This is an optimization exercise on Yosys and OpenROAD, whose aim is small area, not a production implementation. The RTL was checked by simulation tests, not by an equivalence proof against the original design. Not every run is shown, and edits may drop behaviour that the tests do not exercise. Power figures rest on the tool's default switching activity, not on a simulated workload.

<file path="flow/run.sh">
#!/bin/bash
# synth_recipe.tcl (not shown) runs the flow's synth.tcl, then flattens the netlist and writes it again
# the make line also repeats each setting of config.mk as NAME=value (left out here)
make -C /OpenROAD-flow-scripts/flow DESIGN_CONFIG=/design/flow/config.mk WORK_HOME=/design/flow/orfs CLKGATE_MAP_FILE= SYNTH_SCRIPT=/design/flow/synth_recipe.tcl finish
</file>
<file path="flow/config.mk">
export PLATFORM = sky130hd
export DESIGN_NAME = turn_points_rom
export DESIGN_NICKNAME = turn_points_rom
export VERILOG_FILES = /design/flow/design.v
export SDC_FILE = /design/flow/constraint.sdc
export NUM_CORES = 8
export LEC_CHECK = 0
export CAP_MARGIN = 20
export CORE_MARGIN = 2
export CORE_UTILIZATION = 40
export SLEW_MARGIN = 20
export SYNTH_MEMORY_MAX_BITS = 16384
</file>
<file path="flow/constraint.sdc">
create_clock -name core_clock -period 10.0 [get_ports {clk}]
set_input_delay 2.0000 -clock core_clock [delete_from_list [all_inputs] [get_ports {clk}]]
set_output_delay 2.0000 -clock core_clock [all_outputs]
set_load 0.01 [all_outputs]
</file>
<file path="flow/design.v">
`timescale 1ns / 1ps
module turn_points_rom(
    input                   clk,
    input                   reset,
    input                   load_raw,
    input [ 1:0]            song,
    input [10:0]            refer_x, refer_y,
    input [ 9:0]            current_block_x, current_block_y,
    input [ 9:0]            x1, y1, x2, y2,
    output reg              fail,
    output                  is_road,
    output [2:0]            debug
    );
    reg        load;
    reg  [8:0] cnt;
    reg        phi;       
    reg  [1:0] wsong;     
    reg        spwrap;    
    reg  [9:0] curx, cury;     
    reg  [9:0] prvx, pry;      
    wire       shift_enable;
    reg  [9:0] s1;
    reg  [9:0] s2;
    reg  [9:0] s3;
    reg  [9:0] s4;
    reg  [9:0] s5;
    reg  [9:0] s6;
    reg  [9:0] s7;
    reg  [9:0] s8;
    reg  [9:0] s9;
    reg  [9:0] s10;
    reg  [9:0] s11;
    reg  [9:0] s12;
    reg  [9:0] s13;
    reg  [9:0] s14;
    reg  [9:0] s15;
    reg  [9:0] s16;
    reg  [9:0] s17;
    reg  [9:0] s18;
    reg  [9:0] s19;
    reg        isc1;
    reg        isc2;
    reg        isc3;
    reg        isc4;
    reg        isc5;
    reg        isc6;
    reg        isc7;
    reg        isc8;
    reg        isc9;
    reg        isc10;
    reg        isc11;
    reg        isc12;
    reg        isc13;
    reg        isc14;
    reg        isc15;
    reg        isc16;
    reg        isc17;
    reg        isc18;
    reg        isc19;
    reg        issp1, al1;
    reg        issp2, al2;
    reg        issp3, al3;
    reg        issp4, al4;
    reg        issp5, al5;
    reg        issp6, al6;
    reg        issp7, al7;
    reg        issp8, al8;
    reg        issp9, al9;
    reg        issp10, al10;
    reg        issp11, al11;
    reg        issp12, al12;
    reg        issp13, al13;
    reg        issp14, al14;
    reg        issp15, al15;
    reg        issp16, al16;
    reg        issp17, al17;
    reg        issp18, al18;
    assign debug = {shift_enable, load_raw, fail};
    wire [11:0] rxs = {1'b0, refer_x} + 12'd21;
    wire [11:0] rys = {1'b0, refer_y} + 12'd16;
    assign shift_enable = ({2'b0, prvx} <= rxs) & ({2'b0, pry} <= rys);
    reg [5:0] dlt;
    always @(*) begin
        case ({wsong, cnt})
            {2'd0, 9'd1}: dlt = 6'd4;
            {2'd0, 9'd2}: dlt = 6'd8;
            {2'd0, 9'd3}: dlt = 6'd8;
            {2'd0, 9'd4}: dlt = 6'd8;
            {2'd0, 9'd5}: dlt = 6'd8;
            {2'd0, 9'd6}: dlt = 6'd8;
            {2'd0, 9'd7}: dlt = 6'd4;
            {2'd0, 9'd8}: dlt = 6'd3;
            {2'd0, 9'd9}: dlt = 6'd3;
            {2'd0, 9'd10}: dlt = 6'd2;
            {2'd0, 9'd11}: dlt = 6'd4;
            {2'd0, 9'd12}: dlt = 6'd4;
            {2'd0, 9'd13}: dlt = 6'd4;
            {2'd0, 9'd14}: dlt = 6'd4;
            {2'd0, 9'd15}: dlt = 6'd4;
            {2'd0, 9'd16}: dlt = 6'd4;
            {2'd0, 9'd18}: dlt = 6'd2;
            {2'd0, 9'd19}: dlt = 6'd2;
            {2'd0, 9'd20}: dlt = 6'd2;
            {2'd0, 9'd21}: dlt = 6'd4;
            {2'd0, 9'd22}: dlt = 6'd4;
            {2'd0, 9'd23}: dlt = 6'd4;
            {2'd0, 9'd24}: dlt = 6'd4;
            {2'd0, 9'd25}: dlt = 6'd2;
            {2'd0, 9'd26}: dlt = 6'd2;
            {2'd0, 9'd27}: dlt = 6'd2;
            {2'd0, 9'd28}: dlt = 6'd2;
            {2'd0, 9'd29}: dlt = 6'd4;
            {2'd0, 9'd30}: dlt = 6'd4;
            {2'd0, 9'd31}: dlt = 6'd2;
            {2'd0, 9'd32}: dlt = 6'd2;
            {2'd0, 9'd33}: dlt = 6'd2;
            {2'd0, 9'd34}: dlt = 6'd2;
            {2'd0, 9'd35}: dlt = 6'd4;
            {2'd0, 9'd36}: dlt = 6'd4;
            {2'd0, 9'd37}: dlt = 6'd6;
            {2'd0, 9'd38}: dlt = 6'd2;
            {2'd0, 9'd39}: dlt = 6'd4;
            {2'd0, 9'd40}: dlt = 6'd4;
            {2'd0, 9'd41}: dlt = 6'd2;
            {2'd0, 9'd42}: dlt = 6'd2;
            {2'd0, 9'd43}: dlt = 6'd2;
            {2'd0, 9'd44}: dlt = 6'd2;
            {2'd0, 9'd45}: dlt = 6'd2;
            {2'd0, 9'd46}: dlt = 6'd2;
            {2'd0, 9'd47}: dlt = 6'd2;
            {2'd0, 9'd48}: dlt = 6'd2;
            {2'd0, 9'd49}: dlt = 6'd2;
            {2'd0, 9'd50}: dlt = 6'd2;
            {2'd0, 9'd51}: dlt = 6'd2;
            {2'd0, 9'd52}: dlt = 6'd2;
            {2'd0, 9'd53}: dlt = 6'd12;
            {2'd0, 9'd54}: dlt = 6'd4;
            {2'd0, 9'd55}: dlt = 6'd4;
            {2'd0, 9'd56}: dlt = 6'd4;
            {2'd0, 9'd57}: dlt = 6'd4;
            {2'd0, 9'd58}: dlt = 6'd4;
            {2'd0, 9'd59}: dlt = 6'd2;
            {2'd0, 9'd60}: dlt = 6'd2;
            {2'd0, 9'd61}: dlt = 6'd2;
            {2'd0, 9'd62}: dlt = 6'd2;
            {2'd0, 9'd63}: dlt = 6'd4;
            {2'd0, 9'd64}: dlt = 6'd4;
            {2'd0, 9'd65}: dlt = 6'd4;
            {2'd0, 9'd66}: dlt = 6'd4;
            {2'd0, 9'd67}: dlt = 6'd4;
            {2'd0, 9'd68}: dlt = 6'd4;
            {2'd0, 9'd69}: dlt = 6'd2;
            {2'd0, 9'd70}: dlt = 6'd2;
            {2'd0, 9'd71}: dlt = 6'd2;
            {2'd0, 9'd72}: dlt = 6'd2;
            {2'd0, 9'd73}: dlt = 6'd4;
            {2'd0, 9'd74}: dlt = 6'd2;
            {2'd0, 9'd75}: dlt = 6'd2;
            {2'd0, 9'd76}: dlt = 6'd4;
            {2'd0, 9'd77}: dlt = 6'd4;
            {2'd0, 9'd78}: dlt = 6'd4;
            {2'd0, 9'd79}: dlt = 6'd4;
            {2'd0, 9'd80}: dlt = 6'd2;
            {2'd0, 9'd81}: dlt = 6'd2;
            {2'd0, 9'd82}: dlt = 6'd2;
            {2'd0, 9'd83}: dlt = 6'd2;
            {2'd0, 9'd84}: dlt = 6'd4;
            {2'd0, 9'd85}: dlt = 6'd4;
            {2'd0, 9'd86}: dlt = 6'd4;
            {2'd0, 9'd87}: dlt = 6'd4;
            {2'd0, 9'd88}: dlt = 6'd2;
            {2'd0, 9'd89}: dlt = 6'd2;
            {2'd0, 9'd90}: dlt = 6'd2;
            {2'd0, 9'd91}: dlt = 6'd2;
            {2'd0, 9'd92}: dlt = 6'd12;
            {2'd0, 9'd93}: dlt = 6'd4;
            {2'd0, 9'd94}: dlt = 6'd4;
            {2'd0, 9'd95}: dlt = 6'd2;
            {2'd0, 9'd96}: dlt = 6'd2;
            {2'd0, 9'd97}: dlt = 6'd4;
            {2'd0, 9'd98}: dlt = 6'd2;
            {2'd0, 9'd99}: dlt = 6'd2;
            {2'd0, 9'd100}: dlt = 6'd2;
            {2'd0, 9'd101}: dlt = 6'd2;
            {2'd0, 9'd102}: dlt = 6'd2;
            {2'd0, 9'd103}: dlt = 6'd2;
            {2'd0, 9'd104}: dlt = 6'd4;
            {2'd0, 9'd105}: dlt = 6'd4;
            {2'd0, 9'd106}: dlt = 6'd4;
            {2'd0, 9'd107}: dlt = 6'd2;
            {2'd0, 9'd108}: dlt = 6'd2;
            {2'd0, 9'd109}: dlt = 6'd4;
            {2'd0, 9'd110}: dlt = 6'd2;
            {2'd0, 9'd111}: dlt = 6'd2;
            {2'd0, 9'd112}: dlt = 6'd2;
            {2'd0, 9'd113}: dlt = 6'd2;
            {2'd0, 9'd114}: dlt = 6'd2;
            {2'd0, 9'd115}: dlt = 6'd2;
            {2'd0, 9'd116}: dlt = 6'd4;
            {2'd0, 9'd117}: dlt = 6'd2;
            {2'd0, 9'd118}: dlt = 6'd2;
            {2'd0, 9'd119}: dlt = 6'd4;
            {2'd0, 9'd120}: dlt = 6'd2;
            {2'd0, 9'd121}: dlt = 6'd2;
            {2'd0, 9'd122}: dlt = 6'd2;
            {2'd0, 9'd123}: dlt = 6'd2;
            {2'd0, 9'd124}: dlt = 6'd2;
            {2'd0, 9'd125}: dlt = 6'd2;
            {2'd0, 9'd126}: dlt = 6'd2;
            {2'd0, 9'd127}: dlt = 6'd2;
            {2'd0, 9'd128}: dlt = 6'd2;
            {2'd0, 9'd129}: dlt = 6'd2;
            {2'd0, 9'd130}: dlt = 6'd4;
            {2'd0, 9'd131}: dlt = 6'd4;
            {2'd0, 9'd132}: dlt = 6'd4;
            {2'd0, 9'd133}: dlt = 6'd2;
            {2'd0, 9'd134}: dlt = 6'd2;
            {2'd0, 9'd135}: dlt = 6'd2;
            {2'd0, 9'd136}: dlt = 6'd2;
            {2'd0, 9'd137}: dlt = 6'd2;
            {2'd0, 9'd138}: dlt = 6'd2;
            {2'd0, 9'd139}: dlt = 6'd12;
            {2'd0, 9'd140}: dlt = 6'd4;
            {2'd0, 9'd141}: dlt = 6'd8;
            {2'd0, 9'd142}: dlt = 6'd8;
            {2'd0, 9'd143}: dlt = 6'd8;
            {2'd0, 9'd144}: dlt = 6'd8;
            {2'd0, 9'd145}: dlt = 6'd12;
            {2'd0, 9'd146}: dlt = 6'd4;
            {2'd0, 9'd147}: dlt = 6'd8;
            {2'd0, 9'd148}: dlt = 6'd4;
            {2'd0, 9'd149}: dlt = 6'd4;
            {2'd0, 9'd150}: dlt = 6'd8;
            {2'd0, 9'd151}: dlt = 6'd8;
            {2'd0, 9'd152}: dlt = 6'd8;
            {2'd0, 9'd153}: dlt = 6'd8;
            {2'd0, 9'd154}: dlt = 6'd12;
            {2'd0, 9'd155}: dlt = 6'd4;
            {2'd0, 9'd156}: dlt = 6'd4;
            {2'd0, 9'd157}: dlt = 6'd4;
            {2'd0, 9'd158}: dlt = 6'd4;
            {2'd0, 9'd159}: dlt = 6'd4;
            {2'd0, 9'd160}: dlt = 6'd8;
            {2'd0, 9'd161}: dlt = 6'd8;
            {2'd0, 9'd162}: dlt = 6'd8;
            {2'd0, 9'd163}: dlt = 6'd8;
            {2'd0, 9'd164}: dlt = 6'd12;
            {2'd0, 9'd165}: dlt = 6'd4;
            {2'd0, 9'd166}: dlt = 6'd8;
            {2'd0, 9'd167}: dlt = 6'd4;
            {2'd0, 9'd168}: dlt = 6'd4;
            {2'd0, 9'd169}: dlt = 6'd8;
            {2'd0, 9'd170}: dlt = 6'd8;
            {2'd0, 9'd171}: dlt = 6'd8;
            {2'd0, 9'd172}: dlt = 6'd8;
            {2'd0, 9'd173}: dlt = 6'd12;
            {2'd0, 9'd174}: dlt = 6'd4;
            {2'd0, 9'd175}: dlt = 6'd4;
            {2'd0, 9'd176}: dlt = 6'd4;
            {2'd0, 9'd177}: dlt = 6'd4;
            {2'd0, 9'd178}: dlt = 6'd8;
            {2'd0, 9'd179}: dlt = 6'd8;
            {2'd0, 9'd180}: dlt = 6'd8;
            {2'd0, 9'd181}: dlt = 6'd8;
            {2'd0, 9'd182}: dlt = 6'd8;
            {2'd0, 9'd183}: dlt = 6'd8;
            {2'd0, 9'd184}: dlt = 6'd4;
            {2'd0, 9'd185}: dlt = 6'd3;
            {2'd0, 9'd186}: dlt = 6'd3;
            {2'd0, 9'd187}: dlt = 6'd2;
            {2'd0, 9'd188}: dlt = 6'd8;
            {2'd0, 9'd189}: dlt = 6'd4;
            {2'd0, 9'd190}: dlt = 6'd2;
            {2'd0, 9'd191}: dlt = 6'd2;
            {2'd0, 9'd192}: dlt = 6'd4;
            {2'd0, 9'd193}: dlt = 6'd2;
            {2'd0, 9'd194}: dlt = 6'd2;
            {2'd0, 9'd195}: dlt = 6'd2;
            {2'd0, 9'd196}: dlt = 6'd2;
            {2'd0, 9'd197}: dlt = 6'd2;
            {2'd0, 9'd198}: dlt = 6'd2;
            {2'd0, 9'd199}: dlt = 6'd4;
            {2'd0, 9'd200}: dlt = 6'd2;
            {2'd0, 9'd201}: dlt = 6'd2;
            {2'd0, 9'd202}: dlt = 6'd4;
            {2'd0, 9'd203}: dlt = 6'd2;
            {2'd0, 9'd204}: dlt = 6'd2;
            {2'd0, 9'd205}: dlt = 6'd2;
            {2'd0, 9'd206}: dlt = 6'd2;
            {2'd0, 9'd207}: dlt = 6'd2;
            {2'd0, 9'd208}: dlt = 6'd2;
            {2'd0, 9'd209}: dlt = 6'd4;
            {2'd0, 9'd210}: dlt = 6'd2;
            {2'd0, 9'd211}: dlt = 6'd2;
            {2'd0, 9'd212}: dlt = 6'd2;
            {2'd0, 9'd213}: dlt = 6'd2;
            {2'd0, 9'd214}: dlt = 6'd2;
            {2'd0, 9'd215}: dlt = 6'd2;
            {2'd0, 9'd216}: dlt = 6'd2;
            {2'd0, 9'd217}: dlt = 6'd2;
            {2'd0, 9'd218}: dlt = 6'd2;
            {2'd0, 9'd219}: dlt = 6'd2;
            {2'd0, 9'd220}: dlt = 6'd6;
            {2'd0, 9'd221}: dlt = 6'd2;
            {2'd0, 9'd222}: dlt = 6'd4;
            {2'd0, 9'd223}: dlt = 6'd4;
            {2'd0, 9'd224}: dlt = 6'd2;
            {2'd0, 9'd225}: dlt = 6'd2;
            {2'd0, 9'd226}: dlt = 6'd2;
            {2'd0, 9'd227}: dlt = 6'd2;
            {2'd0, 9'd228}: dlt = 6'd2;
            {2'd0, 9'd229}: dlt = 6'd2;
            {2'd0, 9'd230}: dlt = 6'd2;
            {2'd0, 9'd231}: dlt = 6'd2;
            {2'd0, 9'd232}: dlt = 6'd2;
            {2'd0, 9'd233}: dlt = 6'd2;
            {2'd0, 9'd234}: dlt = 6'd2;
            {2'd0, 9'd235}: dlt = 6'd2;
            {2'd0, 9'd236}: dlt = 6'd12;
            {2'd0, 9'd237}: dlt = 6'd4;
            {2'd0, 9'd238}: dlt = 6'd4;
            {2'd0, 9'd239}: dlt = 6'd2;
            {2'd0, 9'd240}: dlt = 6'd2;
            {2'd0, 9'd241}: dlt = 6'd4;
            {2'd0, 9'd242}: dlt = 6'd2;
            {2'd0, 9'd243}: dlt = 6'd2;
            {2'd0, 9'd244}: dlt = 6'd2;
            {2'd0, 9'd245}: dlt = 6'd2;
            {2'd0, 9'd246}: dlt = 6'd2;
            {2'd0, 9'd247}: dlt = 6'd2;
            {2'd0, 9'd248}: dlt = 6'd4;
            {2'd0, 9'd249}: dlt = 6'd4;
            {2'd0, 9'd250}: dlt = 6'd4;
            {2'd0, 9'd251}: dlt = 6'd2;
            {2'd0, 9'd252}: dlt = 6'd2;
            {2'd0, 9'd253}: dlt = 6'd4;
            {2'd0, 9'd254}: dlt = 6'd2;
            {2'd0, 9'd255}: dlt = 6'd2;
            {2'd0, 9'd256}: dlt = 6'd2;
            {2'd0, 9'd257}: dlt = 6'd2;
            {2'd0, 9'd258}: dlt = 6'd2;
            {2'd0, 9'd259}: dlt = 6'd2;
            {2'd0, 9'd260}: dlt = 6'd4;
            {2'd0, 9'd261}: dlt = 6'd2;
            {2'd0, 9'd262}: dlt = 6'd2;
            {2'd0, 9'd263}: dlt = 6'd4;
            {2'd0, 9'd264}: dlt = 6'd2;
            {2'd0, 9'd265}: dlt = 6'd2;
            {2'd0, 9'd266}: dlt = 6'd2;
            {2'd0, 9'd267}: dlt = 6'd2;
            {2'd0, 9'd268}: dlt = 6'd2;
            {2'd0, 9'd269}: dlt = 6'd2;
            {2'd0, 9'd270}: dlt = 6'd2;
            {2'd0, 9'd271}: dlt = 6'd2;
            {2'd0, 9'd272}: dlt = 6'd2;
            {2'd0, 9'd273}: dlt = 6'd2;
            {2'd0, 9'd274}: dlt = 6'd4;
            {2'd0, 9'd275}: dlt = 6'd4;
            {2'd0, 9'd276}: dlt = 6'd4;
            {2'd0, 9'd277}: dlt = 6'd2;
            {2'd0, 9'd278}: dlt = 6'd2;
            {2'd0, 9'd279}: dlt = 6'd2;
            {2'd0, 9'd280}: dlt = 6'd2;
            {2'd0, 9'd281}: dlt = 6'd2;
            {2'd0, 9'd282}: dlt = 6'd2;
            {2'd0, 9'd283}: dlt = 6'd12;
            {2'd0, 9'd284}: dlt = 6'd2;
            {2'd0, 9'd285}: dlt = 6'd2;
            {2'd0, 9'd286}: dlt = 6'd4;
            {2'd0, 9'd287}: dlt = 6'd2;
            {2'd0, 9'd288}: dlt = 6'd2;
            {2'd0, 9'd289}: dlt = 6'd4;
            {2'd0, 9'd290}: dlt = 6'd2;
            {2'd0, 9'd291}: dlt = 6'd2;
            {2'd0, 9'd292}: dlt = 6'd2;
            {2'd0, 9'd293}: dlt = 6'd2;
            {2'd0, 9'd294}: dlt = 6'd2;
            {2'd0, 9'd295}: dlt = 6'd2;
            {2'd0, 9'd296}: dlt = 6'd4;
            {2'd0, 9'd297}: dlt = 6'd4;
            {2'd0, 9'd298}: dlt = 6'd4;
            {2'd0, 9'd299}: dlt = 6'd2;
            {2'd0, 9'd300}: dlt = 6'd2;
            {2'd0, 9'd301}: dlt = 6'd2;
            {2'd0, 9'd302}: dlt = 6'd2;
            {2'd0, 9'd303}: dlt = 6'd2;
            {2'd0, 9'd304}: dlt = 6'd2;
            {2'd0, 9'd305}: dlt = 6'd2;
            {2'd0, 9'd306}: dlt = 6'd2;
            {2'd0, 9'd307}: dlt = 6'd2;
            {2'd0, 9'd308}: dlt = 6'd2;
            {2'd0, 9'd309}: dlt = 6'd4;
            {2'd0, 9'd310}: dlt = 6'd2;
            {2'd0, 9'd311}: dlt = 6'd2;
            {2'd0, 9'd312}: dlt = 6'd4;
            {2'd0, 9'd313}: dlt = 6'd2;
            {2'd0, 9'd314}: dlt = 6'd2;
            {2'd0, 9'd315}: dlt = 6'd2;
            {2'd0, 9'd316}: dlt = 6'd2;
            {2'd0, 9'd317}: dlt = 6'd2;
            {2'd0, 9'd318}: dlt = 6'd2;
            {2'd0, 9'd319}: dlt = 6'd2;
            {2'd0, 9'd320}: dlt = 6'd2;
            {2'd0, 9'd321}: dlt = 6'd2;
            {2'd0, 9'd322}: dlt = 6'd2;
            {2'd0, 9'd323}: dlt = 6'd4;
            {2'd0, 9'd324}: dlt = 6'd4;
            {2'd0, 9'd325}: dlt = 6'd4;
            {2'd0, 9'd326}: dlt = 6'd2;
            {2'd0, 9'd327}: dlt = 6'd2;
            {2'd0, 9'd328}: dlt = 6'd2;
            {2'd0, 9'd329}: dlt = 6'd2;
            {2'd0, 9'd330}: dlt = 6'd2;
            {2'd0, 9'd331}: dlt = 6'd2;
            {2'd0, 9'd332}: dlt = 6'd12;
            {2'd0, 9'd333}: dlt = 6'd2;
            {2'd0, 9'd334}: dlt = 6'd2;
            {2'd0, 9'd335}: dlt = 6'd4;
            {2'd0, 9'd336}: dlt = 6'd2;
            {2'd0, 9'd337}: dlt = 6'd2;
            {2'd0, 9'd338}: dlt = 6'd4;
            {2'd0, 9'd339}: dlt = 6'd2;
            {2'd0, 9'd340}: dlt = 6'd2;
            {2'd0, 9'd341}: dlt = 6'd2;
            {2'd0, 9'd342}: dlt = 6'd2;
            {2'd0, 9'd343}: dlt = 6'd2;
            {2'd0, 9'd344}: dlt = 6'd2;
            {2'd0, 9'd345}: dlt = 6'd4;
            {2'd0, 9'd346}: dlt = 6'd2;
            {2'd0, 9'd347}: dlt = 6'd2;
            {2'd0, 9'd348}: dlt = 6'd4;
            {2'd0, 9'd349}: dlt = 6'd2;
            {2'd0, 9'd350}: dlt = 6'd2;
            {2'd0, 9'd351}: dlt = 6'd2;
            {2'd0, 9'd352}: dlt = 6'd2;
            {2'd0, 9'd353}: dlt = 6'd2;
            {2'd0, 9'd354}: dlt = 6'd2;
            {2'd0, 9'd355}: dlt = 6'd2;
            {2'd0, 9'd356}: dlt = 6'd2;
            {2'd0, 9'd357}: dlt = 6'd2;
            {2'd0, 9'd358}: dlt = 6'd2;
            {2'd0, 9'd359}: dlt = 6'd4;
            {2'd0, 9'd360}: dlt = 6'd2;
            {2'd0, 9'd361}: dlt = 6'd2;
            {2'd0, 9'd362}: dlt = 6'd4;
            {2'd0, 9'd363}: dlt = 6'd2;
            {2'd0, 9'd364}: dlt = 6'd2;
            {2'd0, 9'd365}: dlt = 6'd2;
            {2'd0, 9'd366}: dlt = 6'd2;
            {2'd0, 9'd367}: dlt = 6'd2;
            {2'd0, 9'd368}: dlt = 6'd2;
            {2'd0, 9'd369}: dlt = 6'd2;
            {2'd0, 9'd370}: dlt = 6'd2;
            {2'd0, 9'd371}: dlt = 6'd2;
            {2'd0, 9'd372}: dlt = 6'd2;
            {2'd0, 9'd373}: dlt = 6'd4;
            {2'd0, 9'd374}: dlt = 6'd2;
            {2'd0, 9'd375}: dlt = 6'd2;
            {2'd0, 9'd376}: dlt = 6'd4;
            {2'd0, 9'd377}: dlt = 6'd2;
            {2'd0, 9'd378}: dlt = 6'd2;
            {2'd0, 9'd379}: dlt = 6'd2;
            {2'd0, 9'd380}: dlt = 6'd2;
            {2'd0, 9'd381}: dlt = 6'd2;
            {2'd0, 9'd382}: dlt = 6'd2;
            {2'd0, 9'd383}: dlt = 6'd12;
            {2'd0, 9'd384}: dlt = 6'd2;
            {2'd0, 9'd385}: dlt = 6'd2;
            {2'd0, 9'd386}: dlt = 6'd4;
            {2'd0, 9'd387}: dlt = 6'd2;
            {2'd0, 9'd388}: dlt = 6'd2;
            {2'd0, 9'd389}: dlt = 6'd4;
            {2'd0, 9'd390}: dlt = 6'd2;
            {2'd0, 9'd391}: dlt = 6'd2;
            {2'd0, 9'd392}: dlt = 6'd2;
            {2'd0, 9'd393}: dlt = 6'd2;
            {2'd0, 9'd394}: dlt = 6'd2;
            {2'd0, 9'd395}: dlt = 6'd2;
            {2'd0, 9'd396}: dlt = 6'd4;
            {2'd0, 9'd397}: dlt = 6'd2;
            {2'd0, 9'd398}: dlt = 6'd2;
            {2'd0, 9'd399}: dlt = 6'd4;
            {2'd0, 9'd400}: dlt = 6'd2;
            {2'd0, 9'd401}: dlt = 6'd2;
            {2'd0, 9'd402}: dlt = 6'd2;
            {2'd0, 9'd403}: dlt = 6'd2;
            {2'd0, 9'd404}: dlt = 6'd2;
            {2'd0, 9'd405}: dlt = 6'd2;
            {2'd0, 9'd406}: dlt = 6'd2;
            {2'd0, 9'd407}: dlt = 6'd2;
            {2'd0, 9'd408}: dlt = 6'd2;
            {2'd0, 9'd409}: dlt = 6'd2;
            {2'd0, 9'd410}: dlt = 6'd4;
            {2'd0, 9'd411}: dlt = 6'd2;
            {2'd0, 9'd412}: dlt = 6'd2;
            {2'd0, 9'd413}: dlt = 6'd4;
            {2'd0, 9'd414}: dlt = 6'd2;
            {2'd0, 9'd415}: dlt = 6'd2;
            {2'd0, 9'd416}: dlt = 6'd2;
            {2'd0, 9'd417}: dlt = 6'd2;
            {2'd0, 9'd418}: dlt = 6'd2;
            {2'd0, 9'd419}: dlt = 6'd2;
            {2'd0, 9'd420}: dlt = 6'd2;
            {2'd0, 9'd421}: dlt = 6'd2;
            {2'd0, 9'd422}: dlt = 6'd2;
            {2'd0, 9'd423}: dlt = 6'd2;
            {2'd0, 9'd424}: dlt = 6'd4;
            {2'd0, 9'd425}: dlt = 6'd2;
            {2'd0, 9'd426}: dlt = 6'd2;
            {2'd0, 9'd427}: dlt = 6'd4;
            {2'd0, 9'd428}: dlt = 6'd2;
            {2'd0, 9'd429}: dlt = 6'd2;
            {2'd0, 9'd430}: dlt = 6'd2;
            {2'd0, 9'd431}: dlt = 6'd2;
            {2'd0, 9'd432}: dlt = 6'd2;
            {2'd0, 9'd433}: dlt = 6'd2;
            {2'd0, 9'd434}: dlt = 6'd12;
            {2'd0, 9'd435}: dlt = 6'd2;
            {2'd0, 9'd436}: dlt = 6'd2;
            {2'd0, 9'd437}: dlt = 6'd6;
            {2'd0, 9'd438}: dlt = 6'd2;
            {2'd0, 9'd439}: dlt = 6'd6;
            {2'd0, 9'd440}: dlt = 6'd2;
            {2'd0, 9'd441}: dlt = 6'd6;
            {2'd0, 9'd442}: dlt = 6'd2;
            {2'd0, 9'd443}: dlt = 6'd4;
            {2'd0, 9'd444}: dlt = 6'd4;
            {2'd0, 9'd445}: dlt = 6'd6;
            {2'd0, 9'd446}: dlt = 6'd2;
            {2'd0, 9'd447}: dlt = 6'd4;
            {2'd0, 9'd448}: dlt = 6'd4;
            {2'd0, 9'd449}: dlt = 6'd3;
            {2'd0, 9'd450}: dlt = 6'd3;
            {2'd0, 9'd451}: dlt = 6'd2;
            {2'd0, 9'd452}: dlt = 6'd8;
            {2'd0, 9'd453}: dlt = 6'd20;
            {2'd1, 9'd1}: dlt = 6'd4;
            {2'd1, 9'd2}: dlt = 6'd4;
            {2'd1, 9'd3}: dlt = 6'd4;
            {2'd1, 9'd4}: dlt = 6'd4;
            {2'd1, 9'd5}: dlt = 6'd4;
            {2'd1, 9'd6}: dlt = 6'd4;
            {2'd1, 9'd7}: dlt = 6'd4;
            {2'd1, 9'd8}: dlt = 6'd4;
            {2'd1, 9'd9}: dlt = 6'd4;
            {2'd1, 9'd10}: dlt = 6'd4;
            {2'd1, 9'd11}: dlt = 6'd4;
            {2'd1, 9'd12}: dlt = 6'd4;
            {2'd1, 9'd13}: dlt = 6'd4;
            {2'd1, 9'd14}: dlt = 6'd4;
            {2'd1, 9'd15}: dlt = 6'd4;
            {2'd1, 9'd16}: dlt = 6'd4;
            {2'd1, 9'd18}: dlt = 6'd4;
            {2'd1, 9'd19}: dlt = 6'd4;
            {2'd1, 9'd20}: dlt = 6'd4;
            {2'd1, 9'd21}: dlt = 6'd4;
            {2'd1, 9'd22}: dlt = 6'd4;
            {2'd1, 9'd23}: dlt = 6'd4;
            {2'd1, 9'd24}: dlt = 6'd4;
            {2'd1, 9'd25}: dlt = 6'd4;
            {2'd1, 9'd26}: dlt = 6'd4;
            {2'd1, 9'd27}: dlt = 6'd4;
            {2'd1, 9'd28}: dlt = 6'd4;
            {2'd1, 9'd29}: dlt = 6'd4;
            {2'd1, 9'd30}: dlt = 6'd4;
            {2'd1, 9'd31}: dlt = 6'd4;
            {2'd1, 9'd32}: dlt = 6'd4;
            {2'd1, 9'd33}: dlt = 6'd4;
            {2'd1, 9'd34}: dlt = 6'd2;
            {2'd1, 9'd35}: dlt = 6'd2;
            {2'd1, 9'd36}: dlt = 6'd4;
            {2'd1, 9'd37}: dlt = 6'd2;
            {2'd1, 9'd38}: dlt = 6'd2;
            {2'd1, 9'd39}: dlt = 6'd4;
            {2'd1, 9'd40}: dlt = 6'd2;
            {2'd1, 9'd41}: dlt = 6'd2;
            {2'd1, 9'd42}: dlt = 6'd4;
            {2'd1, 9'd43}: dlt = 6'd2;
            {2'd1, 9'd44}: dlt = 6'd1;
            {2'd1, 9'd45}: dlt = 6'd1;
            {2'd1, 9'd46}: dlt = 6'd4;
            {2'd1, 9'd47}: dlt = 6'd2;
            {2'd1, 9'd48}: dlt = 6'd2;
            {2'd1, 9'd49}: dlt = 6'd4;
            {2'd1, 9'd50}: dlt = 6'd2;
            {2'd1, 9'd51}: dlt = 6'd2;
            {2'd1, 9'd52}: dlt = 6'd4;
            {2'd1, 9'd53}: dlt = 6'd2;
            {2'd1, 9'd54}: dlt = 6'd2;
            {2'd1, 9'd55}: dlt = 6'd4;
            {2'd1, 9'd56}: dlt = 6'd2;
            {2'd1, 9'd57}: dlt = 6'd2;
            {2'd1, 9'd58}: dlt = 6'd4;
            {2'd1, 9'd59}: dlt = 6'd2;
            {2'd1, 9'd60}: dlt = 6'd2;
            {2'd1, 9'd61}: dlt = 6'd4;
            {2'd1, 9'd62}: dlt = 6'd2;
            {2'd1, 9'd63}: dlt = 6'd2;
            {2'd1, 9'd64}: dlt = 6'd4;
            {2'd1, 9'd65}: dlt = 6'd2;
            {2'd1, 9'd66}: dlt = 6'd2;
            {2'd1, 9'd67}: dlt = 6'd4;
            {2'd1, 9'd68}: dlt = 6'd2;
            {2'd1, 9'd69}: dlt = 6'd1;
            {2'd1, 9'd70}: dlt = 6'd1;
            {2'd1, 9'd71}: dlt = 6'd4;
            {2'd1, 9'd72}: dlt = 6'd2;
            {2'd1, 9'd73}: dlt = 6'd2;
            {2'd1, 9'd74}: dlt = 6'd4;
            {2'd1, 9'd75}: dlt = 6'd2;
            {2'd1, 9'd76}: dlt = 6'd2;
            {2'd1, 9'd77}: dlt = 6'd4;
            {2'd1, 9'd78}: dlt = 6'd2;
            {2'd1, 9'd79}: dlt = 6'd2;
            {2'd1, 9'd80}: dlt = 6'd2;
            {2'd1, 9'd81}: dlt = 6'd1;
            {2'd1, 9'd82}: dlt = 6'd1;
            {2'd1, 9'd83}: dlt = 6'd2;
            {2'd1, 9'd84}: dlt = 6'd1;
            {2'd1, 9'd85}: dlt = 6'd1;
            {2'd1, 9'd86}: dlt = 6'd4;
            {2'd1, 9'd87}: dlt = 6'd4;
            {2'd1, 9'd88}: dlt = 6'd8;
            {2'd1, 9'd89}: dlt = 6'd4;
            {2'd1, 9'd90}: dlt = 6'd4;
            {2'd1, 9'd91}: dlt = 6'd2;
            {2'd1, 9'd92}: dlt = 6'd6;
            {2'd1, 9'd93}: dlt = 6'd4;
            {2'd1, 9'd94}: dlt = 6'd4;
            {2'd1, 9'd95}: dlt = 6'd8;
            {2'd1, 9'd96}: dlt = 6'd4;
            {2'd1, 9'd97}: dlt = 6'd4;
            {2'd1, 9'd98}: dlt = 6'd2;
            {2'd1, 9'd99}: dlt = 6'd6;
            {2'd1, 9'd100}: dlt = 6'd4;
            {2'd1, 9'd101}: dlt = 6'd4;
            {2'd1, 9'd102}: dlt = 6'd8;
            {2'd1, 9'd103}: dlt = 6'd4;
            {2'd1, 9'd104}: dlt = 6'd4;
            {2'd1, 9'd105}: dlt = 6'd2;
            {2'd1, 9'd106}: dlt = 6'd6;
            {2'd1, 9'd107}: dlt = 6'd4;
            {2'd1, 9'd108}: dlt = 6'd4;
            {2'd1, 9'd109}: dlt = 6'd8;
            {2'd1, 9'd110}: dlt = 6'd4;
            {2'd1, 9'd111}: dlt = 6'd4;
            {2'd1, 9'd112}: dlt = 6'd4;
            {2'd1, 9'd113}: dlt = 6'd4;
            {2'd1, 9'd114}: dlt = 6'd2;
            {2'd1, 9'd115}: dlt = 6'd2;
            {2'd1, 9'd116}: dlt = 6'd2;
            {2'd1, 9'd117}: dlt = 6'd2;
            {2'd1, 9'd118}: dlt = 6'd4;
            {2'd1, 9'd119}: dlt = 6'd2;
            {2'd1, 9'd120}: dlt = 6'd2;
            {2'd1, 9'd121}: dlt = 6'd4;
            {2'd1, 9'd122}: dlt = 6'd4;
            {2'd1, 9'd123}: dlt = 6'd2;
            {2'd1, 9'd124}: dlt = 6'd2;
            {2'd1, 9'd125}: dlt = 6'd2;
            {2'd1, 9'd126}: dlt = 6'd2;
            {2'd1, 9'd127}: dlt = 6'd2;
            {2'd1, 9'd128}: dlt = 6'd2;
            {2'd1, 9'd129}: dlt = 6'd2;
            {2'd1, 9'd130}: dlt = 6'd2;
            {2'd1, 9'd131}: dlt = 6'd4;
            {2'd1, 9'd132}: dlt = 6'd2;
            {2'd1, 9'd133}: dlt = 6'd2;
            {2'd1, 9'd134}: dlt = 6'd2;
            {2'd1, 9'd135}: dlt = 6'd2;
            {2'd1, 9'd136}: dlt = 6'd2;
            {2'd1, 9'd137}: dlt = 6'd2;
            {2'd1, 9'd138}: dlt = 6'd2;
            {2'd1, 9'd139}: dlt = 6'd2;
            {2'd1, 9'd140}: dlt = 6'd2;
            {2'd1, 9'd141}: dlt = 6'd2;
            {2'd1, 9'd142}: dlt = 6'd2;
            {2'd1, 9'd143}: dlt = 6'd2;
            {2'd1, 9'd144}: dlt = 6'd2;
            {2'd1, 9'd145}: dlt = 6'd2;
            {2'd1, 9'd146}: dlt = 6'd4;
            {2'd1, 9'd147}: dlt = 6'd2;
            {2'd1, 9'd148}: dlt = 6'd2;
            {2'd1, 9'd149}: dlt = 6'd4;
            {2'd1, 9'd150}: dlt = 6'd4;
            {2'd1, 9'd151}: dlt = 6'd2;
            {2'd1, 9'd152}: dlt = 6'd2;
            {2'd1, 9'd153}: dlt = 6'd2;
            {2'd1, 9'd154}: dlt = 6'd2;
            {2'd1, 9'd155}: dlt = 6'd2;
            {2'd1, 9'd156}: dlt = 6'd2;
            {2'd1, 9'd157}: dlt = 6'd2;
            {2'd1, 9'd158}: dlt = 6'd2;
            {2'd1, 9'd159}: dlt = 6'd4;
            {2'd1, 9'd160}: dlt = 6'd2;
            {2'd1, 9'd161}: dlt = 6'd2;
            {2'd1, 9'd162}: dlt = 6'd4;
            {2'd1, 9'd163}: dlt = 6'd4;
            {2'd1, 9'd164}: dlt = 6'd4;
            {2'd1, 9'd165}: dlt = 6'd4;
            {2'd1, 9'd166}: dlt = 6'd2;
            {2'd1, 9'd167}: dlt = 6'd2;
            {2'd1, 9'd168}: dlt = 6'd2;
            {2'd1, 9'd169}: dlt = 6'd2;
            {2'd1, 9'd170}: dlt = 6'd4;
            {2'd1, 9'd171}: dlt = 6'd2;
            {2'd1, 9'd172}: dlt = 6'd2;
            {2'd1, 9'd173}: dlt = 6'd4;
            {2'd1, 9'd174}: dlt = 6'd4;
            {2'd1, 9'd175}: dlt = 6'd2;
            {2'd1, 9'd176}: dlt = 6'd2;
            {2'd1, 9'd177}: dlt = 6'd2;
            {2'd1, 9'd178}: dlt = 6'd2;
            {2'd1, 9'd179}: dlt = 6'd2;
            {2'd1, 9'd180}: dlt = 6'd2;
            {2'd1, 9'd181}: dlt = 6'd2;
            {2'd1, 9'd182}: dlt = 6'd2;
            {2'd1, 9'd183}: dlt = 6'd4;
            {2'd1, 9'd184}: dlt = 6'd2;
            {2'd1, 9'd185}: dlt = 6'd2;
            {2'd1, 9'd186}: dlt = 6'd2;
            {2'd1, 9'd187}: dlt = 6'd2;
            {2'd1, 9'd188}: dlt = 6'd2;
            {2'd1, 9'd189}: dlt = 6'd2;
            {2'd1, 9'd190}: dlt = 6'd2;
            {2'd1, 9'd191}: dlt = 6'd2;
            {2'd1, 9'd192}: dlt = 6'd2;
            {2'd1, 9'd193}: dlt = 6'd2;
            {2'd1, 9'd194}: dlt = 6'd2;
            {2'd1, 9'd195}: dlt = 6'd2;
            {2'd1, 9'd196}: dlt = 6'd2;
            {2'd1, 9'd197}: dlt = 6'd2;
            {2'd1, 9'd198}: dlt = 6'd4;
            {2'd1, 9'd199}: dlt = 6'd2;
            {2'd1, 9'd200}: dlt = 6'd2;
            {2'd1, 9'd201}: dlt = 6'd4;
            {2'd1, 9'd202}: dlt = 6'd4;
            {2'd1, 9'd203}: dlt = 6'd2;
            {2'd1, 9'd204}: dlt = 6'd2;
            {2'd1, 9'd205}: dlt = 6'd2;
            {2'd1, 9'd206}: dlt = 6'd2;
            {2'd1, 9'd207}: dlt = 6'd2;
            {2'd1, 9'd208}: dlt = 6'd2;
            {2'd1, 9'd209}: dlt = 6'd2;
            {2'd1, 9'd210}: dlt = 6'd2;
            {2'd1, 9'd211}: dlt = 6'd4;
            {2'd1, 9'd212}: dlt = 6'd2;
            {2'd1, 9'd213}: dlt = 6'd2;
            {2'd1, 9'd214}: dlt = 6'd4;
            {2'd1, 9'd215}: dlt = 6'd4;
            {2'd1, 9'd216}: dlt = 6'd4;
            {2'd1, 9'd217}: dlt = 6'd4;
            {2'd1, 9'd218}: dlt = 6'd2;
            {2'd1, 9'd219}: dlt = 6'd2;
            {2'd1, 9'd220}: dlt = 6'd2;
            {2'd1, 9'd221}: dlt = 6'd2;
            {2'd1, 9'd222}: dlt = 6'd4;
            {2'd1, 9'd223}: dlt = 6'd2;
            {2'd1, 9'd224}: dlt = 6'd2;
            {2'd1, 9'd225}: dlt = 6'd2;
            {2'd1, 9'd226}: dlt = 6'd2;
            {2'd1, 9'd227}: dlt = 6'd2;
            {2'd1, 9'd228}: dlt = 6'd2;
            {2'd1, 9'd229}: dlt = 6'd4;
            {2'd1, 9'd230}: dlt = 6'd2;
            {2'd1, 9'd231}: dlt = 6'd2;
            {2'd1, 9'd232}: dlt = 6'd2;
            {2'd1, 9'd233}: dlt = 6'd2;
            {2'd1, 9'd234}: dlt = 6'd2;
            {2'd1, 9'd235}: dlt = 6'd2;
            {2'd1, 9'd236}: dlt = 6'd4;
            {2'd1, 9'd237}: dlt = 6'd2;
            {2'd1, 9'd238}: dlt = 6'd2;
            {2'd1, 9'd239}: dlt = 6'd2;
            {2'd1, 9'd240}: dlt = 6'd2;
            {2'd1, 9'd241}: dlt = 6'd2;
            {2'd1, 9'd242}: dlt = 6'd2;
            {2'd1, 9'd243}: dlt = 6'd4;
            {2'd1, 9'd244}: dlt = 6'd2;
            {2'd1, 9'd245}: dlt = 6'd2;
            {2'd1, 9'd246}: dlt = 6'd2;
            {2'd1, 9'd247}: dlt = 6'd2;
            {2'd1, 9'd248}: dlt = 6'd2;
            {2'd1, 9'd249}: dlt = 6'd2;
            {2'd1, 9'd250}: dlt = 6'd4;
            {2'd1, 9'd251}: dlt = 6'd2;
            {2'd1, 9'd252}: dlt = 6'd2;
            {2'd1, 9'd253}: dlt = 6'd2;
            {2'd1, 9'd254}: dlt = 6'd2;
            {2'd1, 9'd255}: dlt = 6'd2;
            {2'd1, 9'd256}: dlt = 6'd2;
            {2'd1, 9'd257}: dlt = 6'd4;
            {2'd1, 9'd258}: dlt = 6'd2;
            {2'd1, 9'd259}: dlt = 6'd2;
            {2'd1, 9'd260}: dlt = 6'd2;
            {2'd1, 9'd261}: dlt = 6'd2;
            {2'd1, 9'd262}: dlt = 6'd2;
            {2'd1, 9'd263}: dlt = 6'd2;
            {2'd1, 9'd264}: dlt = 6'd4;
            {2'd1, 9'd265}: dlt = 6'd2;
            {2'd1, 9'd266}: dlt = 6'd2;
            {2'd1, 9'd267}: dlt = 6'd2;
            {2'd1, 9'd268}: dlt = 6'd2;
            {2'd1, 9'd269}: dlt = 6'd2;
            {2'd1, 9'd270}: dlt = 6'd2;
            {2'd1, 9'd271}: dlt = 6'd4;
            {2'd1, 9'd272}: dlt = 6'd2;
            {2'd1, 9'd273}: dlt = 6'd2;
            {2'd1, 9'd274}: dlt = 6'd2;
            {2'd1, 9'd275}: dlt = 6'd2;
            {2'd1, 9'd276}: dlt = 6'd2;
            {2'd1, 9'd277}: dlt = 6'd2;
            {2'd1, 9'd278}: dlt = 6'd4;
            {2'd1, 9'd279}: dlt = 6'd2;
            {2'd1, 9'd280}: dlt = 6'd2;
            {2'd1, 9'd281}: dlt = 6'd2;
            {2'd1, 9'd282}: dlt = 6'd2;
            {2'd1, 9'd283}: dlt = 6'd2;
            {2'd1, 9'd284}: dlt = 6'd2;
            {2'd1, 9'd285}: dlt = 6'd4;
            {2'd1, 9'd286}: dlt = 6'd2;
            {2'd1, 9'd287}: dlt = 6'd2;
            {2'd1, 9'd288}: dlt = 6'd2;
            {2'd1, 9'd289}: dlt = 6'd2;
            {2'd1, 9'd290}: dlt = 6'd2;
            {2'd1, 9'd291}: dlt = 6'd2;
            {2'd1, 9'd292}: dlt = 6'd4;
            {2'd1, 9'd293}: dlt = 6'd2;
            {2'd1, 9'd294}: dlt = 6'd2;
            {2'd1, 9'd295}: dlt = 6'd2;
            {2'd1, 9'd296}: dlt = 6'd2;
            {2'd1, 9'd297}: dlt = 6'd2;
            {2'd1, 9'd298}: dlt = 6'd2;
            {2'd1, 9'd299}: dlt = 6'd4;
            {2'd1, 9'd300}: dlt = 6'd2;
            {2'd1, 9'd301}: dlt = 6'd2;
            {2'd1, 9'd302}: dlt = 6'd2;
            {2'd1, 9'd303}: dlt = 6'd2;
            {2'd1, 9'd304}: dlt = 6'd2;
            {2'd1, 9'd305}: dlt = 6'd2;
            {2'd1, 9'd306}: dlt = 6'd4;
            {2'd1, 9'd307}: dlt = 6'd2;
            {2'd1, 9'd308}: dlt = 6'd2;
            {2'd1, 9'd309}: dlt = 6'd2;
            {2'd1, 9'd310}: dlt = 6'd2;
            {2'd1, 9'd311}: dlt = 6'd2;
            {2'd1, 9'd312}: dlt = 6'd2;
            {2'd1, 9'd313}: dlt = 6'd4;
            {2'd1, 9'd314}: dlt = 6'd2;
            {2'd1, 9'd315}: dlt = 6'd2;
            {2'd1, 9'd316}: dlt = 6'd2;
            {2'd1, 9'd317}: dlt = 6'd2;
            {2'd1, 9'd318}: dlt = 6'd2;
            {2'd1, 9'd319}: dlt = 6'd2;
            {2'd1, 9'd320}: dlt = 6'd4;
            {2'd1, 9'd321}: dlt = 6'd2;
            {2'd1, 9'd322}: dlt = 6'd2;
            {2'd1, 9'd323}: dlt = 6'd2;
            {2'd1, 9'd324}: dlt = 6'd2;
            {2'd1, 9'd325}: dlt = 6'd2;
            {2'd1, 9'd326}: dlt = 6'd2;
            {2'd1, 9'd327}: dlt = 6'd8;
            {2'd1, 9'd328}: dlt = 6'd8;
            {2'd1, 9'd329}: dlt = 6'd8;
            {2'd1, 9'd330}: dlt = 6'd8;
            {2'd1, 9'd331}: dlt = 6'd8;
            {2'd1, 9'd332}: dlt = 6'd8;
            {2'd1, 9'd333}: dlt = 6'd8;
            {2'd1, 9'd334}: dlt = 6'd8;
            {2'd1, 9'd335}: dlt = 6'd8;
            {2'd1, 9'd336}: dlt = 6'd8;
            {2'd1, 9'd337}: dlt = 6'd8;
            {2'd1, 9'd338}: dlt = 6'd8;
            {2'd1, 9'd339}: dlt = 6'd8;
            {2'd1, 9'd340}: dlt = 6'd8;
            {2'd1, 9'd341}: dlt = 6'd8;
            {2'd1, 9'd342}: dlt = 6'd2;
            {2'd1, 9'd343}: dlt = 6'd2;
            {2'd1, 9'd344}: dlt = 6'd2;
            {2'd1, 9'd345}: dlt = 6'd2;
            {2'd1, 9'd346}: dlt = 6'd4;
            {2'd1, 9'd347}: dlt = 6'd2;
            {2'd1, 9'd348}: dlt = 6'd2;
            {2'd1, 9'd349}: dlt = 6'd2;
            {2'd1, 9'd350}: dlt = 6'd2;
            {2'd1, 9'd351}: dlt = 6'd2;
            {2'd1, 9'd352}: dlt = 6'd2;
            {2'd1, 9'd353}: dlt = 6'd4;
            {2'd1, 9'd354}: dlt = 6'd2;
            {2'd1, 9'd355}: dlt = 6'd2;
            {2'd1, 9'd356}: dlt = 6'd2;
            {2'd1, 9'd357}: dlt = 6'd2;
            {2'd1, 9'd358}: dlt = 6'd2;
            {2'd1, 9'd359}: dlt = 6'd2;
            {2'd1, 9'd360}: dlt = 6'd4;
            {2'd1, 9'd361}: dlt = 6'd2;
            {2'd1, 9'd362}: dlt = 6'd2;
            {2'd1, 9'd363}: dlt = 6'd2;
            {2'd1, 9'd364}: dlt = 6'd2;
            {2'd1, 9'd365}: dlt = 6'd2;
            {2'd1, 9'd366}: dlt = 6'd2;
            {2'd1, 9'd367}: dlt = 6'd4;
            {2'd1, 9'd368}: dlt = 6'd2;
            {2'd1, 9'd369}: dlt = 6'd2;
            {2'd1, 9'd370}: dlt = 6'd2;
            {2'd1, 9'd371}: dlt = 6'd2;
            {2'd1, 9'd372}: dlt = 6'd2;
            {2'd1, 9'd373}: dlt = 6'd2;
            {2'd1, 9'd374}: dlt = 6'd4;
            {2'd1, 9'd375}: dlt = 6'd2;
            {2'd1, 9'd376}: dlt = 6'd2;
            {2'd1, 9'd377}: dlt = 6'd2;
            {2'd1, 9'd378}: dlt = 6'd2;
            {2'd1, 9'd379}: dlt = 6'd2;
            {2'd1, 9'd380}: dlt = 6'd2;
            {2'd1, 9'd381}: dlt = 6'd4;
            {2'd1, 9'd382}: dlt = 6'd2;
            {2'd1, 9'd383}: dlt = 6'd2;
            {2'd1, 9'd384}: dlt = 6'd2;
            {2'd1, 9'd385}: dlt = 6'd2;
            {2'd1, 9'd386}: dlt = 6'd2;
            {2'd1, 9'd387}: dlt = 6'd2;
            {2'd1, 9'd388}: dlt = 6'd4;
            {2'd1, 9'd389}: dlt = 6'd2;
            {2'd1, 9'd390}: dlt = 6'd2;
            {2'd1, 9'd391}: dlt = 6'd2;
            {2'd1, 9'd392}: dlt = 6'd2;
            {2'd1, 9'd393}: dlt = 6'd2;
            {2'd1, 9'd394}: dlt = 6'd2;
            {2'd1, 9'd395}: dlt = 6'd4;
            {2'd1, 9'd396}: dlt = 6'd2;
            {2'd1, 9'd397}: dlt = 6'd2;
            {2'd1, 9'd398}: dlt = 6'd2;
            {2'd1, 9'd399}: dlt = 6'd2;
            {2'd1, 9'd400}: dlt = 6'd2;
            {2'd1, 9'd401}: dlt = 6'd2;
            {2'd1, 9'd402}: dlt = 6'd8;
            {2'd1, 9'd403}: dlt = 6'd3;
            {2'd1, 9'd404}: dlt = 6'd3;
            {2'd1, 9'd405}: dlt = 6'd2;
            {2'd1, 9'd406}: dlt = 6'd3;
            {2'd1, 9'd407}: dlt = 6'd3;
            {2'd1, 9'd408}: dlt = 6'd2;
            {2'd1, 9'd409}: dlt = 6'd3;
            {2'd1, 9'd410}: dlt = 6'd3;
            {2'd1, 9'd411}: dlt = 6'd2;
            {2'd1, 9'd412}: dlt = 6'd3;
            {2'd1, 9'd413}: dlt = 6'd3;
            {2'd1, 9'd414}: dlt = 6'd2;
            {2'd1, 9'd415}: dlt = 6'd3;
            {2'd1, 9'd416}: dlt = 6'd3;
            {2'd1, 9'd417}: dlt = 6'd2;
            {2'd1, 9'd418}: dlt = 6'd3;
            {2'd1, 9'd419}: dlt = 6'd3;
            {2'd1, 9'd420}: dlt = 6'd2;
            {2'd1, 9'd421}: dlt = 6'd3;
            {2'd1, 9'd422}: dlt = 6'd3;
            {2'd1, 9'd423}: dlt = 6'd2;
            {2'd1, 9'd424}: dlt = 6'd3;
            {2'd1, 9'd425}: dlt = 6'd3;
            {2'd1, 9'd426}: dlt = 6'd2;
            {2'd1, 9'd427}: dlt = 6'd8;
            {2'd1, 9'd428}: dlt = 6'd20;
            {2'd2, 9'd1}: dlt = 6'd8;
            {2'd2, 9'd2}: dlt = 6'd8;
            {2'd2, 9'd3}: dlt = 6'd8;
            {2'd2, 9'd4}: dlt = 6'd2;
            {2'd2, 9'd5}: dlt = 6'd2;
            {2'd2, 9'd6}: dlt = 6'd4;
            {2'd2, 9'd7}: dlt = 6'd4;
            {2'd2, 9'd8}: dlt = 6'd4;
            {2'd2, 9'd9}: dlt = 6'd8;
            {2'd2, 9'd10}: dlt = 6'd8;
            {2'd2, 9'd11}: dlt = 6'd2;
            {2'd2, 9'd12}: dlt = 6'd2;
            {2'd2, 9'd13}: dlt = 6'd4;
            {2'd2, 9'd14}: dlt = 6'd2;
            {2'd2, 9'd15}: dlt = 6'd2;
            {2'd2, 9'd16}: dlt = 6'd2;
            {2'd2, 9'd18}: dlt = 6'd4;
            {2'd2, 9'd19}: dlt = 6'd4;
            {2'd2, 9'd20}: dlt = 6'd16;
            {2'd2, 9'd21}: dlt = 6'd6;
            {2'd2, 9'd22}: dlt = 6'd6;
            {2'd2, 9'd23}: dlt = 6'd4;
            {2'd2, 9'd24}: dlt = 6'd4;
            {2'd2, 9'd25}: dlt = 6'd12;
            {2'd2, 9'd26}: dlt = 6'd6;
            {2'd2, 9'd27}: dlt = 6'd6;
            {2'd2, 9'd28}: dlt = 6'd4;
            {2'd2, 9'd29}: dlt = 6'd16;
            {2'd2, 9'd30}: dlt = 6'd6;
            {2'd2, 9'd31}: dlt = 6'd6;
            {2'd2, 9'd32}: dlt = 6'd4;
            {2'd2, 9'd33}: dlt = 6'd4;
            {2'd2, 9'd34}: dlt = 6'd12;
            {2'd2, 9'd35}: dlt = 6'd6;
            {2'd2, 9'd36}: dlt = 6'd6;
            {2'd2, 9'd37}: dlt = 6'd4;
            {2'd2, 9'd38}: dlt = 6'd16;
            {2'd2, 9'd39}: dlt = 6'd8;
            {2'd2, 9'd40}: dlt = 6'd2;
            {2'd2, 9'd41}: dlt = 6'd2;
            {2'd2, 9'd42}: dlt = 6'd4;
            {2'd2, 9'd43}: dlt = 6'd8;
            {2'd2, 9'd44}: dlt = 6'd2;
            {2'd2, 9'd45}: dlt = 6'd2;
            {2'd2, 9'd46}: dlt = 6'd4;
            {2'd2, 9'd47}: dlt = 6'd8;
            {2'd2, 9'd48}: dlt = 6'd2;
            {2'd2, 9'd49}: dlt = 6'd2;
            {2'd2, 9'd50}: dlt = 6'd2;
            {2'd2, 9'd51}: dlt = 6'd2;
            {2'd2, 9'd52}: dlt = 6'd10;
            {2'd2, 9'd53}: dlt = 6'd2;
            {2'd2, 9'd54}: dlt = 6'd2;
            {2'd2, 9'd55}: dlt = 6'd2;
            {2'd2, 9'd56}: dlt = 6'd4;
            {2'd2, 9'd57}: dlt = 6'd4;
            {2'd2, 9'd58}: dlt = 6'd2;
            {2'd2, 9'd59}: dlt = 6'd2;
            {2'd2, 9'd60}: dlt = 6'd4;
            {2'd2, 9'd61}: dlt = 6'd4;
            {2'd2, 9'd62}: dlt = 6'd2;
            {2'd2, 9'd63}: dlt = 6'd2;
            {2'd2, 9'd64}: dlt = 6'd2;
            {2'd2, 9'd65}: dlt = 6'd4;
            {2'd2, 9'd66}: dlt = 6'd2;
            {2'd2, 9'd67}: dlt = 6'd10;
            {2'd2, 9'd68}: dlt = 6'd2;
            {2'd2, 9'd69}: dlt = 6'd4;
            {2'd2, 9'd70}: dlt = 6'd8;
            {2'd2, 9'd71}: dlt = 6'd2;
            {2'd2, 9'd72}: dlt = 6'd2;
            {2'd2, 9'd73}: dlt = 6'd2;
            {2'd2, 9'd74}: dlt = 6'd2;
            {2'd2, 9'd75}: dlt = 6'd12;
            {2'd2, 9'd76}: dlt = 6'd2;
            {2'd2, 9'd77}: dlt = 6'd2;
            {2'd2, 9'd78}: dlt = 6'd12;
            {2'd2, 9'd79}: dlt = 6'd4;
            {2'd2, 9'd80}: dlt = 6'd2;
            {2'd2, 9'd81}: dlt = 6'd6;
            {2'd2, 9'd82}: dlt = 6'd2;
            {2'd2, 9'd83}: dlt = 6'd2;
            {2'd2, 9'd84}: dlt = 6'd4;
            {2'd2, 9'd85}: dlt = 6'd4;
            {2'd2, 9'd86}: dlt = 6'd2;
            {2'd2, 9'd87}: dlt = 6'd2;
            {2'd2, 9'd88}: dlt = 6'd4;
            {2'd2, 9'd89}: dlt = 6'd2;
            {2'd2, 9'd90}: dlt = 6'd2;
            {2'd2, 9'd91}: dlt = 6'd10;
            {2'd2, 9'd92}: dlt = 6'd2;
            {2'd2, 9'd93}: dlt = 6'd4;
            {2'd2, 9'd94}: dlt = 6'd4;
            {2'd2, 9'd95}: dlt = 6'd8;
            {2'd2, 9'd96}: dlt = 6'd4;
            {2'd2, 9'd97}: dlt = 6'd2;
            {2'd2, 9'd98}: dlt = 6'd2;
            {2'd2, 9'd99}: dlt = 6'd2;
            {2'd2, 9'd100}: dlt = 6'd2;
            {2'd2, 9'd101}: dlt = 6'd4;
            {2'd2, 9'd102}: dlt = 6'd4;
            {2'd2, 9'd103}: dlt = 6'd8;
            {2'd2, 9'd104}: dlt = 6'd8;
            {2'd2, 9'd105}: dlt = 6'd4;
            {2'd2, 9'd106}: dlt = 6'd4;
            {2'd2, 9'd107}: dlt = 6'd2;
            {2'd2, 9'd108}: dlt = 6'd2;
            {2'd2, 9'd109}: dlt = 6'd4;
            {2'd2, 9'd110}: dlt = 6'd4;
            {2'd2, 9'd111}: dlt = 6'd4;
            {2'd2, 9'd112}: dlt = 6'd2;
            {2'd2, 9'd113}: dlt = 6'd2;
            {2'd2, 9'd114}: dlt = 6'd4;
            {2'd2, 9'd115}: dlt = 6'd4;
            {2'd2, 9'd116}: dlt = 6'd4;
            {2'd2, 9'd117}: dlt = 6'd2;
            {2'd2, 9'd118}: dlt = 6'd2;
            {2'd2, 9'd119}: dlt = 6'd4;
            {2'd2, 9'd120}: dlt = 6'd4;
            {2'd2, 9'd121}: dlt = 6'd4;
            {2'd2, 9'd122}: dlt = 6'd2;
            {2'd2, 9'd123}: dlt = 6'd2;
            {2'd2, 9'd124}: dlt = 6'd4;
            {2'd2, 9'd125}: dlt = 6'd4;
            {2'd2, 9'd126}: dlt = 6'd4;
            {2'd2, 9'd127}: dlt = 6'd2;
            {2'd2, 9'd128}: dlt = 6'd2;
            {2'd2, 9'd129}: dlt = 6'd4;
            {2'd2, 9'd130}: dlt = 6'd4;
            {2'd2, 9'd131}: dlt = 6'd4;
            {2'd2, 9'd132}: dlt = 6'd2;
            {2'd2, 9'd133}: dlt = 6'd2;
            {2'd2, 9'd134}: dlt = 6'd4;
            {2'd2, 9'd135}: dlt = 6'd6;
            {2'd2, 9'd136}: dlt = 6'd6;
            {2'd2, 9'd137}: dlt = 6'd4;
            {2'd2, 9'd138}: dlt = 6'd8;
            {2'd2, 9'd139}: dlt = 6'd2;
            {2'd2, 9'd140}: dlt = 6'd2;
            {2'd2, 9'd141}: dlt = 6'd4;
            {2'd2, 9'd142}: dlt = 6'd4;
            {2'd2, 9'd143}: dlt = 6'd2;
            {2'd2, 9'd144}: dlt = 6'd2;
            {2'd2, 9'd145}: dlt = 6'd2;
            {2'd2, 9'd146}: dlt = 6'd2;
            {2'd2, 9'd147}: dlt = 6'd4;
            {2'd2, 9'd148}: dlt = 6'd4;
            {2'd2, 9'd149}: dlt = 6'd4;
            {2'd2, 9'd150}: dlt = 6'd2;
            {2'd2, 9'd151}: dlt = 6'd2;
            {2'd2, 9'd152}: dlt = 6'd4;
            {2'd2, 9'd153}: dlt = 6'd4;
            {2'd2, 9'd154}: dlt = 6'd2;
            {2'd2, 9'd155}: dlt = 6'd2;
            {2'd2, 9'd156}: dlt = 6'd2;
            {2'd2, 9'd157}: dlt = 6'd2;
            {2'd2, 9'd158}: dlt = 6'd4;
            {2'd2, 9'd159}: dlt = 6'd4;
            {2'd2, 9'd160}: dlt = 6'd4;
            {2'd2, 9'd161}: dlt = 6'd2;
            {2'd2, 9'd162}: dlt = 6'd2;
            {2'd2, 9'd163}: dlt = 6'd4;
            {2'd2, 9'd164}: dlt = 6'd4;
            {2'd2, 9'd165}: dlt = 6'd2;
            {2'd2, 9'd166}: dlt = 6'd2;
            {2'd2, 9'd167}: dlt = 6'd2;
            {2'd2, 9'd168}: dlt = 6'd2;
            {2'd2, 9'd169}: dlt = 6'd4;
            {2'd2, 9'd170}: dlt = 6'd4;
            {2'd2, 9'd171}: dlt = 6'd4;
            {2'd2, 9'd172}: dlt = 6'd2;
            {2'd2, 9'd173}: dlt = 6'd2;
            {2'd2, 9'd174}: dlt = 6'd4;
            {2'd2, 9'd175}: dlt = 6'd6;
            {2'd2, 9'd176}: dlt = 6'd6;
            {2'd2, 9'd177}: dlt = 6'd4;
            {2'd2, 9'd178}: dlt = 6'd8;
            {2'd2, 9'd179}: dlt = 6'd2;
            {2'd2, 9'd180}: dlt = 6'd2;
            {2'd2, 9'd181}: dlt = 6'd4;
            {2'd2, 9'd182}: dlt = 6'd16;
            {2'd2, 9'd183}: dlt = 6'd16;
            {2'd2, 9'd184}: dlt = 6'd16;
            {2'd2, 9'd185}: dlt = 6'd24;
            {2'd2, 9'd186}: dlt = 6'd20;
            {2'd3, 9'd1}: dlt = 6'd4;
            {2'd3, 9'd2}: dlt = 6'd8;
            {2'd3, 9'd3}: dlt = 6'd8;
            {2'd3, 9'd4}: dlt = 6'd2;
            {2'd3, 9'd5}: dlt = 6'd1;
            {2'd3, 9'd6}: dlt = 6'd3;
            {2'd3, 9'd7}: dlt = 6'd2;
            {2'd3, 9'd8}: dlt = 6'd8;
            {2'd3, 9'd9}: dlt = 6'd4;
            {2'd3, 9'd10}: dlt = 6'd4;
            {2'd3, 9'd11}: dlt = 6'd8;
            {2'd3, 9'd12}: dlt = 6'd8;
            {2'd3, 9'd13}: dlt = 6'd8;
            {2'd3, 9'd14}: dlt = 6'd8;
            {2'd3, 9'd15}: dlt = 6'd8;
            {2'd3, 9'd16}: dlt = 6'd2;
            {2'd3, 9'd18}: dlt = 6'd3;
            {2'd3, 9'd19}: dlt = 6'd2;
            {2'd3, 9'd20}: dlt = 6'd8;
            {2'd3, 9'd21}: dlt = 6'd4;
            {2'd3, 9'd22}: dlt = 6'd4;
            {2'd3, 9'd23}: dlt = 6'd2;
            {2'd3, 9'd24}: dlt = 6'd2;
            {2'd3, 9'd25}: dlt = 6'd2;
            {2'd3, 9'd26}: dlt = 6'd2;
            {2'd3, 9'd27}: dlt = 6'd7;
            {2'd3, 9'd28}: dlt = 6'd9;
            {2'd3, 9'd29}: dlt = 6'd4;
            {2'd3, 9'd30}: dlt = 6'd4;
            {2'd3, 9'd31}: dlt = 6'd2;
            {2'd3, 9'd32}: dlt = 6'd2;
            {2'd3, 9'd33}: dlt = 6'd4;
            {2'd3, 9'd34}: dlt = 6'd4;
            {2'd3, 9'd35}: dlt = 6'd4;
            {2'd3, 9'd36}: dlt = 6'd2;
            {2'd3, 9'd37}: dlt = 6'd2;
            {2'd3, 9'd38}: dlt = 6'd4;
            {2'd3, 9'd39}: dlt = 6'd4;
            {2'd3, 9'd40}: dlt = 6'd4;
            {2'd3, 9'd41}: dlt = 6'd2;
            {2'd3, 9'd42}: dlt = 6'd2;
            {2'd3, 9'd43}: dlt = 6'd2;
            {2'd3, 9'd44}: dlt = 6'd2;
            {2'd3, 9'd45}: dlt = 6'd4;
            {2'd3, 9'd46}: dlt = 6'd2;
            {2'd3, 9'd47}: dlt = 6'd2;
            {2'd3, 9'd48}: dlt = 6'd4;
            {2'd3, 9'd49}: dlt = 6'd4;
            {2'd3, 9'd50}: dlt = 6'd1;
            {2'd3, 9'd51}: dlt = 6'd3;
            {2'd3, 9'd52}: dlt = 6'd1;
            {2'd3, 9'd53}: dlt = 6'd3;
            {2'd3, 9'd54}: dlt = 6'd1;
            {2'd3, 9'd55}: dlt = 6'd3;
            {2'd3, 9'd56}: dlt = 6'd4;
            {2'd3, 9'd57}: dlt = 6'd1;
            {2'd3, 9'd58}: dlt = 6'd3;
            {2'd3, 9'd59}: dlt = 6'd1;
            {2'd3, 9'd60}: dlt = 6'd3;
            {2'd3, 9'd61}: dlt = 6'd1;
            {2'd3, 9'd62}: dlt = 6'd3;
            {2'd3, 9'd63}: dlt = 6'd4;
            {2'd3, 9'd64}: dlt = 6'd1;
            {2'd3, 9'd65}: dlt = 6'd3;
            {2'd3, 9'd66}: dlt = 6'd1;
            {2'd3, 9'd67}: dlt = 6'd3;
            {2'd3, 9'd68}: dlt = 6'd1;
            {2'd3, 9'd69}: dlt = 6'd3;
            {2'd3, 9'd70}: dlt = 6'd1;
            {2'd3, 9'd71}: dlt = 6'd3;
            {2'd3, 9'd72}: dlt = 6'd1;
            {2'd3, 9'd73}: dlt = 6'd3;
            {2'd3, 9'd74}: dlt = 6'd1;
            {2'd3, 9'd75}: dlt = 6'd3;
            {2'd3, 9'd76}: dlt = 6'd4;
            {2'd3, 9'd77}: dlt = 6'd4;
            {2'd3, 9'd78}: dlt = 6'd1;
            {2'd3, 9'd79}: dlt = 6'd3;
            {2'd3, 9'd80}: dlt = 6'd1;
            {2'd3, 9'd81}: dlt = 6'd3;
            {2'd3, 9'd82}: dlt = 6'd1;
            {2'd3, 9'd83}: dlt = 6'd3;
            {2'd3, 9'd84}: dlt = 6'd4;
            {2'd3, 9'd85}: dlt = 6'd1;
            {2'd3, 9'd86}: dlt = 6'd3;
            {2'd3, 9'd87}: dlt = 6'd1;
            {2'd3, 9'd88}: dlt = 6'd3;
            {2'd3, 9'd89}: dlt = 6'd8;
            {2'd3, 9'd90}: dlt = 6'd2;
            {2'd3, 9'd91}: dlt = 6'd2;
            {2'd3, 9'd92}: dlt = 6'd2;
            {2'd3, 9'd93}: dlt = 6'd2;
            {2'd3, 9'd94}: dlt = 6'd1;
            {2'd3, 9'd95}: dlt = 6'd3;
            {2'd3, 9'd96}: dlt = 6'd1;
            {2'd3, 9'd97}: dlt = 6'd3;
            {2'd3, 9'd98}: dlt = 6'd1;
            {2'd3, 9'd99}: dlt = 6'd3;
            {2'd3, 9'd100}: dlt = 6'd1;
            {2'd3, 9'd101}: dlt = 6'd3;
            {2'd3, 9'd102}: dlt = 6'd8;
            {2'd3, 9'd103}: dlt = 6'd2;
            {2'd3, 9'd104}: dlt = 6'd2;
            {2'd3, 9'd105}: dlt = 6'd2;
            {2'd3, 9'd106}: dlt = 6'd2;
            {2'd3, 9'd107}: dlt = 6'd1;
            {2'd3, 9'd108}: dlt = 6'd3;
            {2'd3, 9'd109}: dlt = 6'd1;
            {2'd3, 9'd110}: dlt = 6'd3;
            {2'd3, 9'd111}: dlt = 6'd1;
            {2'd3, 9'd112}: dlt = 6'd3;
            {2'd3, 9'd113}: dlt = 6'd1;
            {2'd3, 9'd114}: dlt = 6'd3;
            {2'd3, 9'd115}: dlt = 6'd16;
            {2'd3, 9'd116}: dlt = 6'd4;
            {2'd3, 9'd117}: dlt = 6'd4;
            {2'd3, 9'd118}: dlt = 6'd4;
            {2'd3, 9'd119}: dlt = 6'd4;
            {2'd3, 9'd120}: dlt = 6'd4;
            {2'd3, 9'd121}: dlt = 6'd4;
            {2'd3, 9'd122}: dlt = 6'd4;
            {2'd3, 9'd123}: dlt = 6'd4;
            {2'd3, 9'd124}: dlt = 6'd8;
            {2'd3, 9'd125}: dlt = 6'd4;
            {2'd3, 9'd126}: dlt = 6'd4;
            {2'd3, 9'd127}: dlt = 6'd4;
            {2'd3, 9'd128}: dlt = 6'd4;
            {2'd3, 9'd129}: dlt = 6'd4;
            {2'd3, 9'd130}: dlt = 6'd4;
            {2'd3, 9'd131}: dlt = 6'd8;
            {2'd3, 9'd132}: dlt = 6'd4;
            {2'd3, 9'd133}: dlt = 6'd4;
            {2'd3, 9'd134}: dlt = 6'd2;
            {2'd3, 9'd135}: dlt = 6'd2;
            {2'd3, 9'd136}: dlt = 6'd4;
            {2'd3, 9'd137}: dlt = 6'd4;
            {2'd3, 9'd138}: dlt = 6'd2;
            {2'd3, 9'd139}: dlt = 6'd2;
            {2'd3, 9'd140}: dlt = 6'd8;
            {2'd3, 9'd141}: dlt = 6'd4;
            {2'd3, 9'd142}: dlt = 6'd4;
            {2'd3, 9'd143}: dlt = 6'd4;
            {2'd3, 9'd144}: dlt = 6'd4;
            {2'd3, 9'd145}: dlt = 6'd4;
            {2'd3, 9'd146}: dlt = 6'd4;
            {2'd3, 9'd147}: dlt = 6'd2;
            {2'd3, 9'd148}: dlt = 6'd2;
            {2'd3, 9'd149}: dlt = 6'd4;
            {2'd3, 9'd150}: dlt = 6'd4;
            {2'd3, 9'd151}: dlt = 6'd4;
            {2'd3, 9'd152}: dlt = 6'd4;
            {2'd3, 9'd153}: dlt = 6'd4;
            {2'd3, 9'd154}: dlt = 6'd12;
            {2'd3, 9'd155}: dlt = 6'd4;
            {2'd3, 9'd156}: dlt = 6'd1;
            {2'd3, 9'd157}: dlt = 6'd3;
            {2'd3, 9'd158}: dlt = 6'd1;
            {2'd3, 9'd159}: dlt = 6'd3;
            {2'd3, 9'd160}: dlt = 6'd1;
            {2'd3, 9'd161}: dlt = 6'd3;
            {2'd3, 9'd162}: dlt = 6'd4;
            {2'd3, 9'd163}: dlt = 6'd1;
            {2'd3, 9'd164}: dlt = 6'd3;
            {2'd3, 9'd165}: dlt = 6'd1;
            {2'd3, 9'd166}: dlt = 6'd3;
            {2'd3, 9'd167}: dlt = 6'd1;
            {2'd3, 9'd168}: dlt = 6'd3;
            {2'd3, 9'd169}: dlt = 6'd4;
            {2'd3, 9'd170}: dlt = 6'd1;
            {2'd3, 9'd171}: dlt = 6'd3;
            {2'd3, 9'd172}: dlt = 6'd1;
            {2'd3, 9'd173}: dlt = 6'd3;
            {2'd3, 9'd174}: dlt = 6'd1;
            {2'd3, 9'd175}: dlt = 6'd3;
            {2'd3, 9'd176}: dlt = 6'd1;
            {2'd3, 9'd177}: dlt = 6'd3;
            {2'd3, 9'd178}: dlt = 6'd1;
            {2'd3, 9'd179}: dlt = 6'd3;
            {2'd3, 9'd180}: dlt = 6'd1;
            {2'd3, 9'd181}: dlt = 6'd3;
            {2'd3, 9'd182}: dlt = 6'd8;
            {2'd3, 9'd183}: dlt = 6'd1;
            {2'd3, 9'd184}: dlt = 6'd3;
            {2'd3, 9'd185}: dlt = 6'd1;
            {2'd3, 9'd186}: dlt = 6'd3;
            {2'd3, 9'd187}: dlt = 6'd1;
            {2'd3, 9'd188}: dlt = 6'd3;
            {2'd3, 9'd189}: dlt = 6'd4;
            {2'd3, 9'd190}: dlt = 6'd1;
            {2'd3, 9'd191}: dlt = 6'd3;
            {2'd3, 9'd192}: dlt = 6'd1;
            {2'd3, 9'd193}: dlt = 6'd3;
            {2'd3, 9'd194}: dlt = 6'd8;
            {2'd3, 9'd195}: dlt = 6'd2;
            {2'd3, 9'd196}: dlt = 6'd2;
            {2'd3, 9'd197}: dlt = 6'd2;
            {2'd3, 9'd198}: dlt = 6'd2;
            {2'd3, 9'd199}: dlt = 6'd1;
            {2'd3, 9'd200}: dlt = 6'd3;
            {2'd3, 9'd201}: dlt = 6'd1;
            {2'd3, 9'd202}: dlt = 6'd3;
            {2'd3, 9'd203}: dlt = 6'd1;
            {2'd3, 9'd204}: dlt = 6'd3;
            {2'd3, 9'd205}: dlt = 6'd1;
            {2'd3, 9'd206}: dlt = 6'd3;
            {2'd3, 9'd207}: dlt = 6'd8;
            {2'd3, 9'd208}: dlt = 6'd2;
            {2'd3, 9'd209}: dlt = 6'd2;
            {2'd3, 9'd210}: dlt = 6'd2;
            {2'd3, 9'd211}: dlt = 6'd2;
            {2'd3, 9'd212}: dlt = 6'd1;
            {2'd3, 9'd213}: dlt = 6'd3;
            {2'd3, 9'd214}: dlt = 6'd1;
            {2'd3, 9'd215}: dlt = 6'd3;
            {2'd3, 9'd216}: dlt = 6'd1;
            {2'd3, 9'd217}: dlt = 6'd3;
            {2'd3, 9'd218}: dlt = 6'd1;
            {2'd3, 9'd219}: dlt = 6'd3;
            {2'd3, 9'd220}: dlt = 6'd8;
            {2'd3, 9'd221}: dlt = 6'd2;
            {2'd3, 9'd222}: dlt = 6'd2;
            {2'd3, 9'd223}: dlt = 6'd2;
            {2'd3, 9'd224}: dlt = 6'd2;
            {2'd3, 9'd225}: dlt = 6'd1;
            {2'd3, 9'd226}: dlt = 6'd3;
            {2'd3, 9'd227}: dlt = 6'd1;
            {2'd3, 9'd228}: dlt = 6'd3;
            {2'd3, 9'd229}: dlt = 6'd1;
            {2'd3, 9'd230}: dlt = 6'd3;
            {2'd3, 9'd231}: dlt = 6'd1;
            {2'd3, 9'd232}: dlt = 6'd3;
            {2'd3, 9'd233}: dlt = 6'd8;
            {2'd3, 9'd234}: dlt = 6'd4;
            {2'd3, 9'd235}: dlt = 6'd4;
            {2'd3, 9'd236}: dlt = 6'd4;
            {2'd3, 9'd237}: dlt = 6'd4;
            {2'd3, 9'd238}: dlt = 6'd4;
            {2'd3, 9'd239}: dlt = 6'd40;
            {2'd3, 9'd240}: dlt = 6'd20;
            default: dlt = 6'bxxxxxx;
        endcase
    end
    reg [8:0] len; reg lastd; reg [9:0] c17x, c17y, spend;
    always @(*) begin
        case (wsong)
            2'd0: begin len = 9'd454; lastd = 1'b1; c17x = 10'd51; c17y = 10'd48; spend = 10'd762; end
            2'd1: begin len = 9'd429; lastd = 1'b0; c17x = 10'd46; c17y = 10'd39; spend = 10'd644; end
            2'd2: begin len = 9'd187; lastd = 1'b0; c17x = 10'd50; c17y = 10'd39; spend = 10'd446; end
            2'd3: begin len = 9'd241; lastd = 1'b0; c17x = 10'd54; c17y = 10'd50; spend = 10'd443; end
        endcase
    end
    wire is17  = (cnt == 9'd17);
    wire is0   = (cnt == 9'd0);
    wire past  = (cnt >= len);
    wire islast = (cnt == len - 9'd1);
    wire sdir  = islast ? lastd : ~cnt[0];    
    wire t     = phi;                          
    reg [9:0] nx, ny;
    always @(*) begin
        if (is17) begin
            nx = c17x; ny = c17y;
        end else if (is0) begin
            nx = 10'd10; ny = 10'd7;
        end else if (past) begin
            nx = 10'd0; ny = 10'd0;
        end else begin
            nx = curx + (sdir ? 10'd0 : {4'd0, dlt});
            ny = cury + (sdir ? {4'd0, dlt} : 10'd0);
        end
    end
    reg n_isc, n_issp, n_al;
    always @(*) begin
        n_isc = 1'b0; n_issp = 1'b0;
        if (is17) begin
            n_isc = 1'b1;
            n_al = (c17y == cury) ^ t;
        end else if (is0) begin
            n_issp = t; n_al = 1'b0;
        end else if (past) begin
            n_al = (cnt != len);
        end else if (islast) begin
            n_issp = 1'b1; n_al = (t == lastd);
        end else begin
            n_al = (t == sdir);
        end
    end
    wire [9:0] n_own  = t ? ny : nx;         
    wire [9:0] n_lend = t ? cury : curx;     
    wire       n_bank = n_isc | (n_issp & n_al);
    always @(posedge clk or posedge reset) begin
        if (reset) cnt <= 9'd17;
        else if (load) cnt <= 9'd17;
        else if (shift_enable) cnt <= cnt + 9'd1;
    end
    always @(posedge clk) begin
        load <= load_raw;
        if (load) begin
            phi <= 1'b0;
            wsong <= song;
            case (song)
            2'd0: begin
                curx <= 10'd49; cury <= 10'd48; prvx <= 10'd49; pry <= 10'd44;
                s1 <= 10'd48;
                s2 <= 10'd49;
                s3 <= 10'd44;
                s4 <= 10'd45;
                s5 <= 10'd40;
                s6 <= 10'd41;
                s7 <= 10'd36;
                s8 <= 10'd37;
                s9 <= 10'd34;
                s10 <= 10'd34;
                s11 <= 10'd31;
                s12 <= 10'd30;
                s13 <= 10'd23;
                s14 <= 10'd22;
                s15 <= 10'd15;
                s16 <= 10'd14;
                s17 <= 10'd7;
                s18 <= 10'd10;
            end
            2'd1: begin
                curx <= 10'd42; cury <= 10'd39; prvx <= 10'd42; pry <= 10'd35;
                s1 <= 10'd39;
                s2 <= 10'd42;
                s3 <= 10'd35;
                s4 <= 10'd38;
                s5 <= 10'd31;
                s6 <= 10'd34;
                s7 <= 10'd27;
                s8 <= 10'd30;
                s9 <= 10'd23;
                s10 <= 10'd26;
                s11 <= 10'd19;
                s12 <= 10'd22;
                s13 <= 10'd15;
                s14 <= 10'd18;
                s15 <= 10'd11;
                s16 <= 10'd14;
                s17 <= 10'd7;
                s18 <= 10'd10;
            end
            2'd2: begin
                curx <= 10'd48; cury <= 10'd39; prvx <= 10'd48; pry <= 10'd37;
                s1 <= 10'd39;
                s2 <= 10'd48;
                s3 <= 10'd37;
                s4 <= 10'd46;
                s5 <= 10'd35;
                s6 <= 10'd42;
                s7 <= 10'd33;
                s8 <= 10'd40;
                s9 <= 10'd25;
                s10 <= 10'd32;
                s11 <= 10'd21;
                s12 <= 10'd28;
                s13 <= 10'd17;
                s14 <= 10'd26;
                s15 <= 10'd15;
                s16 <= 10'd18;
                s17 <= 10'd7;
                s18 <= 10'd10;
            end
            2'd3: begin
                curx <= 10'd53; cury <= 10'd50; prvx <= 10'd53; pry <= 10'd48;
                s1 <= 10'd50;
                s2 <= 10'd53;
                s3 <= 10'd48;
                s4 <= 10'd45;
                s5 <= 10'd40;
                s6 <= 10'd37;
                s7 <= 10'd32;
                s8 <= 10'd29;
                s9 <= 10'd28;
                s10 <= 10'd25;
                s11 <= 10'd20;
                s12 <= 10'd23;
                s13 <= 10'd17;
                s14 <= 10'd22;
                s15 <= 10'd15;
                s16 <= 10'd14;
                s17 <= 10'd7;
                s18 <= 10'd10;
            end
            endcase
            isc1 <= 1'b0; issp1 <= 1'b0; al1 <= 1'b1;
            isc2 <= 1'b0; issp2 <= 1'b0; al2 <= 1'b1;
            isc3 <= 1'b0; issp3 <= 1'b0; al3 <= 1'b1;
            isc4 <= 1'b0; issp4 <= 1'b0; al4 <= 1'b1;
            isc5 <= 1'b0; issp5 <= 1'b0; al5 <= 1'b1;
            isc6 <= 1'b0; issp6 <= 1'b0; al6 <= 1'b1;
            isc7 <= 1'b0; issp7 <= 1'b0; al7 <= 1'b1;
            isc8 <= 1'b0; issp8 <= 1'b0; al8 <= 1'b1;
            isc9 <= 1'b0; issp9 <= 1'b0; al9 <= 1'b1;
            isc10 <= 1'b0; issp10 <= 1'b0; al10 <= 1'b1;
            isc11 <= 1'b0; issp11 <= 1'b0; al11 <= 1'b1;
            isc12 <= 1'b0; issp12 <= 1'b0; al12 <= 1'b1;
            isc13 <= 1'b0; issp13 <= 1'b0; al13 <= 1'b1;
            isc14 <= 1'b0; issp14 <= 1'b0; al14 <= 1'b1;
            isc15 <= 1'b0; issp15 <= 1'b0; al15 <= 1'b1;
            isc16 <= 1'b0; issp16 <= 1'b0; al16 <= 1'b1;
            isc17 <= 1'b0; issp17 <= 1'b0; al17 <= 1'b1;
            isc18 <= 1'b0; issp18 <= 1'b0; al18 <= 1'b0;
            isc19 <= 1'b0;
        end else if (shift_enable) begin
            phi <= ~phi;
            if (is17) spwrap <= spwrap;
            if (islast & ~past) spwrap <= 1'b0;
            if (is0) spwrap <= 1'b1;
            curx <= nx; cury <= ny; prvx <= curx; pry <= cury;
            s1 <= n_bank ? n_lend : n_own;
            isc1 <= n_isc; issp1 <= n_issp; al1 <= n_al;
            s2 <= s1; isc2 <= isc1; issp2 <= issp1; al2 <= al1;
            s3 <= s2; isc3 <= isc2; issp3 <= issp2; al3 <= al2;
            s4 <= s3; isc4 <= isc3; issp4 <= issp3; al4 <= al3;
            s5 <= s4; isc5 <= isc4; issp5 <= issp4; al5 <= al4;
            s6 <= s5; isc6 <= isc5; issp6 <= issp5; al6 <= al5;
            s7 <= s6; isc7 <= isc6; issp7 <= issp6; al7 <= al6;
            s8 <= s7; isc8 <= isc7; issp8 <= issp7; al8 <= al7;
            s9 <= s8; isc9 <= isc8; issp9 <= issp8; al9 <= al8;
            s10 <= s9; isc10 <= isc9; issp10 <= issp9; al10 <= al9;
            s11 <= s10; isc11 <= isc10; issp11 <= issp10; al11 <= al10;
            s12 <= s11; isc12 <= isc11; issp12 <= issp11; al12 <= al11;
            s13 <= s12; isc13 <= isc12; issp13 <= issp12; al13 <= al12;
            s14 <= s13; isc14 <= isc13; issp14 <= issp13; al14 <= al13;
            s15 <= s14; isc15 <= isc14; issp15 <= issp14; al15 <= al14;
            s16 <= s15; isc16 <= isc15; issp16 <= issp15; al16 <= al15;
            s17 <= s16; isc17 <= isc16; issp17 <= issp16; al17 <= al16;
            s18 <= s17; isc18 <= isc17; issp18 <= issp17; al18 <= al17;
            s19 <= s18; isc19 <= isc18;
        end
    end
    function [1:0] cmp;   
        input [9:0] u, v;
        integer i;
        reg ge, gt;
        begin
            ge = 1'b1; gt = 1'b0;
            for (i = 0; i < 10; i = i + 1) begin
                ge = (u[i] & ~v[i]) | (u[i] & ge) | (~v[i] & ge);
                gt = (u[i] & ~v[i]) | (u[i] & gt) | (~v[i] & gt);
            end
            cmp = {ge, ~gt};
        end
    endfunction
    wire [9:0] ecx = phi ? current_block_y : current_block_x;
    wire [9:0] eax = phi ? y1 : x1;
    wire [9:0] ebx = phi ? y2 : x2;
    wire [9:0] ocx = phi ? current_block_x : current_block_y;
    wire [9:0] oax = phi ? x1 : y1;
    wire [9:0] obx = phi ? x2 : y2;
    function [5:0] cmp3;
        input [9:0] c, a, b, v;
        cmp3 = {cmp(c, v), cmp(a, v), cmp(b, v)};
    endfunction
    wire [5:0] c17_x = cmp3(current_block_x, x1, x2, c17x);
    wire [5:0] c17_y = cmp3(current_block_y, y1, y2, c17y);
    wire [5:0] c17_e = phi ? c17_y : c17_x;    
    wire [5:0] c17_o = phi ? c17_x : c17_y;
    wire       sp_t = spwrap ? 1'b0 : lastd;
    wire [9:0] sp_v = spwrap ? 10'd10 : spend;
    wire [5:0] sp = sp_t ? cmp3(current_block_y, y1, y2, sp_v) : cmp3(current_block_x, x1, x2, sp_v);
    wire [5:0] S1 = cmp3(ocx, oax, obx, s1);
    wire [5:0] S2 = cmp3(ecx, eax, ebx, s2);
    wire [5:0] S3 = cmp3(ocx, oax, obx, s3);
    wire [5:0] S4 = cmp3(ecx, eax, ebx, s4);
    wire [5:0] S5 = cmp3(ocx, oax, obx, s5);
    wire [5:0] S6 = cmp3(ecx, eax, ebx, s6);
    wire [5:0] S7 = cmp3(ocx, oax, obx, s7);
    wire [5:0] S8 = cmp3(ecx, eax, ebx, s8);
    wire [5:0] S9 = cmp3(ocx, oax, obx, s9);
    wire [5:0] S10 = cmp3(ecx, eax, ebx, s10);
    wire [5:0] S11 = cmp3(ocx, oax, obx, s11);
    wire [5:0] S12 = cmp3(ecx, eax, ebx, s12);
    wire [5:0] S13 = cmp3(ocx, oax, obx, s13);
    wire [5:0] S14 = cmp3(ecx, eax, ebx, s14);
    wire [5:0] S15 = cmp3(ocx, oax, obx, s15);
    wire [5:0] S16 = cmp3(ecx, eax, ebx, s16);
    wire [5:0] S17 = cmp3(ocx, oax, obx, s17);
    wire [5:0] S18 = cmp3(ecx, eax, ebx, s18);
    wire [5:0] S19 = cmp3(ocx, oax, obx, s19);
    wire [9:0] oth1 = phi ? cury : curx;    
    wire [5:0] S1o = cmp3(ecx, eax, ebx, oth1);
    wire [5:0] E1 = isc1 ? c17_o : (issp1 & al1) ? sp : S1;
    wire [5:0] O1 = S1o;
    wire r1 = isc1 ? al1 : (al1 ^ (issp1 & spwrap));
    wire [5:0] E2 = isc2 ? c17_e : (issp2 & al2) ? sp : S2;
    wire [5:0] O2 = isc2 ? c17_o : (issp2 & ~al2) ? sp : al2 ? (isc3 ? c17_o : S3) : S1;
    wire r2 = isc2 ? al2 : (al2 ^ (issp2 & spwrap));
    wire [5:0] E3 = isc3 ? c17_o : (issp3 & al3) ? sp : S3;
    wire [5:0] O3 = isc3 ? c17_e : (issp3 & ~al3) ? sp : al3 ? (isc4 ? c17_e : S4) : S2;
    wire r3 = isc3 ? al3 : (al3 ^ (issp3 & spwrap));
    wire [5:0] E4 = isc4 ? c17_e : (issp4 & al4) ? sp : S4;
    wire [5:0] O4 = isc4 ? c17_o : (issp4 & ~al4) ? sp : al4 ? (isc5 ? c17_o : S5) : S3;
    wire r4 = isc4 ? al4 : (al4 ^ (issp4 & spwrap));
    wire [5:0] E5 = isc5 ? c17_o : (issp5 & al5) ? sp : S5;
    wire [5:0] O5 = isc5 ? c17_e : (issp5 & ~al5) ? sp : al5 ? (isc6 ? c17_e : S6) : S4;
    wire r5 = isc5 ? al5 : (al5 ^ (issp5 & spwrap));
    wire [5:0] E6 = isc6 ? c17_e : (issp6 & al6) ? sp : S6;
    wire [5:0] O6 = isc6 ? c17_o : (issp6 & ~al6) ? sp : al6 ? (isc7 ? c17_o : S7) : S5;
    wire r6 = isc6 ? al6 : (al6 ^ (issp6 & spwrap));
    wire [5:0] E7 = isc7 ? c17_o : (issp7 & al7) ? sp : S7;
    wire [5:0] O7 = isc7 ? c17_e : (issp7 & ~al7) ? sp : al7 ? (isc8 ? c17_e : S8) : S6;
    wire r7 = isc7 ? al7 : (al7 ^ (issp7 & spwrap));
    wire [5:0] E8 = isc8 ? c17_e : (issp8 & al8) ? sp : S8;
    wire [5:0] O8 = isc8 ? c17_o : (issp8 & ~al8) ? sp : al8 ? (isc9 ? c17_o : S9) : S7;
    wire r8 = isc8 ? al8 : (al8 ^ (issp8 & spwrap));
    wire [5:0] E9 = isc9 ? c17_o : (issp9 & al9) ? sp : S9;
    wire [5:0] O9 = isc9 ? c17_e : (issp9 & ~al9) ? sp : al9 ? (isc10 ? c17_e : S10) : S8;
    wire r9 = isc9 ? al9 : (al9 ^ (issp9 & spwrap));
    wire [5:0] E10 = isc10 ? c17_e : (issp10 & al10) ? sp : S10;
    wire [5:0] O10 = isc10 ? c17_o : (issp10 & ~al10) ? sp : al10 ? (isc11 ? c17_o : S11) : S9;
    wire r10 = isc10 ? al10 : (al10 ^ (issp10 & spwrap));
    wire [5:0] E11 = isc11 ? c17_o : (issp11 & al11) ? sp : S11;
    wire [5:0] O11 = isc11 ? c17_e : (issp11 & ~al11) ? sp : al11 ? (isc12 ? c17_e : S12) : S10;
    wire r11 = isc11 ? al11 : (al11 ^ (issp11 & spwrap));
    wire [5:0] E12 = isc12 ? c17_e : (issp12 & al12) ? sp : S12;
    wire [5:0] O12 = isc12 ? c17_o : (issp12 & ~al12) ? sp : al12 ? (isc13 ? c17_o : S13) : S11;
    wire r12 = isc12 ? al12 : (al12 ^ (issp12 & spwrap));
    wire [5:0] E13 = isc13 ? c17_o : (issp13 & al13) ? sp : S13;
    wire [5:0] O13 = isc13 ? c17_e : (issp13 & ~al13) ? sp : al13 ? (isc14 ? c17_e : S14) : S12;
    wire r13 = isc13 ? al13 : (al13 ^ (issp13 & spwrap));
    wire [5:0] E14 = isc14 ? c17_e : (issp14 & al14) ? sp : S14;
    wire [5:0] O14 = isc14 ? c17_o : (issp14 & ~al14) ? sp : al14 ? (isc15 ? c17_o : S15) : S13;
    wire r14 = isc14 ? al14 : (al14 ^ (issp14 & spwrap));
    wire [5:0] E15 = isc15 ? c17_o : (issp15 & al15) ? sp : S15;
    wire [5:0] O15 = isc15 ? c17_e : (issp15 & ~al15) ? sp : al15 ? (isc16 ? c17_e : S16) : S14;
    wire r15 = isc15 ? al15 : (al15 ^ (issp15 & spwrap));
    wire [5:0] E16 = isc16 ? c17_e : (issp16 & al16) ? sp : S16;
    wire [5:0] O16 = isc16 ? c17_o : (issp16 & ~al16) ? sp : al16 ? (isc17 ? c17_o : S17) : S15;
    wire r16 = isc16 ? al16 : (al16 ^ (issp16 & spwrap));
    wire [5:0] E17 = isc17 ? c17_o : (issp17 & al17) ? sp : S17;
    wire [5:0] O17 = isc17 ? c17_e : (issp17 & ~al17) ? sp : al17 ? (isc18 ? c17_e : S18) : S16;
    wire r17 = isc17 ? al17 : (al17 ^ (issp17 & spwrap));
    wire [5:0] E18 = isc18 ? c17_e : (issp18 & al18) ? sp : S18;
    wire [5:0] O18 = isc18 ? c17_o : (issp18 & ~al18) ? sp : al18 ? (isc19 ? c17_o : S19) : S17;
    wire r18 = isc18 ? al18 : (al18 ^ (issp18 & spwrap));
    wire in1_1 = E1[2] & O1[2] & O2[3] & E2[3];
    wire in2_1 = E1[0] & O1[0] & O2[1] & E2[1];
    wire road1 = r1 ? (O2[5] & E1[4] & O1[5] & O1[4]) : (E2[5] & O1[4] & E1[5] & E1[4]);
    wire in1_2 = E2[2] & O2[2] & O3[3] & E3[3];
    wire in2_2 = E2[0] & O2[0] & O3[1] & E3[1];
    wire road2 = r2 ? (O3[5] & E2[4] & O2[5] & O2[4]) : (E3[5] & O2[4] & E2[5] & E2[4]);
    wire in1_3 = E3[2] & O3[2] & O4[3] & E4[3];
    wire in2_3 = E3[0] & O3[0] & O4[1] & E4[1];
    wire road3 = r3 ? (O4[5] & E3[4] & O3[5] & O3[4]) : (E4[5] & O3[4] & E3[5] & E3[4]);
    wire in1_4 = E4[2] & O4[2] & O5[3] & E5[3];
    wire in2_4 = E4[0] & O4[0] & O5[1] & E5[1];
    wire road4 = r4 ? (O5[5] & E4[4] & O4[5] & O4[4]) : (E5[5] & O4[4] & E4[5] & E4[4]);
    wire in1_5 = E5[2] & O5[2] & O6[3] & E6[3];
    wire in2_5 = E5[0] & O5[0] & O6[1] & E6[1];
    wire road5 = r5 ? (O6[5] & E5[4] & O5[5] & O5[4]) : (E6[5] & O5[4] & E5[5] & E5[4]);
    wire in1_6 = E6[2] & O6[2] & O7[3] & E7[3];
    wire in2_6 = E6[0] & O6[0] & O7[1] & E7[1];
    wire road6 = r6 ? (O7[5] & E6[4] & O6[5] & O6[4]) : (E7[5] & O6[4] & E6[5] & E6[4]);
    wire in1_7 = E7[2] & O7[2] & O8[3] & E8[3];
    wire in2_7 = E7[0] & O7[0] & O8[1] & E8[1];
    wire road7 = r7 ? (O8[5] & E7[4] & O7[5] & O7[4]) : (E8[5] & O7[4] & E7[5] & E7[4]);
    wire in1_8 = E8[2] & O8[2] & O9[3] & E9[3];
    wire in2_8 = E8[0] & O8[0] & O9[1] & E9[1];
    wire road8 = r8 ? (O9[5] & E8[4] & O8[5] & O8[4]) : (E9[5] & O8[4] & E8[5] & E8[4]);
    wire in1_9 = E9[2] & O9[2] & O10[3] & E10[3];
    wire in2_9 = E9[0] & O9[0] & O10[1] & E10[1];
    wire road9 = r9 ? (O10[5] & E9[4] & O9[5] & O9[4]) : (E10[5] & O9[4] & E9[5] & E9[4]);
    wire in1_10 = E10[2] & O10[2] & O11[3] & E11[3];
    wire in2_10 = E10[0] & O10[0] & O11[1] & E11[1];
    wire road10 = r10 ? (O11[5] & E10[4] & O10[5] & O10[4]) : (E11[5] & O10[4] & E10[5] & E10[4]);
    wire in1_11 = E11[2] & O11[2] & O12[3] & E12[3];
    wire in2_11 = E11[0] & O11[0] & O12[1] & E12[1];
    wire road11 = r11 ? (O12[5] & E11[4] & O11[5] & O11[4]) : (E12[5] & O11[4] & E11[5] & E11[4]);
    wire in1_12 = E12[2] & O12[2] & O13[3] & E13[3];
    wire in2_12 = E12[0] & O12[0] & O13[1] & E13[1];
    wire road12 = r12 ? (O13[5] & E12[4] & O12[5] & O12[4]) : (E13[5] & O12[4] & E12[5] & E12[4]);
    wire in1_13 = E13[2] & O13[2] & O14[3] & E14[3];
    wire in2_13 = E13[0] & O13[0] & O14[1] & E14[1];
    wire road13 = r13 ? (O14[5] & E13[4] & O13[5] & O13[4]) : (E14[5] & O13[4] & E13[5] & E13[4]);
    wire in1_14 = E14[2] & O14[2] & O15[3] & E15[3];
    wire in2_14 = E14[0] & O14[0] & O15[1] & E15[1];
    wire road14 = r14 ? (O15[5] & E14[4] & O14[5] & O14[4]) : (E15[5] & O14[4] & E14[5] & E14[4]);
    wire in1_15 = E15[2] & O15[2] & O16[3] & E16[3];
    wire in2_15 = E15[0] & O15[0] & O16[1] & E16[1];
    wire road15 = r15 ? (O16[5] & E15[4] & O15[5] & O15[4]) : (E16[5] & O15[4] & E15[5] & E15[4]);
    wire in1_16 = E16[2] & O16[2] & O17[3] & E17[3];
    wire in2_16 = E16[0] & O16[0] & O17[1] & E17[1];
    wire road16 = r16 ? (O17[5] & E16[4] & O16[5] & O16[4]) : (E17[5] & O16[4] & E16[5] & E16[4]);
    wire in1_17 = E17[2] & O17[2] & O18[3] & E18[3];
    wire in2_17 = E17[0] & O17[0] & O18[1] & E18[1];
    wire road17 = r17 ? (O18[5] & E17[4] & O17[5] & O17[4]) : (E18[5] & O17[4] & E17[5] & E17[4]);
    assign is_road = road1 | road2 | road3 | road4 | road5 | road6 | road7 | road8 | road9 | road10 | road11 | road12 | road13 | road14 | road15 | road16 | road17;
    always @(posedge clk) fail <= ~(in1_1 | in2_1 | in1_2 | in2_2 | in1_3 | in2_3 | in1_4 | in2_4 | in1_5 | in2_5 | in1_6 | in2_6 | in1_7 | in2_7 | in1_8 | in2_8 | in1_9 | in2_9 | in1_10 | in2_10 | in1_11 | in2_11 | in1_12 | in2_12 | in1_13 | in2_13 | in1_14 | in2_14 | in1_15 | in2_15 | in1_16 | in2_16 | in1_17 | in2_17 | shift_enable);
endmodule
</file>
==> run_1/pdn.png <==
Pins as bars on the die edge. Tap cells in grey.
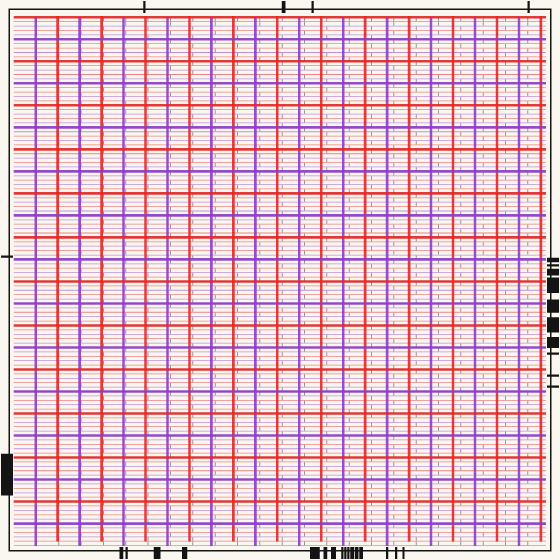
- VDD: red
- VSS: purple
- met1 rails: 121
- tap cells: 1403

==> run_1/cell_classes.png <==
Fill, decap, tap and diode cells in grey.
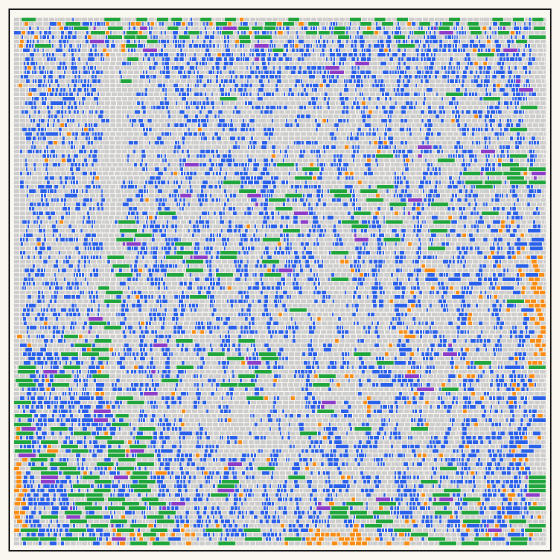
- flip-flops: green (cells 300; share of their area 18%)
- all other logic: blue (cells 5269; share of their area 72%)
- other buffers and delay cells: orange (cells 363; share of their area 6.6%)
- clock drivers and dummy loads: purple (cells 78; share of their area 3.1%)

==> run_1/clock_map.png <==
Bar = 100 um.
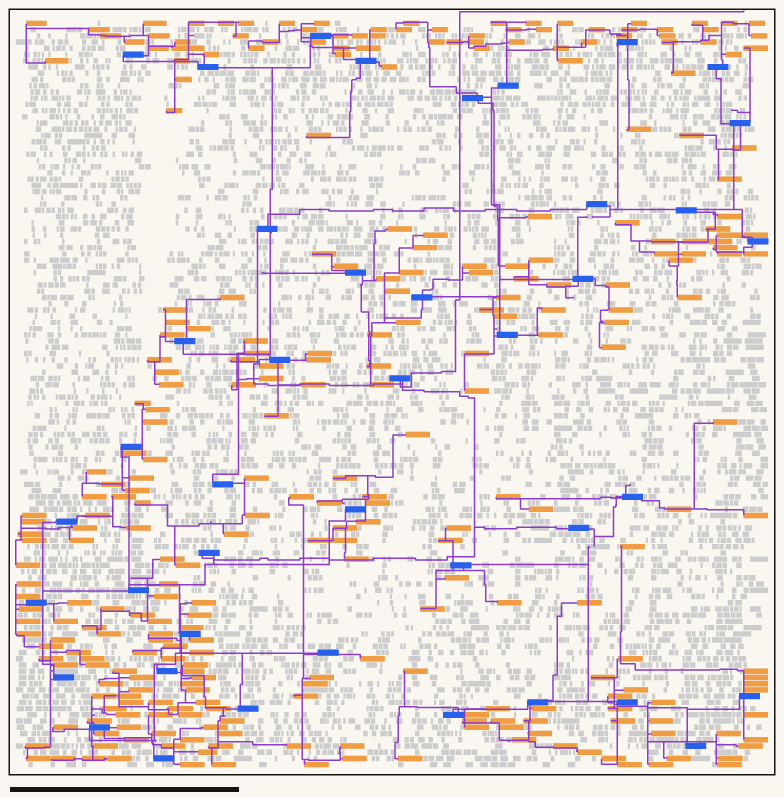
- cells driving clock nets: blue (count 42)
- clock wires: purple (length 6780 um)
- flip-flops: orange (count 300)
- flops lie: widely spread

==> metrics.md, run 1 <==
| Metric | Value |
|---|---|
| Yosys cell types | `between 100 and 150` |
| WL/cell | `between 30 and 40 um` |
| Final hold violations | `0` |
| Largest net degree at the start of global routing | `roughly 110` |
| Synthesis Warnings | `1` |
| Status | `no timing/DRC/antenna violations` |
| Crit path time final | `around 9.5 ns` |
| Clock skew | `roughly 0.044 ns` |
| Flops & latches, synth | `300` |
| Cells after DPL | `7330` |
| Hold buffers post-CTS | `0` |
| Async set-reset flop share out of synthesis | `0.03000` |
| Die width | `approximately 330 um` |
| Area share of the largest cell type after synthesis | `0.1610` |
| Antenna-violating nets left | `0` |
| Syn avg cell area | `6.936 um2` |
| Die Height | `around 330 um` |
| PortBufs | `91` |
| Multi-input logic area | `around 32000 um2` |
| Grt ovf | `0` |
| # setup viols final | `0` |
| Critical path peak fanout | `22` |
| CTS buffer count | `between 40 and 50` |
| I/O Pins | `between 90 and 100` |
| Nets | `~6k` |
| Clk latency of the worst-skew pair | `0.71 ns` |
| Placer Congestion | `~1.1` |
| Core area | `107400 um2` |
| Worst Setup Path Type | `in2out` |
-- run 1: per-layer routing --
layer  vias up  global-route usage  part of all wire
li1      23260                   -                 -
met1     26560              0.5608              0.34
met2      4561              0.7432              0.42
met3      1296              0.1529              0.12
met4         2              0.4550              0.12
met5         -                   0          0.000042
-- run 1: worst max-delay path, cell delays in order --
cell and delay, ns:
clkdlybuf4s50_1 0.82, buf_4 0.36, mux2i_4 0.73, a22oi_1 0.24, a21oi_1 0.33, o211ai_1 0.24, a21oi_1 0.30, o21ai_0 0.20
a211oi_1 0.34, and3b_1 0.22, o221ai_1 0.36, o221ai_1 0.25, nor4_1 0.32, nand4_1 0.21, clkdlybuf4s50_1 0.55
-- run 1: Yosys cell counts, drive strengths merged (28+ instances only) --
library cell / number
nand4: 36
ha: 75
nand2b: 105
buf: 213
and3: 37
o2111ai: 42
a211o: 34
nor3: 210
a2111oi: 50
o21ai: 500
or3: 29
o22ai: 162
edfxtp: 233
a22oi: 107
o211ai: 121
mux2i: 100
xnor2: 35
or2: 53
mux2: 36
and2: 38
a211oi: 137
nand3: 180
o311ai: 37
nor2b: 148
nand2: 569
a21oi: 503
o21a: 47
maj3: 85
o32ai: 28
a21o: 47
clkbuf: 483
a221oi: 78
nor4: 47
dfxtp: 58
o221ai: 56
a31oi: 163
o31ai: 96
nor2: 627
inv: 206
-- run 1: kinds of logic (layout without fill, tap and decap cells) --
family | Yosys count | in the layout | share of synthesized area
flops | 300 | 300 | 0.1930
compound gates | 2523 | 2523 | 0.3919
other cells | 0 | 6 | 0
buf+inv | 921 | 666 | 0.08862
fa+ha+maj | 162 | 162 | 0.04235
simple gates | 2159 | 2159 | 0.2343
xor+xnor | 60 | 60 | 0.01209
mux | 140 | 140 | 0.03780
-- run 1: power by group --
part           leakage (nW)  switching, W  internal (W)
Sequential             3.15       0.00149       0.00193
Clock                 0.684      0.000751      0.000919
Combinational          12.6       0.00705       0.00330
-- run 1: cell type report --
type / instances / share of cell area
diodes: 6 / 0.0003180
flip-flops and latches: 300 / 0.1779
repair buffers: 363 / 0.06373
inverters: 225 / 0.01789
well taps: 1403 / 0.03718
clock inverters: 25 / 0.006094
multi-input cells: 5044 / 0.6729
clock buffers: 53 / 0.02401
-- run 1: stage by stage --
| stage | hold slack, ns | instance area (um2) | worst slack, ns |
|---|---|---|---|
| 2_1_floorplan | 0.4244 | 43460 | 0.1105 |
| 3_3_place_gp | 0.6235 | 45700 | 0.7997 |
| 3_5_place_dp | 0.6336 | 45700 | 0.7357 |
| 4_1_cts | 0.6384 | 47120 | 0.7322 |
| 5_1_grt | 0.6870 | 47210 | 0.2977 |
| 6_report | 0.6429 | 47220 | 0.5059 |
-- run 1: path summary, 6_finish.rpt --
check / endpoint / from / slack, ns / depth (start not counted)
worst min-delay path: prvx[9] / curx[9] / 0.64 / 1
worst max register to register: s1[9] / cnt[1] / 2.50 / 24
max in group asynchronous: cnt[2] / reset / 7.79 / 2
min in group asynchronous: cnt[8] / reset / 1.70 / 2
worst max-delay path: is_road / current_block_x[1] / 0.51 / 15
worst min register to register: prvx[9] / curx[9] / 0.64 / 1
==> run_1/final_congestion.png <==
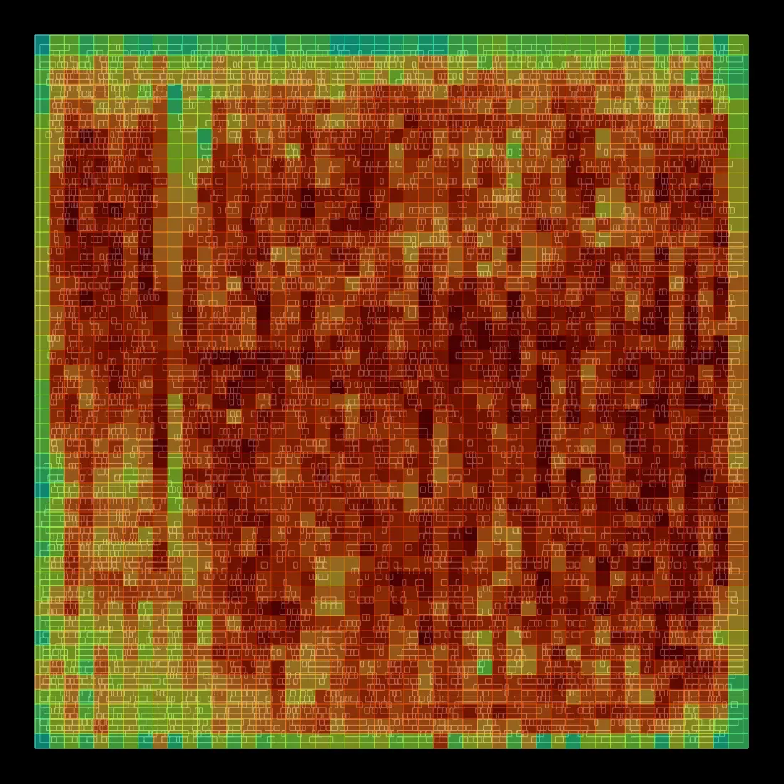

==> run 2: changes to the inputs <==
--- a/flow/design.v
+++ b/flow/design.v
@@ -57,24 +57,25 @@
     reg        isc17;
     reg        isc18;
     reg        isc19;
-    reg        issp1, al1;
-    reg        issp2, al2;
-    reg        issp3, al3;
-    reg        issp4, al4;
-    reg        issp5, al5;
-    reg        issp6, al6;
-    reg        issp7, al7;
-    reg        issp8, al8;
-    reg        issp9, al9;
-    reg        issp10, al10;
-    reg        issp11, al11;
-    reg        issp12, al12;
-    reg        issp13, al13;
-    reg        issp14, al14;
-    reg        issp15, al15;
-    reg        issp16, al16;
-    reg        issp17, al17;
-    reg        issp18, al18;
+    reg        al1;
+    reg        al2;
+    reg        al3;
+    reg        al4;
+    reg        al5;
+    reg        al6;
+    reg        al7;
+    reg        al8;
+    reg        al9;
+    reg        al10;
+    reg        al11;
+    reg        al12;
+    reg        al13;
+    reg        al14;
+    reg        al15;
+    reg        al16;
+    reg        al17;
+    reg        al18;
+    reg  [4:0] sp_pos;    
     assign debug = {shift_enable, load_raw, fail};
     wire [11:0] rxs = {1'b0, refer_x} + 12'd21;
     wire [11:0] rys = {1'b0, refer_y} + 12'd16;
@@ -1388,13 +1389,13 @@
             default: dlt = 6'bxxxxxx;
         endcase
     end
-    reg [8:0] len; reg lastd; reg [9:0] c17x, c17y, spend;
+    reg [8:0] len; reg lastd; reg [9:0] c17x, c17y, spendx, spendy;
     always @(*) begin
         case (wsong)
-            2'd0: begin len = 9'd454; lastd = 1'b1; c17x = 10'd51; c17y = 10'd48; spend = 10'd762; end
-            2'd1: begin len = 9'd429; lastd = 1'b0; c17x = 10'd46; c17y = 10'd39; spend = 10'd644; end
-            2'd2: begin len = 9'd187; lastd = 1'b0; c17x = 10'd50; c17y = 10'd39; spend = 10'd446; end
-            2'd3: begin len = 9'd241; lastd = 1'b0; c17x = 10'd54; c17y = 10'd50; spend = 10'd443; end
+            2'd0: begin len = 9'd454; lastd = 1'b1; c17x = 10'd51; c17y = 10'd48; spendx = 10'd747; spendy = 10'd762; end
+            2'd1: begin len = 9'd429; lastd = 1'b0; c17x = 10'd46; c17y = 10'd39; spendx = 10'd644; spendy = 10'd617; end
+            2'd2: begin len = 9'd187; lastd = 1'b0; c17x = 10'd50; c17y = 10'd39; spendx = 10'd446; spendy = 10'd399; end
+            2'd3: begin len = 9'd241; lastd = 1'b0; c17x = 10'd54; c17y = 10'd50; spendx = 10'd443; spendy = 10'd378; end
         endcase
     end
     wire is17  = (cnt == 9'd17);
@@ -1416,25 +1417,17 @@
             ny = cury + (sdir ? {4'd0, dlt} : 10'd0);
         end
     end
-    reg n_isc, n_issp, n_al;
+    reg n_al;
     always @(*) begin
-        n_isc = 1'b0; n_issp = 1'b0;
-        if (is17) begin
-            n_isc = 1'b1;
-            n_al = (c17y == cury) ^ t;
-        end else if (is0) begin
-            n_issp = t; n_al = 1'b0;
-        end else if (past) begin
-            n_al = (cnt != len);
-        end else if (islast) begin
-            n_issp = 1'b1; n_al = (t == lastd);
-        end else begin
-            n_al = (t == sdir);
-        end
+        if (is17)      n_al = (c17y == cury);
+        else if (past) n_al = (cnt != len);
+        else           n_al = (t == sdir);
     end
+    wire n_isc = is17;
+    wire n_sp  = is0 | (islast & ~past);
     wire [9:0] n_own  = t ? ny : nx;         
     wire [9:0] n_lend = t ? cury : curx;     
-    wire       n_bank = n_isc | (n_issp & n_al);
+    wire       n_bank = is17 | (islast & ~past);
     always @(posedge clk or posedge reset) begin
         if (reset) cnt <= 9'd17;
         else if (load) cnt <= 9'd17;
@@ -1531,50 +1524,51 @@
                 s18 <= 10'd10;
             end
             endcase
-            isc1 <= 1'b0; issp1 <= 1'b0; al1 <= 1'b1;
-            isc2 <= 1'b0; issp2 <= 1'b0; al2 <= 1'b1;
-            isc3 <= 1'b0; issp3 <= 1'b0; al3 <= 1'b1;
-            isc4 <= 1'b0; issp4 <= 1'b0; al4 <= 1'b1;
-            isc5 <= 1'b0; issp5 <= 1'b0; al5 <= 1'b1;
-            isc6 <= 1'b0; issp6 <= 1'b0; al6 <= 1'b1;
-            isc7 <= 1'b0; issp7 <= 1'b0; al7 <= 1'b1;
-            isc8 <= 1'b0; issp8 <= 1'b0; al8 <= 1'b1;
-            isc9 <= 1'b0; issp9 <= 1'b0; al9 <= 1'b1;
-            isc10 <= 1'b0; issp10 <= 1'b0; al10 <= 1'b1;
-            isc11 <= 1'b0; issp11 <= 1'b0; al11 <= 1'b1;
-            isc12 <= 1'b0; issp12 <= 1'b0; al12 <= 1'b1;
-            isc13 <= 1'b0; issp13 <= 1'b0; al13 <= 1'b1;
-            isc14 <= 1'b0; issp14 <= 1'b0; al14 <= 1'b1;
-            isc15 <= 1'b0; issp15 <= 1'b0; al15 <= 1'b1;
-            isc16 <= 1'b0; issp16 <= 1'b0; al16 <= 1'b1;
-            isc17 <= 1'b0; issp17 <= 1'b0; al17 <= 1'b1;
-            isc18 <= 1'b0; issp18 <= 1'b0; al18 <= 1'b0;
+            isc1 <= 1'b0; al1 <= 1'b1;
+            isc2 <= 1'b0; al2 <= 1'b1;
+            isc3 <= 1'b0; al3 <= 1'b1;
+            isc4 <= 1'b0; al4 <= 1'b1;
+            isc5 <= 1'b0; al5 <= 1'b1;
+            isc6 <= 1'b0; al6 <= 1'b1;
+            isc7 <= 1'b0; al7 <= 1'b1;
+            isc8 <= 1'b0; al8 <= 1'b1;
+            isc9 <= 1'b0; al9 <= 1'b1;
+            isc10 <= 1'b0; al10 <= 1'b1;
+            isc11 <= 1'b0; al11 <= 1'b1;
+            isc12 <= 1'b0; al12 <= 1'b1;
+            isc13 <= 1'b0; al13 <= 1'b1;
+            isc14 <= 1'b0; al14 <= 1'b1;
+            isc15 <= 1'b0; al15 <= 1'b1;
+            isc16 <= 1'b0; al16 <= 1'b1;
+            isc17 <= 1'b0; al17 <= 1'b1;
+            isc18 <= 1'b0; al18 <= 1'b0;
             isc19 <= 1'b0;
+            sp_pos <= 5'd0;
         end else if (shift_enable) begin
             phi <= ~phi;
-            if (is17) spwrap <= spwrap;
-            if (islast & ~past) spwrap <= 1'b0;
-            if (is0) spwrap <= 1'b1;
+            if (n_sp) begin
+                spwrap <= is0; sp_pos <= 5'd1;
+            end else if (sp_pos != 5'd0 && sp_pos != 5'd19) sp_pos <= sp_pos + 5'd1;
             curx <= nx; cury <= ny; prvx <= curx; pry <= cury;
             s1 <= n_bank ? n_lend : n_own;
-            isc1 <= n_isc; issp1 <= n_issp; al1 <= n_al;
-            s2 <= s1; isc2 <= isc1; issp2 <= issp1; al2 <= al1;
-            s3 <= s2; isc3 <= isc2; issp3 <= issp2; al3 <= al2;
-            s4 <= s3; isc4 <= isc3; issp4 <= issp3; al4 <= al3;
-            s5 <= s4; isc5 <= isc4; issp5 <= issp4; al5 <= al4;
-            s6 <= s5; isc6 <= isc5; issp6 <= issp5; al6 <= al5;
-            s7 <= s6; isc7 <= isc6; issp7 <= issp6; al7 <= al6;
-            s8 <= s7; isc8 <= isc7; issp8 <= issp7; al8 <= al7;
-            s9 <= s8; isc9 <= isc8; issp9 <= issp8; al9 <= al8;
-            s10 <= s9; isc10 <= isc9; issp10 <= issp9; al10 <= al9;
-            s11 <= s10; isc11 <= isc10; issp11 <= issp10; al11 <= al10;
-            s12 <= s11; isc12 <= isc11; issp12 <= issp11; al12 <= al11;
-            s13 <= s12; isc13 <= isc12; issp13 <= issp12; al13 <= al12;
-            s14 <= s13; isc14 <= isc13; issp14 <= issp13; al14 <= al13;
-            s15 <= s14; isc15 <= isc14; issp15 <= issp14; al15 <= al14;
-            s16 <= s15; isc16 <= isc15; issp16 <= issp15; al16 <= al15;
-            s17 <= s16; isc17 <= isc16; issp17 <= issp16; al17 <= al16;
-            s18 <= s17; isc18 <= isc17; issp18 <= issp17; al18 <= al17;
+            isc1 <= n_isc; al1 <= n_al;
+            s2 <= s1; isc2 <= isc1; al2 <= al1;
+            s3 <= s2; isc3 <= isc2; al3 <= al2;
+            s4 <= s3; isc4 <= isc3; al4 <= al3;
+            s5 <= s4; isc5 <= isc4; al5 <= al4;
+            s6 <= s5; isc6 <= isc5; al6 <= al5;
+            s7 <= s6; isc7 <= isc6; al7 <= al6;
+            s8 <= s7; isc8 <= isc7; al8 <= al7;
+            s9 <= s8; isc9 <= isc8; al9 <= al8;
+            s10 <= s9; isc10 <= isc9; al10 <= al9;
+            s11 <= s10; isc11 <= isc10; al11 <= al10;
+            s12 <= s11; isc12 <= isc11; al12 <= al11;
+            s13 <= s12; isc13 <= isc12; al13 <= al12;
+            s14 <= s13; isc14 <= isc13; al14 <= al13;
+            s15 <= s14; isc15 <= isc14; al15 <= al14;
+            s16 <= s15; isc16 <= isc15; al16 <= al15;
+            s17 <= s16; isc17 <= isc16; al17 <= al16;
+            s18 <= s17; isc18 <= isc17; al18 <= al17;
             s19 <= s18; isc19 <= isc18;
         end
     end
@@ -1605,9 +1599,17 @@
     wire [5:0] c17_y = cmp3(current_block_y, y1, y2, c17y);
     wire [5:0] c17_e = phi ? c17_y : c17_x;    
     wire [5:0] c17_o = phi ? c17_x : c17_y;
-    wire       sp_t = spwrap ? 1'b0 : lastd;
-    wire [9:0] sp_v = spwrap ? 10'd10 : spend;
-    wire [5:0] sp = sp_t ? cmp3(current_block_y, y1, y2, sp_v) : cmp3(current_block_x, x1, x2, sp_v);
+    wire [2:0] c17_le = {c17_x[4] & c17_y[4], c17_x[2] & c17_y[2], c17_x[0] & c17_y[0]};
+    wire [2:0] c17_ge = {c17_x[5] & c17_y[5], c17_x[3] & c17_y[3], c17_x[1] & c17_y[1]};
+    wire       c17_cond = c17_y[4] & c17_x[5] & c17_x[4];    
+    wire [9:0] spx = spwrap ? 10'd10 : spendx;
+    wire [9:0] spy = spwrap ? 10'd7  : spendy;
+    wire [5:0] sp_x = cmp3(current_block_x, x1, x2, spx);
+    wire [5:0] sp_y = cmp3(current_block_y, y1, y2, spy);
+    wire [2:0] sp_le = {sp_x[4] & sp_y[4], sp_x[2] & sp_y[2], sp_x[0] & sp_y[0]};
+    wire [2:0] sp_ge = {sp_x[5] & sp_y[5], sp_x[3] & sp_y[3], sp_x[1] & sp_y[1]};
+    wire       sp_gey = sp_y[5];
+    wire       wrap_road = (current_block_y <= 10'd7) & (current_block_x == 10'd10);
     wire [5:0] S1 = cmp3(ocx, oax, obx, s1);
     wire [5:0] S2 = cmp3(ecx, eax, ebx, s2);
     wire [5:0] S3 = cmp3(ocx, oax, obx, s3);
@@ -1629,111 +1631,165 @@
     wire [5:0] S19 = cmp3(ocx, oax, obx, s19);
     wire [9:0] oth1 = phi ? cury : curx;    
     wire [5:0] S1o = cmp3(ecx, eax, ebx, oth1);
-    wire [5:0] E1 = isc1 ? c17_o : (issp1 & al1) ? sp : S1;
-    wire [5:0] O1 = S1o;
-    wire r1 = isc1 ? al1 : (al1 ^ (issp1 & spwrap));
-    wire [5:0] E2 = isc2 ? c17_e : (issp2 & al2) ? sp : S2;
-    wire [5:0] O2 = isc2 ? c17_o : (issp2 & ~al2) ? sp : al2 ? (isc3 ? c17_o : S3) : S1;
-    wire r2 = isc2 ? al2 : (al2 ^ (issp2 & spwrap));
-    wire [5:0] E3 = isc3 ? c17_o : (issp3 & al3) ? sp : S3;
-    wire [5:0] O3 = isc3 ? c17_e : (issp3 & ~al3) ? sp : al3 ? (isc4 ? c17_e : S4) : S2;
-    wire r3 = isc3 ? al3 : (al3 ^ (issp3 & spwrap));
-    wire [5:0] E4 = isc4 ? c17_e : (issp4 & al4) ? sp : S4;
-    wire [5:0] O4 = isc4 ? c17_o : (issp4 & ~al4) ? sp : al4 ? (isc5 ? c17_o : S5) : S3;
-    wire r4 = isc4 ? al4 : (al4 ^ (issp4 & spwrap));
-    wire [5:0] E5 = isc5 ? c17_o : (issp5 & al5) ? sp : S5;
-    wire [5:0] O5 = isc5 ? c17_e : (issp5 & ~al5) ? sp : al5 ? (isc6 ? c17_e : S6) : S4;
-    wire r5 = isc5 ? al5 : (al5 ^ (issp5 & spwrap));
-    wire [5:0] E6 = isc6 ? c17_e : (issp6 & al6) ? sp : S6;
-    wire [5:0] O6 = isc6 ? c17_o : (issp6 & ~al6) ? sp : al6 ? (isc7 ? c17_o : S7) : S5;
-    wire r6 = isc6 ? al6 : (al6 ^ (issp6 & spwrap));
-    wire [5:0] E7 = isc7 ? c17_o : (issp7 & al7) ? sp : S7;
-    wire [5:0] O7 = isc7 ? c17_e : (issp7 & ~al7) ? sp : al7 ? (isc8 ? c17_e : S8) : S6;
-    wire r7 = isc7 ? al7 : (al7 ^ (issp7 & spwrap));
-    wire [5:0] E8 = isc8 ? c17_e : (issp8 & al8) ? sp : S8;
-    wire [5:0] O8 = isc8 ? c17_o : (issp8 & ~al8) ? sp : al8 ? (isc9 ? c17_o : S9) : S7;
-    wire r8 = isc8 ? al8 : (al8 ^ (issp8 & spwrap));
-    wire [5:0] E9 = isc9 ? c17_o : (issp9 & al9) ? sp : S9;
-    wire [5:0] O9 = isc9 ? c17_e : (issp9 & ~al9) ? sp : al9 ? (isc10 ? c17_e : S10) : S8;
-    wire r9 = isc9 ? al9 : (al9 ^ (issp9 & spwrap));
-    wire [5:0] E10 = isc10 ? c17_e : (issp10 & al10) ? sp : S10;
-    wire [5:0] O10 = isc10 ? c17_o : (issp10 & ~al10) ? sp : al10 ? (isc11 ? c17_o : S11) : S9;
-    wire r10 = isc10 ? al10 : (al10 ^ (issp10 & spwrap));
-    wire [5:0] E11 = isc11 ? c17_o : (issp11 & al11) ? sp : S11;
-    wire [5:0] O11 = isc11 ? c17_e : (issp11 & ~al11) ? sp : al11 ? (isc12 ? c17_e : S12) : S10;
-    wire r11 = isc11 ? al11 : (al11 ^ (issp11 & spwrap));
-    wire [5:0] E12 = isc12 ? c17_e : (issp12 & al12) ? sp : S12;
-    wire [5:0] O12 = isc12 ? c17_o : (issp12 & ~al12) ? sp : al12 ? (isc13 ? c17_o : S13) : S11;
-    wire r12 = isc12 ? al12 : (al12 ^ (issp12 & spwrap));
-    wire [5:0] E13 = isc13 ? c17_o : (issp13 & al13) ? sp : S13;
-    wire [5:0] O13 = isc13 ? c17_e : (issp13 & ~al13) ? sp : al13 ? (isc14 ? c17_e : S14) : S12;
-    wire r13 = isc13 ? al13 : (al13 ^ (issp13 & spwrap));
-    wire [5:0] E14 = isc14 ? c17_e : (issp14 & al14) ? sp : S14;
-    wire [5:0] O14 = isc14 ? c17_o : (issp14 & ~al14) ? sp : al14 ? (isc15 ? c17_o : S15) : S13;
-    wire r14 = isc14 ? al14 : (al14 ^ (issp14 & spwrap));
-    wire [5:0] E15 = isc15 ? c17_o : (issp15 & al15) ? sp : S15;
-    wire [5:0] O15 = isc15 ? c17_e : (issp15 & ~al15) ? sp : al15 ? (isc16 ? c17_e : S16) : S14;
-    wire r15 = isc15 ? al15 : (al15 ^ (issp15 & spwrap));
-    wire [5:0] E16 = isc16 ? c17_e : (issp16 & al16) ? sp : S16;
-    wire [5:0] O16 = isc16 ? c17_o : (issp16 & ~al16) ? sp : al16 ? (isc17 ? c17_o : S17) : S15;
-    wire r16 = isc16 ? al16 : (al16 ^ (issp16 & spwrap));
-    wire [5:0] E17 = isc17 ? c17_o : (issp17 & al17) ? sp : S17;
-    wire [5:0] O17 = isc17 ? c17_e : (issp17 & ~al17) ? sp : al17 ? (isc18 ? c17_e : S18) : S16;
-    wire r17 = isc17 ? al17 : (al17 ^ (issp17 & spwrap));
-    wire [5:0] E18 = isc18 ? c17_e : (issp18 & al18) ? sp : S18;
-    wire [5:0] O18 = isc18 ? c17_o : (issp18 & ~al18) ? sp : al18 ? (isc19 ? c17_o : S19) : S17;
-    wire r18 = isc18 ? al18 : (al18 ^ (issp18 & spwrap));
-    wire in1_1 = E1[2] & O1[2] & O2[3] & E2[3];
-    wire in2_1 = E1[0] & O1[0] & O2[1] & E2[1];
-    wire road1 = r1 ? (O2[5] & E1[4] & O1[5] & O1[4]) : (E2[5] & O1[4] & E1[5] & E1[4]);
-    wire in1_2 = E2[2] & O2[2] & O3[3] & E3[3];
-    wire in2_2 = E2[0] & O2[0] & O3[1] & E3[1];
-    wire road2 = r2 ? (O3[5] & E2[4] & O2[5] & O2[4]) : (E3[5] & O2[4] & E2[5] & E2[4]);
-    wire in1_3 = E3[2] & O3[2] & O4[3] & E4[3];
-    wire in2_3 = E3[0] & O3[0] & O4[1] & E4[1];
-    wire road3 = r3 ? (O4[5] & E3[4] & O3[5] & O3[4]) : (E4[5] & O3[4] & E3[5] & E3[4]);
-    wire in1_4 = E4[2] & O4[2] & O5[3] & E5[3];
-    wire in2_4 = E4[0] & O4[0] & O5[1] & E5[1];
-    wire road4 = r4 ? (O5[5] & E4[4] & O4[5] & O4[4]) : (E5[5] & O4[4] & E4[5] & E4[4]);
-    wire in1_5 = E5[2] & O5[2] & O6[3] & E6[3];
-    wire in2_5 = E5[0] & O5[0] & O6[1] & E6[1];
-    wire road5 = r5 ? (O6[5] & E5[4] & O5[5] & O5[4]) : (E6[5] & O5[4] & E5[5] & E5[4]);
-    wire in1_6 = E6[2] & O6[2] & O7[3] & E7[3];
-    wire in2_6 = E6[0] & O6[0] & O7[1] & E7[1];
-    wire road6 = r6 ? (O7[5] & E6[4] & O6[5] & O6[4]) : (E7[5] & O6[4] & E6[5] & E6[4]);
-    wire in1_7 = E7[2] & O7[2] & O8[3] & E8[3];
-    wire in2_7 = E7[0] & O7[0] & O8[1] & E8[1];
-    wire road7 = r7 ? (O8[5] & E7[4] & O7[5] & O7[4]) : (E8[5] & O7[4] & E7[5] & E7[4]);
-    wire in1_8 = E8[2] & O8[2] & O9[3] & E9[3];
-    wire in2_8 = E8[0] & O8[0] & O9[1] & E9[1];
-    wire road8 = r8 ? (O9[5] & E8[4] & O8[5] & O8[4]) : (E9[5] & O8[4] & E8[5] & E8[4]);
-    wire in1_9 = E9[2] & O9[2] & O10[3] & E10[3];
-    wire in2_9 = E9[0] & O9[0] & O10[1] & E10[1];
-    wire road9 = r9 ? (O10[5] & E9[4] & O9[5] & O9[4]) : (E10[5] & O9[4] & E9[5] & E9[4]);
-    wire in1_10 = E10[2] & O10[2] & O11[3] & E11[3];
-    wire in2_10 = E10[0] & O10[0] & O11[1] & E11[1];
-    wire road10 = r10 ? (O11[5] & E10[4] & O10[5] & O10[4]) : (E11[5] & O10[4] & E10[5] & E10[4]);
-    wire in1_11 = E11[2] & O11[2] & O12[3] & E12[3];
-    wire in2_11 = E11[0] & O11[0] & O12[1] & E12[1];
-    wire road11 = r11 ? (O12[5] & E11[4] & O11[5] & O11[4]) : (E12[5] & O11[4] & E11[5] & E11[4]);
-    wire in1_12 = E12[2] & O12[2] & O13[3] & E13[3];
-    wire in2_12 = E12[0] & O12[0] & O13[1] & E13[1];
-    wire road12 = r12 ? (O13[5] & E12[4] & O12[5] & O12[4]) : (E13[5] & O12[4] & E12[5] & E12[4]);
-    wire in1_13 = E13[2] & O13[2] & O14[3] & E14[3];
-    wire in2_13 = E13[0] & O13[0] & O14[1] & E14[1];
-    wire road13 = r13 ? (O14[5] & E13[4] & O13[5] & O13[4]) : (E14[5] & O13[4] & E13[5] & E13[4]);
-    wire in1_14 = E14[2] & O14[2] & O15[3] & E15[3];
-    wire in2_14 = E14[0] & O14[0] & O15[1] & E15[1];
-    wire road14 = r14 ? (O15[5] & E14[4] & O14[5] & O14[4]) : (E15[5] & O14[4] & E14[5] & E14[4]);
-    wire in1_15 = E15[2] & O15[2] & O16[3] & E16[3];
-    wire in2_15 = E15[0] & O15[0] & O16[1] & E16[1];
-    wire road15 = r15 ? (O16[5] & E15[4] & O15[5] & O15[4]) : (E16[5] & O15[4] & E15[5] & E15[4]);
-    wire in1_16 = E16[2] & O16[2] & O17[3] & E17[3];
-    wire in2_16 = E16[0] & O16[0] & O17[1] & E17[1];
-    wire road16 = r16 ? (O17[5] & E16[4] & O16[5] & O16[4]) : (E17[5] & O16[4] & E16[5] & E16[4]);
-    wire in1_17 = E17[2] & O17[2] & O18[3] & E18[3];
-    wire in2_17 = E17[0] & O17[0] & O18[1] & E18[1];
-    wire road17 = r17 ? (O18[5] & E17[4] & O17[5] & O17[4]) : (E18[5] & O17[4] & E17[5] & E17[4]);
+    wire isp1 = (sp_pos == 5'd1);
+    wire [5:0] H1 = S1o;
+    wire [2:0] LEn1 = {S1[4] & H1[4], S1[2] & H1[2], S1[0] & H1[0]};
+    wire [2:0] GEn1 = {S1[5] & H1[5], S1[3] & H1[3], S1[1] & H1[1]};
+    wire [2:0] LE1 = isc1 ? c17_le : isp1 ? sp_le : LEn1;
+    wire [2:0] GE1 = isc1 ? c17_ge : isp1 ? sp_ge : GEn1;
+    wire isp2 = (sp_pos == 5'd2);
+    wire [5:0] H2 = al2 ? (isc3 ? c17_o : S3) : S1;
+    wire [2:0] LEn2 = {S2[4] & H2[4], S2[2] & H2[2], S2[0] & H2[0]};
+    wire [2:0] GEn2 = {S2[5] & H2[5], S2[3] & H2[3], S2[1] & H2[1]};
+    wire [2:0] LE2 = isc2 ? c17_le : isp2 ? sp_le : LEn2;
+    wire [2:0] GE2 = isc2 ? c17_ge : isp2 ? sp_ge : GEn2;
+    wire gey2 = isp2 ? sp_gey : ((phi ^ 1'b0) ? S2[5] : H2[5]);
+    wire isp3 = (sp_pos == 5'd3);
+    wire [5:0] H3 = al3 ? (isc4 ? c17_e : S4) : S2;
+    wire [2:0] LEn3 = {S3[4] & H3[4], S3[2] & H3[2], S3[0] & H3[0]};
+    wire [2:0] GEn3 = {S3[5] & H3[5], S3[3] & H3[3], S3[1] & H3[1]};
+    wire [2:0] LE3 = isc3 ? c17_le : isp3 ? sp_le : LEn3;
+    wire [2:0] GE3 = isc3 ? c17_ge : isp3 ? sp_ge : GEn3;
+    wire gey3 = isp3 ? sp_gey : ((phi ^ 1'b1) ? S3[5] : H3[5]);
+    wire isp4 = (sp_pos == 5'd4);
+    wire [5:0] H4 = al4 ? (isc5 ? c17_o : S5) : S3;
+    wire [2:0] LEn4 = {S4[4] & H4[4], S4[2] & H4[2], S4[0] & H4[0]};
+    wire [2:0] GEn4 = {S4[5] & H4[5], S4[3] & H4[3], S4[1] & H4[1]};
+    wire [2:0] LE4 = isc4 ? c17_le : isp4 ? sp_le : LEn4;
+    wire [2:0] GE4 = isc4 ? c17_ge : isp4 ? sp_ge : GEn4;
+    wire gey4 = isp4 ? sp_gey : ((phi ^ 1'b0) ? S4[5] : H4[5]);
+    wire isp5 = (sp_pos == 5'd5);
+    wire [5:0] H5 = al5 ? (isc6 ? c17_e : S6) : S4;
+    wire [2:0] LEn5 = {S5[4] & H5[4], S5[2] & H5[2], S5[0] & H5[0]};
+    wire [2:0] GEn5 = {S5[5] & H5[5], S5[3] & H5[3], S5[1] & H5[1]};
+    wire [2:0] LE5 = isc5 ? c17_le : isp5 ? sp_le : LEn5;
+    wire [2:0] GE5 = isc5 ? c17_ge : isp5 ? sp_ge : GEn5;
+    wire gey5 = isp5 ? sp_gey : ((phi ^ 1'b1) ? S5[5] : H5[5]);
+    wire isp6 = (sp_pos == 5'd6);
+    wire [5:0] H6 = al6 ? (isc7 ? c17_o : S7) : S5;
+    wire [2:0] LEn6 = {S6[4] & H6[4], S6[2] & H6[2], S6[0] & H6[0]};
+    wire [2:0] GEn6 = {S6[5] & H6[5], S6[3] & H6[3], S6[1] & H6[1]};
+    wire [2:0] LE6 = isc6 ? c17_le : isp6 ? sp_le : LEn6;
+    wire [2:0] GE6 = isc6 ? c17_ge : isp6 ? sp_ge : GEn6;
+    wire gey6 = isp6 ? sp_gey : ((phi ^ 1'b0) ? S6[5] : H6[5]);
+    wire isp7 = (sp_pos == 5'd7);
+    wire [5:0] H7 = al7 ? (isc8 ? c17_e : S8) : S6;
+    wire [2:0] LEn7 = {S7[4] & H7[4], S7[2] & H7[2], S7[0] & H7[0]};
+    wire [2:0] GEn7 = {S7[5] & H7[5], S7[3] & H7[3], S7[1] & H7[1]};
+    wire [2:0] LE7 = isc7 ? c17_le : isp7 ? sp_le : LEn7;
+    wire [2:0] GE7 = isc7 ? c17_ge : isp7 ? sp_ge : GEn7;
+    wire gey7 = isp7 ? sp_gey : ((phi ^ 1'b1) ? S7[5] : H7[5]);
+    wire isp8 = (sp_pos == 5'd8);
+    wire [5:0] H8 = al8 ? (isc9 ? c17_o : S9) : S7;
+    wire [2:0] LEn8 = {S8[4] & H8[4], S8[2] & H8[2], S8[0] & H8[0]};
+    wire [2:0] GEn8 = {S8[5] & H8[5], S8[3] & H8[3], S8[1] & H8[1]};
+    wire [2:0] LE8 = isc8 ? c17_le : isp8 ? sp_le : LEn8;
+    wire [2:0] GE8 = isc8 ? c17_ge : isp8 ? sp_ge : GEn8;
+    wire gey8 = isp8 ? sp_gey : ((phi ^ 1'b0) ? S8[5] : H8[5]);
+    wire isp9 = (sp_pos == 5'd9);
+    wire [5:0] H9 = al9 ? (isc10 ? c17_e : S10) : S8;
+    wire [2:0] LEn9 = {S9[4] & H9[4], S9[2] & H9[2], S9[0] & H9[0]};
+    wire [2:0] GEn9 = {S9[5] & H9[5], S9[3] & H9[3], S9[1] & H9[1]};
+    wire [2:0] LE9 = isc9 ? c17_le : isp9 ? sp_le : LEn9;
+    wire [2:0] GE9 = isc9 ? c17_ge : isp9 ? sp_ge : GEn9;
+    wire gey9 = isp9 ? sp_gey : ((phi ^ 1'b1) ? S9[5] : H9[5]);
+    wire isp10 = (sp_pos == 5'd10);
+    wire [5:0] H10 = al10 ? (isc11 ? c17_o : S11) : S9;
+    wire [2:0] LEn10 = {S10[4] & H10[4], S10[2] & H10[2], S10[0] & H10[0]};
+    wire [2:0] GEn10 = {S10[5] & H10[5], S10[3] & H10[3], S10[1] & H10[1]};
+    wire [2:0] LE10 = isc10 ? c17_le : isp10 ? sp_le : LEn10;
+    wire [2:0] GE10 = isc10 ? c17_ge : isp10 ? sp_ge : GEn10;
+    wire gey10 = isp10 ? sp_gey : ((phi ^ 1'b0) ? S10[5] : H10[5]);
+    wire isp11 = (sp_pos == 5'd11);
+    wire [5:0] H11 = al11 ? (isc12 ? c17_e : S12) : S10;
+    wire [2:0] LEn11 = {S11[4] & H11[4], S11[2] & H11[2], S11[0] & H11[0]};
+    wire [2:0] GEn11 = {S11[5] & H11[5], S11[3] & H11[3], S11[1] & H11[1]};
+    wire [2:0] LE11 = isc11 ? c17_le : isp11 ? sp_le : LEn11;
+    wire [2:0] GE11 = isc11 ? c17_ge : isp11 ? sp_ge : GEn11;
+    wire gey11 = isp11 ? sp_gey : ((phi ^ 1'b1) ? S11[5] : H11[5]);
+    wire isp12 = (sp_pos == 5'd12);
+    wire [5:0] H12 = al12 ? (isc13 ? c17_o : S13) : S11;
+    wire [2:0] LEn12 = {S12[4] & H12[4], S12[2] & H12[2], S12[0] & H12[0]};
+    wire [2:0] GEn12 = {S12[5] & H12[5], S12[3] & H12[3], S12[1] & H12[1]};
+    wire [2:0] LE12 = isc12 ? c17_le : isp12 ? sp_le : LEn12;
+    wire [2:0] GE12 = isc12 ? c17_ge : isp12 ? sp_ge : GEn12;
+    wire gey12 = isp12 ? sp_gey : ((phi ^ 1'b0) ? S12[5] : H12[5]);
+    wire isp13 = (sp_pos == 5'd13);
+    wire [5:0] H13 = al13 ? (isc14 ? c17_e : S14) : S12;
+    wire [2:0] LEn13 = {S13[4] & H13[4], S13[2] & H13[2], S13[0] & H13[0]};
+    wire [2:0] GEn13 = {S13[5] & H13[5], S13[3] & H13[3], S13[1] & H13[1]};
+    wire [2:0] LE13 = isc13 ? c17_le : isp13 ? sp_le : LEn13;
+    wire [2:0] GE13 = isc13 ? c17_ge : isp13 ? sp_ge : GEn13;
+    wire gey13 = isp13 ? sp_gey : ((phi ^ 1'b1) ? S13[5] : H13[5]);
+    wire isp14 = (sp_pos == 5'd14);
+    wire [5:0] H14 = al14 ? (isc15 ? c17_o : S15) : S13;
+    wire [2:0] LEn14 = {S14[4] & H14[4], S14[2] & H14[2], S14[0] & H14[0]};
+    wire [2:0] GEn14 = {S14[5] & H14[5], S14[3] & H14[3], S14[1] & H14[1]};
+    wire [2:0] LE14 = isc14 ? c17_le : isp14 ? sp_le : LEn14;
+    wire [2:0] GE14 = isc14 ? c17_ge : isp14 ? sp_ge : GEn14;
+    wire gey14 = isp14 ? sp_gey : ((phi ^ 1'b0) ? S14[5] : H14[5]);
+    wire isp15 = (sp_pos == 5'd15);
+    wire [5:0] H15 = al15 ? (isc16 ? c17_e : S16) : S14;
+    wire [2:0] LEn15 = {S15[4] & H15[4], S15[2] & H15[2], S15[0] & H15[0]};
+    wire [2:0] GEn15 = {S15[5] & H15[5], S15[3] & H15[3], S15[1] & H15[1]};
+    wire [2:0] LE15 = isc15 ? c17_le : isp15 ? sp_le : LEn15;
+    wire [2:0] GE15 = isc15 ? c17_ge : isp15 ? sp_ge : GEn15;
+    wire gey15 = isp15 ? sp_gey : ((phi ^ 1'b1) ? S15[5] : H15[5]);
+    wire isp16 = (sp_pos == 5'd16);
+    wire [5:0] H16 = al16 ? (isc17 ? c17_o : S17) : S15;
+    wire [2:0] LEn16 = {S16[4] & H16[4], S16[2] & H16[2], S16[0] & H16[0]};
+    wire [2:0] GEn16 = {S16[5] & H16[5], S16[3] & H16[3], S16[1] & H16[1]};
+    wire [2:0] LE16 = isc16 ? c17_le : isp16 ? sp_le : LEn16;
+    wire [2:0] GE16 = isc16 ? c17_ge : isp16 ? sp_ge : GEn16;
+    wire gey16 = isp16 ? sp_gey : ((phi ^ 1'b0) ? S16[5] : H16[5]);
+    wire isp17 = (sp_pos == 5'd17);
+    wire [5:0] H17 = al17 ? (isc18 ? c17_e : S18) : S16;
+    wire [2:0] LEn17 = {S17[4] & H17[4], S17[2] & H17[2], S17[0] & H17[0]};
+    wire [2:0] GEn17 = {S17[5] & H17[5], S17[3] & H17[3], S17[1] & H17[1]};
+    wire [2:0] LE17 = isc17 ? c17_le : isp17 ? sp_le : LEn17;
+    wire [2:0] GE17 = isc17 ? c17_ge : isp17 ? sp_ge : GEn17;
+    wire gey17 = isp17 ? sp_gey : ((phi ^ 1'b1) ? S17[5] : H17[5]);
+    wire isp18 = (sp_pos == 5'd18);
+    wire [5:0] H18 = al18 ? (isc19 ? c17_o : S19) : S17;
+    wire [2:0] LEn18 = {S18[4] & H18[4], S18[2] & H18[2], S18[0] & H18[0]};
+    wire [2:0] GEn18 = {S18[5] & H18[5], S18[3] & H18[3], S18[1] & H18[1]};
+    wire [2:0] LE18 = isc18 ? c17_le : isp18 ? sp_le : LEn18;
+    wire [2:0] GE18 = isc18 ? c17_ge : isp18 ? sp_ge : GEn18;
+    wire gey18 = isp18 ? sp_gey : ((phi ^ 1'b0) ? S18[5] : H18[5]);
+    wire [2:0] in1 = LE1 & GE2;
+    wire road1 = isc1 ? (al1 ? in1[2] : (gey2 & c17_cond)) : (isp1 & spwrap) ? wrap_road : in1[2];
+    wire [2:0] in2 = LE2 & GE3;
+    wire road2 = isc2 ? (al2 ? in2[2] : (gey3 & c17_cond)) : (isp2 & spwrap) ? wrap_road : in2[2];
+    wire [2:0] in3 = LE3 & GE4;
+    wire road3 = isc3 ? (al3 ? in3[2] : (gey4 & c17_cond)) : (isp3 & spwrap) ? wrap_road : in3[2];
+    wire [2:0] in4 = LE4 & GE5;
+    wire road4 = isc4 ? (al4 ? in4[2] : (gey5 & c17_cond)) : (isp4 & spwrap) ? wrap_road : in4[2];
+    wire [2:0] in5 = LE5 & GE6;
+    wire road5 = isc5 ? (al5 ? in5[2] : (gey6 & c17_cond)) : (isp5 & spwrap) ? wrap_road : in5[2];
+    wire [2:0] in6 = LE6 & GE7;
+    wire road6 = isc6 ? (al6 ? in6[2] : (gey7 & c17_cond)) : (isp6 & spwrap) ? wrap_road : in6[2];
+    wire [2:0] in7 = LE7 & GE8;
+    wire road7 = isc7 ? (al7 ? in7[2] : (gey8 & c17_cond)) : (isp7 & spwrap) ? wrap_road : in7[2];
+    wire [2:0] in8 = LE8 & GE9;
+    wire road8 = isc8 ? (al8 ? in8[2] : (gey9 & c17_cond)) : (isp8 & spwrap) ? wrap_road : in8[2];
+    wire [2:0] in9 = LE9 & GE10;
+    wire road9 = isc9 ? (al9 ? in9[2] : (gey10 & c17_cond)) : (isp9 & spwrap) ? wrap_road : in9[2];
+    wire [2:0] in10 = LE10 & GE11;
+    wire road10 = isc10 ? (al10 ? in10[2] : (gey11 & c17_cond)) : (isp10 & spwrap) ? wrap_road : in10[2];
+    wire [2:0] in11 = LE11 & GE12;
+    wire road11 = isc11 ? (al11 ? in11[2] : (gey12 & c17_cond)) : (isp11 & spwrap) ? wrap_road : in11[2];
+    wire [2:0] in12 = LE12 & GE13;
+    wire road12 = isc12 ? (al12 ? in12[2] : (gey13 & c17_cond)) : (isp12 & spwrap) ? wrap_road : in12[2];
+    wire [2:0] in13 = LE13 & GE14;
+    wire road13 = isc13 ? (al13 ? in13[2] : (gey14 & c17_cond)) : (isp13 & spwrap) ? wrap_road : in13[2];
+    wire [2:0] in14 = LE14 & GE15;
+    wire road14 = isc14 ? (al14 ? in14[2] : (gey15 & c17_cond)) : (isp14 & spwrap) ? wrap_road : in14[2];
+    wire [2:0] in15 = LE15 & GE16;
+    wire road15 = isc15 ? (al15 ? in15[2] : (gey16 & c17_cond)) : (isp15 & spwrap) ? wrap_road : in15[2];
+    wire [2:0] in16 = LE16 & GE17;
+    wire road16 = isc16 ? (al16 ? in16[2] : (gey17 & c17_cond)) : (isp16 & spwrap) ? wrap_road : in16[2];
+    wire [2:0] in17 = LE17 & GE18;
+    wire road17 = isc17 ? (al17 ? in17[2] : (gey18 & c17_cond)) : (isp17 & spwrap) ? wrap_road : in17[2];
     assign is_road = road1 | road2 | road3 | road4 | road5 | road6 | road7 | road8 | road9 | road10 | road11 | road12 | road13 | road14 | road15 | road16 | road17;
-    always @(posedge clk) fail <= ~(in1_1 | in2_1 | in1_2 | in2_2 | in1_3 | in2_3 | in1_4 | in2_4 | in1_5 | in2_5 | in1_6 | in2_6 | in1_7 | in2_7 | in1_8 | in2_8 | in1_9 | in2_9 | in1_10 | in2_10 | in1_11 | in2_11 | in1_12 | in2_12 | in1_13 | in2_13 | in1_14 | in2_14 | in1_15 | in2_15 | in1_16 | in2_16 | in1_17 | in2_17 | shift_enable);
+    always @(posedge clk) fail <= ~(in1[1] | in1[0] | in2[1] | in2[0] | in3[1] | in3[0] | in4[1] | in4[0] | in5[1] | in5[0] | in6[1] | in6[0] | in7[1] | in7[0] | in8[1] | in8[0] | in9[1] | in9[0] | in10[1] | in10[0] | in11[1] | in11[0] | in12[1] | in12[0] | in13[1] | in13[0] | in14[1] | in14[0] | in15[1] | in15[0] | in16[1] | in16[0] | in17[1] | in17[0] | shift_enable);
 endmodule
==> flow/flow/run.sh (new file) <==
#!/bin/bash
# Own layout flow: the standard synthesis (same script, same register mapping) with
# two changes to the combinational mapping: Yosys's extract_fa (half/full adder cells)
# is skipped and ABC runs the area-oriented script flow/abc.script instead of ORFS's
# delay script. Then the standard layout steps, with port buffers of buf_2.
set -euo pipefail
W=$(pwd)
F=$W/flow
python3 - "$FLOW_HOME/scripts/synth.tcl" "$W/synth_area.tcl" "$F/abc.script" <<'PY'
import sys
src, dst, script = sys.argv[1:4]
s = open(src).read()
old = "  log_cmd abc {*}$abc_args\n"
assert s.count(old) == 1
new = ("  set abc_args [lreplace $abc_args 1 1 " + script + "]\n"
       "  set i [lsearch $abc_args -D]\n"
       "  if { $i >= 0 } { set abc_args [lreplace $abc_args $i [expr {$i + 1}]] }\n" + old)
s = s.replace(old, new)
old = "  extract_fa {*}[dont_use_extract_fa_args]\n"
assert s.count(old) == 1
s = s.replace(old, "")
open(dst, "w").write(s)
PY
python3 - "$W/synth_recipe.tcl" "$W/synth_top.tcl" "$W/synth_area.tcl" <<'PY'
import sys
src, dst, inner = sys.argv[1:4]
s = open(src).read()
old = "source $::env(SCRIPTS_DIR)/synth.tcl"
assert s.count(old) == 1
open(dst, "w").write(s.replace(old, "source " + inner))
PY
make -C "$FLOW_HOME" DESIGN_CONFIG="$W/config.mk" WORK_HOME="$W/orfs" CLKGATE_MAP_FILE= \
    SYNTH_SCRIPT="$W/synth_top.tcl" synth > "$W/synth.log" 2>&1
bash standard.sh "BUFFER_PORTS_ARGS=-buffer_cell sky130_fd_sc_hd__buf_2" "CTS_ARGS=-sink_clustering_enable -repair_clock_nets -buf_list sky130_fd_sc_hd__clkbuf_4 -dont_use_dummy_load -sink_clustering_size 10 -sink_clustering_max_diameter 50" finish > "$W/layout.log" 2>&1
==> flow/flow/abc.script (new file) <==
strash
balance -l
resub -K 6 -l
rewrite -l
resub -K 6 -N 2 -l
refactor -l
resub -K 8 -l
balance -l
resub -K 8 -N 2 -l
rewrite -l
resub -K 10 -l
rewrite -z -l
resub -K 10 -N 2 -l
balance -l
resub -K 12 -l
refactor -z -l
resub -K 12 -N 2 -l
rewrite -z -l
balance -l
&get -n
&get -n
&deepsyn -T 120
&put
dch -f
amap
topo
==> flow/standard.sh (new file) <==
#!/bin/bash
# synth_recipe.tcl (not shown) runs the flow's synth.tcl, then flattens the netlist and writes it again
# the make line also repeats each setting of config.mk as NAME=value (left out here)
make -C /OpenROAD-flow-scripts/flow DESIGN_CONFIG=/design/flow/config.mk WORK_HOME=/design/flow/orfs CLKGATE_MAP_FILE= SYNTH_SCRIPT=/design/flow/synth_recipe.tcl "${@:-finish}"
--- a/flow/config.mk
+++ b/flow/config.mk
@@ -8,5 +8,7 @@
 export CAP_MARGIN = 20
 export CORE_MARGIN = 2
 export CORE_UTILIZATION = 40
+export CTS_BUF_LIST = sky130_fd_sc_hd__clkbuf_4
+export SETUP_SLACK_MARGIN = 0.4
 export SLEW_MARGIN = 20
 export SYNTH_MEMORY_MAX_BITS = 16384
removed: flow/run.sh
==> run_2/final_congestion.png <==
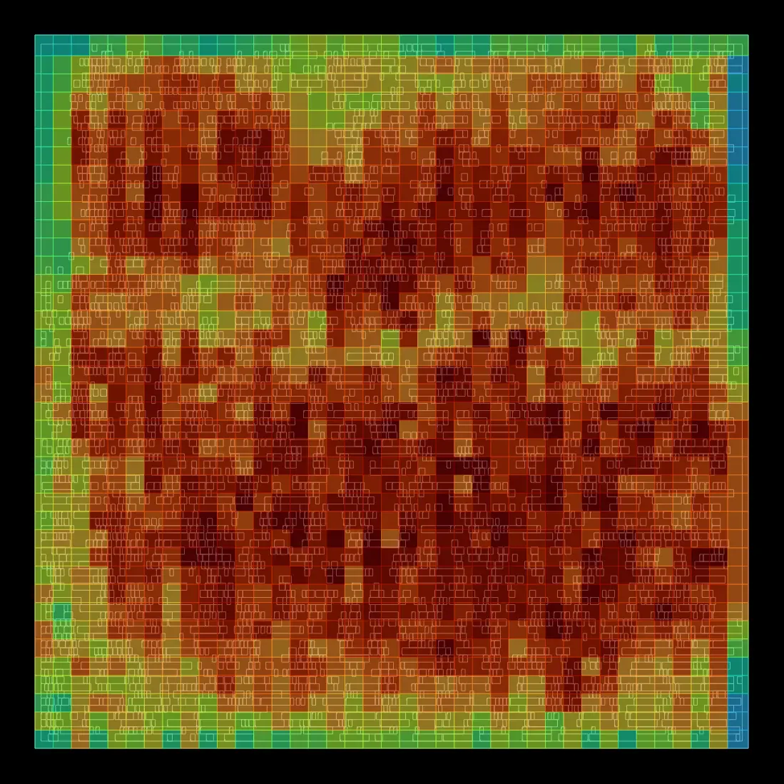
met2 Track Usage GR: 0.7222
global routing's busiest layer: met2

==> run_2/pdn.png <==
Pins as bars on the die edge. Tap cells in grey.
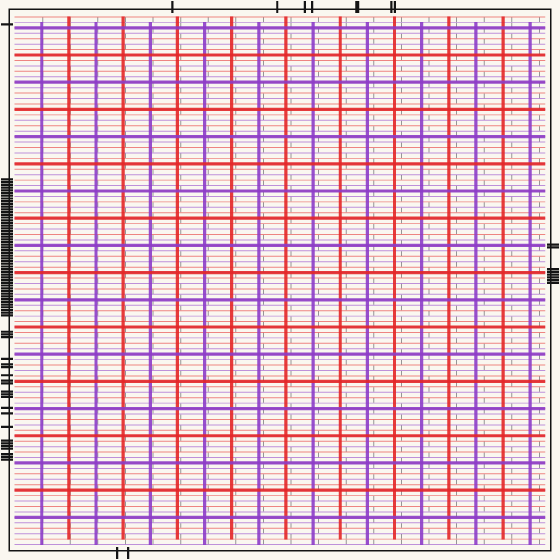
- VDD: red
- VSS: purple
- tap cells: 940
- signal pins: 92
- rows: 97
- met4 straps: 19

==> run 2 against run 1 <==
Compared with the run above: sequential cell count shrank 13; global-route usage is 1.1 points higher; register-to-register slack got worse by 0.31 ns; largest power group unchanged.
==> metrics.md, run 2 <==
| Metric | Value |
|---|---|
| Area growth syn-to-layout | `12.20% (was 8.661%)` |
| Most frequent cells after synthesis | `nor2_1, clkinv_1, o22ai_1, o21ai_0, nand2_1 (was nor2_1, nand2_1, a21oi_1, o21ai_0, clkbuf_1)` |
| Hold Path Depth | `1 (unchanged)` |
| Status | `no timing/DRC/antenna violations (unchanged)` |
| Clk latency of the worst-skew pair | `0.94 ns (was 0.71 ns)` |
| Antenna-violating nets left | `0 (unchanged)` |
| Die width | `270.0 um (was 333.6 um)` |
| Worst setup EP type | `primary output (unchanged)` |
| Flops & latches, synth | `287 (was 300)` |
| Syn avg cell area | `6.835 um2 (was 6.936 um2)` |
| RSZ-0062 raised after global routing | `false (unchanged)` |
| Hold buffers post-CTS | `0 (unchanged)` |
| CTS buffer count | `48 (was 42)` |
| Core area | `70030 um2 (was 107400 um2)` |
| Die Height | `270.0 um (was 333.6 um)` |
| Grt ovf | `0 (unchanged)` |
| Via count | `40.10k (was 55.68k)` |
| Antenna violations before repair | `13 (was 16)` |
| I/O Pins | `92 (unchanged)` |
| Crit path time final | `9.490 ns (was 9.494 ns)` |
| Nets | `4547 (was 6140)` |
| Internal Pwr Total | `0.002788 W (was 0.006150 W)` |
| Async set-reset flop share out of synthesis | `0.03136 (was 0.03000)` |
| Sw Pwr | `0.003497 W (was 0.009294 W)` |
| # setup viols final | `0 (unchanged)` |
| Final hold violations | `0 (unchanged)` |
| Combinational power share | `0.605 (was 0.670)` |
| FF-to-FF path depth | `34 (was 24)` |
| Yosys cell types | `61 (was 107)` |
| Area share of the largest cell type after synthesis | `0.2471 (was 0.1610)` |
| Placer Congestion | `1.159 (was 1.091)` |
| Post-route design area | `31760 um2 (was 47220 um2)` |
| WL/cell | `35.64 um (was 38.51 um)` |
| Sequential share of power | `0.283 (was 0.221)` |
| Worst Setup Path Type | `reg2out (was in2out)` |
| Clock network power share | `0.112 (was 0.108)` |
| Sw frac | `0.5564 (was 0.6018)` |
| Critical path peak fanout | `11 (was 22)` |
| Clock skew | `0.1654 ns (was 0.04379 ns)` |
| Synthesis Warnings | `1 (unchanged)` |
| PortBufs | `91 (unchanged)` |
| Worst-Margin Slew | `1.428 ns (was 1.384 ns)` |
| Placement Cell Area | `31350 um2 (was 45700 um2)` |
| Die area | `72920 um2 (was 111300 um2)` |
| Count leader, synth | `nor2_1 (unchanged)` |
==> run_2/cell_classes.png <==
Fill, decap, tap and diode cells in grey.
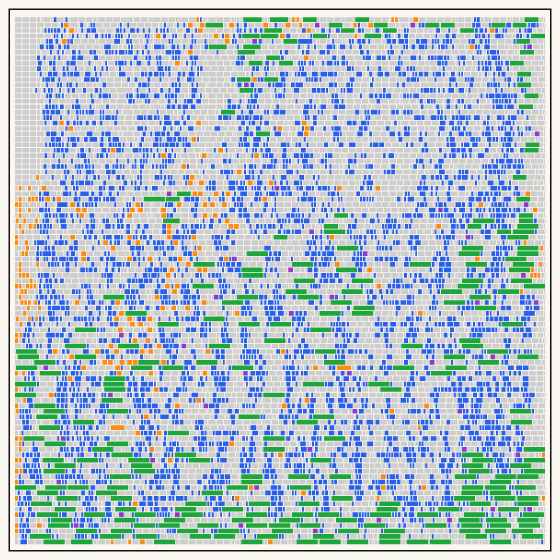
- other buffers and delay cells: orange (cells 271; share of their area 6.0%)
- flip-flops: green (cells 287; share of their area 27%)
- cells driving clock nets: purple (cells 48; share of their area 1.2%)
- all other logic: blue (cells 3852; share of their area 66%)

-- run 2: cell types whose count changed after synthesis, sizes merged, moves of 184 or more --
| cell | before | now |
|---|---|---|
| nand2 | 569 | 274 |
| clkbuf | 483 | 0 |
| o21ai | 500 | 316 |
| clkinv | 19 | 630 |
| a21oi | 503 | 263 |
| nor2 | 627 | 903 |
| inv | 206 | 0 |
| buf | 213 | 3 |
| o22ai | 162 | 352 |
-- run 2: final timing paths --
kind	from	to	slack [ns]
max reg2reg	cnt[0]	s1[9]	2.19
min	sp_pos[4]	sp_pos[4]	0.48
min in group asynchronous	reset	cnt[1]	1.05
max in group asynchronous	reset	cnt[0]	8.70
min reg2reg	sp_pos[4]	sp_pos[4]	0.48
max	wsong[0]	is_road	0.51
-- run 2: routing by layer --
metal | part of all wire | up-vias | global-route usage | wire [um]
met4 | 0.11 | 10 | 0.4231 | 20780
met5 | 0.00036 | - | 0 | 70
li1 | - | 16430 | - | -
met2 | 0.39 | 3899 | 0.7222 | 76080
met3 | 0.15 | 1092 | 0.1725 | 28290
met1 | 0.35 | 18670 | 0.6109 | 67460
-- run 2: cells by family (layout without fill, tap and decap cells) --
group | count (synthesis) | after routing | synth area share
flip-flops | 287 | 287 | 0.2870
AO/OA/AOI/OAI | 1706 | 1706 | 0.4040
other | 0 | 9 | 0
AND/OR/NAND/NOR | 1516 | 1516 | 0.2247
buffers and inverters | 633 | 949 | 0.08433
-- run 2: final cells by class --
class | instances | area (um2)
clock buffer | 48 | 360.3
tap | 940 | 1176
timing repair buffer | 271 | 1822
multi-input combinational | 3222 | 17880
inverter | 630 | 2365
antenna | 9 | 22.52
sequential | 287 | 8133
fill | 7488 | 38270
-- run 2: power by group through the flow --
stage / sequential, W / combinational (W) / clock (W)
2_1_floorplan: 0.00172 / 0.00196 / 0
3_3_place_gp: 0.00178 / 0.00351 / 0
3_5_place_dp: 0.00178 / 0.00349 / 0
4_1_cts: 0.00175 / 0.00350 / 0.000702
5_1_grt: 0.00178 / 0.00387 / 0.000748
6_report: 0.00178 / 0.00380 / 0.000704
-- run 2: critical path: stages, from the launching register on --
cell and delay, ns:
edfxtp_1 0.70, clkinv_1 0.60, nor2_1 0.58, nor2_1 0.13, clkinv_1 0.27, nor2_1 0.14, nor3_1 0.14, o21ai_0 0.12
o41ai_1 0.28, buf_4 0.21, clkinv_1 0.08, o22ai_1 0.22, clkinv_1 0.40, a221oi_1 0.45, nor3_1 0.08, a221oi_1 0.30
nor2_1 0.09, nor4_1 0.38, nand3b_1 0.12, nor4b_1 0.40, o21ai_0 0.16, nor2b_1 0.25, nand2_1 0.09, nand2b_1 0.17
buf_2 0.16
-- run 2: through the flow --
stage / instances / util / total power [W] / worst slack [ns] / hold slack [ns]
3_5_place_dp: 5346 / 0.4477 / 0.005268 / 1.043 / 0.4613
3_3_place_gp: 5346 / 0.4475 / 0.005288 / 1.161 / 0.4626
5_1_grt: 5401 / 0.4534 / 0.006394 / 0.4015 / 0.5266
6_report: 5407 / 0.4536 / 0.006285 / 0.5098 / 0.4771
2_1_floorplan: 4142 / - / 0.003678 / 0.9628 / 0.4449
4_1_cts: 5394 / 0.4528 / 0.005961 / 0.8446 / 0.4786
==> run_2/clock_map.png <==
Bar = 100 um.
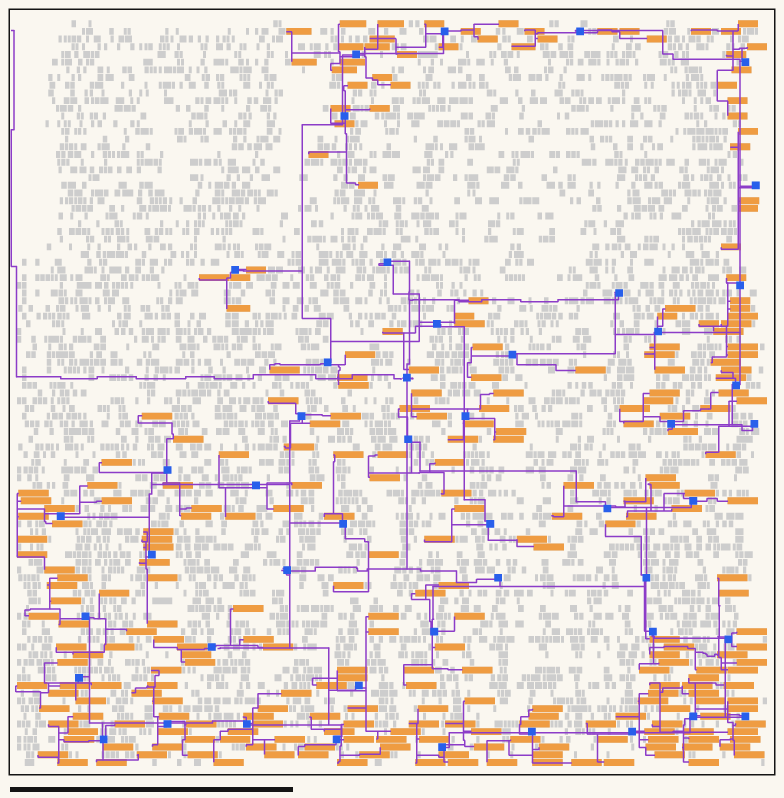

==> run 3: changes to the inputs <==
--- a/flow/flow/run.sh
+++ b/flow/flow/run.sh
@@ -31,4 +31,4 @@
 PY
 make -C "$FLOW_HOME" DESIGN_CONFIG="$W/config.mk" WORK_HOME="$W/orfs" CLKGATE_MAP_FILE= \
     SYNTH_SCRIPT="$W/synth_top.tcl" synth > "$W/synth.log" 2>&1
-bash standard.sh "BUFFER_PORTS_ARGS=-buffer_cell sky130_fd_sc_hd__buf_2" "CTS_ARGS=-sink_clustering_enable -repair_clock_nets -buf_list sky130_fd_sc_hd__clkbuf_4 -dont_use_dummy_load -sink_clustering_size 10 -sink_clustering_max_diameter 50" finish > "$W/layout.log" 2>&1
+bash standard.sh "BUFFER_PORTS_ARGS=-buffer_cell sky130_fd_sc_hd__buf_2" finish > "$W/layout.log" 2>&1
--- a/flow/flow/abc.script
+++ b/flow/flow/abc.script
@@ -18,9 +18,8 @@
 rewrite -z -l
 balance -l
 &get -n
-&get -n
 &deepsyn -T 120
 &put
 dch -f
-amap
+map -a
 topo
--- a/flow/config.mk
+++ b/flow/config.mk
@@ -9,6 +9,6 @@
 export CORE_MARGIN = 2
 export CORE_UTILIZATION = 40
 export CTS_BUF_LIST = sky130_fd_sc_hd__clkbuf_4
-export SETUP_SLACK_MARGIN = 0.4
+export SETUP_SLACK_MARGIN = 0.3
 export SLEW_MARGIN = 20
 export SYNTH_MEMORY_MAX_BITS = 16384
==> run_3/clock_map.png <==
Bar = 100 um.
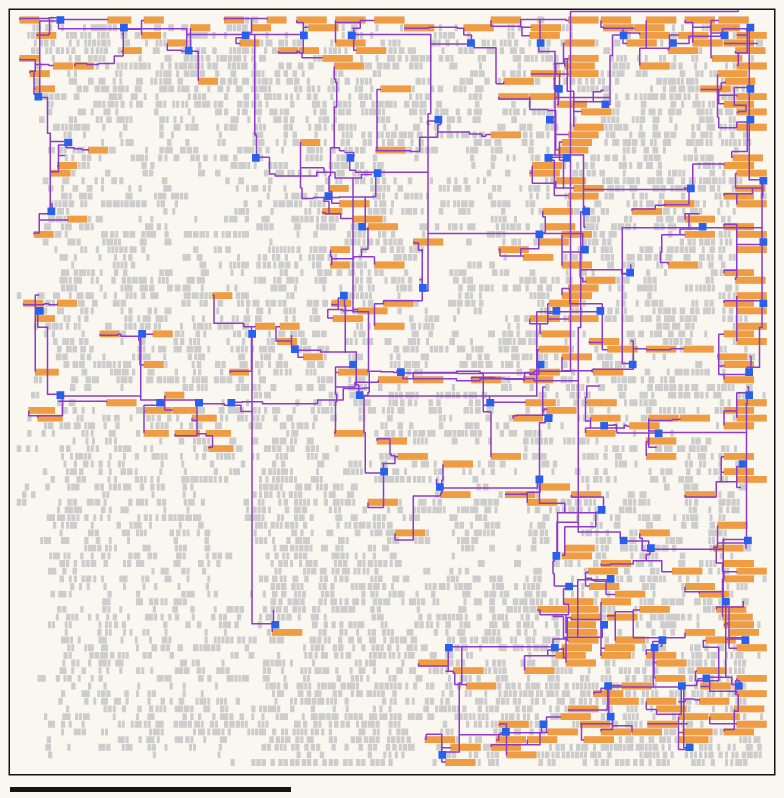
- cells driving clock nets: blue (count 88)
- clock wires: purple (length 5840 um)
- flip-flops: orange (count 287)
- flops lie: widely spread

==> run_3/cell_classes.png <==
Fill, decap, tap and diode cells in grey.
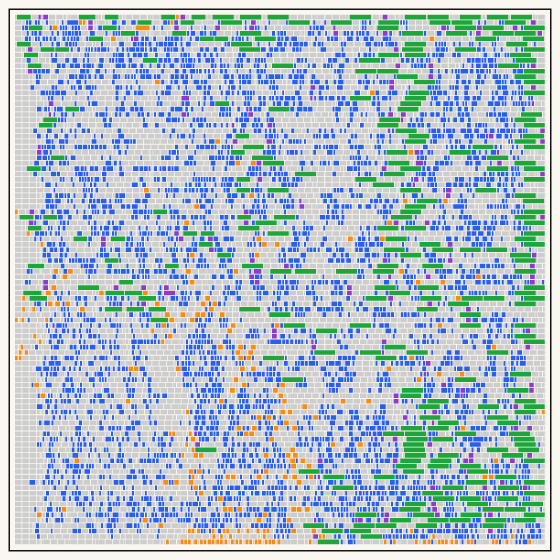
- flip-flops: green (cells 287; share of their area 26%)
- all other logic: blue (cells 4070; share of their area 65%)
- clock drivers and dummy loads: purple (cells 160; share of their area 3.6%)
- other buffers and delay cells: orange (cells 246; share of their area 5.2%)

==> run 3 against run 2 <==
Compared with the run above: register-to-register slack improved by 0.19 ns; critical path type unchanged; still clean on timing, DRC and antenna; sequential power rose by 7%; synthesized cell count rose by 5.3%; maximum frequency rose by 0.18%; largest cell class unchanged; design area rose by 2.7%.
==> metrics.md, run 3 <==
| Metric | Value |
|---|---|
| Worst-Margin Slew | `1.296 ns (was 1.428 ns)` |
| R2r startpoint | `cnt[3] (was cnt[0])` |
| Antenna-violating nets left | `0 (unchanged)` |
| CP cell instances | `clkinv_1, nor2_1, clkinv_1, o22ai_1, clkinv_1, a21oi_1, o211ai_1, o21ai_1, clkinv_1, nand2_1, buf_4, o22ai_1, nor2_1, a21oi_1, a211oi_1, o2111ai_1, a21oi_1, nor4b_1, o221ai_1, buf_2 (was clkinv_1, nor2_1, nor2_1, clkinv_1, nor2_1, nor3_1, o21ai_0, o41ai_1, buf_4, clkinv_1, o22ai_1, clkinv_1, a221oi_1, nor3_1, a221oi_1, nor2_1, nor4_1, nand3b_1, nor4b_1, o21ai_0, nor2b_1, nand2_1, nand2b_1, buf_2)` |
| Antenna violations before repair | `19 (was 13)` |
| Final hold violations | `0 (unchanged)` |
| CP top delay family | `compound AO/OA/AOI/OAI gates (was simple AND/OR/NAND/NOR gates)` |
| R2r endpoint | `s1[9] (unchanged)` |
| WP buf/inv | `6 (unchanged)` |
| Crit-path slowest cell | `nor2_1 (was edfxtp_1)` |
| Hold Path Depth | `2 (was 1)` |
| Worst setup EP type | `primary output (unchanged)` |
| Status | `no timing/DRC/antenna violations (unchanged)` |
| Cells after DPL | `5551 (was 5346)` |
| I/O Pins | `92 (unchanged)` |
| Placer Congestion | `1.177 (was 1.159)` |
| CP peak stage delay | `0.65 ns (was 0.70 ns)` |
| # setup viols final | `0 (unchanged)` |
| Die width | `271.5 um (was 270.0 um)` |
| Largest net degree at the start of global routing | `149 (was 113)` |
| Crit. path cell count | `20 (was 24)` |
| Hold buffers post-CTS | `0 (unchanged)` |
| Fillers | `7655 (was 7488)` |
| Grt ovf | `0 (unchanged)` |
| FF-to-FF path depth | `33 (was 34)` |
| Yosys cell types | `50 (was 61)` |
| Die Height | `271.5 um (was 270.0 um)` |
==> run_3/final_worst_path.png <==
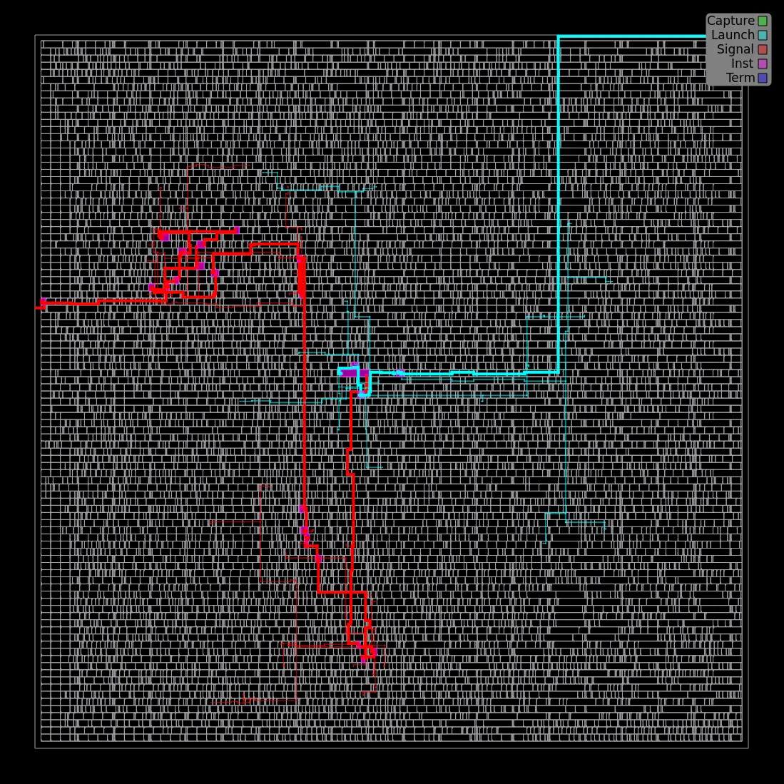
setup_tns: 0 ns
fin worst setup slack: 0.5265 ns
non-filler instance count after layout: 5726
crit path time final: 9.473 ns
final core utilization: 0.4589

==> run 3: metrics by stage <==
step	power (W)	setup slack, ns	hold WS, ns	cell area [um2]
floorplan	0.003809	0.3332	0.4575	28620
global placement	0.005538	0.9315	0.5219	31450
detailed placement	0.005506	0.8983	0.5264	31460
CTS	0.006756	0.8228	0.5384	32580
global route	0.007229	0.5884	0.5667	32610
finish	0.007113	0.5265	0.5377	32630
==> run 3: how the worst max path moves through the flow <==
stage / start / endpoint / slack (ns)
global route: wsong[1] / is_road / 0.59
finish: wsong[1] / is_road / 0.53
global placement: current_block_y[5] / is_road / 0.93
CTS: phi / is_road / 0.82
detailed placement: current_block_y[5] / is_road / 0.90
floorplan: phi / is_road / 0.33
==> run 3: tightest hold or removal path: cells and delay by family (launching register included) <==
family | cells | cell delay, ns
AND/OR/NAND/NOR | 2 | 0.16
flip-flops | 1 | 0.34
==> run 3: report_power, final <==
group | switching, W | internal, W
combinational | 0.00296 | 0.000998
clock | 0.000661 | 0.000591
sequential | 0.000343 | 0.00156
total | 0.00397 | 0.00315
==> run 3: routing by layer <==
| layer | share of wire | track usage |
|---|---|---|
| met1 | 0.36 | 0.6376 |
| met2 | 0.38 | 0.7041 |
| met3 | 0.17 | 0.2350 |
| met4 | 0.095 | 0.3702 |
| met5 | 0.00069 | 0 |
==> run 3: cell type report <==
type                       count  area, um2  area share
antenna                       13      32.53   0.0009969
clock buffer                 126      945.9     0.02899
clock inverter                34      180.2    0.005521
inverter                     747       2816     0.08630
multi-input combinational   3323      17710      0.5426
sequential                   287       8133      0.2492
tap                          950       1189     0.03642
timing repair buffer         246       1632     0.05000
==> run 3: cells by family (layout without fill, tap and decap cells) <==
kind of cell,count (synthesis),after routing,share of synthesized area
flops,287,287,0.2839
buf+inv,750,1153,0.09876
xor+xnor,9,9,0.002754
simple gates,1510,1510,0.2147
fa+ha+maj,1,1,0.0003498
other cells,0,13,0
compound gates,1803,1803,0.3995
==> run_3/metal_stack.png <==
Bar = 100 um. Only two layers are drawn.
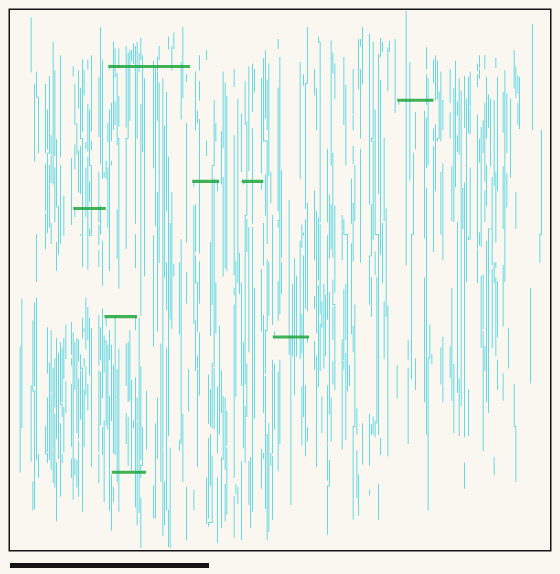

==> run 4: changes to the inputs <==
--- a/flow/flow/run.sh
+++ b/flow/flow/run.sh
@@ -31,4 +31,4 @@
 PY
 make -C "$FLOW_HOME" DESIGN_CONFIG="$W/config.mk" WORK_HOME="$W/orfs" CLKGATE_MAP_FILE= \
     SYNTH_SCRIPT="$W/synth_top.tcl" synth > "$W/synth.log" 2>&1
-bash standard.sh "BUFFER_PORTS_ARGS=-buffer_cell sky130_fd_sc_hd__buf_2" finish > "$W/layout.log" 2>&1
+bash standard.sh "BUFFER_PORTS_ARGS=-buffer_cell sky130_fd_sc_hd__buf_2" "CTS_ARGS=-sink_clustering_enable -repair_clock_nets -buf_list sky130_fd_sc_hd__clkbuf_4 -dont_use_dummy_load -sink_clustering_size 8 -sink_clustering_max_diameter 40" finish > "$W/layout.log" 2>&1
--- a/flow/flow/abc.script
+++ b/flow/flow/abc.script
@@ -18,8 +18,11 @@
 rewrite -z -l
 balance -l
 &get -n
+&get -n
 &deepsyn -T 120
 &put
 dch -f
-map -a
+map -D 4000
 topo
+upsize -D 4000
+dnsize -D 4000
--- a/flow/config.mk
+++ b/flow/config.mk
@@ -9,6 +9,7 @@
 export CORE_MARGIN = 2
 export CORE_UTILIZATION = 40
 export CTS_BUF_LIST = sky130_fd_sc_hd__clkbuf_4
+export GPL_TIMING_DRIVEN = 0
 export SETUP_SLACK_MARGIN = 0.3
 export SLEW_MARGIN = 20
 export SYNTH_MEMORY_MAX_BITS = 16384
==> run_4/metal_stack.png <==
Bar = 100 um. Only two layers are drawn.
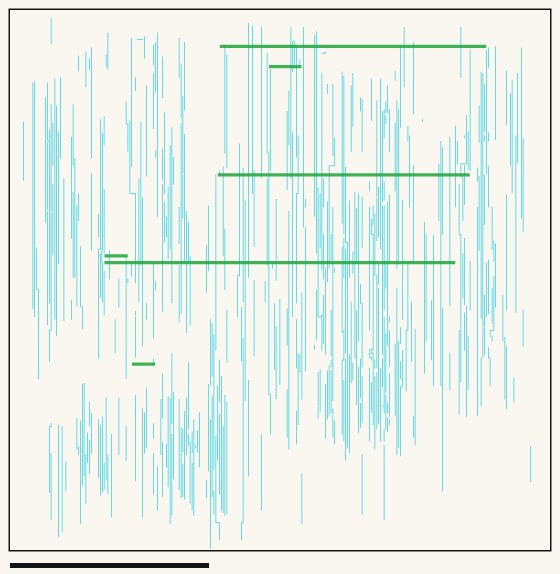
- met5: green (wire length 467 um)
- met4: cyan (wire length 15400 um)

==> run_4/final_worst_path.png <==
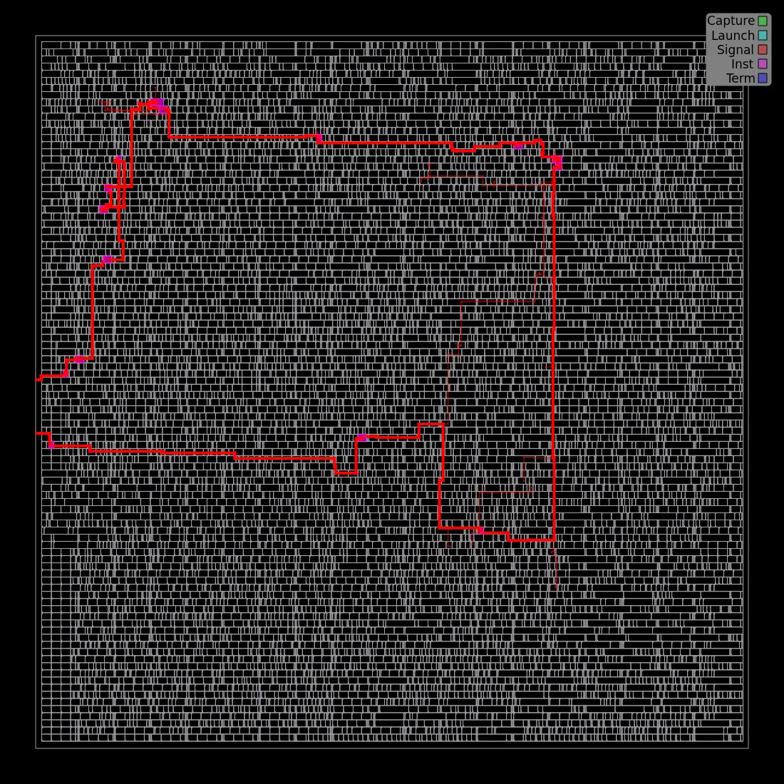
crit path time final: 10.11 ns
non-filler instance count after layout: 5551

==> run 4 against run 3 <==
Compared with the run above: clock-buffer cell count is 56 lower; combinational power increased by 2%; sequential cell count is the same; critical endpoint unchanged; register-to-register slack worse by 1.7 ns; sequential share of layout area is 0.38 points higher; die area barely moved; the layout now fails its checks (setup timing); core utilization shrank 0.76 points; worst setup slack got worse by 0.64 ns.
==> metrics.md, run 4 <==
| Metric | Value |
|---|---|
| Most frequent cells after synthesis | `clkinv_1, nor2_1, nand2_1, o21ai_0, a21oi_1 (unchanged)` |
| Worst-Margin Slew | `1.306 ns (was 1.296 ns)` |
| WL/cell | `35.15 um (was 34.69 um)` |
| RSZ-0062 raised after global routing | `false (unchanged)` |
| Hold Path Depth | `2 (unchanged)` |
| Area growth syn-to-layout | `12.25% (was 14.02%)` |
| PortBufs | `91 (unchanged)` |
| Final hold violations | `0 (unchanged)` |
| Die Height | `271.6 um (was 271.5 um)` |
| Nets | `4677 (was 4780)` |
| Tot Pwr | `0.006750 W (was 0.007113 W)` |
| Count leader, synth | `clkinv_1 (unchanged)` |
| Largest net degree at the start of global routing | `124 (was 149)` |
| FF-to-FF path depth | `31 (was 33)` |
| Sw frac | `0.5721 (was 0.5577)` |
| Starting Density | `0.4020 (was 0.4024)` |
| Worst hold slack | `0.5020 ns (was 0.5377 ns)` |
| Via count | `40.30k (was 41.54k)` |
| CP top delay family | `compound AO/OA/AOI/OAI gates (unchanged)` |
| Clock network power share | `0.124 (was 0.176)` |
| Core area | `71240 um2 (was 71120 um2)` |
| Placement Cell Area | `31490 um2 (was 31460 um2)` |
| Antenna-violating nets left | `0 (unchanged)` |
| Final core utilization | `0.4513 (was 0.4589)` |
| Grt ovf | `0 (unchanged)` |
| WP buf/inv | `4 (was 6)` |
| Crit. path cell count | `17 (was 20)` |
| CP peak stage delay | `0.89 ns (was 0.65 ns)` |
| Multi-input logic area | `18060 um2 (was 17710 um2)` |
| Flops & latches, synth | `287 (unchanged)` |
| Status | `failed layout checks (was no timing/DRC/antenna violations)` |
| Internal Pwr Total | `0.002888 W (was 0.003146 W)` |
| Failed Checks | `setup timing` |
| Placer Congestion | `1.145 (was 1.177)` |
| Crit-path slowest cell | `o21ai_0 (was nor2_1)` |
| Fin worst setup slack | `-0.1111 ns (was 0.5265 ns)` |
| Clock skew | `0.1533 ns (was 0.07821 ns)` |
| Synthesis Warnings | `1 (unchanged)` |
| Clk latency of the worst-skew pair | `0.91 ns (was 0.94 ns)` |
| CP cell instances | `buf_2, o21ai_2, clkinv_1, o22ai_1, clkinv_1, a21oi_1, o221ai_1, o21ai_0, o221ai_1, nand3_1, o221ai_1, a211oi_1, o2111ai_1, a21oi_1, nor4b_1, o221ai_1, buf_2 (was clkinv_1, nor2_1, clkinv_1, o22ai_1, clkinv_1, a21oi_1, o211ai_1, o21ai_1, clkinv_1, nand2_1, buf_4, o22ai_1, nor2_1, a21oi_1, a211oi_1, o2111ai_1, a21oi_1, nor4b_1, o221ai_1, buf_2)` |
| Yosys cell types | `57 (was 50)` |
| Sequential share of power | `0.279 (was 0.267)` |
| Storage cell area | `8133 um2 (unchanged)` |
| Worst setup EP type | `primary output (unchanged)` |
| I/O Pins | `92 (unchanged)` |
| Combinational power share | `0.597 (was 0.557)` |
| Fillers | `7777 (was 7655)` |
| CTS buffer count | `70 (was 88)` |
| Antenna violations before repair | `9 (was 19)` |
| Async set-reset flop share out of synthesis | `0.03136 (unchanged)` |
| Critical path peak fanout | `14 (was 15)` |
| Syn avg cell area | `6.569 um2 (was 6.564 um2)` |
| # setup viols final | `1 (was 0)` |
| Post-route design area | `32150 um2 (was 32630 um2)` |
| Worst Setup Path Type | `in2out (was reg2out)` |
==> run_4/pdn.png <==
Pins as bars on the die edge. Tap cells in grey.
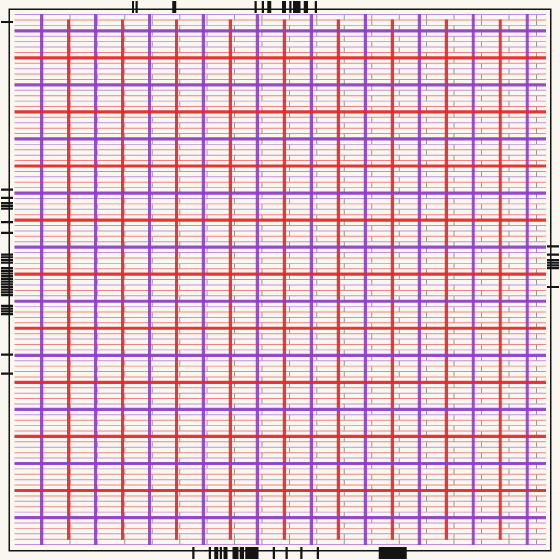
- VDD: red
- VSS: purple
- met1 rails: 99
- signal pins: 92

run 4: worst paths after layout:
path | from | endpoint | slack, ns
worst max register to register | cnt[5] | s1[9] | 0.69
worst min-delay path | al1 | al1 | 0.50
worst min register to register | al1 | al1 | 0.50
min in group asynchronous | reset | cnt[5] | 1.11
max in group asynchronous | reset | cnt[4] | 8.61
worst max-delay path | current_block_x[7] | is_road | -0.11
run 4: cell type report:
cell class	count	share of cell area
Multi-Input combinational cell	3323	0.5618
Inverter	747	0.08878
Antenna cell	13	0.001012
Timing Repair Buffer	158	0.04141
Tap cell	950	0.03697
Buffer	3	0.0007006
Clock buffer	70	0.01635
Sequential cell	287	0.2530
run 4: kinds of logic (layout without fill, tap and decap cells):
family | count (synthesis) | in the layout | synth area share
compound gates | 1803 | 1803 | 0.3992
xor+xnor | 9 | 9 | 0.002752
fa+ha+maj | 1 | 1 | 0.0003495
buf+inv | 750 | 978 | 0.09978
flops | 287 | 287 | 0.2837
other cells | 0 | 13 | 0
simple gates | 1510 | 1510 | 0.2142
run 4: per-stage QoR:
stage / setup TNS [ns] / instances / worst slack (ns)
floorplan: 0 / 4360 / 1.944
global placement: -572.82 / 5401 / -4.228
detailed placement: 0 / 5463 / 0.3116
CTS: 0 / 5533 / 0.4163
global route: 0 / 5541 / 0.3617
finish: -0.1111 / 5551 / -0.1111
run 4: power by group through the flow:
| stage | Clock [W] | Combinational (W) | Sequential, W |
|---|---|---|---|
| global placement | 0 | 0.00351 | 0.00192 |
| global route | 0.000878 | 0.00411 | 0.00189 |
| detailed placement | 0 | 0.00366 | 0.00188 |
| floorplan | 0 | 0.00205 | 0.00177 |
| CTS | 0.000842 | 0.00367 | 0.00186 |
| finish | 0.000837 | 0.00403 | 0.00188 |
run 4: layer usage:
| layer | vias to the layer above | global-route usage | part of all wire |
|---|---|---|---|
| met5 | - | 0.04044 | 0.0024 |
| met4 | 12 | 0.2981 | 0.079 |
| met3 | 937 | 0.2686 | 0.18 |
| met2 | 3849 | 0.6653 | 0.37 |
| met1 | 18750 | 0.6462 | 0.37 |
| li1 | 16750 | - | - |
run 4: worst register-to-register path, delay by kind of cell, from the launching register on:
family                   cells  cell delay (ns)
AND/OR/NAND/NOR             17             4.26
flip-flops                   1             1.01
adder cells (fa/ha/maj)      1             0.41
buffers and inverters        7             2.47
AO/OA/AOI/OAI                5             0.81
XOR/XNOR                     1             0.17
run 4: repair_timing:
item	4_1_cts	5_1_grt
resized for setup	4	4
hold buffers	0	0
endpoints found under the setup margin	1	1
buffers inserted	0	4
==> run_4/cell_classes.png <==
Fill, decap, tap and diode cells in grey.
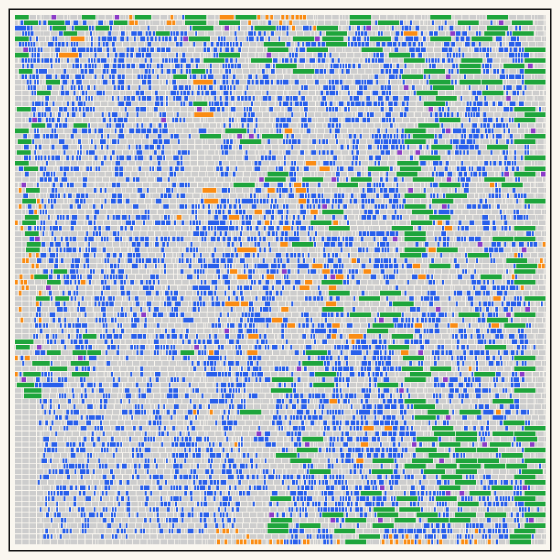

==> run 5: changes to the inputs <==
--- a/flow/flow/abc.script
+++ b/flow/flow/abc.script
@@ -19,10 +19,8 @@
 balance -l
 &get -n
 &get -n
-&deepsyn -T 120
+&deepsyn -T 300
 &put
 dch -f
-map -D 4000
+amap
 topo
-upsize -D 4000
-dnsize -D 4000
--- a/flow/config.mk
+++ b/flow/config.mk
@@ -9,7 +9,7 @@
 export CORE_MARGIN = 2
 export CORE_UTILIZATION = 40
 export CTS_BUF_LIST = sky130_fd_sc_hd__clkbuf_4
-export GPL_TIMING_DRIVEN = 0
-export SETUP_SLACK_MARGIN = 0.3
+export PLACE_DENSITY = 0.75
+export SETUP_SLACK_MARGIN = 0.4
 export SLEW_MARGIN = 20
 export SYNTH_MEMORY_MAX_BITS = 16384
==> run_5/cell_classes.png <==
Fill, decap, tap and diode cells in grey.
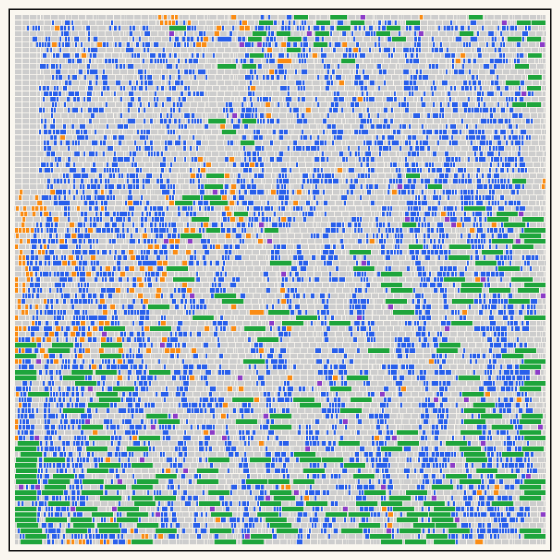
- cells driving clock nets: purple (cells 72; share of their area 1.8%)
- flip-flops: green (cells 287; share of their area 27%)
- all other logic: blue (cells 3795; share of their area 66%)
- other buffers and delay cells: orange (cells 275; share of their area 6.1%)

==> run_5/final_congestion.png <==
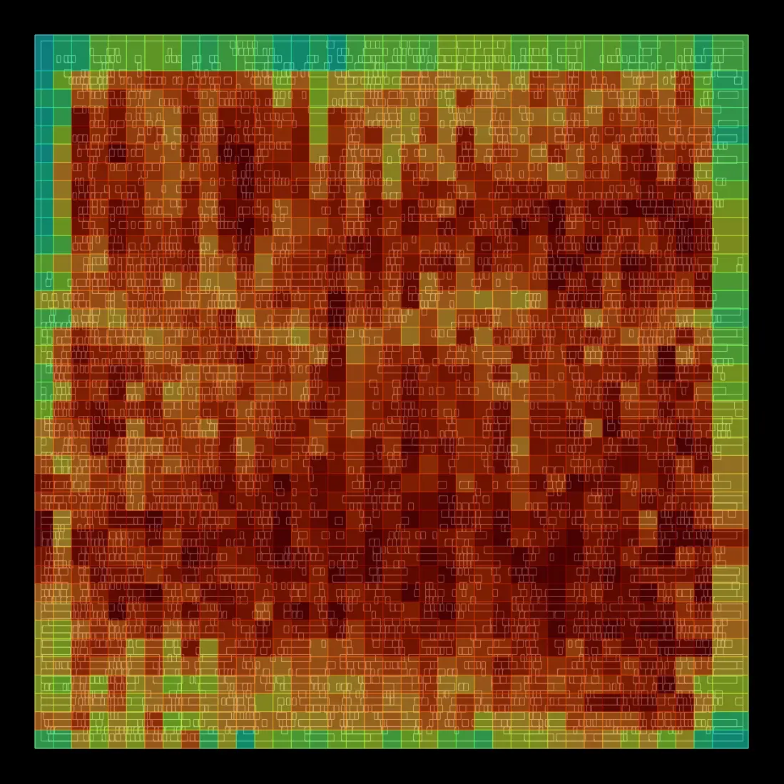
gr usage total: 0.5584
grt met3 use: 0.2851
met2 Track Usage GR: 0.7614

==> run_5/clock_map.png <==
Bar = 100 um.
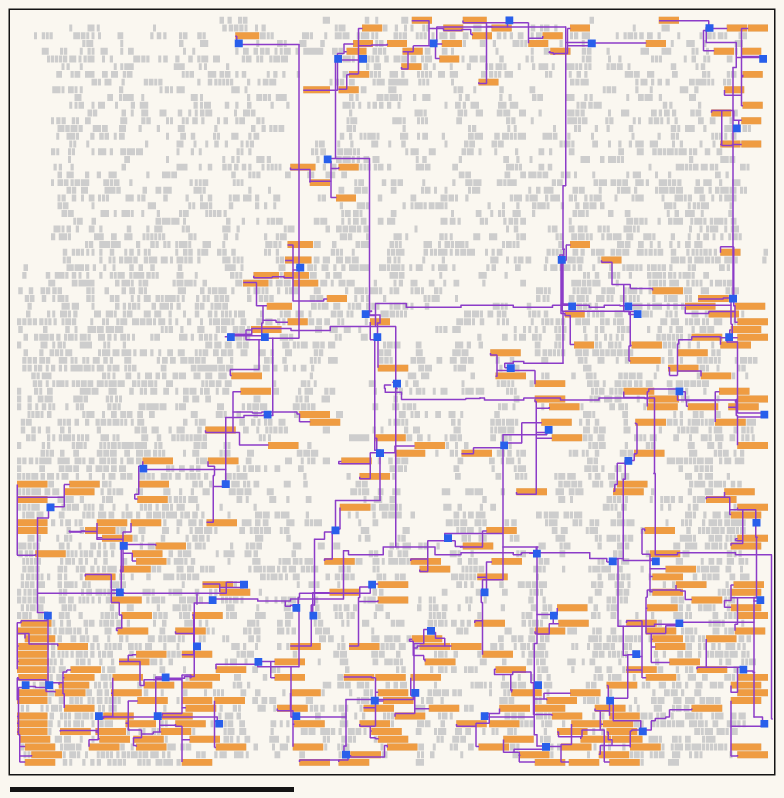
- cells driving clock nets: blue (count 72)
- flip-flops: orange (count 287)
- clock wires: purple (length 5370 um)
- routed clock nets: 73
- flops lie: widely spread

==> run 5 against run 4 <==
Compared with the run above: now clean on timing, DRC and antenna; die area decreased by 2.0%; combinational power increased by 89%; synthesized cell count decreased by 6.3%; maximum frequency increased by 9.0%; critical endpoint unchanged; largest cell class unchanged.
==> metrics.md, run 5 <==
| Metric | Value |
|---|---|
| Status | `no timing/DRC/antenna violations (was failed layout checks)` |
| Core area | `69790 um2 (was 71240 um2)` |
| Min-Delay Endpoint | `sp_pos[4] (was al1)` |
| CTS buffer count | `72 (was 70)` |
| Critical path peak fanout | `9 (was 14)` |
| Clock skew | `0.1122 ns (was 0.1533 ns)` |
| Setup_tns | `0 ns (was -0.1111 ns)` |
| Placer Congestion | `1.219 (was 1.145)` |
| Clock network power share | `0.080 (was 0.124)` |
| Worst Setup Path Type | `in2out (unchanged)` |
| Final hold violations | `0 (unchanged)` |
| WL/cell | `38.40 um (was 35.15 um)` |
| Worst hold slack | `0.5242 ns (was 0.5020 ns)` |
| Crit path time final | `9.279 ns (was 10.11 ns)` |
| Nets | `4518 (was 4677)` |
| Area share of the largest cell type after synthesis | `0.2494 (was 0.2443)` |
| Hold Path Depth | `1 (was 2)` |
| Yosys cell types | `59 (was 57)` |
| Grt ovf | `0 (unchanged)` |
| Antenna-violating nets left | `0 (unchanged)` |
| Internal Pwr Total | `0.004126 W (was 0.002888 W)` |
| # setup viols final | `0 (was 1)` |
| Sequential share of power | `0.211 (was 0.279)` |
| FF-to-FF path depth | `23 (was 31)` |
| Area growth syn-to-layout | `13.33% (was 12.25%)` |
| Non-filler instance count after layout | `5388 (was 5551)` |
| Async set-reset flop share out of synthesis | `0.03136 (unchanged)` |
| Sw Pwr | `0.006625 W (was 0.003862 W)` |
| Setup Buffers After CTS | `0 (unchanged)` |
| Cells after DPL | `5294 (was 5463)` |
| Hold Startpoint | `sp_pos[4] (was al1)` |
| Combinational power share | `0.709 (was 0.597)` |
| Count leader, synth | `nor2_1 (was clkinv_1)` |
| Antenna violations before repair | `20 (was 9)` |
| Flops & latches, synth | `287 (unchanged)` |
| PortBufs | `91 (unchanged)` |
| I/O Pins | `92 (unchanged)` |
| Hold buffers post-CTS | `0 (unchanged)` |
| Sw frac | `0.6162 (was 0.5721)` |
| Most frequent cells after synthesis | `nor2_1, clkinv_1, o22ai_1, o21ai_0, nand2_1 (was clkinv_1, nor2_1, nand2_1, o21ai_0, a21oi_1)` |
| Die area | `72260 um2 (was 73760 um2)` |
## run 5: cell types whose count changed after synthesis, moves of 44 or more
cell	delta
a21oi_1	-123
a222oi_1	+48
a22oi_1	-72
clkinv_1	-134
nand2_1	-279
nand3_1	-59
nor2_1	+229
o21a_1	+58
o21ai_0	-150
o221ai_1	-44
o22ai_1	+67
## run 5: power by group through the flow
stage | sequential [W] | combinational [W] | clock [W]
after floorplan | 0.00208 | 0.00376 | 0
final | 0.00227 | 0.00762 | 0.000859
after global routing | 0.00226 | 0.00766 | 0.000882
after CTS | 0.00221 | 0.00685 | 0.000845
after global placement | 0.00223 | 0.00687 | 0
after detailed placement | 0.00223 | 0.00682 | 0
## run 5: layout make-up
class / instances / area [um2] / share of cell area
multi-input cells: 3187 / 17750 / 0.5583
inverters: 608 / 2282 / 0.07179
clock buffers: 72 / 540.5 / 0.01700
well taps: 940 / 1176 / 0.03700
flip-flops and latches: 287 / 8133 / 0.2558
diodes: 19 / 47.55 / 0.001496
repair buffers: 275 / 1863 / 0.05861
## run 5: worst max path at each step
stage / cells past startpoint / startpoint / end / slack (ns)
after floorplan: 2 / load / curx[0] / 1.13
after global placement: 23 / current_block_y[4] / is_road / 1.34
after detailed placement: 27 / current_block_x[3] / is_road / 1.37
after CTS: 27 / current_block_x[3] / is_road / 1.36
after global routing: 23 / current_block_y[6] / is_road / 0.73
final: 22 / current_block_x[7] / is_road / 0.72
## run 5: metrics by stage
| stage | utilization | total power, W | cell area (um2) | worst slack [ns] |
|---|---|---|---|---|
| 6_report | 0.4555 | 0.01075 | 31790 | 0.7214 |
| 5_1_grt | 0.4550 | 0.01080 | 31750 | 0.7347 |
| 3_3_place_gp | 0.4461 | 0.009108 | 31130 | 1.340 |
| 4_1_cts | 0.4539 | 0.009899 | 31680 | 1.361 |
| 3_5_place_dp | 0.4462 | 0.009047 | 31130 | 1.365 |
| 2_1_floorplan | - | 0.005836 | 28050 | 1.125 |
## run 5: cell families after synthesis
| group | after synthesis | share of synthesized area |
|---|---|---|
| AO/OA/AOI/OAI | 1657 | 0.3975 |
| buffers and inverters | 611 | 0.08217 |
| flip-flops | 287 | 0.2897 |
| AND/OR/NAND/NOR | 1530 | 0.2306 |
## run 5: critical path, stage by stage
cell and delay [ns]:
buf_2 0.14, clkinv_1 0.10, o22ai_1 0.33, clkinv_1 0.95, o21ai_0 0.84, or3_1 0.19, nor3_1 0.04, nor3_1 0.62
buf_4 0.25, nor2_1 0.04, o311a_1 0.32, o21a_1 0.23, nor4_1 0.23, o211ai_1 0.12, nor2_1 0.11, clkinv_1 0.07
nor2_1 0.12, nand2_1 0.06, nor2b_1 0.11, clkinv_1 0.08, nand2b_1 0.14, buf_2 0.14
## run 5: per-layer routing
layer	GRT usage	wire, um	vias to the layer above
met5	0.0006757	183	-
met4	0.4662	22720	15
met3	0.2851	35700	1380
met2	0.7614	78810	4366
met1	0.6451	69510	19170
li1	-	-	16320
==> run_5/metal_stack.png <==
Bar = 100 um. Only two layers are drawn.
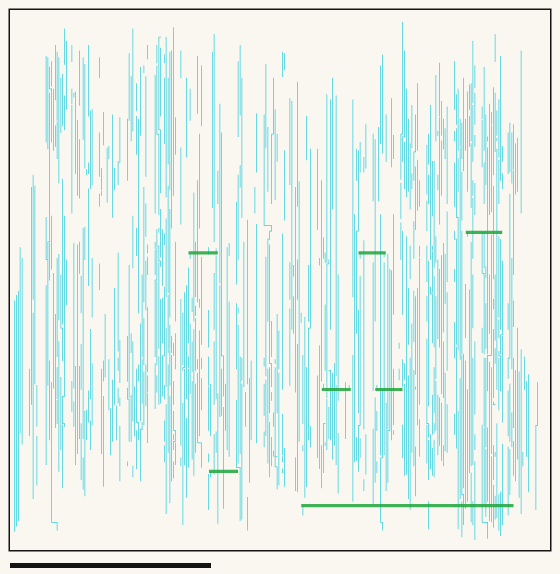

==> run 6: changes to the inputs <==
--- a/flow/config.mk
+++ b/flow/config.mk
@@ -9,7 +9,6 @@
 export CORE_MARGIN = 2
 export CORE_UTILIZATION = 40
 export CTS_BUF_LIST = sky130_fd_sc_hd__clkbuf_4
-export PLACE_DENSITY = 0.75
 export SETUP_SLACK_MARGIN = 0.4
 export SLEW_MARGIN = 20
 export SYNTH_MEMORY_MAX_BITS = 16384
==> run_6/metal_stack.png <==
Bar = 100 um. Only two layers are drawn.
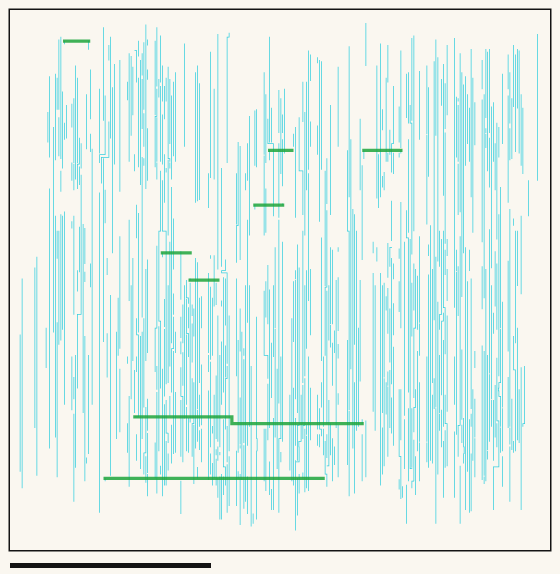
- met4: cyan (wire length 22.5 mm)
- met5: green (wire length 308 um)

==> run_6/final_worst_path.png <==
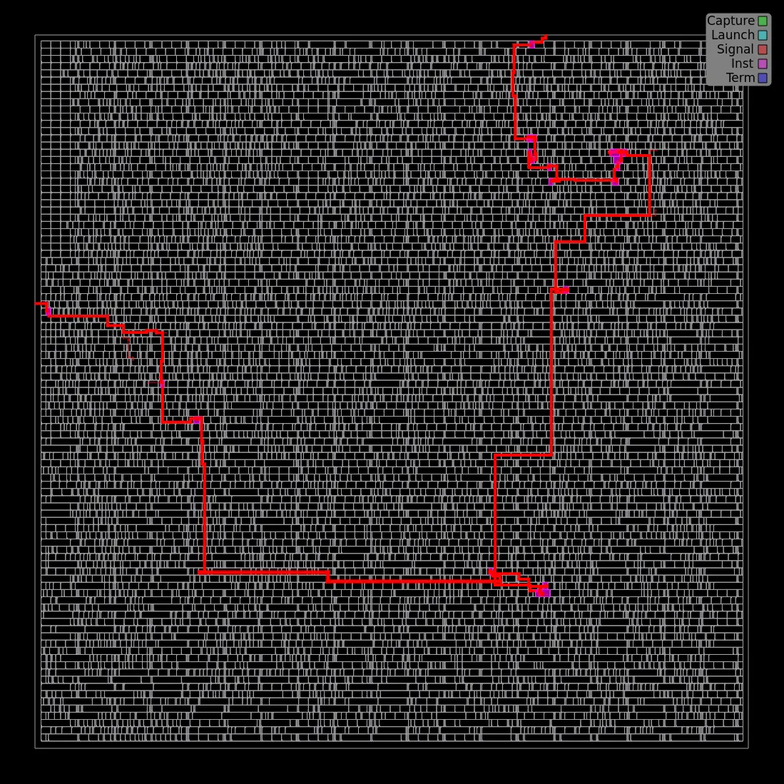
non-filler instance count after layout: 5367
fin worst setup slack: 0.7326 ns
crit path time final: 9.267 ns
final core utilization: 0.4528

==> run_6/clock_map.png <==
Bar = 100 um.
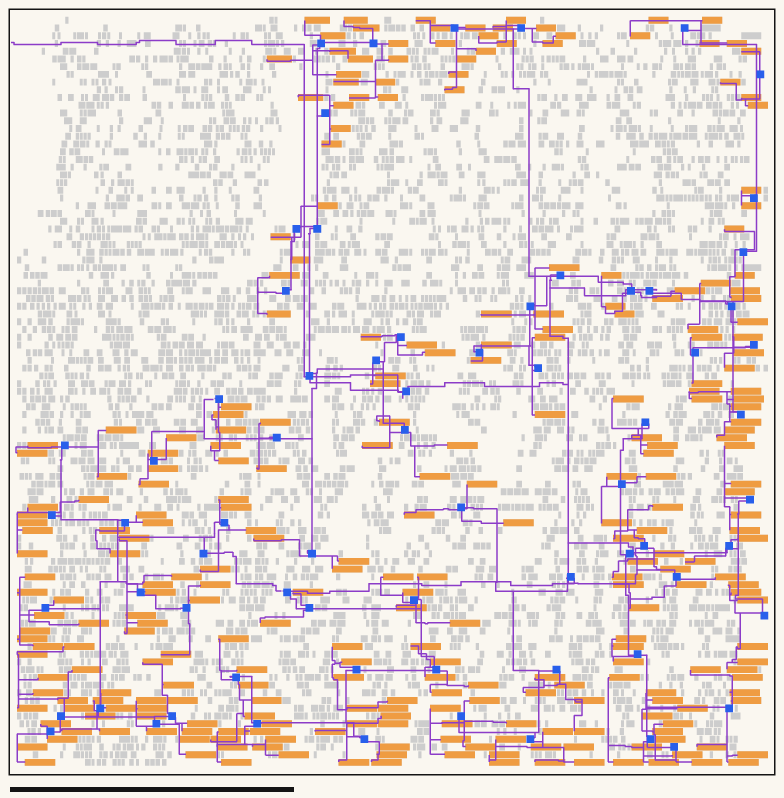
- clock wires: purple (length 5340 um)
- flip-flops: orange (count 287)
- cells driving clock nets: blue (count 69)
- flops lie: widely spread

==> run 6 against run 5 <==
Compared with the run above: routed wire length is 3.5% lower; worst setup slack better by 0.011 ns; clock skew is 0.073 ns higher; non-clock buffer count is 24 lower; combinational power is 3.1% lower; core utilization is 0.28 points lower; clock-buffer cell count is 3 lower; critical path depth is 2 lower; critical path type unchanged.
==> metrics.md, run 6 <==
| Metric | Value |
|---|---|
| Multi-input logic area | `17730 um2 (was 17750 um2)` |
| Area share of the largest cell type after synthesis | `0.2494 (unchanged)` |
| Nets | `4491 (was 4518)` |
| Status | `no timing/DRC/antenna violations (unchanged)` |
| Synthesis Warnings | `1 (unchanged)` |
| Fillers | `7400 (was 7376)` |
| Clk latency of the worst-skew pair | `0.95 ns (was 0.92 ns)` |
| PortBufs | `91 (unchanged)` |
| RSZ-0062 raised after global routing | `false (unchanged)` |
| Die Height | `268.8 um (unchanged)` |
| Worst Setup Path Type | `in2out (unchanged)` |
| Via count | `40.56k (was 41.25k)` |
| Antenna-violating nets left | `0 (unchanged)` |
| CP peak stage delay | `0.96 ns (was 0.95 ns)` |
| Core area | `69790 um2 (unchanged)` |
| Async set-reset flop share out of synthesis | `0.03136 (unchanged)` |
| Placer Congestion | `1.163 (was 1.219)` |
| R2r startpoint | `phi (unchanged)` |
| Crit-path slowest cell | `a222oi_1 (was clkinv_1)` |
| Die area | `72260 um2 (unchanged)` |
| Worst-Margin Slew | `1.380 ns (was 1.361 ns)` |
| Count leader, synth | `nor2_1 (unchanged)` |
| Gr usage total | `0.5415 (was 0.5584)` |
| Starting Density | `0.4019 (unchanged)` |
| Syn avg cell area | `6.866 um2 (unchanged)` |
| Most frequent cells after synthesis | `nor2_1, clkinv_1, o22ai_1, o21ai_0, nand2_1 (unchanged)` |
| Clock skew | `0.1849 ns (was 0.1122 ns)` |
| Critical path peak fanout | `6 (was 9)` |
| Worst setup EP type | `primary output (unchanged)` |
| CP top delay family | `compound AO/OA/AOI/OAI gates (unchanged)` |
| Setup Buffers After CTS | `0 (unchanged)` |
| Flops & latches, synth | `287 (unchanged)` |
| I/O Pins | `92 (unchanged)` |
| Storage cell area | `8133 um2 (unchanged)` |
| Yosys cell types | `59 (unchanged)` |
| R2r endpoint | `fail (unchanged)` |
| # setup viols final | `0 (unchanged)` |
| Hold buffers post-CTS | `0 (unchanged)` |
| Cells after DPL | `5273 (was 5294)` |
| Antenna violations before repair | `26 (was 20)` |
| Final hold violations | `0 (unchanged)` |
-- run 6: cell type report --
class,instances,share of cell area
Inverter,608,0.07239
Sequential cell,287,0.2574
Antenna cell,25,0.001980
Clock buffer,69,0.01639
Timing Repair Buffer,251,0.05362
Multi-Input combinational cell,3187,0.5610
Tap cell,940,0.03722
-- run 6: worst register-to-register path, cell delays in order, from the launching register on --
cell and delay (ns):
dfxtp_4 0.81, clkinv_2 0.57, buf_4 0.43, o22ai_1 0.89
clkinv_1 0.75, o22ai_1 0.45, nand2b_1 0.15, o221ai_1 0.11
a222oi_1 0.29, nor2_1 0.08, a21oi_1 0.45, o21a_1 0.34
o221ai_1 0.18, a222oi_1 0.28, a31oi_1 0.09, nor4_1 0.70
nand2_1 0.28, or2_0 0.31, nor2_1 0.12, clkinv_1 0.05
nand2b_1 0.14, nor2b_1 0.10
-- run 6: metrics by stage --
step | power, W | hold slack, ns | instance area (um2)
floorplan | 0.005836 | 0.4349 | 28050
global placement | 0.008957 | 0.4993 | 30950
detailed placement | 0.008900 | 0.4920 | 30960
CTS | 0.009726 | 0.5229 | 31480
global route | 0.01060 | 0.5478 | 31560
finish | 0.01049 | 0.5257 | 31600
-- run 6: kinds of logic after synthesis --
family	Yosys count	share of synthesized area
and+or+nand+nor	1530	0.2306
DFF	287	0.2897
AOI/OAI and AO/OA	1657	0.3975
buffers and inverters	611	0.08217
-- run 6: where the power goes --
group          total (W)  leakage, nW  switching [W]  internal [W]
combinational    0.00738         7.34        0.00538       0.00199
sequential       0.00227         3.01       0.000529       0.00174
clock           0.000837        0.318       0.000525      0.000312
total             0.0105         10.7        0.00644       0.00405
-- run 6: what timing repair did --
action	4_1_cts	5_1_grt
resized for setup	0	2
setup endpoints to repair	0	1
endpoints found under the hold margin	0	0
-- run 6: how the worst max path moves through the flow --
| stage | cells after the start | slack [ns] | end | startpoint |
|---|---|---|---|---|
| 2_1_floorplan | 2 | 1.13 | curx[0] | load |
| 3_3_place_gp | 25 | 1.35 | is_road | current_block_x[8] |
| 3_5_place_dp | 20 | 1.41 | is_road | current_block_y[4] |
| 4_1_cts | 24 | 0.99 | is_road | wsong[1] |
| 5_1_grt | 21 | 0.50 | is_road | phi |
| 6_report | 20 | 0.73 | is_road | current_block_y[4] |
-- run 6: per-layer routing --
metal  global-route usage  up-vias  share of wire
li1                     -    16280              -
met1               0.6244    18770           0.33
met2               0.7465     4178           0.39
met3               0.2483     1318           0.16
met4               0.4737       16           0.11
met5              0.04459        -         0.0015
==> run_6/final_congestion.png <==
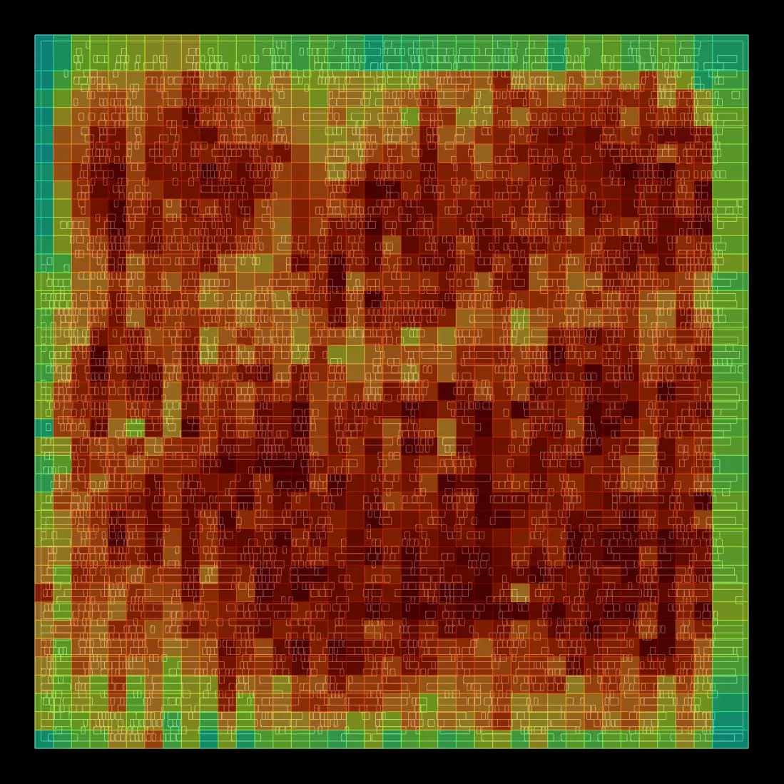

==> run 7: changes to the inputs <==
--- a/flow/flow/run.sh
+++ b/flow/flow/run.sh
@@ -31,4 +31,4 @@
 PY
 make -C "$FLOW_HOME" DESIGN_CONFIG="$W/config.mk" WORK_HOME="$W/orfs" CLKGATE_MAP_FILE= \
     SYNTH_SCRIPT="$W/synth_top.tcl" synth > "$W/synth.log" 2>&1
-bash standard.sh "BUFFER_PORTS_ARGS=-buffer_cell sky130_fd_sc_hd__buf_2" "CTS_ARGS=-sink_clustering_enable -repair_clock_nets -buf_list sky130_fd_sc_hd__clkbuf_4 -dont_use_dummy_load -sink_clustering_size 8 -sink_clustering_max_diameter 40" finish > "$W/layout.log" 2>&1
+bash standard.sh "BUFFER_PORTS_ARGS=-buffer_cell sky130_fd_sc_hd__buf_2" "CTS_ARGS=-sink_clustering_enable -repair_clock_nets -buf_list sky130_fd_sc_hd__clkbuf_8 -dont_use_dummy_load -sink_clustering_size 20 -sink_clustering_max_diameter 60" finish > "$W/layout.log" 2>&1
--- a/flow/config.mk
+++ b/flow/config.mk
@@ -7,8 +7,8 @@
 export LEC_CHECK = 0
 export CAP_MARGIN = 20
 export CORE_MARGIN = 2
-export CORE_UTILIZATION = 40
-export CTS_BUF_LIST = sky130_fd_sc_hd__clkbuf_4
+export CORE_UTILIZATION = 45
+export CTS_BUF_LIST = sky130_fd_sc_hd__clkbuf_8
 export SETUP_SLACK_MARGIN = 0.4
 export SLEW_MARGIN = 20
 export SYNTH_MEMORY_MAX_BITS = 16384
==> run_7/final_congestion.png <==
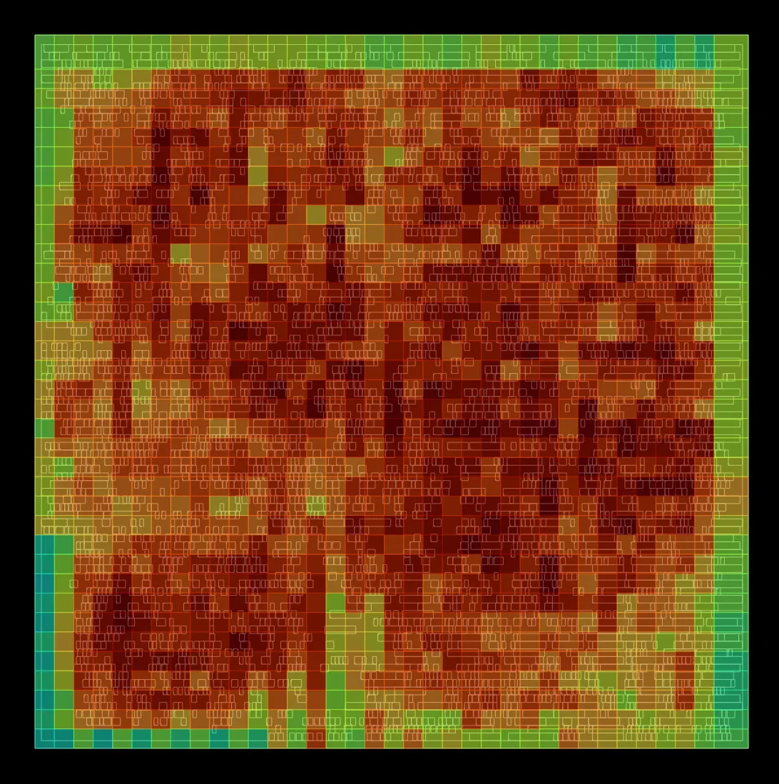
gr usage total: 0.5655
grt met1 use: 0.6902
WL/cell: 36.34 um
grt met3 use: 0.3230
final core utilization: 0.5069

==> run_7/final_worst_path.png <==
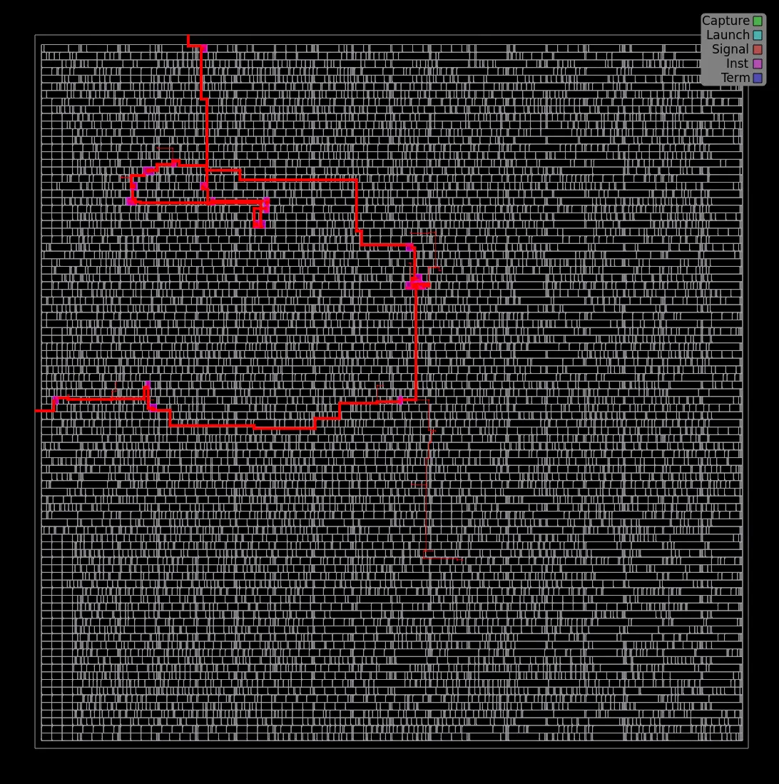
fin worst setup slack: 0.9462 ns
non-filler instance count after layout: 5196
crit path time final: 9.054 ns

==> run_7/cell_classes.png <==
Fill, decap, tap and diode cells in grey.
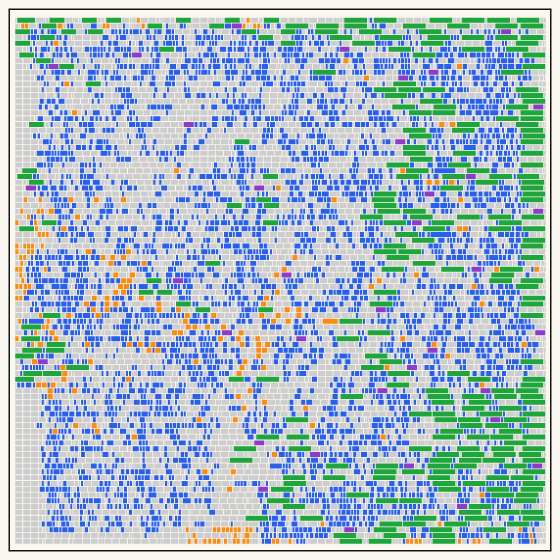
- cells driving clock nets: purple (cells 36; share of their area 1.6%)
- all other logic: blue (cells 3795; share of their area 66%)
- flip-flops: green (cells 287; share of their area 27%)
- other buffers and delay cells: orange (cells 236; share of their area 5.2%)

==> run 7 against run 6 <==
Compared with the run above: still clean; clock skew down 0.10 ns; non-clock buffer count fell by 15; clock-buffer cell count shrank 33; clock power shrank 4.4%; first-iteration DRC count is 20% higher; critical endpoint unchanged; largest power group unchanged.
==> metrics.md, run 7 <==
| Metric | Value |
|---|---|
| Die width | `253.7 um (was 268.8 um)` |
| Yosys cell types | `59 (unchanged)` |
| Synthesis Warnings | `1 (unchanged)` |
| Setup_tns | `0 ns (unchanged)` |
| Post_cts resized | `0 (unchanged)` |
| Count leader, synth | `nor2_1 (unchanged)` |
| Setup Buffers After CTS | `0 (unchanged)` |
| Most frequent cells after synthesis | `nor2_1, clkinv_1, o22ai_1, o21ai_0, nand2_1 (unchanged)` |
| CP peak stage delay | `0.91 ns (was 0.96 ns)` |
| Fillers | `6448 (was 7400)` |
| Status | `no timing/DRC/antenna violations (unchanged)` |
| Critical path peak fanout | `11 (was 6)` |
| CP top delay family | `compound AO/OA/AOI/OAI gates (unchanged)` |
| M1 WL | `64550 um (was 66840 um)` |
| Placer Congestion | `1.211 (was 1.163)` |
| Tot Pwr | `0.01043 W (was 0.01049 W)` |
| Grt ovf | `0 (unchanged)` |
| Multi-input logic area | `17750 um2 (was 17730 um2)` |
| Flops & latches, synth | `287 (unchanged)` |
| Storage cell area | `8133 um2 (unchanged)` |
| Worst setup EP type | `primary output (unchanged)` |
| # setup viols final | `0 (unchanged)` |
| Internal reg-to-reg setup slack | `2.08 ns (was 2.44 ns)` |
| Async set-reset flop share out of synthesis | `0.03136 (unchanged)` |
| Sequential share of power | `0.230 (was 0.217)` |
| Area growth syn-to-layout | `11.51% (was 12.65%)` |
| Internal Pwr Total | `0.004055 W (was 0.004051 W)` |
| RSZ-0062 raised after global routing | `false (unchanged)` |
| Core area | `61710 um2 (was 69790 um2)` |
| Top Layer Used | `met5 (unchanged)` |
| Clock network power share | `0.077 (was 0.080)` |
| Worst Setup Path Type | `in2out (unchanged)` |
| Clock skew | `0.08536 ns (was 0.1849 ns)` |
| Worst hold slack | `0.5374 ns (was 0.5257 ns)` |
| Starting Density | `0.4545 (was 0.4019)` |
| Largest net degree at the start of global routing | `174 (was 97)` |
| Via count | `40.51k (was 40.56k)` |
| Crit-path slowest cell | `a2111oi_0 (was a222oi_1)` |
| Area share of the largest cell type after synthesis | `0.2494 (unchanged)` |
| CTS buffer count | `36 (was 69)` |
| Met2 routed WL | `66760 um (was 77460 um)` |
| Sw frac | `0.6111 (was 0.6138)` |
| Sw Pwr | `0.006372 W (was 0.006438 W)` |
| Worst-Margin Slew | `1.349 ns (was 1.380 ns)` |
| Combinational power share | `0.694 (was 0.703)` |
| Die area | `64350 um2 (was 72260 um2)` |
| WP buf/inv | `5 (unchanged)` |
==> run 7: cell types whose count changed in the layout (fill, tap and decap cells not counted), moves of 4 or more <==
cell	previous run	this run
a2111oi_0	36	41
a2111oi_1	6	1
buf_4	157	144
clkbuf_4	69	0
clkbuf_8	0	36
diode_2	25	5
nor2_1	889	893
nor2_2	5	1
==> run 7: metal layers <==
layer,track usage,up-vias
li1,-,16130
met1,0.6902,18330
met2,0.7270,4631
met3,0.3230,1394
met4,0.3955,20
met5,0.08031,-
==> run 7: cell families (layout without fill, tap and decap cells) <==
kind of cell	Yosys count	in the layout	share of synthesized area
AO/OA/AOI/OAI	1657	1657	0.3975
buffers and inverters	611	880	0.08217
flip-flops	287	287	0.2897
other	0	5	0
AND/OR/NAND/NOR	1530	1530	0.2306
==> run 7: final cells by class <==
| type | count | area share |
|---|---|---|
| multi-input cells | 3187 | 0.5675 |
| inverters | 608 | 0.07300 |
| flip-flops and latches | 287 | 0.2600 |
| well taps | 837 | 0.03348 |
| diodes | 5 | 0.0004000 |
| repair buffers | 236 | 0.04976 |
| clock buffers | 36 | 0.01584 |
==> run 7: per-stage QoR <==
stage / std cells / utilization / cell area (um2) / worst slack (ns)
2_1_floorplan: 4085 / - / 28050 / 1.125
3_3_place_gp: 5155 / 0.4977 / 30710 / 1.360
3_5_place_dp: 5155 / 0.4979 / 30730 / 1.344
4_1_cts: 5191 / 0.5059 / 31220 / 1.329
5_1_grt: 5192 / 0.5067 / 31270 / 0.6833
6_report: 5196 / 0.5069 / 31280 / 0.9462
==> run 7: worst paths after layout <==
path	startpoint	end	cells after the start
min in group asynchronous	reset	cnt[5]	2
min	sp_pos[1]	sp_pos[1]	2
max in group asynchronous	reset	cnt[4]	2
min reg2reg	sp_pos[1]	sp_pos[1]	2
max	current_block_y[4]	is_road	19
max reg2reg	phi	fail	21
==> run 7: tightest hold or removal path: cells and delay by family (launching register included) <==
kind,cells,cell delay (ns)
compound gates,1,0.07
buf+inv,1,0.08
flops,1,0.33
==> run 7: power groups by stage <==
stage               clock (W)  sequential [W]  combinational, W
floorplan                   0         0.00208           0.00376
global placement            0         0.00232           0.00647
detailed placement          0         0.00231           0.00647
CTS                  0.000788         0.00230           0.00649
global route         0.000819         0.00236           0.00726
finish               0.000800         0.00239           0.00723
==> run_7/clock_map.png <==
Bar = 100 um.
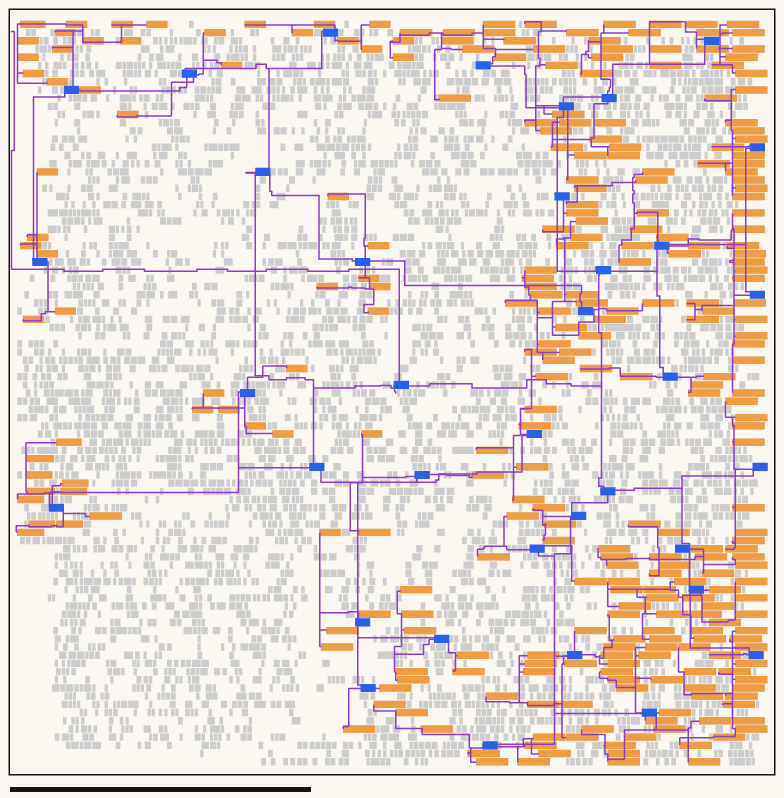

## Run 8: large edit since run 7, in outline
flow/design.v: 1795 -> 1796 lines; modules unchanged: 0
  turn_points_rom: edited, 1794 -> 1795 lines
--- a/flow/flow/run.sh
+++ b/flow/flow/run.sh
@@ -32,3 +32,3 @@
 make -C "$FLOW_HOME" DESIGN_CONFIG="$W/config.mk" WORK_HOME="$W/orfs" CLKGATE_MAP_FILE= \
     SYNTH_SCRIPT="$W/synth_top.tcl" synth > "$W/synth.log" 2>&1
-bash standard.sh "BUFFER_PORTS_ARGS=-buffer_cell sky130_fd_sc_hd__buf_2" "CTS_ARGS=-sink_clustering_enable -repair_clock_nets -buf_list sky130_fd_sc_hd__clkbuf_8 -dont_use_dummy_load -sink_clustering_size 20 -sink_clustering_max_diameter 60" finish > "$W/layout.log" 2>&1
+bash standard.sh "BUFFER_PORTS_ARGS=-buffer_cell sky130_fd_sc_hd__buf_1" "CTS_ARGS=-sink_clustering_enable -repair_clock_nets -buf_list sky130_fd_sc_hd__clkbuf_2 -dont_use_dummy_load -sink_clustering_size 6 -sink_clustering_max_diameter 30" finish > "$W/layout.log" 2>&1
--- a/flow/flow/abc.script
+++ b/flow/flow/abc.script
@@ -20,7 +20,10 @@
 &get -n
 &get -n
-&deepsyn -T 300
+&deepsyn -T 600
 &put
 dch -f
 amap
+strash
+dch -f
+amap
 topo
--- a/flow/config.mk
+++ b/flow/config.mk
@@ -8,6 +8,6 @@
 export CAP_MARGIN = 20
 export CORE_MARGIN = 2
-export CORE_UTILIZATION = 45
-export CTS_BUF_LIST = sky130_fd_sc_hd__clkbuf_8
+export CORE_UTILIZATION = 40
+export CTS_BUF_LIST = sky130_fd_sc_hd__clkbuf_2
 export SETUP_SLACK_MARGIN = 0.4
 export SLEW_MARGIN = 20
==> run_8/clock_map.png <==
Bar = 100 um.
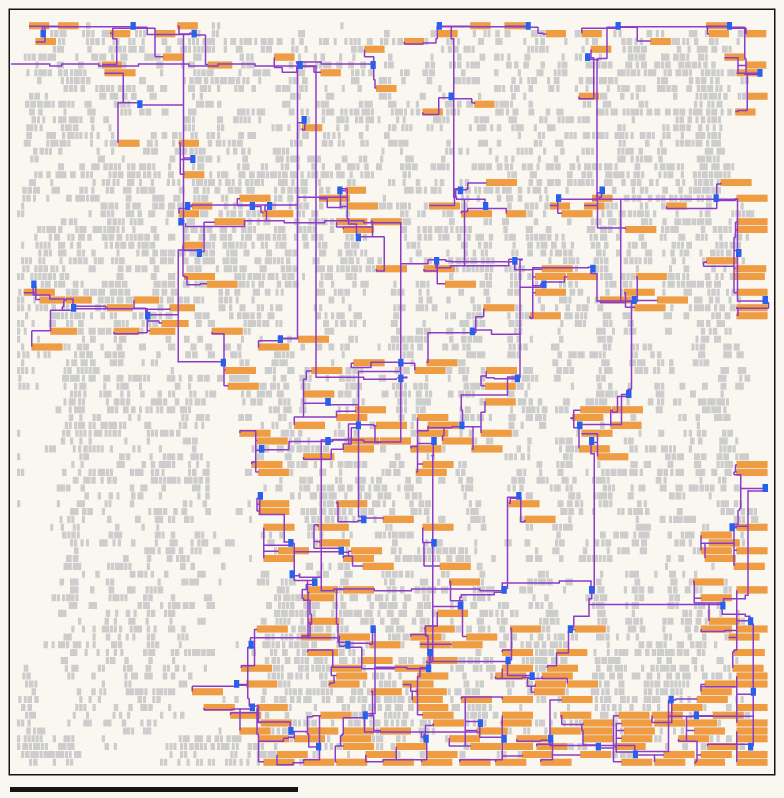
- clock wires: purple (length 5260 um)
- flip-flops: orange (count 287)
- cells driving clock nets: blue (count 90)
- routed clock nets: 91

==> run_8/pdn.png <==
Pins as bars on the die edge. Tap cells in grey.
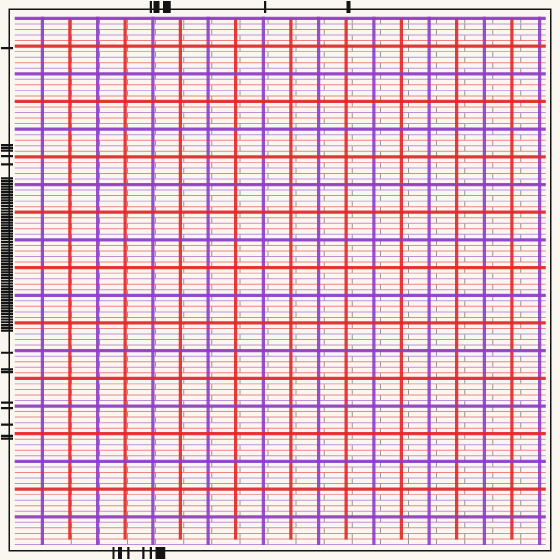
- VSS: purple
- VDD: red
- rows: 95
- met5 straps: 19

==> run 8 against run 7 <==
Compared with the run above: core utilization shrank 5.3 points; final cell count decreased by 0.37%; clock power fell by 4.3%; critical endpoint unchanged; synthesized area shrank 2.7%; sequential share of layout area grew 0.56 points; power shrank 43%; largest cell class unchanged; worst setup slack got worse by 0.15 ns; maximum frequency shrank 1.6%; global-route usage decreased by 4.3 points; critical path depth grew 2; routed wire length rose by 0.44%.
==> metrics.md, run 8 <==
| Metric | Value |
|---|---|
| Grt ovf | `0 (unchanged)` |
| I/O Pins | `92 (unchanged)` |
| Antenna-violating nets left | `0 (unchanged)` |
| Combinational power share | `0.568 (was 0.694)` |
| First-pass GRT wire length | `263200 um (was 261900 um)` |
| Worst-Margin Slew | `1.261 ns (was 1.349 ns)` |
| Met2 Track Usage GR | `0.7544 (was 0.7270)` |
| Internal Pwr Total | `0.002642 W (was 0.004055 W)` |
| Worst setup EP type | `primary output (unchanged)` |
| Synthesized cell area | `27300 um2 (was 28050 um2)` |
| Drt total wl | `189600 um (was 188800 um)` |
| Flops & latches, synth | `287 (unchanged)` |
| Area share of the largest cell type after synthesis | `0.2563 (was 0.2494)` |
| Antenna violations before repair | `15 (was 12)` |
| Die width | `265.2 um (was 253.7 um)` |
| Critical path peak fanout | `37 (was 11)` |
| Die area | `70350 um2 (was 64350 um2)` |
| Crit path time final | `9.206 ns (was 9.054 ns)` |
| Placer Congestion | `1.115 (was 1.211)` |
| Starting Density | `0.4051 (was 0.4545)` |
| CTS buffer count | `90 (was 36)` |
| Final hold violations | `0 (unchanged)` |
| Sequential share of power | `0.303 (was 0.230)` |
| Layout cells sized above 1 | `0.06659 (was 0.06752)` |
| Final core utilization | `0.4541 (was 0.5069)` |
| Post-synthesis instance total | `3941 (was 4085)` |
| Largest net degree at the start of global routing | `166 (was 174)` |
| Via count | `38.68k (was 40.51k)` |
| Most frequent cells after synthesis | `nor2_1, clkinv_1, nand2_1, o22ai_1, o21ai_0 (was nor2_1, clkinv_1, o22ai_1, o21ai_0, nand2_1)` |
| Clk latency of the worst-skew pair | `1.18 ns (was 0.69 ns)` |
| CTS tree | `yes (unchanged)` |
| Status | `no timing/DRC/antenna violations (unchanged)` |
| Setup Buffers After CTS | `0 (unchanged)` |
| Sw Pwr | `0.003311 W (was 0.006372 W)` |
| Die Height | `265.2 um (was 253.7 um)` |
| DP Wirelength | `144900 um (was 144800 um)` |
| Async set-reset flop share out of synthesis | `0.03136 (unchanged)` |
| Synthesis Warnings | `1 (unchanged)` |
| Hold buffers post-CTS | `0 (unchanged)` |
| Syn avg cell area | `6.927 um2 (was 6.866 um2)` |
| Nets | `4384 (was 4443)` |
| Clock network power share | `0.129 (was 0.077)` |
| Area growth syn-to-layout | `12.10% (was 11.51%)` |
| Post_cts resized | `0 (unchanged)` |
| Sw frac | `0.5561 (was 0.6111)` |
| # setup viols final | `0 (unchanged)` |
| PortBufs | `91 (unchanged)` |
| RSZ-0062 raised after global routing | `false (unchanged)` |
| Yosys cell types | `60 (was 59)` |
| CP peak stage delay | `0.93 ns (was 0.91 ns)` |
| Crit-path slowest cell | `o22ai_1 (was a2111oi_0)` |
| Core area | `67400 um2 (was 61710 um2)` |
| Worst Setup Path Type | `reg2out (was in2out)` |
| Setup_tns | `0 ns (unchanged)` |
| Count leader, synth | `nor2_1 (unchanged)` |
| Clock skew | `0.2748 ns (was 0.08536 ns)` |
| Global routing's busiest layer | `met2 (unchanged)` |
| CP cell instances | `inv_2, buf_4, o22ai_1, clkinv_1, o22ai_1, a31o_1, a21oi_1, a21oi_1, o21ai_0, clkinv_1, nor2_1, or4_1, o32ai_1, o32a_1, nor2_1, nand3b_1, clkinv_1, nand2_1, nor2_1, nand2_1, buf_1 (was buf_2, clkinv_1, o22ai_1, clkinv_1, o22ai_1, a31o_1, a31oi_1, a31oi_1, clkinv_1, a222oi_1, o22ai_1, a2111oi_0, nor4_1, nand2_1, o21ai_0, nand3_1, nand2_1, nand2b_1, buf_2)` |
==> run_8/final_congestion.png <==
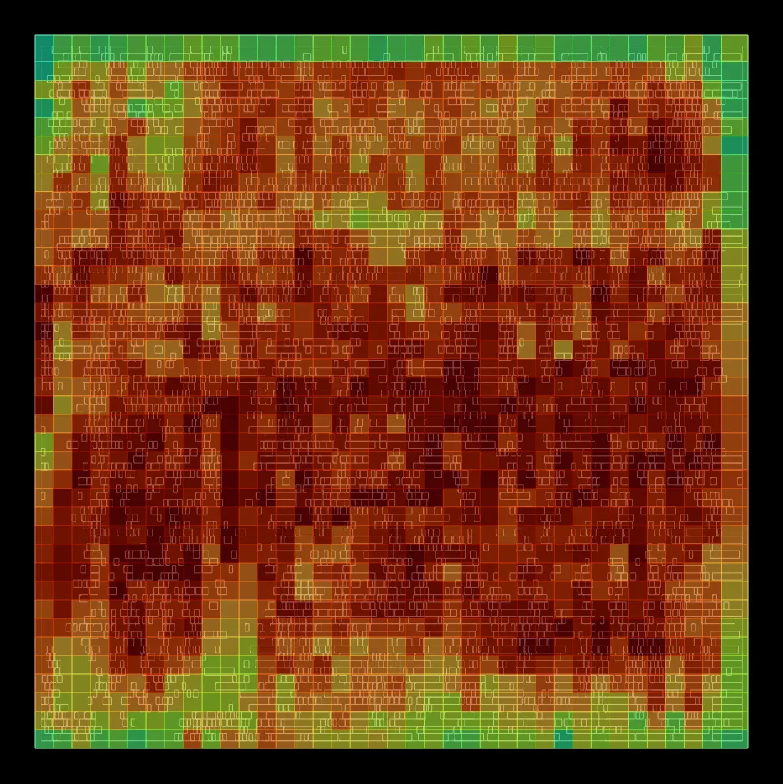
grt met3 use: 0.2098
WL/cell: 36.63 um
grt met1 use: 0.5987
gr usage total: 0.5229

[run 8: changes by cell type in the layout (fill, tap and decap cells not counted), moves of 29 or more]
cell      previous run  this run
nor2_1             893       762
buf_2               91         1
clkbuf_8            36         0
clkinv_1           606       511
buf_1                0        91
or2_0               29        69
nand2_1            274       394
clkbuf_2             0        90
buf_4              144       173
[run 8: worst paths after layout]
kind                              from       to  slack (ns)  cells after the start
worst max-delay path               phi  is_road        0.79                     21
worst min-delay path               al1      al2        0.51                      1
worst max register to register  cnt[6]    s1[9]        1.90                     30
worst min register to register     al1      al2        0.51                      1
max in group asynchronous        reset   cnt[4]        8.86                      2
min in group asynchronous        reset   cnt[1]        0.87                      2
[run 8: cell families after synthesis]
| family | count (synthesis) | synth area share |
|---|---|---|
| simple gates | 1537 | 0.2386 |
| compound gates | 1600 | 0.3922 |
| flops | 287 | 0.2976 |
| buf+inv | 517 | 0.07150 |
[run 8: routing by layer]
layer  share of wire  up-vias
li1                -    15840
met1            0.33    17780
met2            0.40     3852
met3            0.15     1205
met4            0.11        6
met5         0.00061        -
[run 8: stage by stage]
step | power (W) | hold WS [ns] | worst slack, ns | cells | instance area, um2
floorplan | 0.003405 | 0.4662 | 0.6722 | 3941 | 27300
global placement | 0.004937 | 0.4908 | 1.468 | 5074 | 30070
detailed placement | 0.004894 | 0.4986 | 1.516 | 5074 | 30070
CTS | 0.005652 | 0.5017 | 1.216 | 5164 | 30520
global route | 0.006061 | 0.5258 | 0.7609 | 5171 | 30590
finish | 0.005954 | 0.5082 | 0.7943 | 5177 | 30600
[run 8: layout make-up]
type	instances	area, um2
fill	7072	36790
inverter	514	1943
clock buffer	90	450.4
antenna	9	22.52
tap	873	1092
multi-input combinational	3137	17290
sequential	287	8130
timing repair buffer	267	1673
[run 8: power by group through the flow]
stage	logic, W	registers (W)	clock network [W]
6_report	0.00338	0.00180	0.000766
5_1_grt	0.00345	0.00180	0.000808
4_1_cts	0.00311	0.00177	0.000770
3_5_place_dp	0.00310	0.00180	0
3_3_place_gp	0.00313	0.00180	0
2_1_floorplan	0.00171	0.00170	0
[run 8: worst max-delay path: cells and delay by family (launching register included)]
family / cells / cell delay (ns)
buffers and inverters: 6 / 1.93
AO/OA/AOI/OAI: 8 / 2.40
AND/OR/NAND/NOR: 7 / 1.07
flip-flops: 1 / 0.67
==> run_8/metal_stack.png <==
Bar = 100 um. Only two layers are drawn.
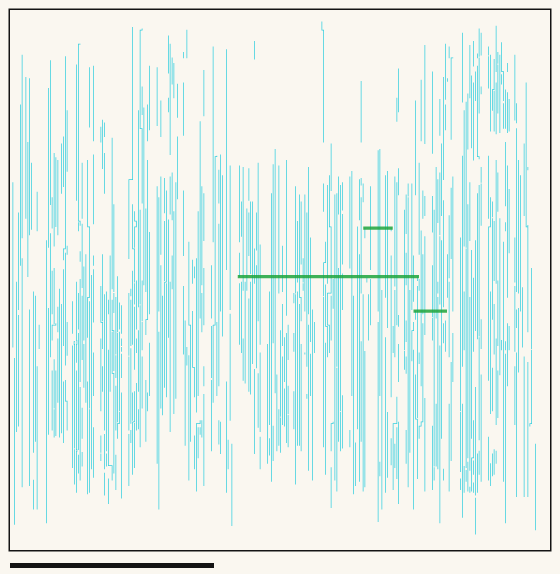

==> run 9: changes to the inputs <==
--- a/flow/flow/run.sh
+++ b/flow/flow/run.sh
@@ -31,4 +31,4 @@
 PY
 make -C "$FLOW_HOME" DESIGN_CONFIG="$W/config.mk" WORK_HOME="$W/orfs" CLKGATE_MAP_FILE= \
     SYNTH_SCRIPT="$W/synth_top.tcl" synth > "$W/synth.log" 2>&1
-bash standard.sh "BUFFER_PORTS_ARGS=-buffer_cell sky130_fd_sc_hd__buf_1" "CTS_ARGS=-sink_clustering_enable -repair_clock_nets -buf_list sky130_fd_sc_hd__clkbuf_2 -dont_use_dummy_load -sink_clustering_size 6 -sink_clustering_max_diameter 30" finish > "$W/layout.log" 2>&1
+bash standard.sh "BUFFER_PORTS_ARGS=-buffer_cell sky130_fd_sc_hd__buf_2" "CTS_ARGS=-sink_clustering_enable -repair_clock_nets -buf_list sky130_fd_sc_hd__clkbuf_4 -dont_use_dummy_load -sink_clustering_size 8 -sink_clustering_max_diameter 40" finish > "$W/layout.log" 2>&1
--- a/flow/config.mk
+++ b/flow/config.mk
@@ -8,7 +8,7 @@
 export CAP_MARGIN = 20
 export CORE_MARGIN = 2
 export CORE_UTILIZATION = 40
-export CTS_BUF_LIST = sky130_fd_sc_hd__clkbuf_2
+export CTS_BUF_LIST = sky130_fd_sc_hd__clkbuf_4
 export SETUP_SLACK_MARGIN = 0.4
 export SLEW_MARGIN = 20
 export SYNTH_MEMORY_MAX_BITS = 16384
==> run_9/metal_stack.png <==
Bar = 100 um. Only two layers are drawn.
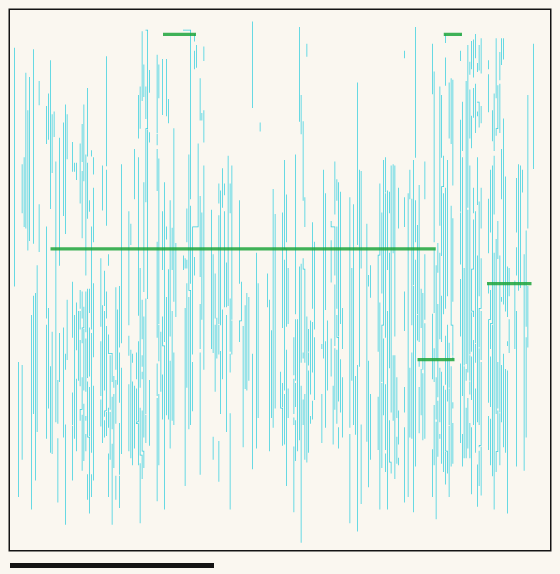
- met4: cyan (wire length 19500 um)
- met5: green (wire length 247 um)

==> run_9/final_worst_path.png <==
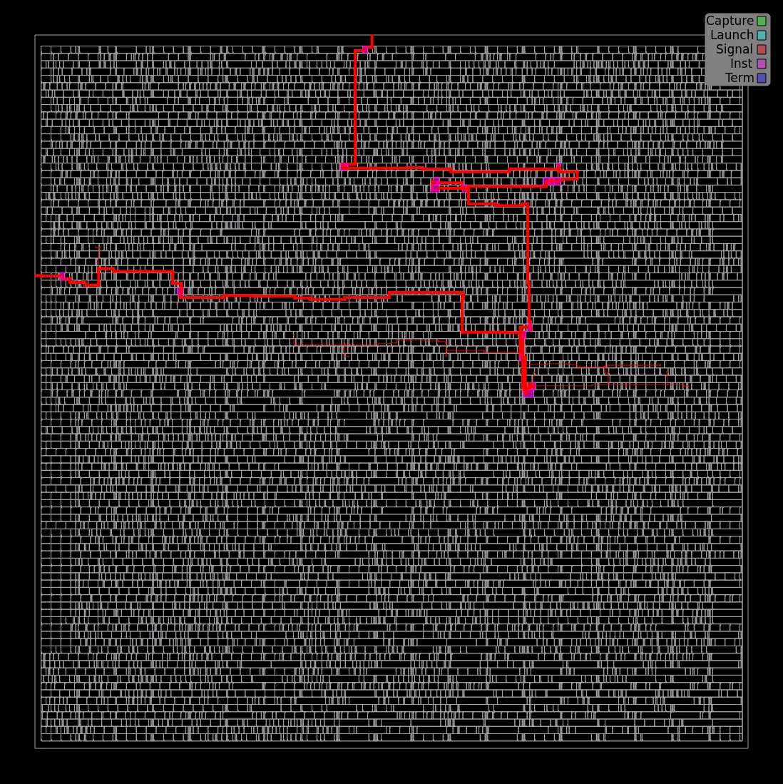
fin worst setup slack: 1.073 ns
crit path time final: 8.927 ns
final core utilization: 0.4563
non-filler instance count after layout: 5149

==> run 9 against run 8 <==
Compared with the run above: die area unchanged; register-to-register slack better by 0.49 ns; power up 1.2%; first-iteration DRC count decreased by 3.9%; non-clock buffer count down 11; largest cell class unchanged; sequential share of layout area down 0.13 points; still clean; clock skew is 0.12 ns lower; clock power rose by 12%; synthesized cell count unchanged; worst setup slack improved by 0.28 ns; worst hold slack gained 0.016 ns.
==> metrics.md, run 9 <==
| Metric | Value |
|---|---|
| Area share of the largest cell type after synthesis | `0.2563 (unchanged)` |
| CTS buffer count | `72 (was 90)` |
| Die area | `70350 um2 (unchanged)` |
| CP peak stage delay | `0.90 ns (was 0.93 ns)` |
| Die Height | `265.2 um (unchanged)` |
| Most frequent cells after synthesis | `nor2_1, clkinv_1, nand2_1, o22ai_1, o21ai_0 (unchanged)` |
| Yosys cell types | `60 (unchanged)` |
| Count leader, synth | `nor2_1 (unchanged)` |
| Setup_tns | `0 ns (unchanged)` |
| Critical path peak fanout | `17 (was 37)` |
| Synthesis Warnings | `1 (unchanged)` |
| Internal reg-to-reg setup slack | `2.39 ns (was 1.90 ns)` |
| Most frequent CP cell | `nor2_1` |
| Starting Density | `0.4051 (unchanged)` |
| Storage cell area | `8130 um2 (unchanged)` |
| RSZ-0062 raised after global routing | `false (unchanged)` |
| Placer Congestion | `1.153 (was 1.115)` |
| Area growth syn-to-layout | `12.64% (was 12.10%)` |
| Antenna-violating nets left | `0 (unchanged)` |
| Layout cells sized above 1 | `0.08251 (was 0.06659)` |
| Via count | `38.56k (was 38.68k)` |
| Syn avg cell area | `6.927 um2 (unchanged)` |
| First-pass GRT wire length | `260900 um (was 263200 um)` |
| CTS tree | `yes (unchanged)` |
| Setup Buffers After CTS | `0 (unchanged)` |
| Synthesized cell area | `27300 um2 (unchanged)` |
| Multi-input logic area | `17320 um2 (was 17290 um2)` |
| Clock skew | `0.1525 ns (was 0.2748 ns)` |
| Worst-Margin Slew | `1.266 ns (was 1.261 ns)` |
| Core area | `67400 um2 (unchanged)` |
| Hold buffers post-CTS | `0 (unchanged)` |
| Tot Pwr | `0.006023 W (was 0.005954 W)` |
| R2r startpoint | `cnt[7] (was cnt[6])` |
| Post_cts resized | `0 (unchanged)` |
| Async set-reset flop share out of synthesis | `0.03136 (unchanged)` |
| # setup viols final | `0 (unchanged)` |
| Largest net degree at the start of global routing | `118 (was 166)` |
| Die width | `265.2 um (unchanged)` |
| Drt total wl | `186500 um (was 189600 um)` |
| CP cell instances | `buf_2, o22ai_1, clkinv_1, nor2_1, nor2_1, a222oi_1, nand2_1, o21ai_0, nor2_1, o221ai_1, a31oi_1, or2_0, nor3_1, and2_0, nand2_1, nor2_1, nand2_1, buf_2 (was inv_2, buf_4, o22ai_1, clkinv_1, o22ai_1, a31o_1, a21oi_1, a21oi_1, o21ai_0, clkinv_1, nor2_1, or4_1, o32ai_1, o32a_1, nor2_1, nand3b_1, clkinv_1, nand2_1, nor2_1, nand2_1, buf_1)` |
| I/O Pins | `92 (unchanged)` |
| R2r endpoint | `s1[9] (unchanged)` |
| Antenna violations before repair | `10 (was 15)` |
| Critical Path End | `is_road (unchanged)` |
| Status | `no timing/DRC/antenna violations (unchanged)` |
| Crit-path slowest cell | `clkinv_1 (was o22ai_1)` |
| DP Wirelength | `142200 um (was 144900 um)` |
| Hold Startpoint | `sp_pos[4] (was al1)` |
| FF-to-FF path depth | `30 (unchanged)` |
==> run_9/final_congestion.png <==
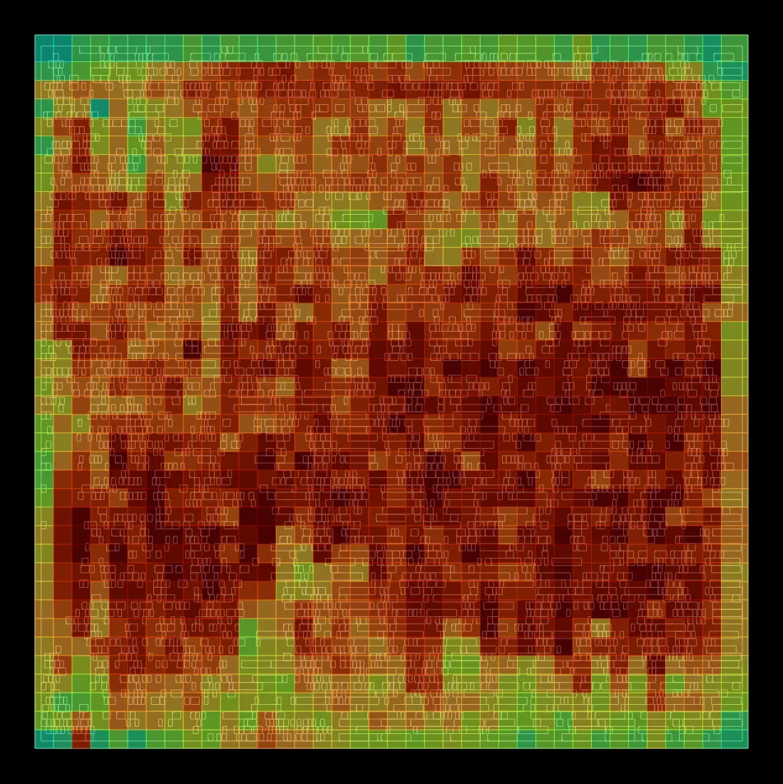
grt met1 use: 0.6120
WL/cell: 36.22 um
gr usage total: 0.5174
grt met3 use: 0.2118
met2 Track Usage GR: 0.7381

run 9: cell counts after synthesis:
No cell type changed its count.
run 9: area by class of cell:
class	count	area share
repair buffers	256	0.05521
inverters	514	0.06319
flip-flops and latches	287	0.2644
well taps	873	0.03552
multi-input cells	3137	0.5633
diodes	10	0.0008137
clock buffers	72	0.01758
run 9: cells by family after synthesis:
kind of cell / share of synthesized area
simple gates: 0.2386
buf+inv: 0.07150
compound gates: 0.3922
flops: 0.2976
run 9: report_power, final:
group / internal [W] / switching (W) / total, W
Sequential: 0.00151 / 0.000285 / 0.00179
Clock: 0.000325 / 0.000535 / 0.000860
Combinational: 0.000907 / 0.00246 / 0.00337
Total: 0.00274 / 0.00328 / 0.00602
run 9: layer usage:
metal	routed length [um]	vias up	global-route usage	part of all wire
li1	-	15780	-	-
met1	64060	17830	0.6120	0.34
met2	73490	3802	0.7381	0.39
met3	29170	1138	0.2118	0.16
met4	19550	10	0.4075	0.10
met5	246	-	0.01940	0.0013
run 9: worst min path at each step:
stage                      to  slack, ns  cells after the start
floorplan           sp_pos[4]       0.47                      1
global placement          al2       0.50                      1
detailed placement        al2       0.50                      1
CTS                       al2       0.52                      1
global route              al1       0.54                      1
finish              sp_pos[4]       0.52                      1
run 9: worst max-delay path: cells and delay by family:
kind                   cells  cell delay, ns
AO/OA/AOI/OAI              5            2.12
buffers and inverters      3            1.21
AND/OR/NAND/NOR           10            1.59
run 9: stage by stage:
step,worst slack (ns),cells,util,hold WS [ns],instance area (um2)
final,1.073,5149,0.4563,0.5239,30750
after global routing,1.146,5142,0.4560,0.5375,30730
after CTS,1.488,5135,0.4545,0.5193,30630
after floorplan,0.6722,3941,-,0.4662,27300
after detailed placement,1.491,5063,0.4465,0.4994,30090
after global placement,1.428,5063,0.4465,0.4950,30090
==> run_9/clock_map.png <==
Bar = 100 um.
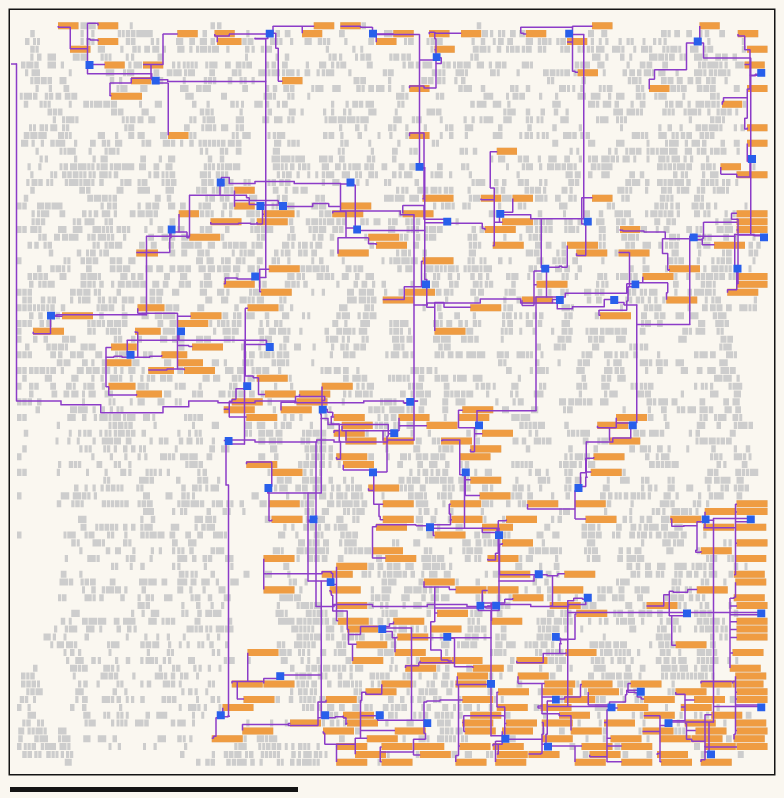

==> run 10: changes to the inputs <==
--- a/flow/flow/run.sh
+++ b/flow/flow/run.sh
@@ -2,7 +2,9 @@
 # Own layout flow: the standard synthesis (same script, same register mapping) with
 # two changes to the combinational mapping: Yosys's extract_fa (half/full adder cells)
 # is skipped and ABC runs the area-oriented script flow/abc.script instead of ORFS's
-# delay script. Then the standard layout steps, with port buffers of buf_2.
+# delay script. Then the standard layout steps (standard.sh), with every port still
+# buffered (by buf_1 cells), and clock tree synthesis with clkbuf_4 cells, small sink
+# clusters and no dummy loads. Each tool's output goes to synth.log / layout.log here.
 set -euo pipefail
 W=$(pwd)
 F=$W/flow
@@ -31,4 +33,4 @@
 PY
 make -C "$FLOW_HOME" DESIGN_CONFIG="$W/config.mk" WORK_HOME="$W/orfs" CLKGATE_MAP_FILE= \
     SYNTH_SCRIPT="$W/synth_top.tcl" synth > "$W/synth.log" 2>&1
-bash standard.sh "BUFFER_PORTS_ARGS=-buffer_cell sky130_fd_sc_hd__buf_2" "CTS_ARGS=-sink_clustering_enable -repair_clock_nets -buf_list sky130_fd_sc_hd__clkbuf_4 -dont_use_dummy_load -sink_clustering_size 8 -sink_clustering_max_diameter 40" finish > "$W/layout.log" 2>&1
+bash standard.sh "BUFFER_PORTS_ARGS=-buffer_cell sky130_fd_sc_hd__buf_1" "CTS_ARGS=-sink_clustering_enable -repair_clock_nets -buf_list sky130_fd_sc_hd__clkbuf_8 -dont_use_dummy_load -sink_clustering_size 16 -sink_clustering_max_diameter 40" finish > "$W/layout.log" 2>&1
--- a/flow/config.mk
+++ b/flow/config.mk
@@ -8,7 +8,7 @@
 export CAP_MARGIN = 20
 export CORE_MARGIN = 2
 export CORE_UTILIZATION = 40
-export CTS_BUF_LIST = sky130_fd_sc_hd__clkbuf_4
+export CTS_BUF_LIST = sky130_fd_sc_hd__clkbuf_8
 export SETUP_SLACK_MARGIN = 0.4
 export SLEW_MARGIN = 20
 export SYNTH_MEMORY_MAX_BITS = 16384
==> run_10/clock_map.png <==
Bar = 100 um.
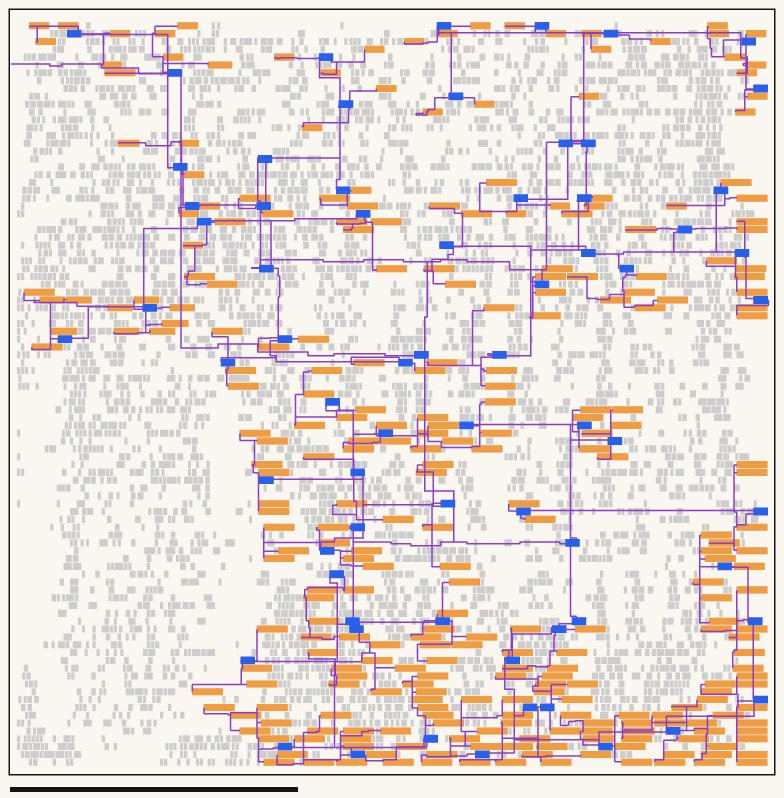
- flip-flops: orange (count 287)
- cells driving clock nets: blue (count 69)
- clock wires: purple (length 5300 um)
- routed clock nets: 70
- flops lie: widely spread

==> run_10/metal_stack.png <==
Bar = 100 um. Only two layers are drawn.
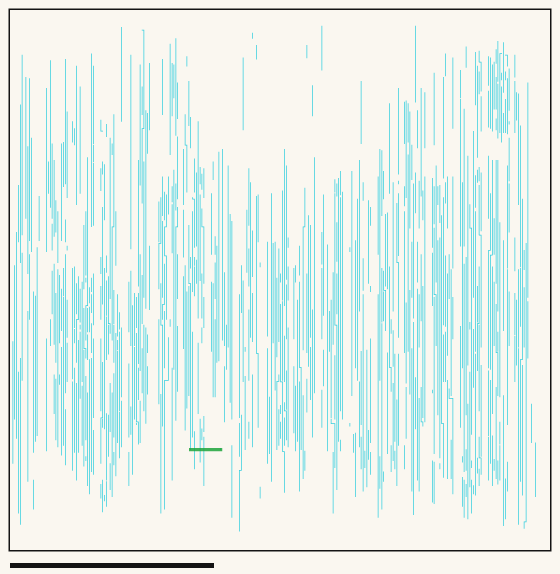
- met5: green (wire length 14.7 um)
- met4: cyan (wire length 21.5 mm)

==> run 10 against run 9 <==
Compared with the run above: still clean; clock-buffer cell count fell by 3; core utilization rose by 0.49 points; design area rose by 1.1%; clock power rose by 35%; critical path type unchanged; largest cell class unchanged.
==> metrics.md, run 10 <==
| Metric | Value |
|---|---|
| Status | `no timing/DRC/antenna violations (unchanged)` |
| CP cell instances | `buf_1, o22ai_1, clkinv_1, o22ai_1, a31o_1, a21oi_1, a21oi_1, o21ai_0, clkinv_1, nor2_1, or4_1, o32ai_1, o32a_1, nor2_1, nand3b_1, clkinv_1, nand2_1, nor2_1, nand2_1, buf_1 (was buf_2, o22ai_1, clkinv_1, nor2_1, nor2_1, a222oi_1, nand2_1, o21ai_0, nor2_1, o221ai_1, a31oi_1, or2_0, nor3_1, and2_0, nand2_1, nor2_1, nand2_1, buf_2)` |
| Crit-path slowest cell | `clkinv_1 (unchanged)` |
| DP Wirelength | `144900 um (was 142200 um)` |
| PortBufs | `91 (unchanged)` |
| Post_cts resized | `0 (unchanged)` |
| Die area | `70350 um2 (unchanged)` |
| CTS tree | `yes (unchanged)` |
| Drt total wl | `189700 um (was 186500 um)` |
| Starting Density | `0.4051 (unchanged)` |
| Worst-Margin Slew | `1.290 ns (was 1.266 ns)` |
| Grt ovf | `0 (unchanged)` |
| Die Height | `265.2 um (unchanged)` |
| Clock skew | `0.08714 ns (was 0.1525 ns)` |
| Final hold violations | `0 (unchanged)` |
| First-pass GRT wire length | `263200 um (was 260900 um)` |
| # setup viols final | `0 (unchanged)` |
| Gr usage total | `0.5234 (was 0.5174)` |
| Die width | `265.2 um (unchanged)` |
| Synthesis Warnings | `1 (unchanged)` |
| Post-synthesis instance total | `3941 (unchanged)` |
| Largest net degree at the start of global routing | `166 (was 118)` |
| Antenna violations before repair | `15 (was 10)` |
| FF-to-FF path depth | `30 (unchanged)` |
| Area growth syn-to-layout | `13.85% (was 12.64%)` |
| Placer Congestion | `1.115 (was 1.153)` |
| CP peak stage delay | `0.91 ns (was 0.90 ns)` |
| Worst setup path startpoint | `current_block_y[7] (unchanged)` |
| Flops & latches, synth | `287 (unchanged)` |
| Worst setup EP type | `primary output (unchanged)` |
| Hold buffers post-CTS | `0 (unchanged)` |
| WP buf/inv | `5 (was 3)` |
==> run_10/final_worst_path.png <==
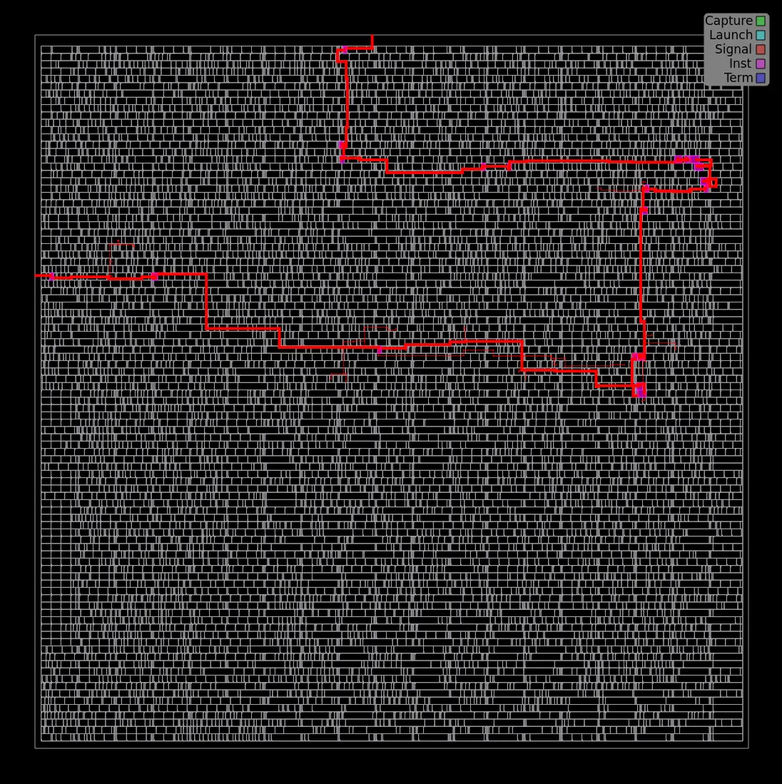
crit path time final: 8.968 ns
fin worst setup slack: 1.032 ns
final core utilization: 0.4612
non-filler instance count after layout: 5157

-- run 10: cell types whose count changed in the layout (fill, tap and decap cells not counted), sizes merged --
cell    before  now
buf        254  264
clkbuf      74   70
diode       10   12
-- run 10: layout make-up --
cell class	count	area (um2)
timing repair buffer	265	1658
antenna	12	30.03
tap	873	1092
multi-input combinational	3137	17280
sequential	287	8130
inverter	514	1943
fill	6989	36310
clock buffer	69	949.7
-- run 10: worst register-to-register path: cells and delay by family (launching register included) --
family / cells / cell delay (ns)
AOI/OAI and AO/OA: 14 / 3.16
buffers and inverters: 2 / 0.92
DFF: 1 / 0.63
and+or+nand+nor: 14 / 2.91
-- run 10: worst paths after layout --
kind                                end  slack [ns]
worst max-delay path            is_road        1.03
worst min-delay path                al2        0.51
worst max register to register    s1[9]        2.08
worst min register to register      al2        0.51
max in group asynchronous        cnt[0]        8.40
min in group asynchronous        cnt[3]        1.32
-- run 10: cells by family (layout without fill, tap and decap cells) --
group                  after synthesis  after routing  share of synthesized area
buffers and inverters              517            848                    0.07150
flip-flops                         287            287                     0.2976
AO/OA/AOI/OAI                     1600           1600                     0.3922
AND/OR/NAND/NOR                   1537           1537                     0.2386
other                                0             12                          0
-- run 10: power groups by stage --
stage               clock, W  combinational (W)  sequential (W)
global placement           0            0.00313         0.00180
detailed placement         0            0.00310         0.00180
floorplan                  0            0.00171         0.00170
finish               0.00116            0.00339         0.00181
global route         0.00120            0.00346         0.00180
CTS                  0.00115            0.00311         0.00178
-- run 10: routing by layer --
layer  GRT usage  vias to the layer above  wire, um
met2      0.7544                     3881     75490
li1            -                    15780         -
met1      0.6050                    17830     63100
met3      0.2038                     1238     29620
met4      0.4530                        2     21510
met5    0.004851                        -        14
-- run 10: metrics by stage --
step           instance area (um2)    util
5_1_grt                      31050  0.4608
2_1_floorplan                27300       -
4_1_cts                      31010  0.4602
3_5_place_dp                 30070  0.4461
3_3_place_gp                 30070  0.4461
6_report                     31080  0.4612
==> run_10/final_congestion.png <==
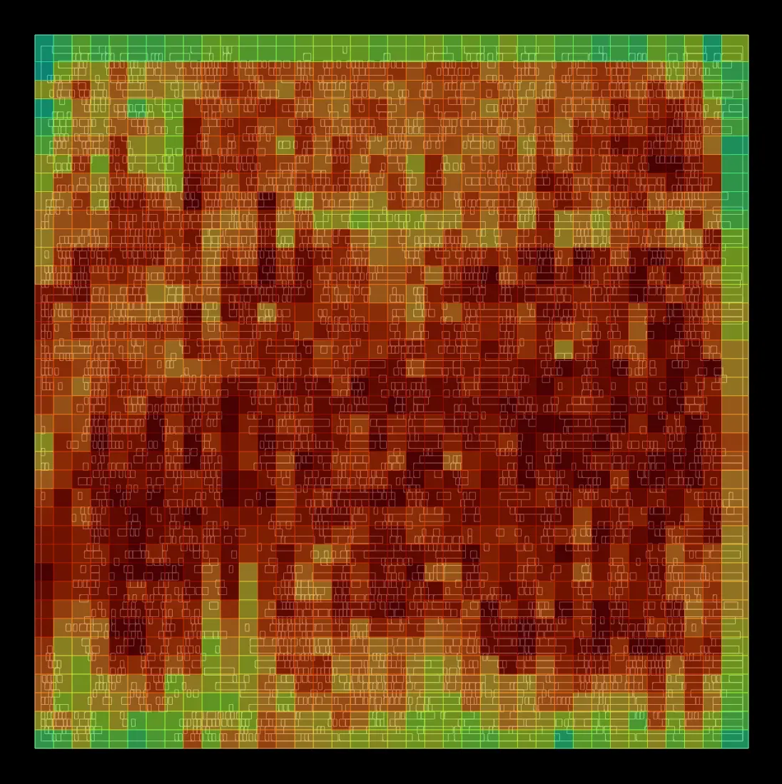

==> run 11: changes to the inputs <==
--- a/flow/flow/run.sh
+++ b/flow/flow/run.sh
@@ -33,4 +33,4 @@
 PY
 make -C "$FLOW_HOME" DESIGN_CONFIG="$W/config.mk" WORK_HOME="$W/orfs" CLKGATE_MAP_FILE= \
     SYNTH_SCRIPT="$W/synth_top.tcl" synth > "$W/synth.log" 2>&1
-bash standard.sh "BUFFER_PORTS_ARGS=-buffer_cell sky130_fd_sc_hd__buf_1" "CTS_ARGS=-sink_clustering_enable -repair_clock_nets -buf_list sky130_fd_sc_hd__clkbuf_8 -dont_use_dummy_load -sink_clustering_size 16 -sink_clustering_max_diameter 40" finish > "$W/layout.log" 2>&1
+bash standard.sh "BUFFER_PORTS_ARGS=-buffer_cell sky130_fd_sc_hd__buf_1" "CTS_ARGS=-sink_clustering_enable -repair_clock_nets -buf_list sky130_fd_sc_hd__clkbuf_4 -dont_use_dummy_load -sink_clustering_size 8 -sink_clustering_max_diameter 40" finish > "$W/layout.log" 2>&1
--- a/flow/config.mk
+++ b/flow/config.mk
@@ -8,7 +8,7 @@
 export CAP_MARGIN = 20
 export CORE_MARGIN = 2
 export CORE_UTILIZATION = 40
-export CTS_BUF_LIST = sky130_fd_sc_hd__clkbuf_8
+export CTS_BUF_LIST = sky130_fd_sc_hd__clkbuf_4
 export SETUP_SLACK_MARGIN = 0.4
 export SLEW_MARGIN = 20
 export SYNTH_MEMORY_MAX_BITS = 16384
==> run_11/final_congestion.png <==
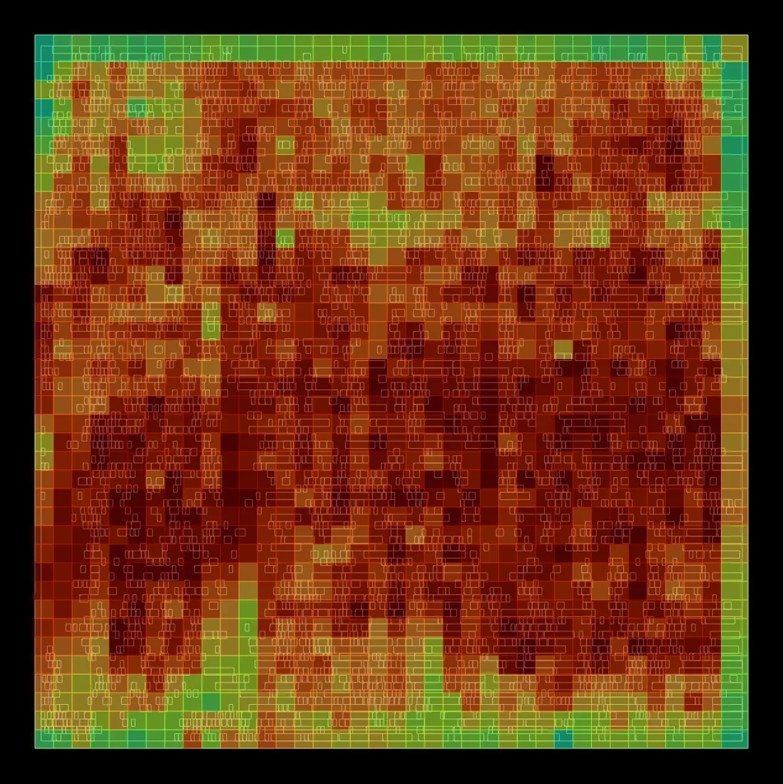
grt met3 use: 0.2034
final core utilization: 0.4556

==> run_11/final_worst_path.png <==
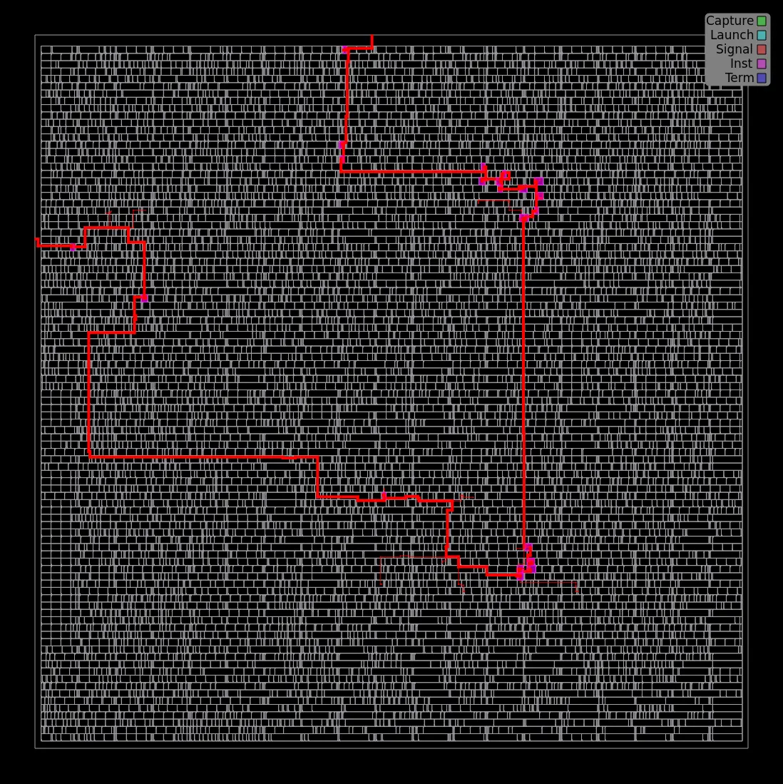
crit path time final: 8.941 ns
non-filler instance count after layout: 5164
fin worst setup slack: 1.059 ns

==> run_11/metal_stack.png <==
Bar = 100 um. Only two layers are drawn.
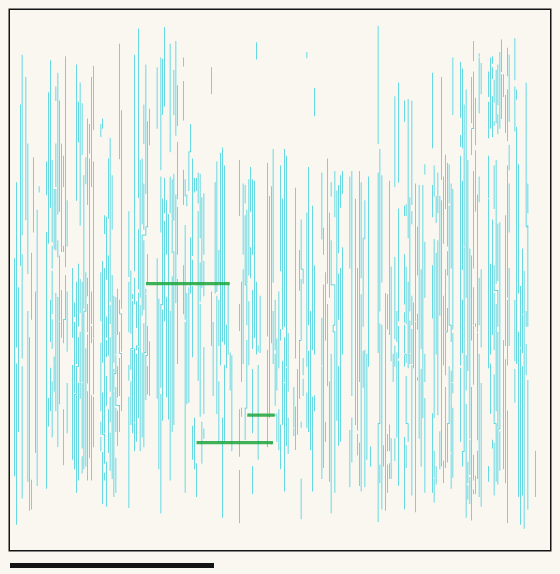
- met4: cyan (wire length 21.9 mm)
- met5: green (wire length 87.4 um)

==> run 11 against run 10 <==
Compared with the run above: worst hold slack worse by 0.00084 ns; synthesized cell count stayed put; clock power is 27% lower; sequential power hardly changed; critical path type unchanged; first-iteration DRC count is 1.0% higher.
==> metrics.md, run 11 <==
| Metric | Value |
|---|---|
| Worst-Margin Slew | `1.320 ns (was 1.290 ns)` |
| Clk latency of the worst-skew pair | `0.89 ns (was 0.71 ns)` |
| Antenna-violating nets left | `0 (unchanged)` |
| Die area | `70350 um2 (unchanged)` |
| Nets | `4367 (was 4361)` |
| Async set-reset flop share out of synthesis | `0.03136 (unchanged)` |
| Placer Congestion | `1.115 (unchanged)` |
| Internal Pwr Total | `0.002738 W (was 0.003014 W)` |
| CP cell instances | `buf_1, o22ai_1, clkinv_1, o22ai_1, or2_0, a31o_1, o211ai_1, a22oi_1, o21ai_0, clkinv_1, nor2_1, o211ai_1, o221ai_1, o21a_1, nor2_1, clkinv_1, nor3_1, and2_0, nand2_1, nor2_1, nand2_1, buf_1 (was buf_1, o22ai_1, clkinv_1, o22ai_1, a31o_1, a21oi_1, a21oi_1, o21ai_0, clkinv_1, nor2_1, or4_1, o32ai_1, o32a_1, nor2_1, nand3b_1, clkinv_1, nand2_1, nor2_1, nand2_1, buf_1)` |
| Clock network power share | `0.140 (was 0.183)` |
| Status | `no timing/DRC/antenna violations (unchanged)` |
| Combinational power share | `0.561 (was 0.533)` |
| CTS tree | `yes (unchanged)` |
| Post-route design area | `30700 um2 (was 31080 um2)` |
| CP peak stage delay | `0.79 ns (was 0.91 ns)` |
| Worst setup path startpoint | `current_block_x[5] (was current_block_y[7])` |
| RSZ-0062 raised after global routing | `false (unchanged)` |
| Yosys cell types | `60 (unchanged)` |
| R2r startpoint | `cnt[3] (was cnt[7])` |
| Synthesis Warnings | `1 (unchanged)` |
| Largest net degree at the start of global routing | `166 (unchanged)` |
| Drt total wl | `190600 um (was 189700 um)` |
| Met2 routed WL | `75700 um (was 75490 um)` |
| Cells after DPL | `5074 (unchanged)` |
| M1 WL | `63750 um (was 63100 um)` |
| Count leader, synth | `nor2_1 (unchanged)` |
| Crit-path slowest cell | `o22ai_1 (was clkinv_1)` |
| Met3 routed WL | `29160 um (was 29620 um)` |
| Clock skew | `0.07679 ns (was 0.08714 ns)` |
| Sw frac | `0.5480 (was 0.5261)` |
| Area share of the largest cell type after synthesis | `0.2563 (unchanged)` |
| Grt ovf | `0 (unchanged)` |
| Area growth syn-to-layout | `12.47% (was 13.85%)` |
| I/O Pins | `92 (unchanged)` |
| Core area | `67400 um2 (unchanged)` |
| Critical path peak fanout | `12 (was 17)` |
| Worst Setup Path Type | `in2out (unchanged)` |
| WP buf/inv | `5 (unchanged)` |
| Die Height | `265.2 um (unchanged)` |
run 11: changes by cell type in the layout (fill, tap and decap cells not counted), moves of 2 or more:
cell,change
buf_4,+3
a211oi_2,+2
a211oi_1,-2
clkbuf_4,+72
clkbuf_8,-69
run 11: cell families (layout without fill, tap and decap cells):
kind of cell | Yosys count | in the layout | share of synthesized area
compound gates | 1600 | 1600 | 0.3922
simple gates | 1537 | 1537 | 0.2386
buf+inv | 517 | 854 | 0.07150
flops | 287 | 287 | 0.2976
other cells | 0 | 13 | 0
run 11: per-layer routing:
metal  GRT usage  vias up
met3      0.2034     1242
met2      0.7564     3870
met1      0.6071    17850
met5    0.005544        -
li1            -    15790
met4      0.4633        6
run 11: cell type report:
cell class / instances / area, um2
multi-input combinational: 3137 / 17290
fill: 7060 / 36690
tap: 873 / 1092
clock buffer: 72 / 540.5
sequential: 287 / 8130
antenna: 13 / 32.53
timing repair buffer: 268 / 1680
inverter: 514 / 1943
run 11: power by group through the flow:
stage                     logic (W)  registers [W]  clock network [W]
after CTS                   0.00311        0.00177           0.000841
after floorplan             0.00171        0.00170                  0
final                       0.00340        0.00181           0.000851
after detailed placement    0.00310        0.00180                  0
after global placement      0.00313        0.00180                  0
after global routing        0.00347        0.00180           0.000885
run 11: through the flow:
step / util / setup slack, ns
CTS: 0.4541 / 1.498
global placement: 0.4461 / 1.468
finish: 0.4556 / 1.059
floorplan: - / 0.6722
global route: 0.4553 / 1.103
detailed placement: 0.4461 / 1.516
run 11: final timing paths:
| path | cells after the start | slack, ns | to |
|---|---|---|---|
| worst max register to register | 32 | 2.01 | s1[9] |
| worst min-delay path | 1 | 0.51 | al2 |
| worst max-delay path | 22 | 1.06 | is_road |
| min in group asynchronous | 2 | 1.10 | cnt[3] |
| worst min register to register | 1 | 0.51 | al2 |
| max in group asynchronous | 2 | 8.62 | cnt[0] |

[separate check: timing with driven ports]
Ports are ideal in the flow. The routed layouts listed here were re-timed in OpenROAD.
Step 1 sets driving cells, clkbuf_16 on the clock port and buf_2 on the other inputs (assumed; they add their load-dependent delay and slew).
Step 2, shift: input delay + t, output delay - t, t = (earliest + latest rising clock arrival at the registers) / 2. This alone moves slack from input paths to output paths.
Three values: ideal, step 1, step 2; two values: the first two.
run | t (ns) | setup slack, ns | worst setup path after step 2 | clock arrival spread, ns | slew at the worst register clock pin (ns)
run 1 | 0.758 | 0.506 / 0.482 / 0.482 | input to output | 0.045 / 0.045 | 0.07 / 0.07
run 2 | 0.925 | 0.510 / 0.446 / 0.567 | input to output | 0.165 / 0.165 | 0.12 / 0.12
run 3 | 0.963 | 0.527 / 0.463 / 0.667 | input to output | 0.080 / 0.080 | 0.08 / 0.08
run 4 | 0.899 | -0.111 / -0.132 / -0.132 | input to output | 0.153 / 0.154 | 0.10 / 0.10
run 5 | 0.930 | 0.721 / 0.668 / 0.668 | input to output | 0.115 / 0.116 | 0.10 / 0.10
run 6 | 0.925 | 0.733 / 0.678 / 0.709 | input to output | 0.185 / 0.185 | 0.10 / 0.10
run 7 | 0.716 | 0.946 / 0.920 / 0.920 | input to output | 0.085 / 0.085 | 0.12 / 0.12
run 8 | 1.131 | 0.794 / 0.730 / 1.003 | input to output | 0.320 / 0.319 | 0.12 / 0.12
run 9 | 0.931 | 1.073 / 1.043 / 1.043 | input to output | 0.156 / 0.156 | 0.11 / 0.11
run 10 | 0.735 | 1.032 / 1.008 / 1.008 | input to output | 0.099 / 0.099 | 0.09 / 0.09
run 11 | 0.924 | 1.059 / 1.027 / 1.031 | input to output | 0.089 / 0.088 | 0.10 / 0.10
In run 8 the clock reaches the registers at very different times; t lies between them, and the last value is a rough guide only. For run 5, which loses most, drivers alone change the setup slack by -0.053 ns; drivers and shift together by -0.053 ns.
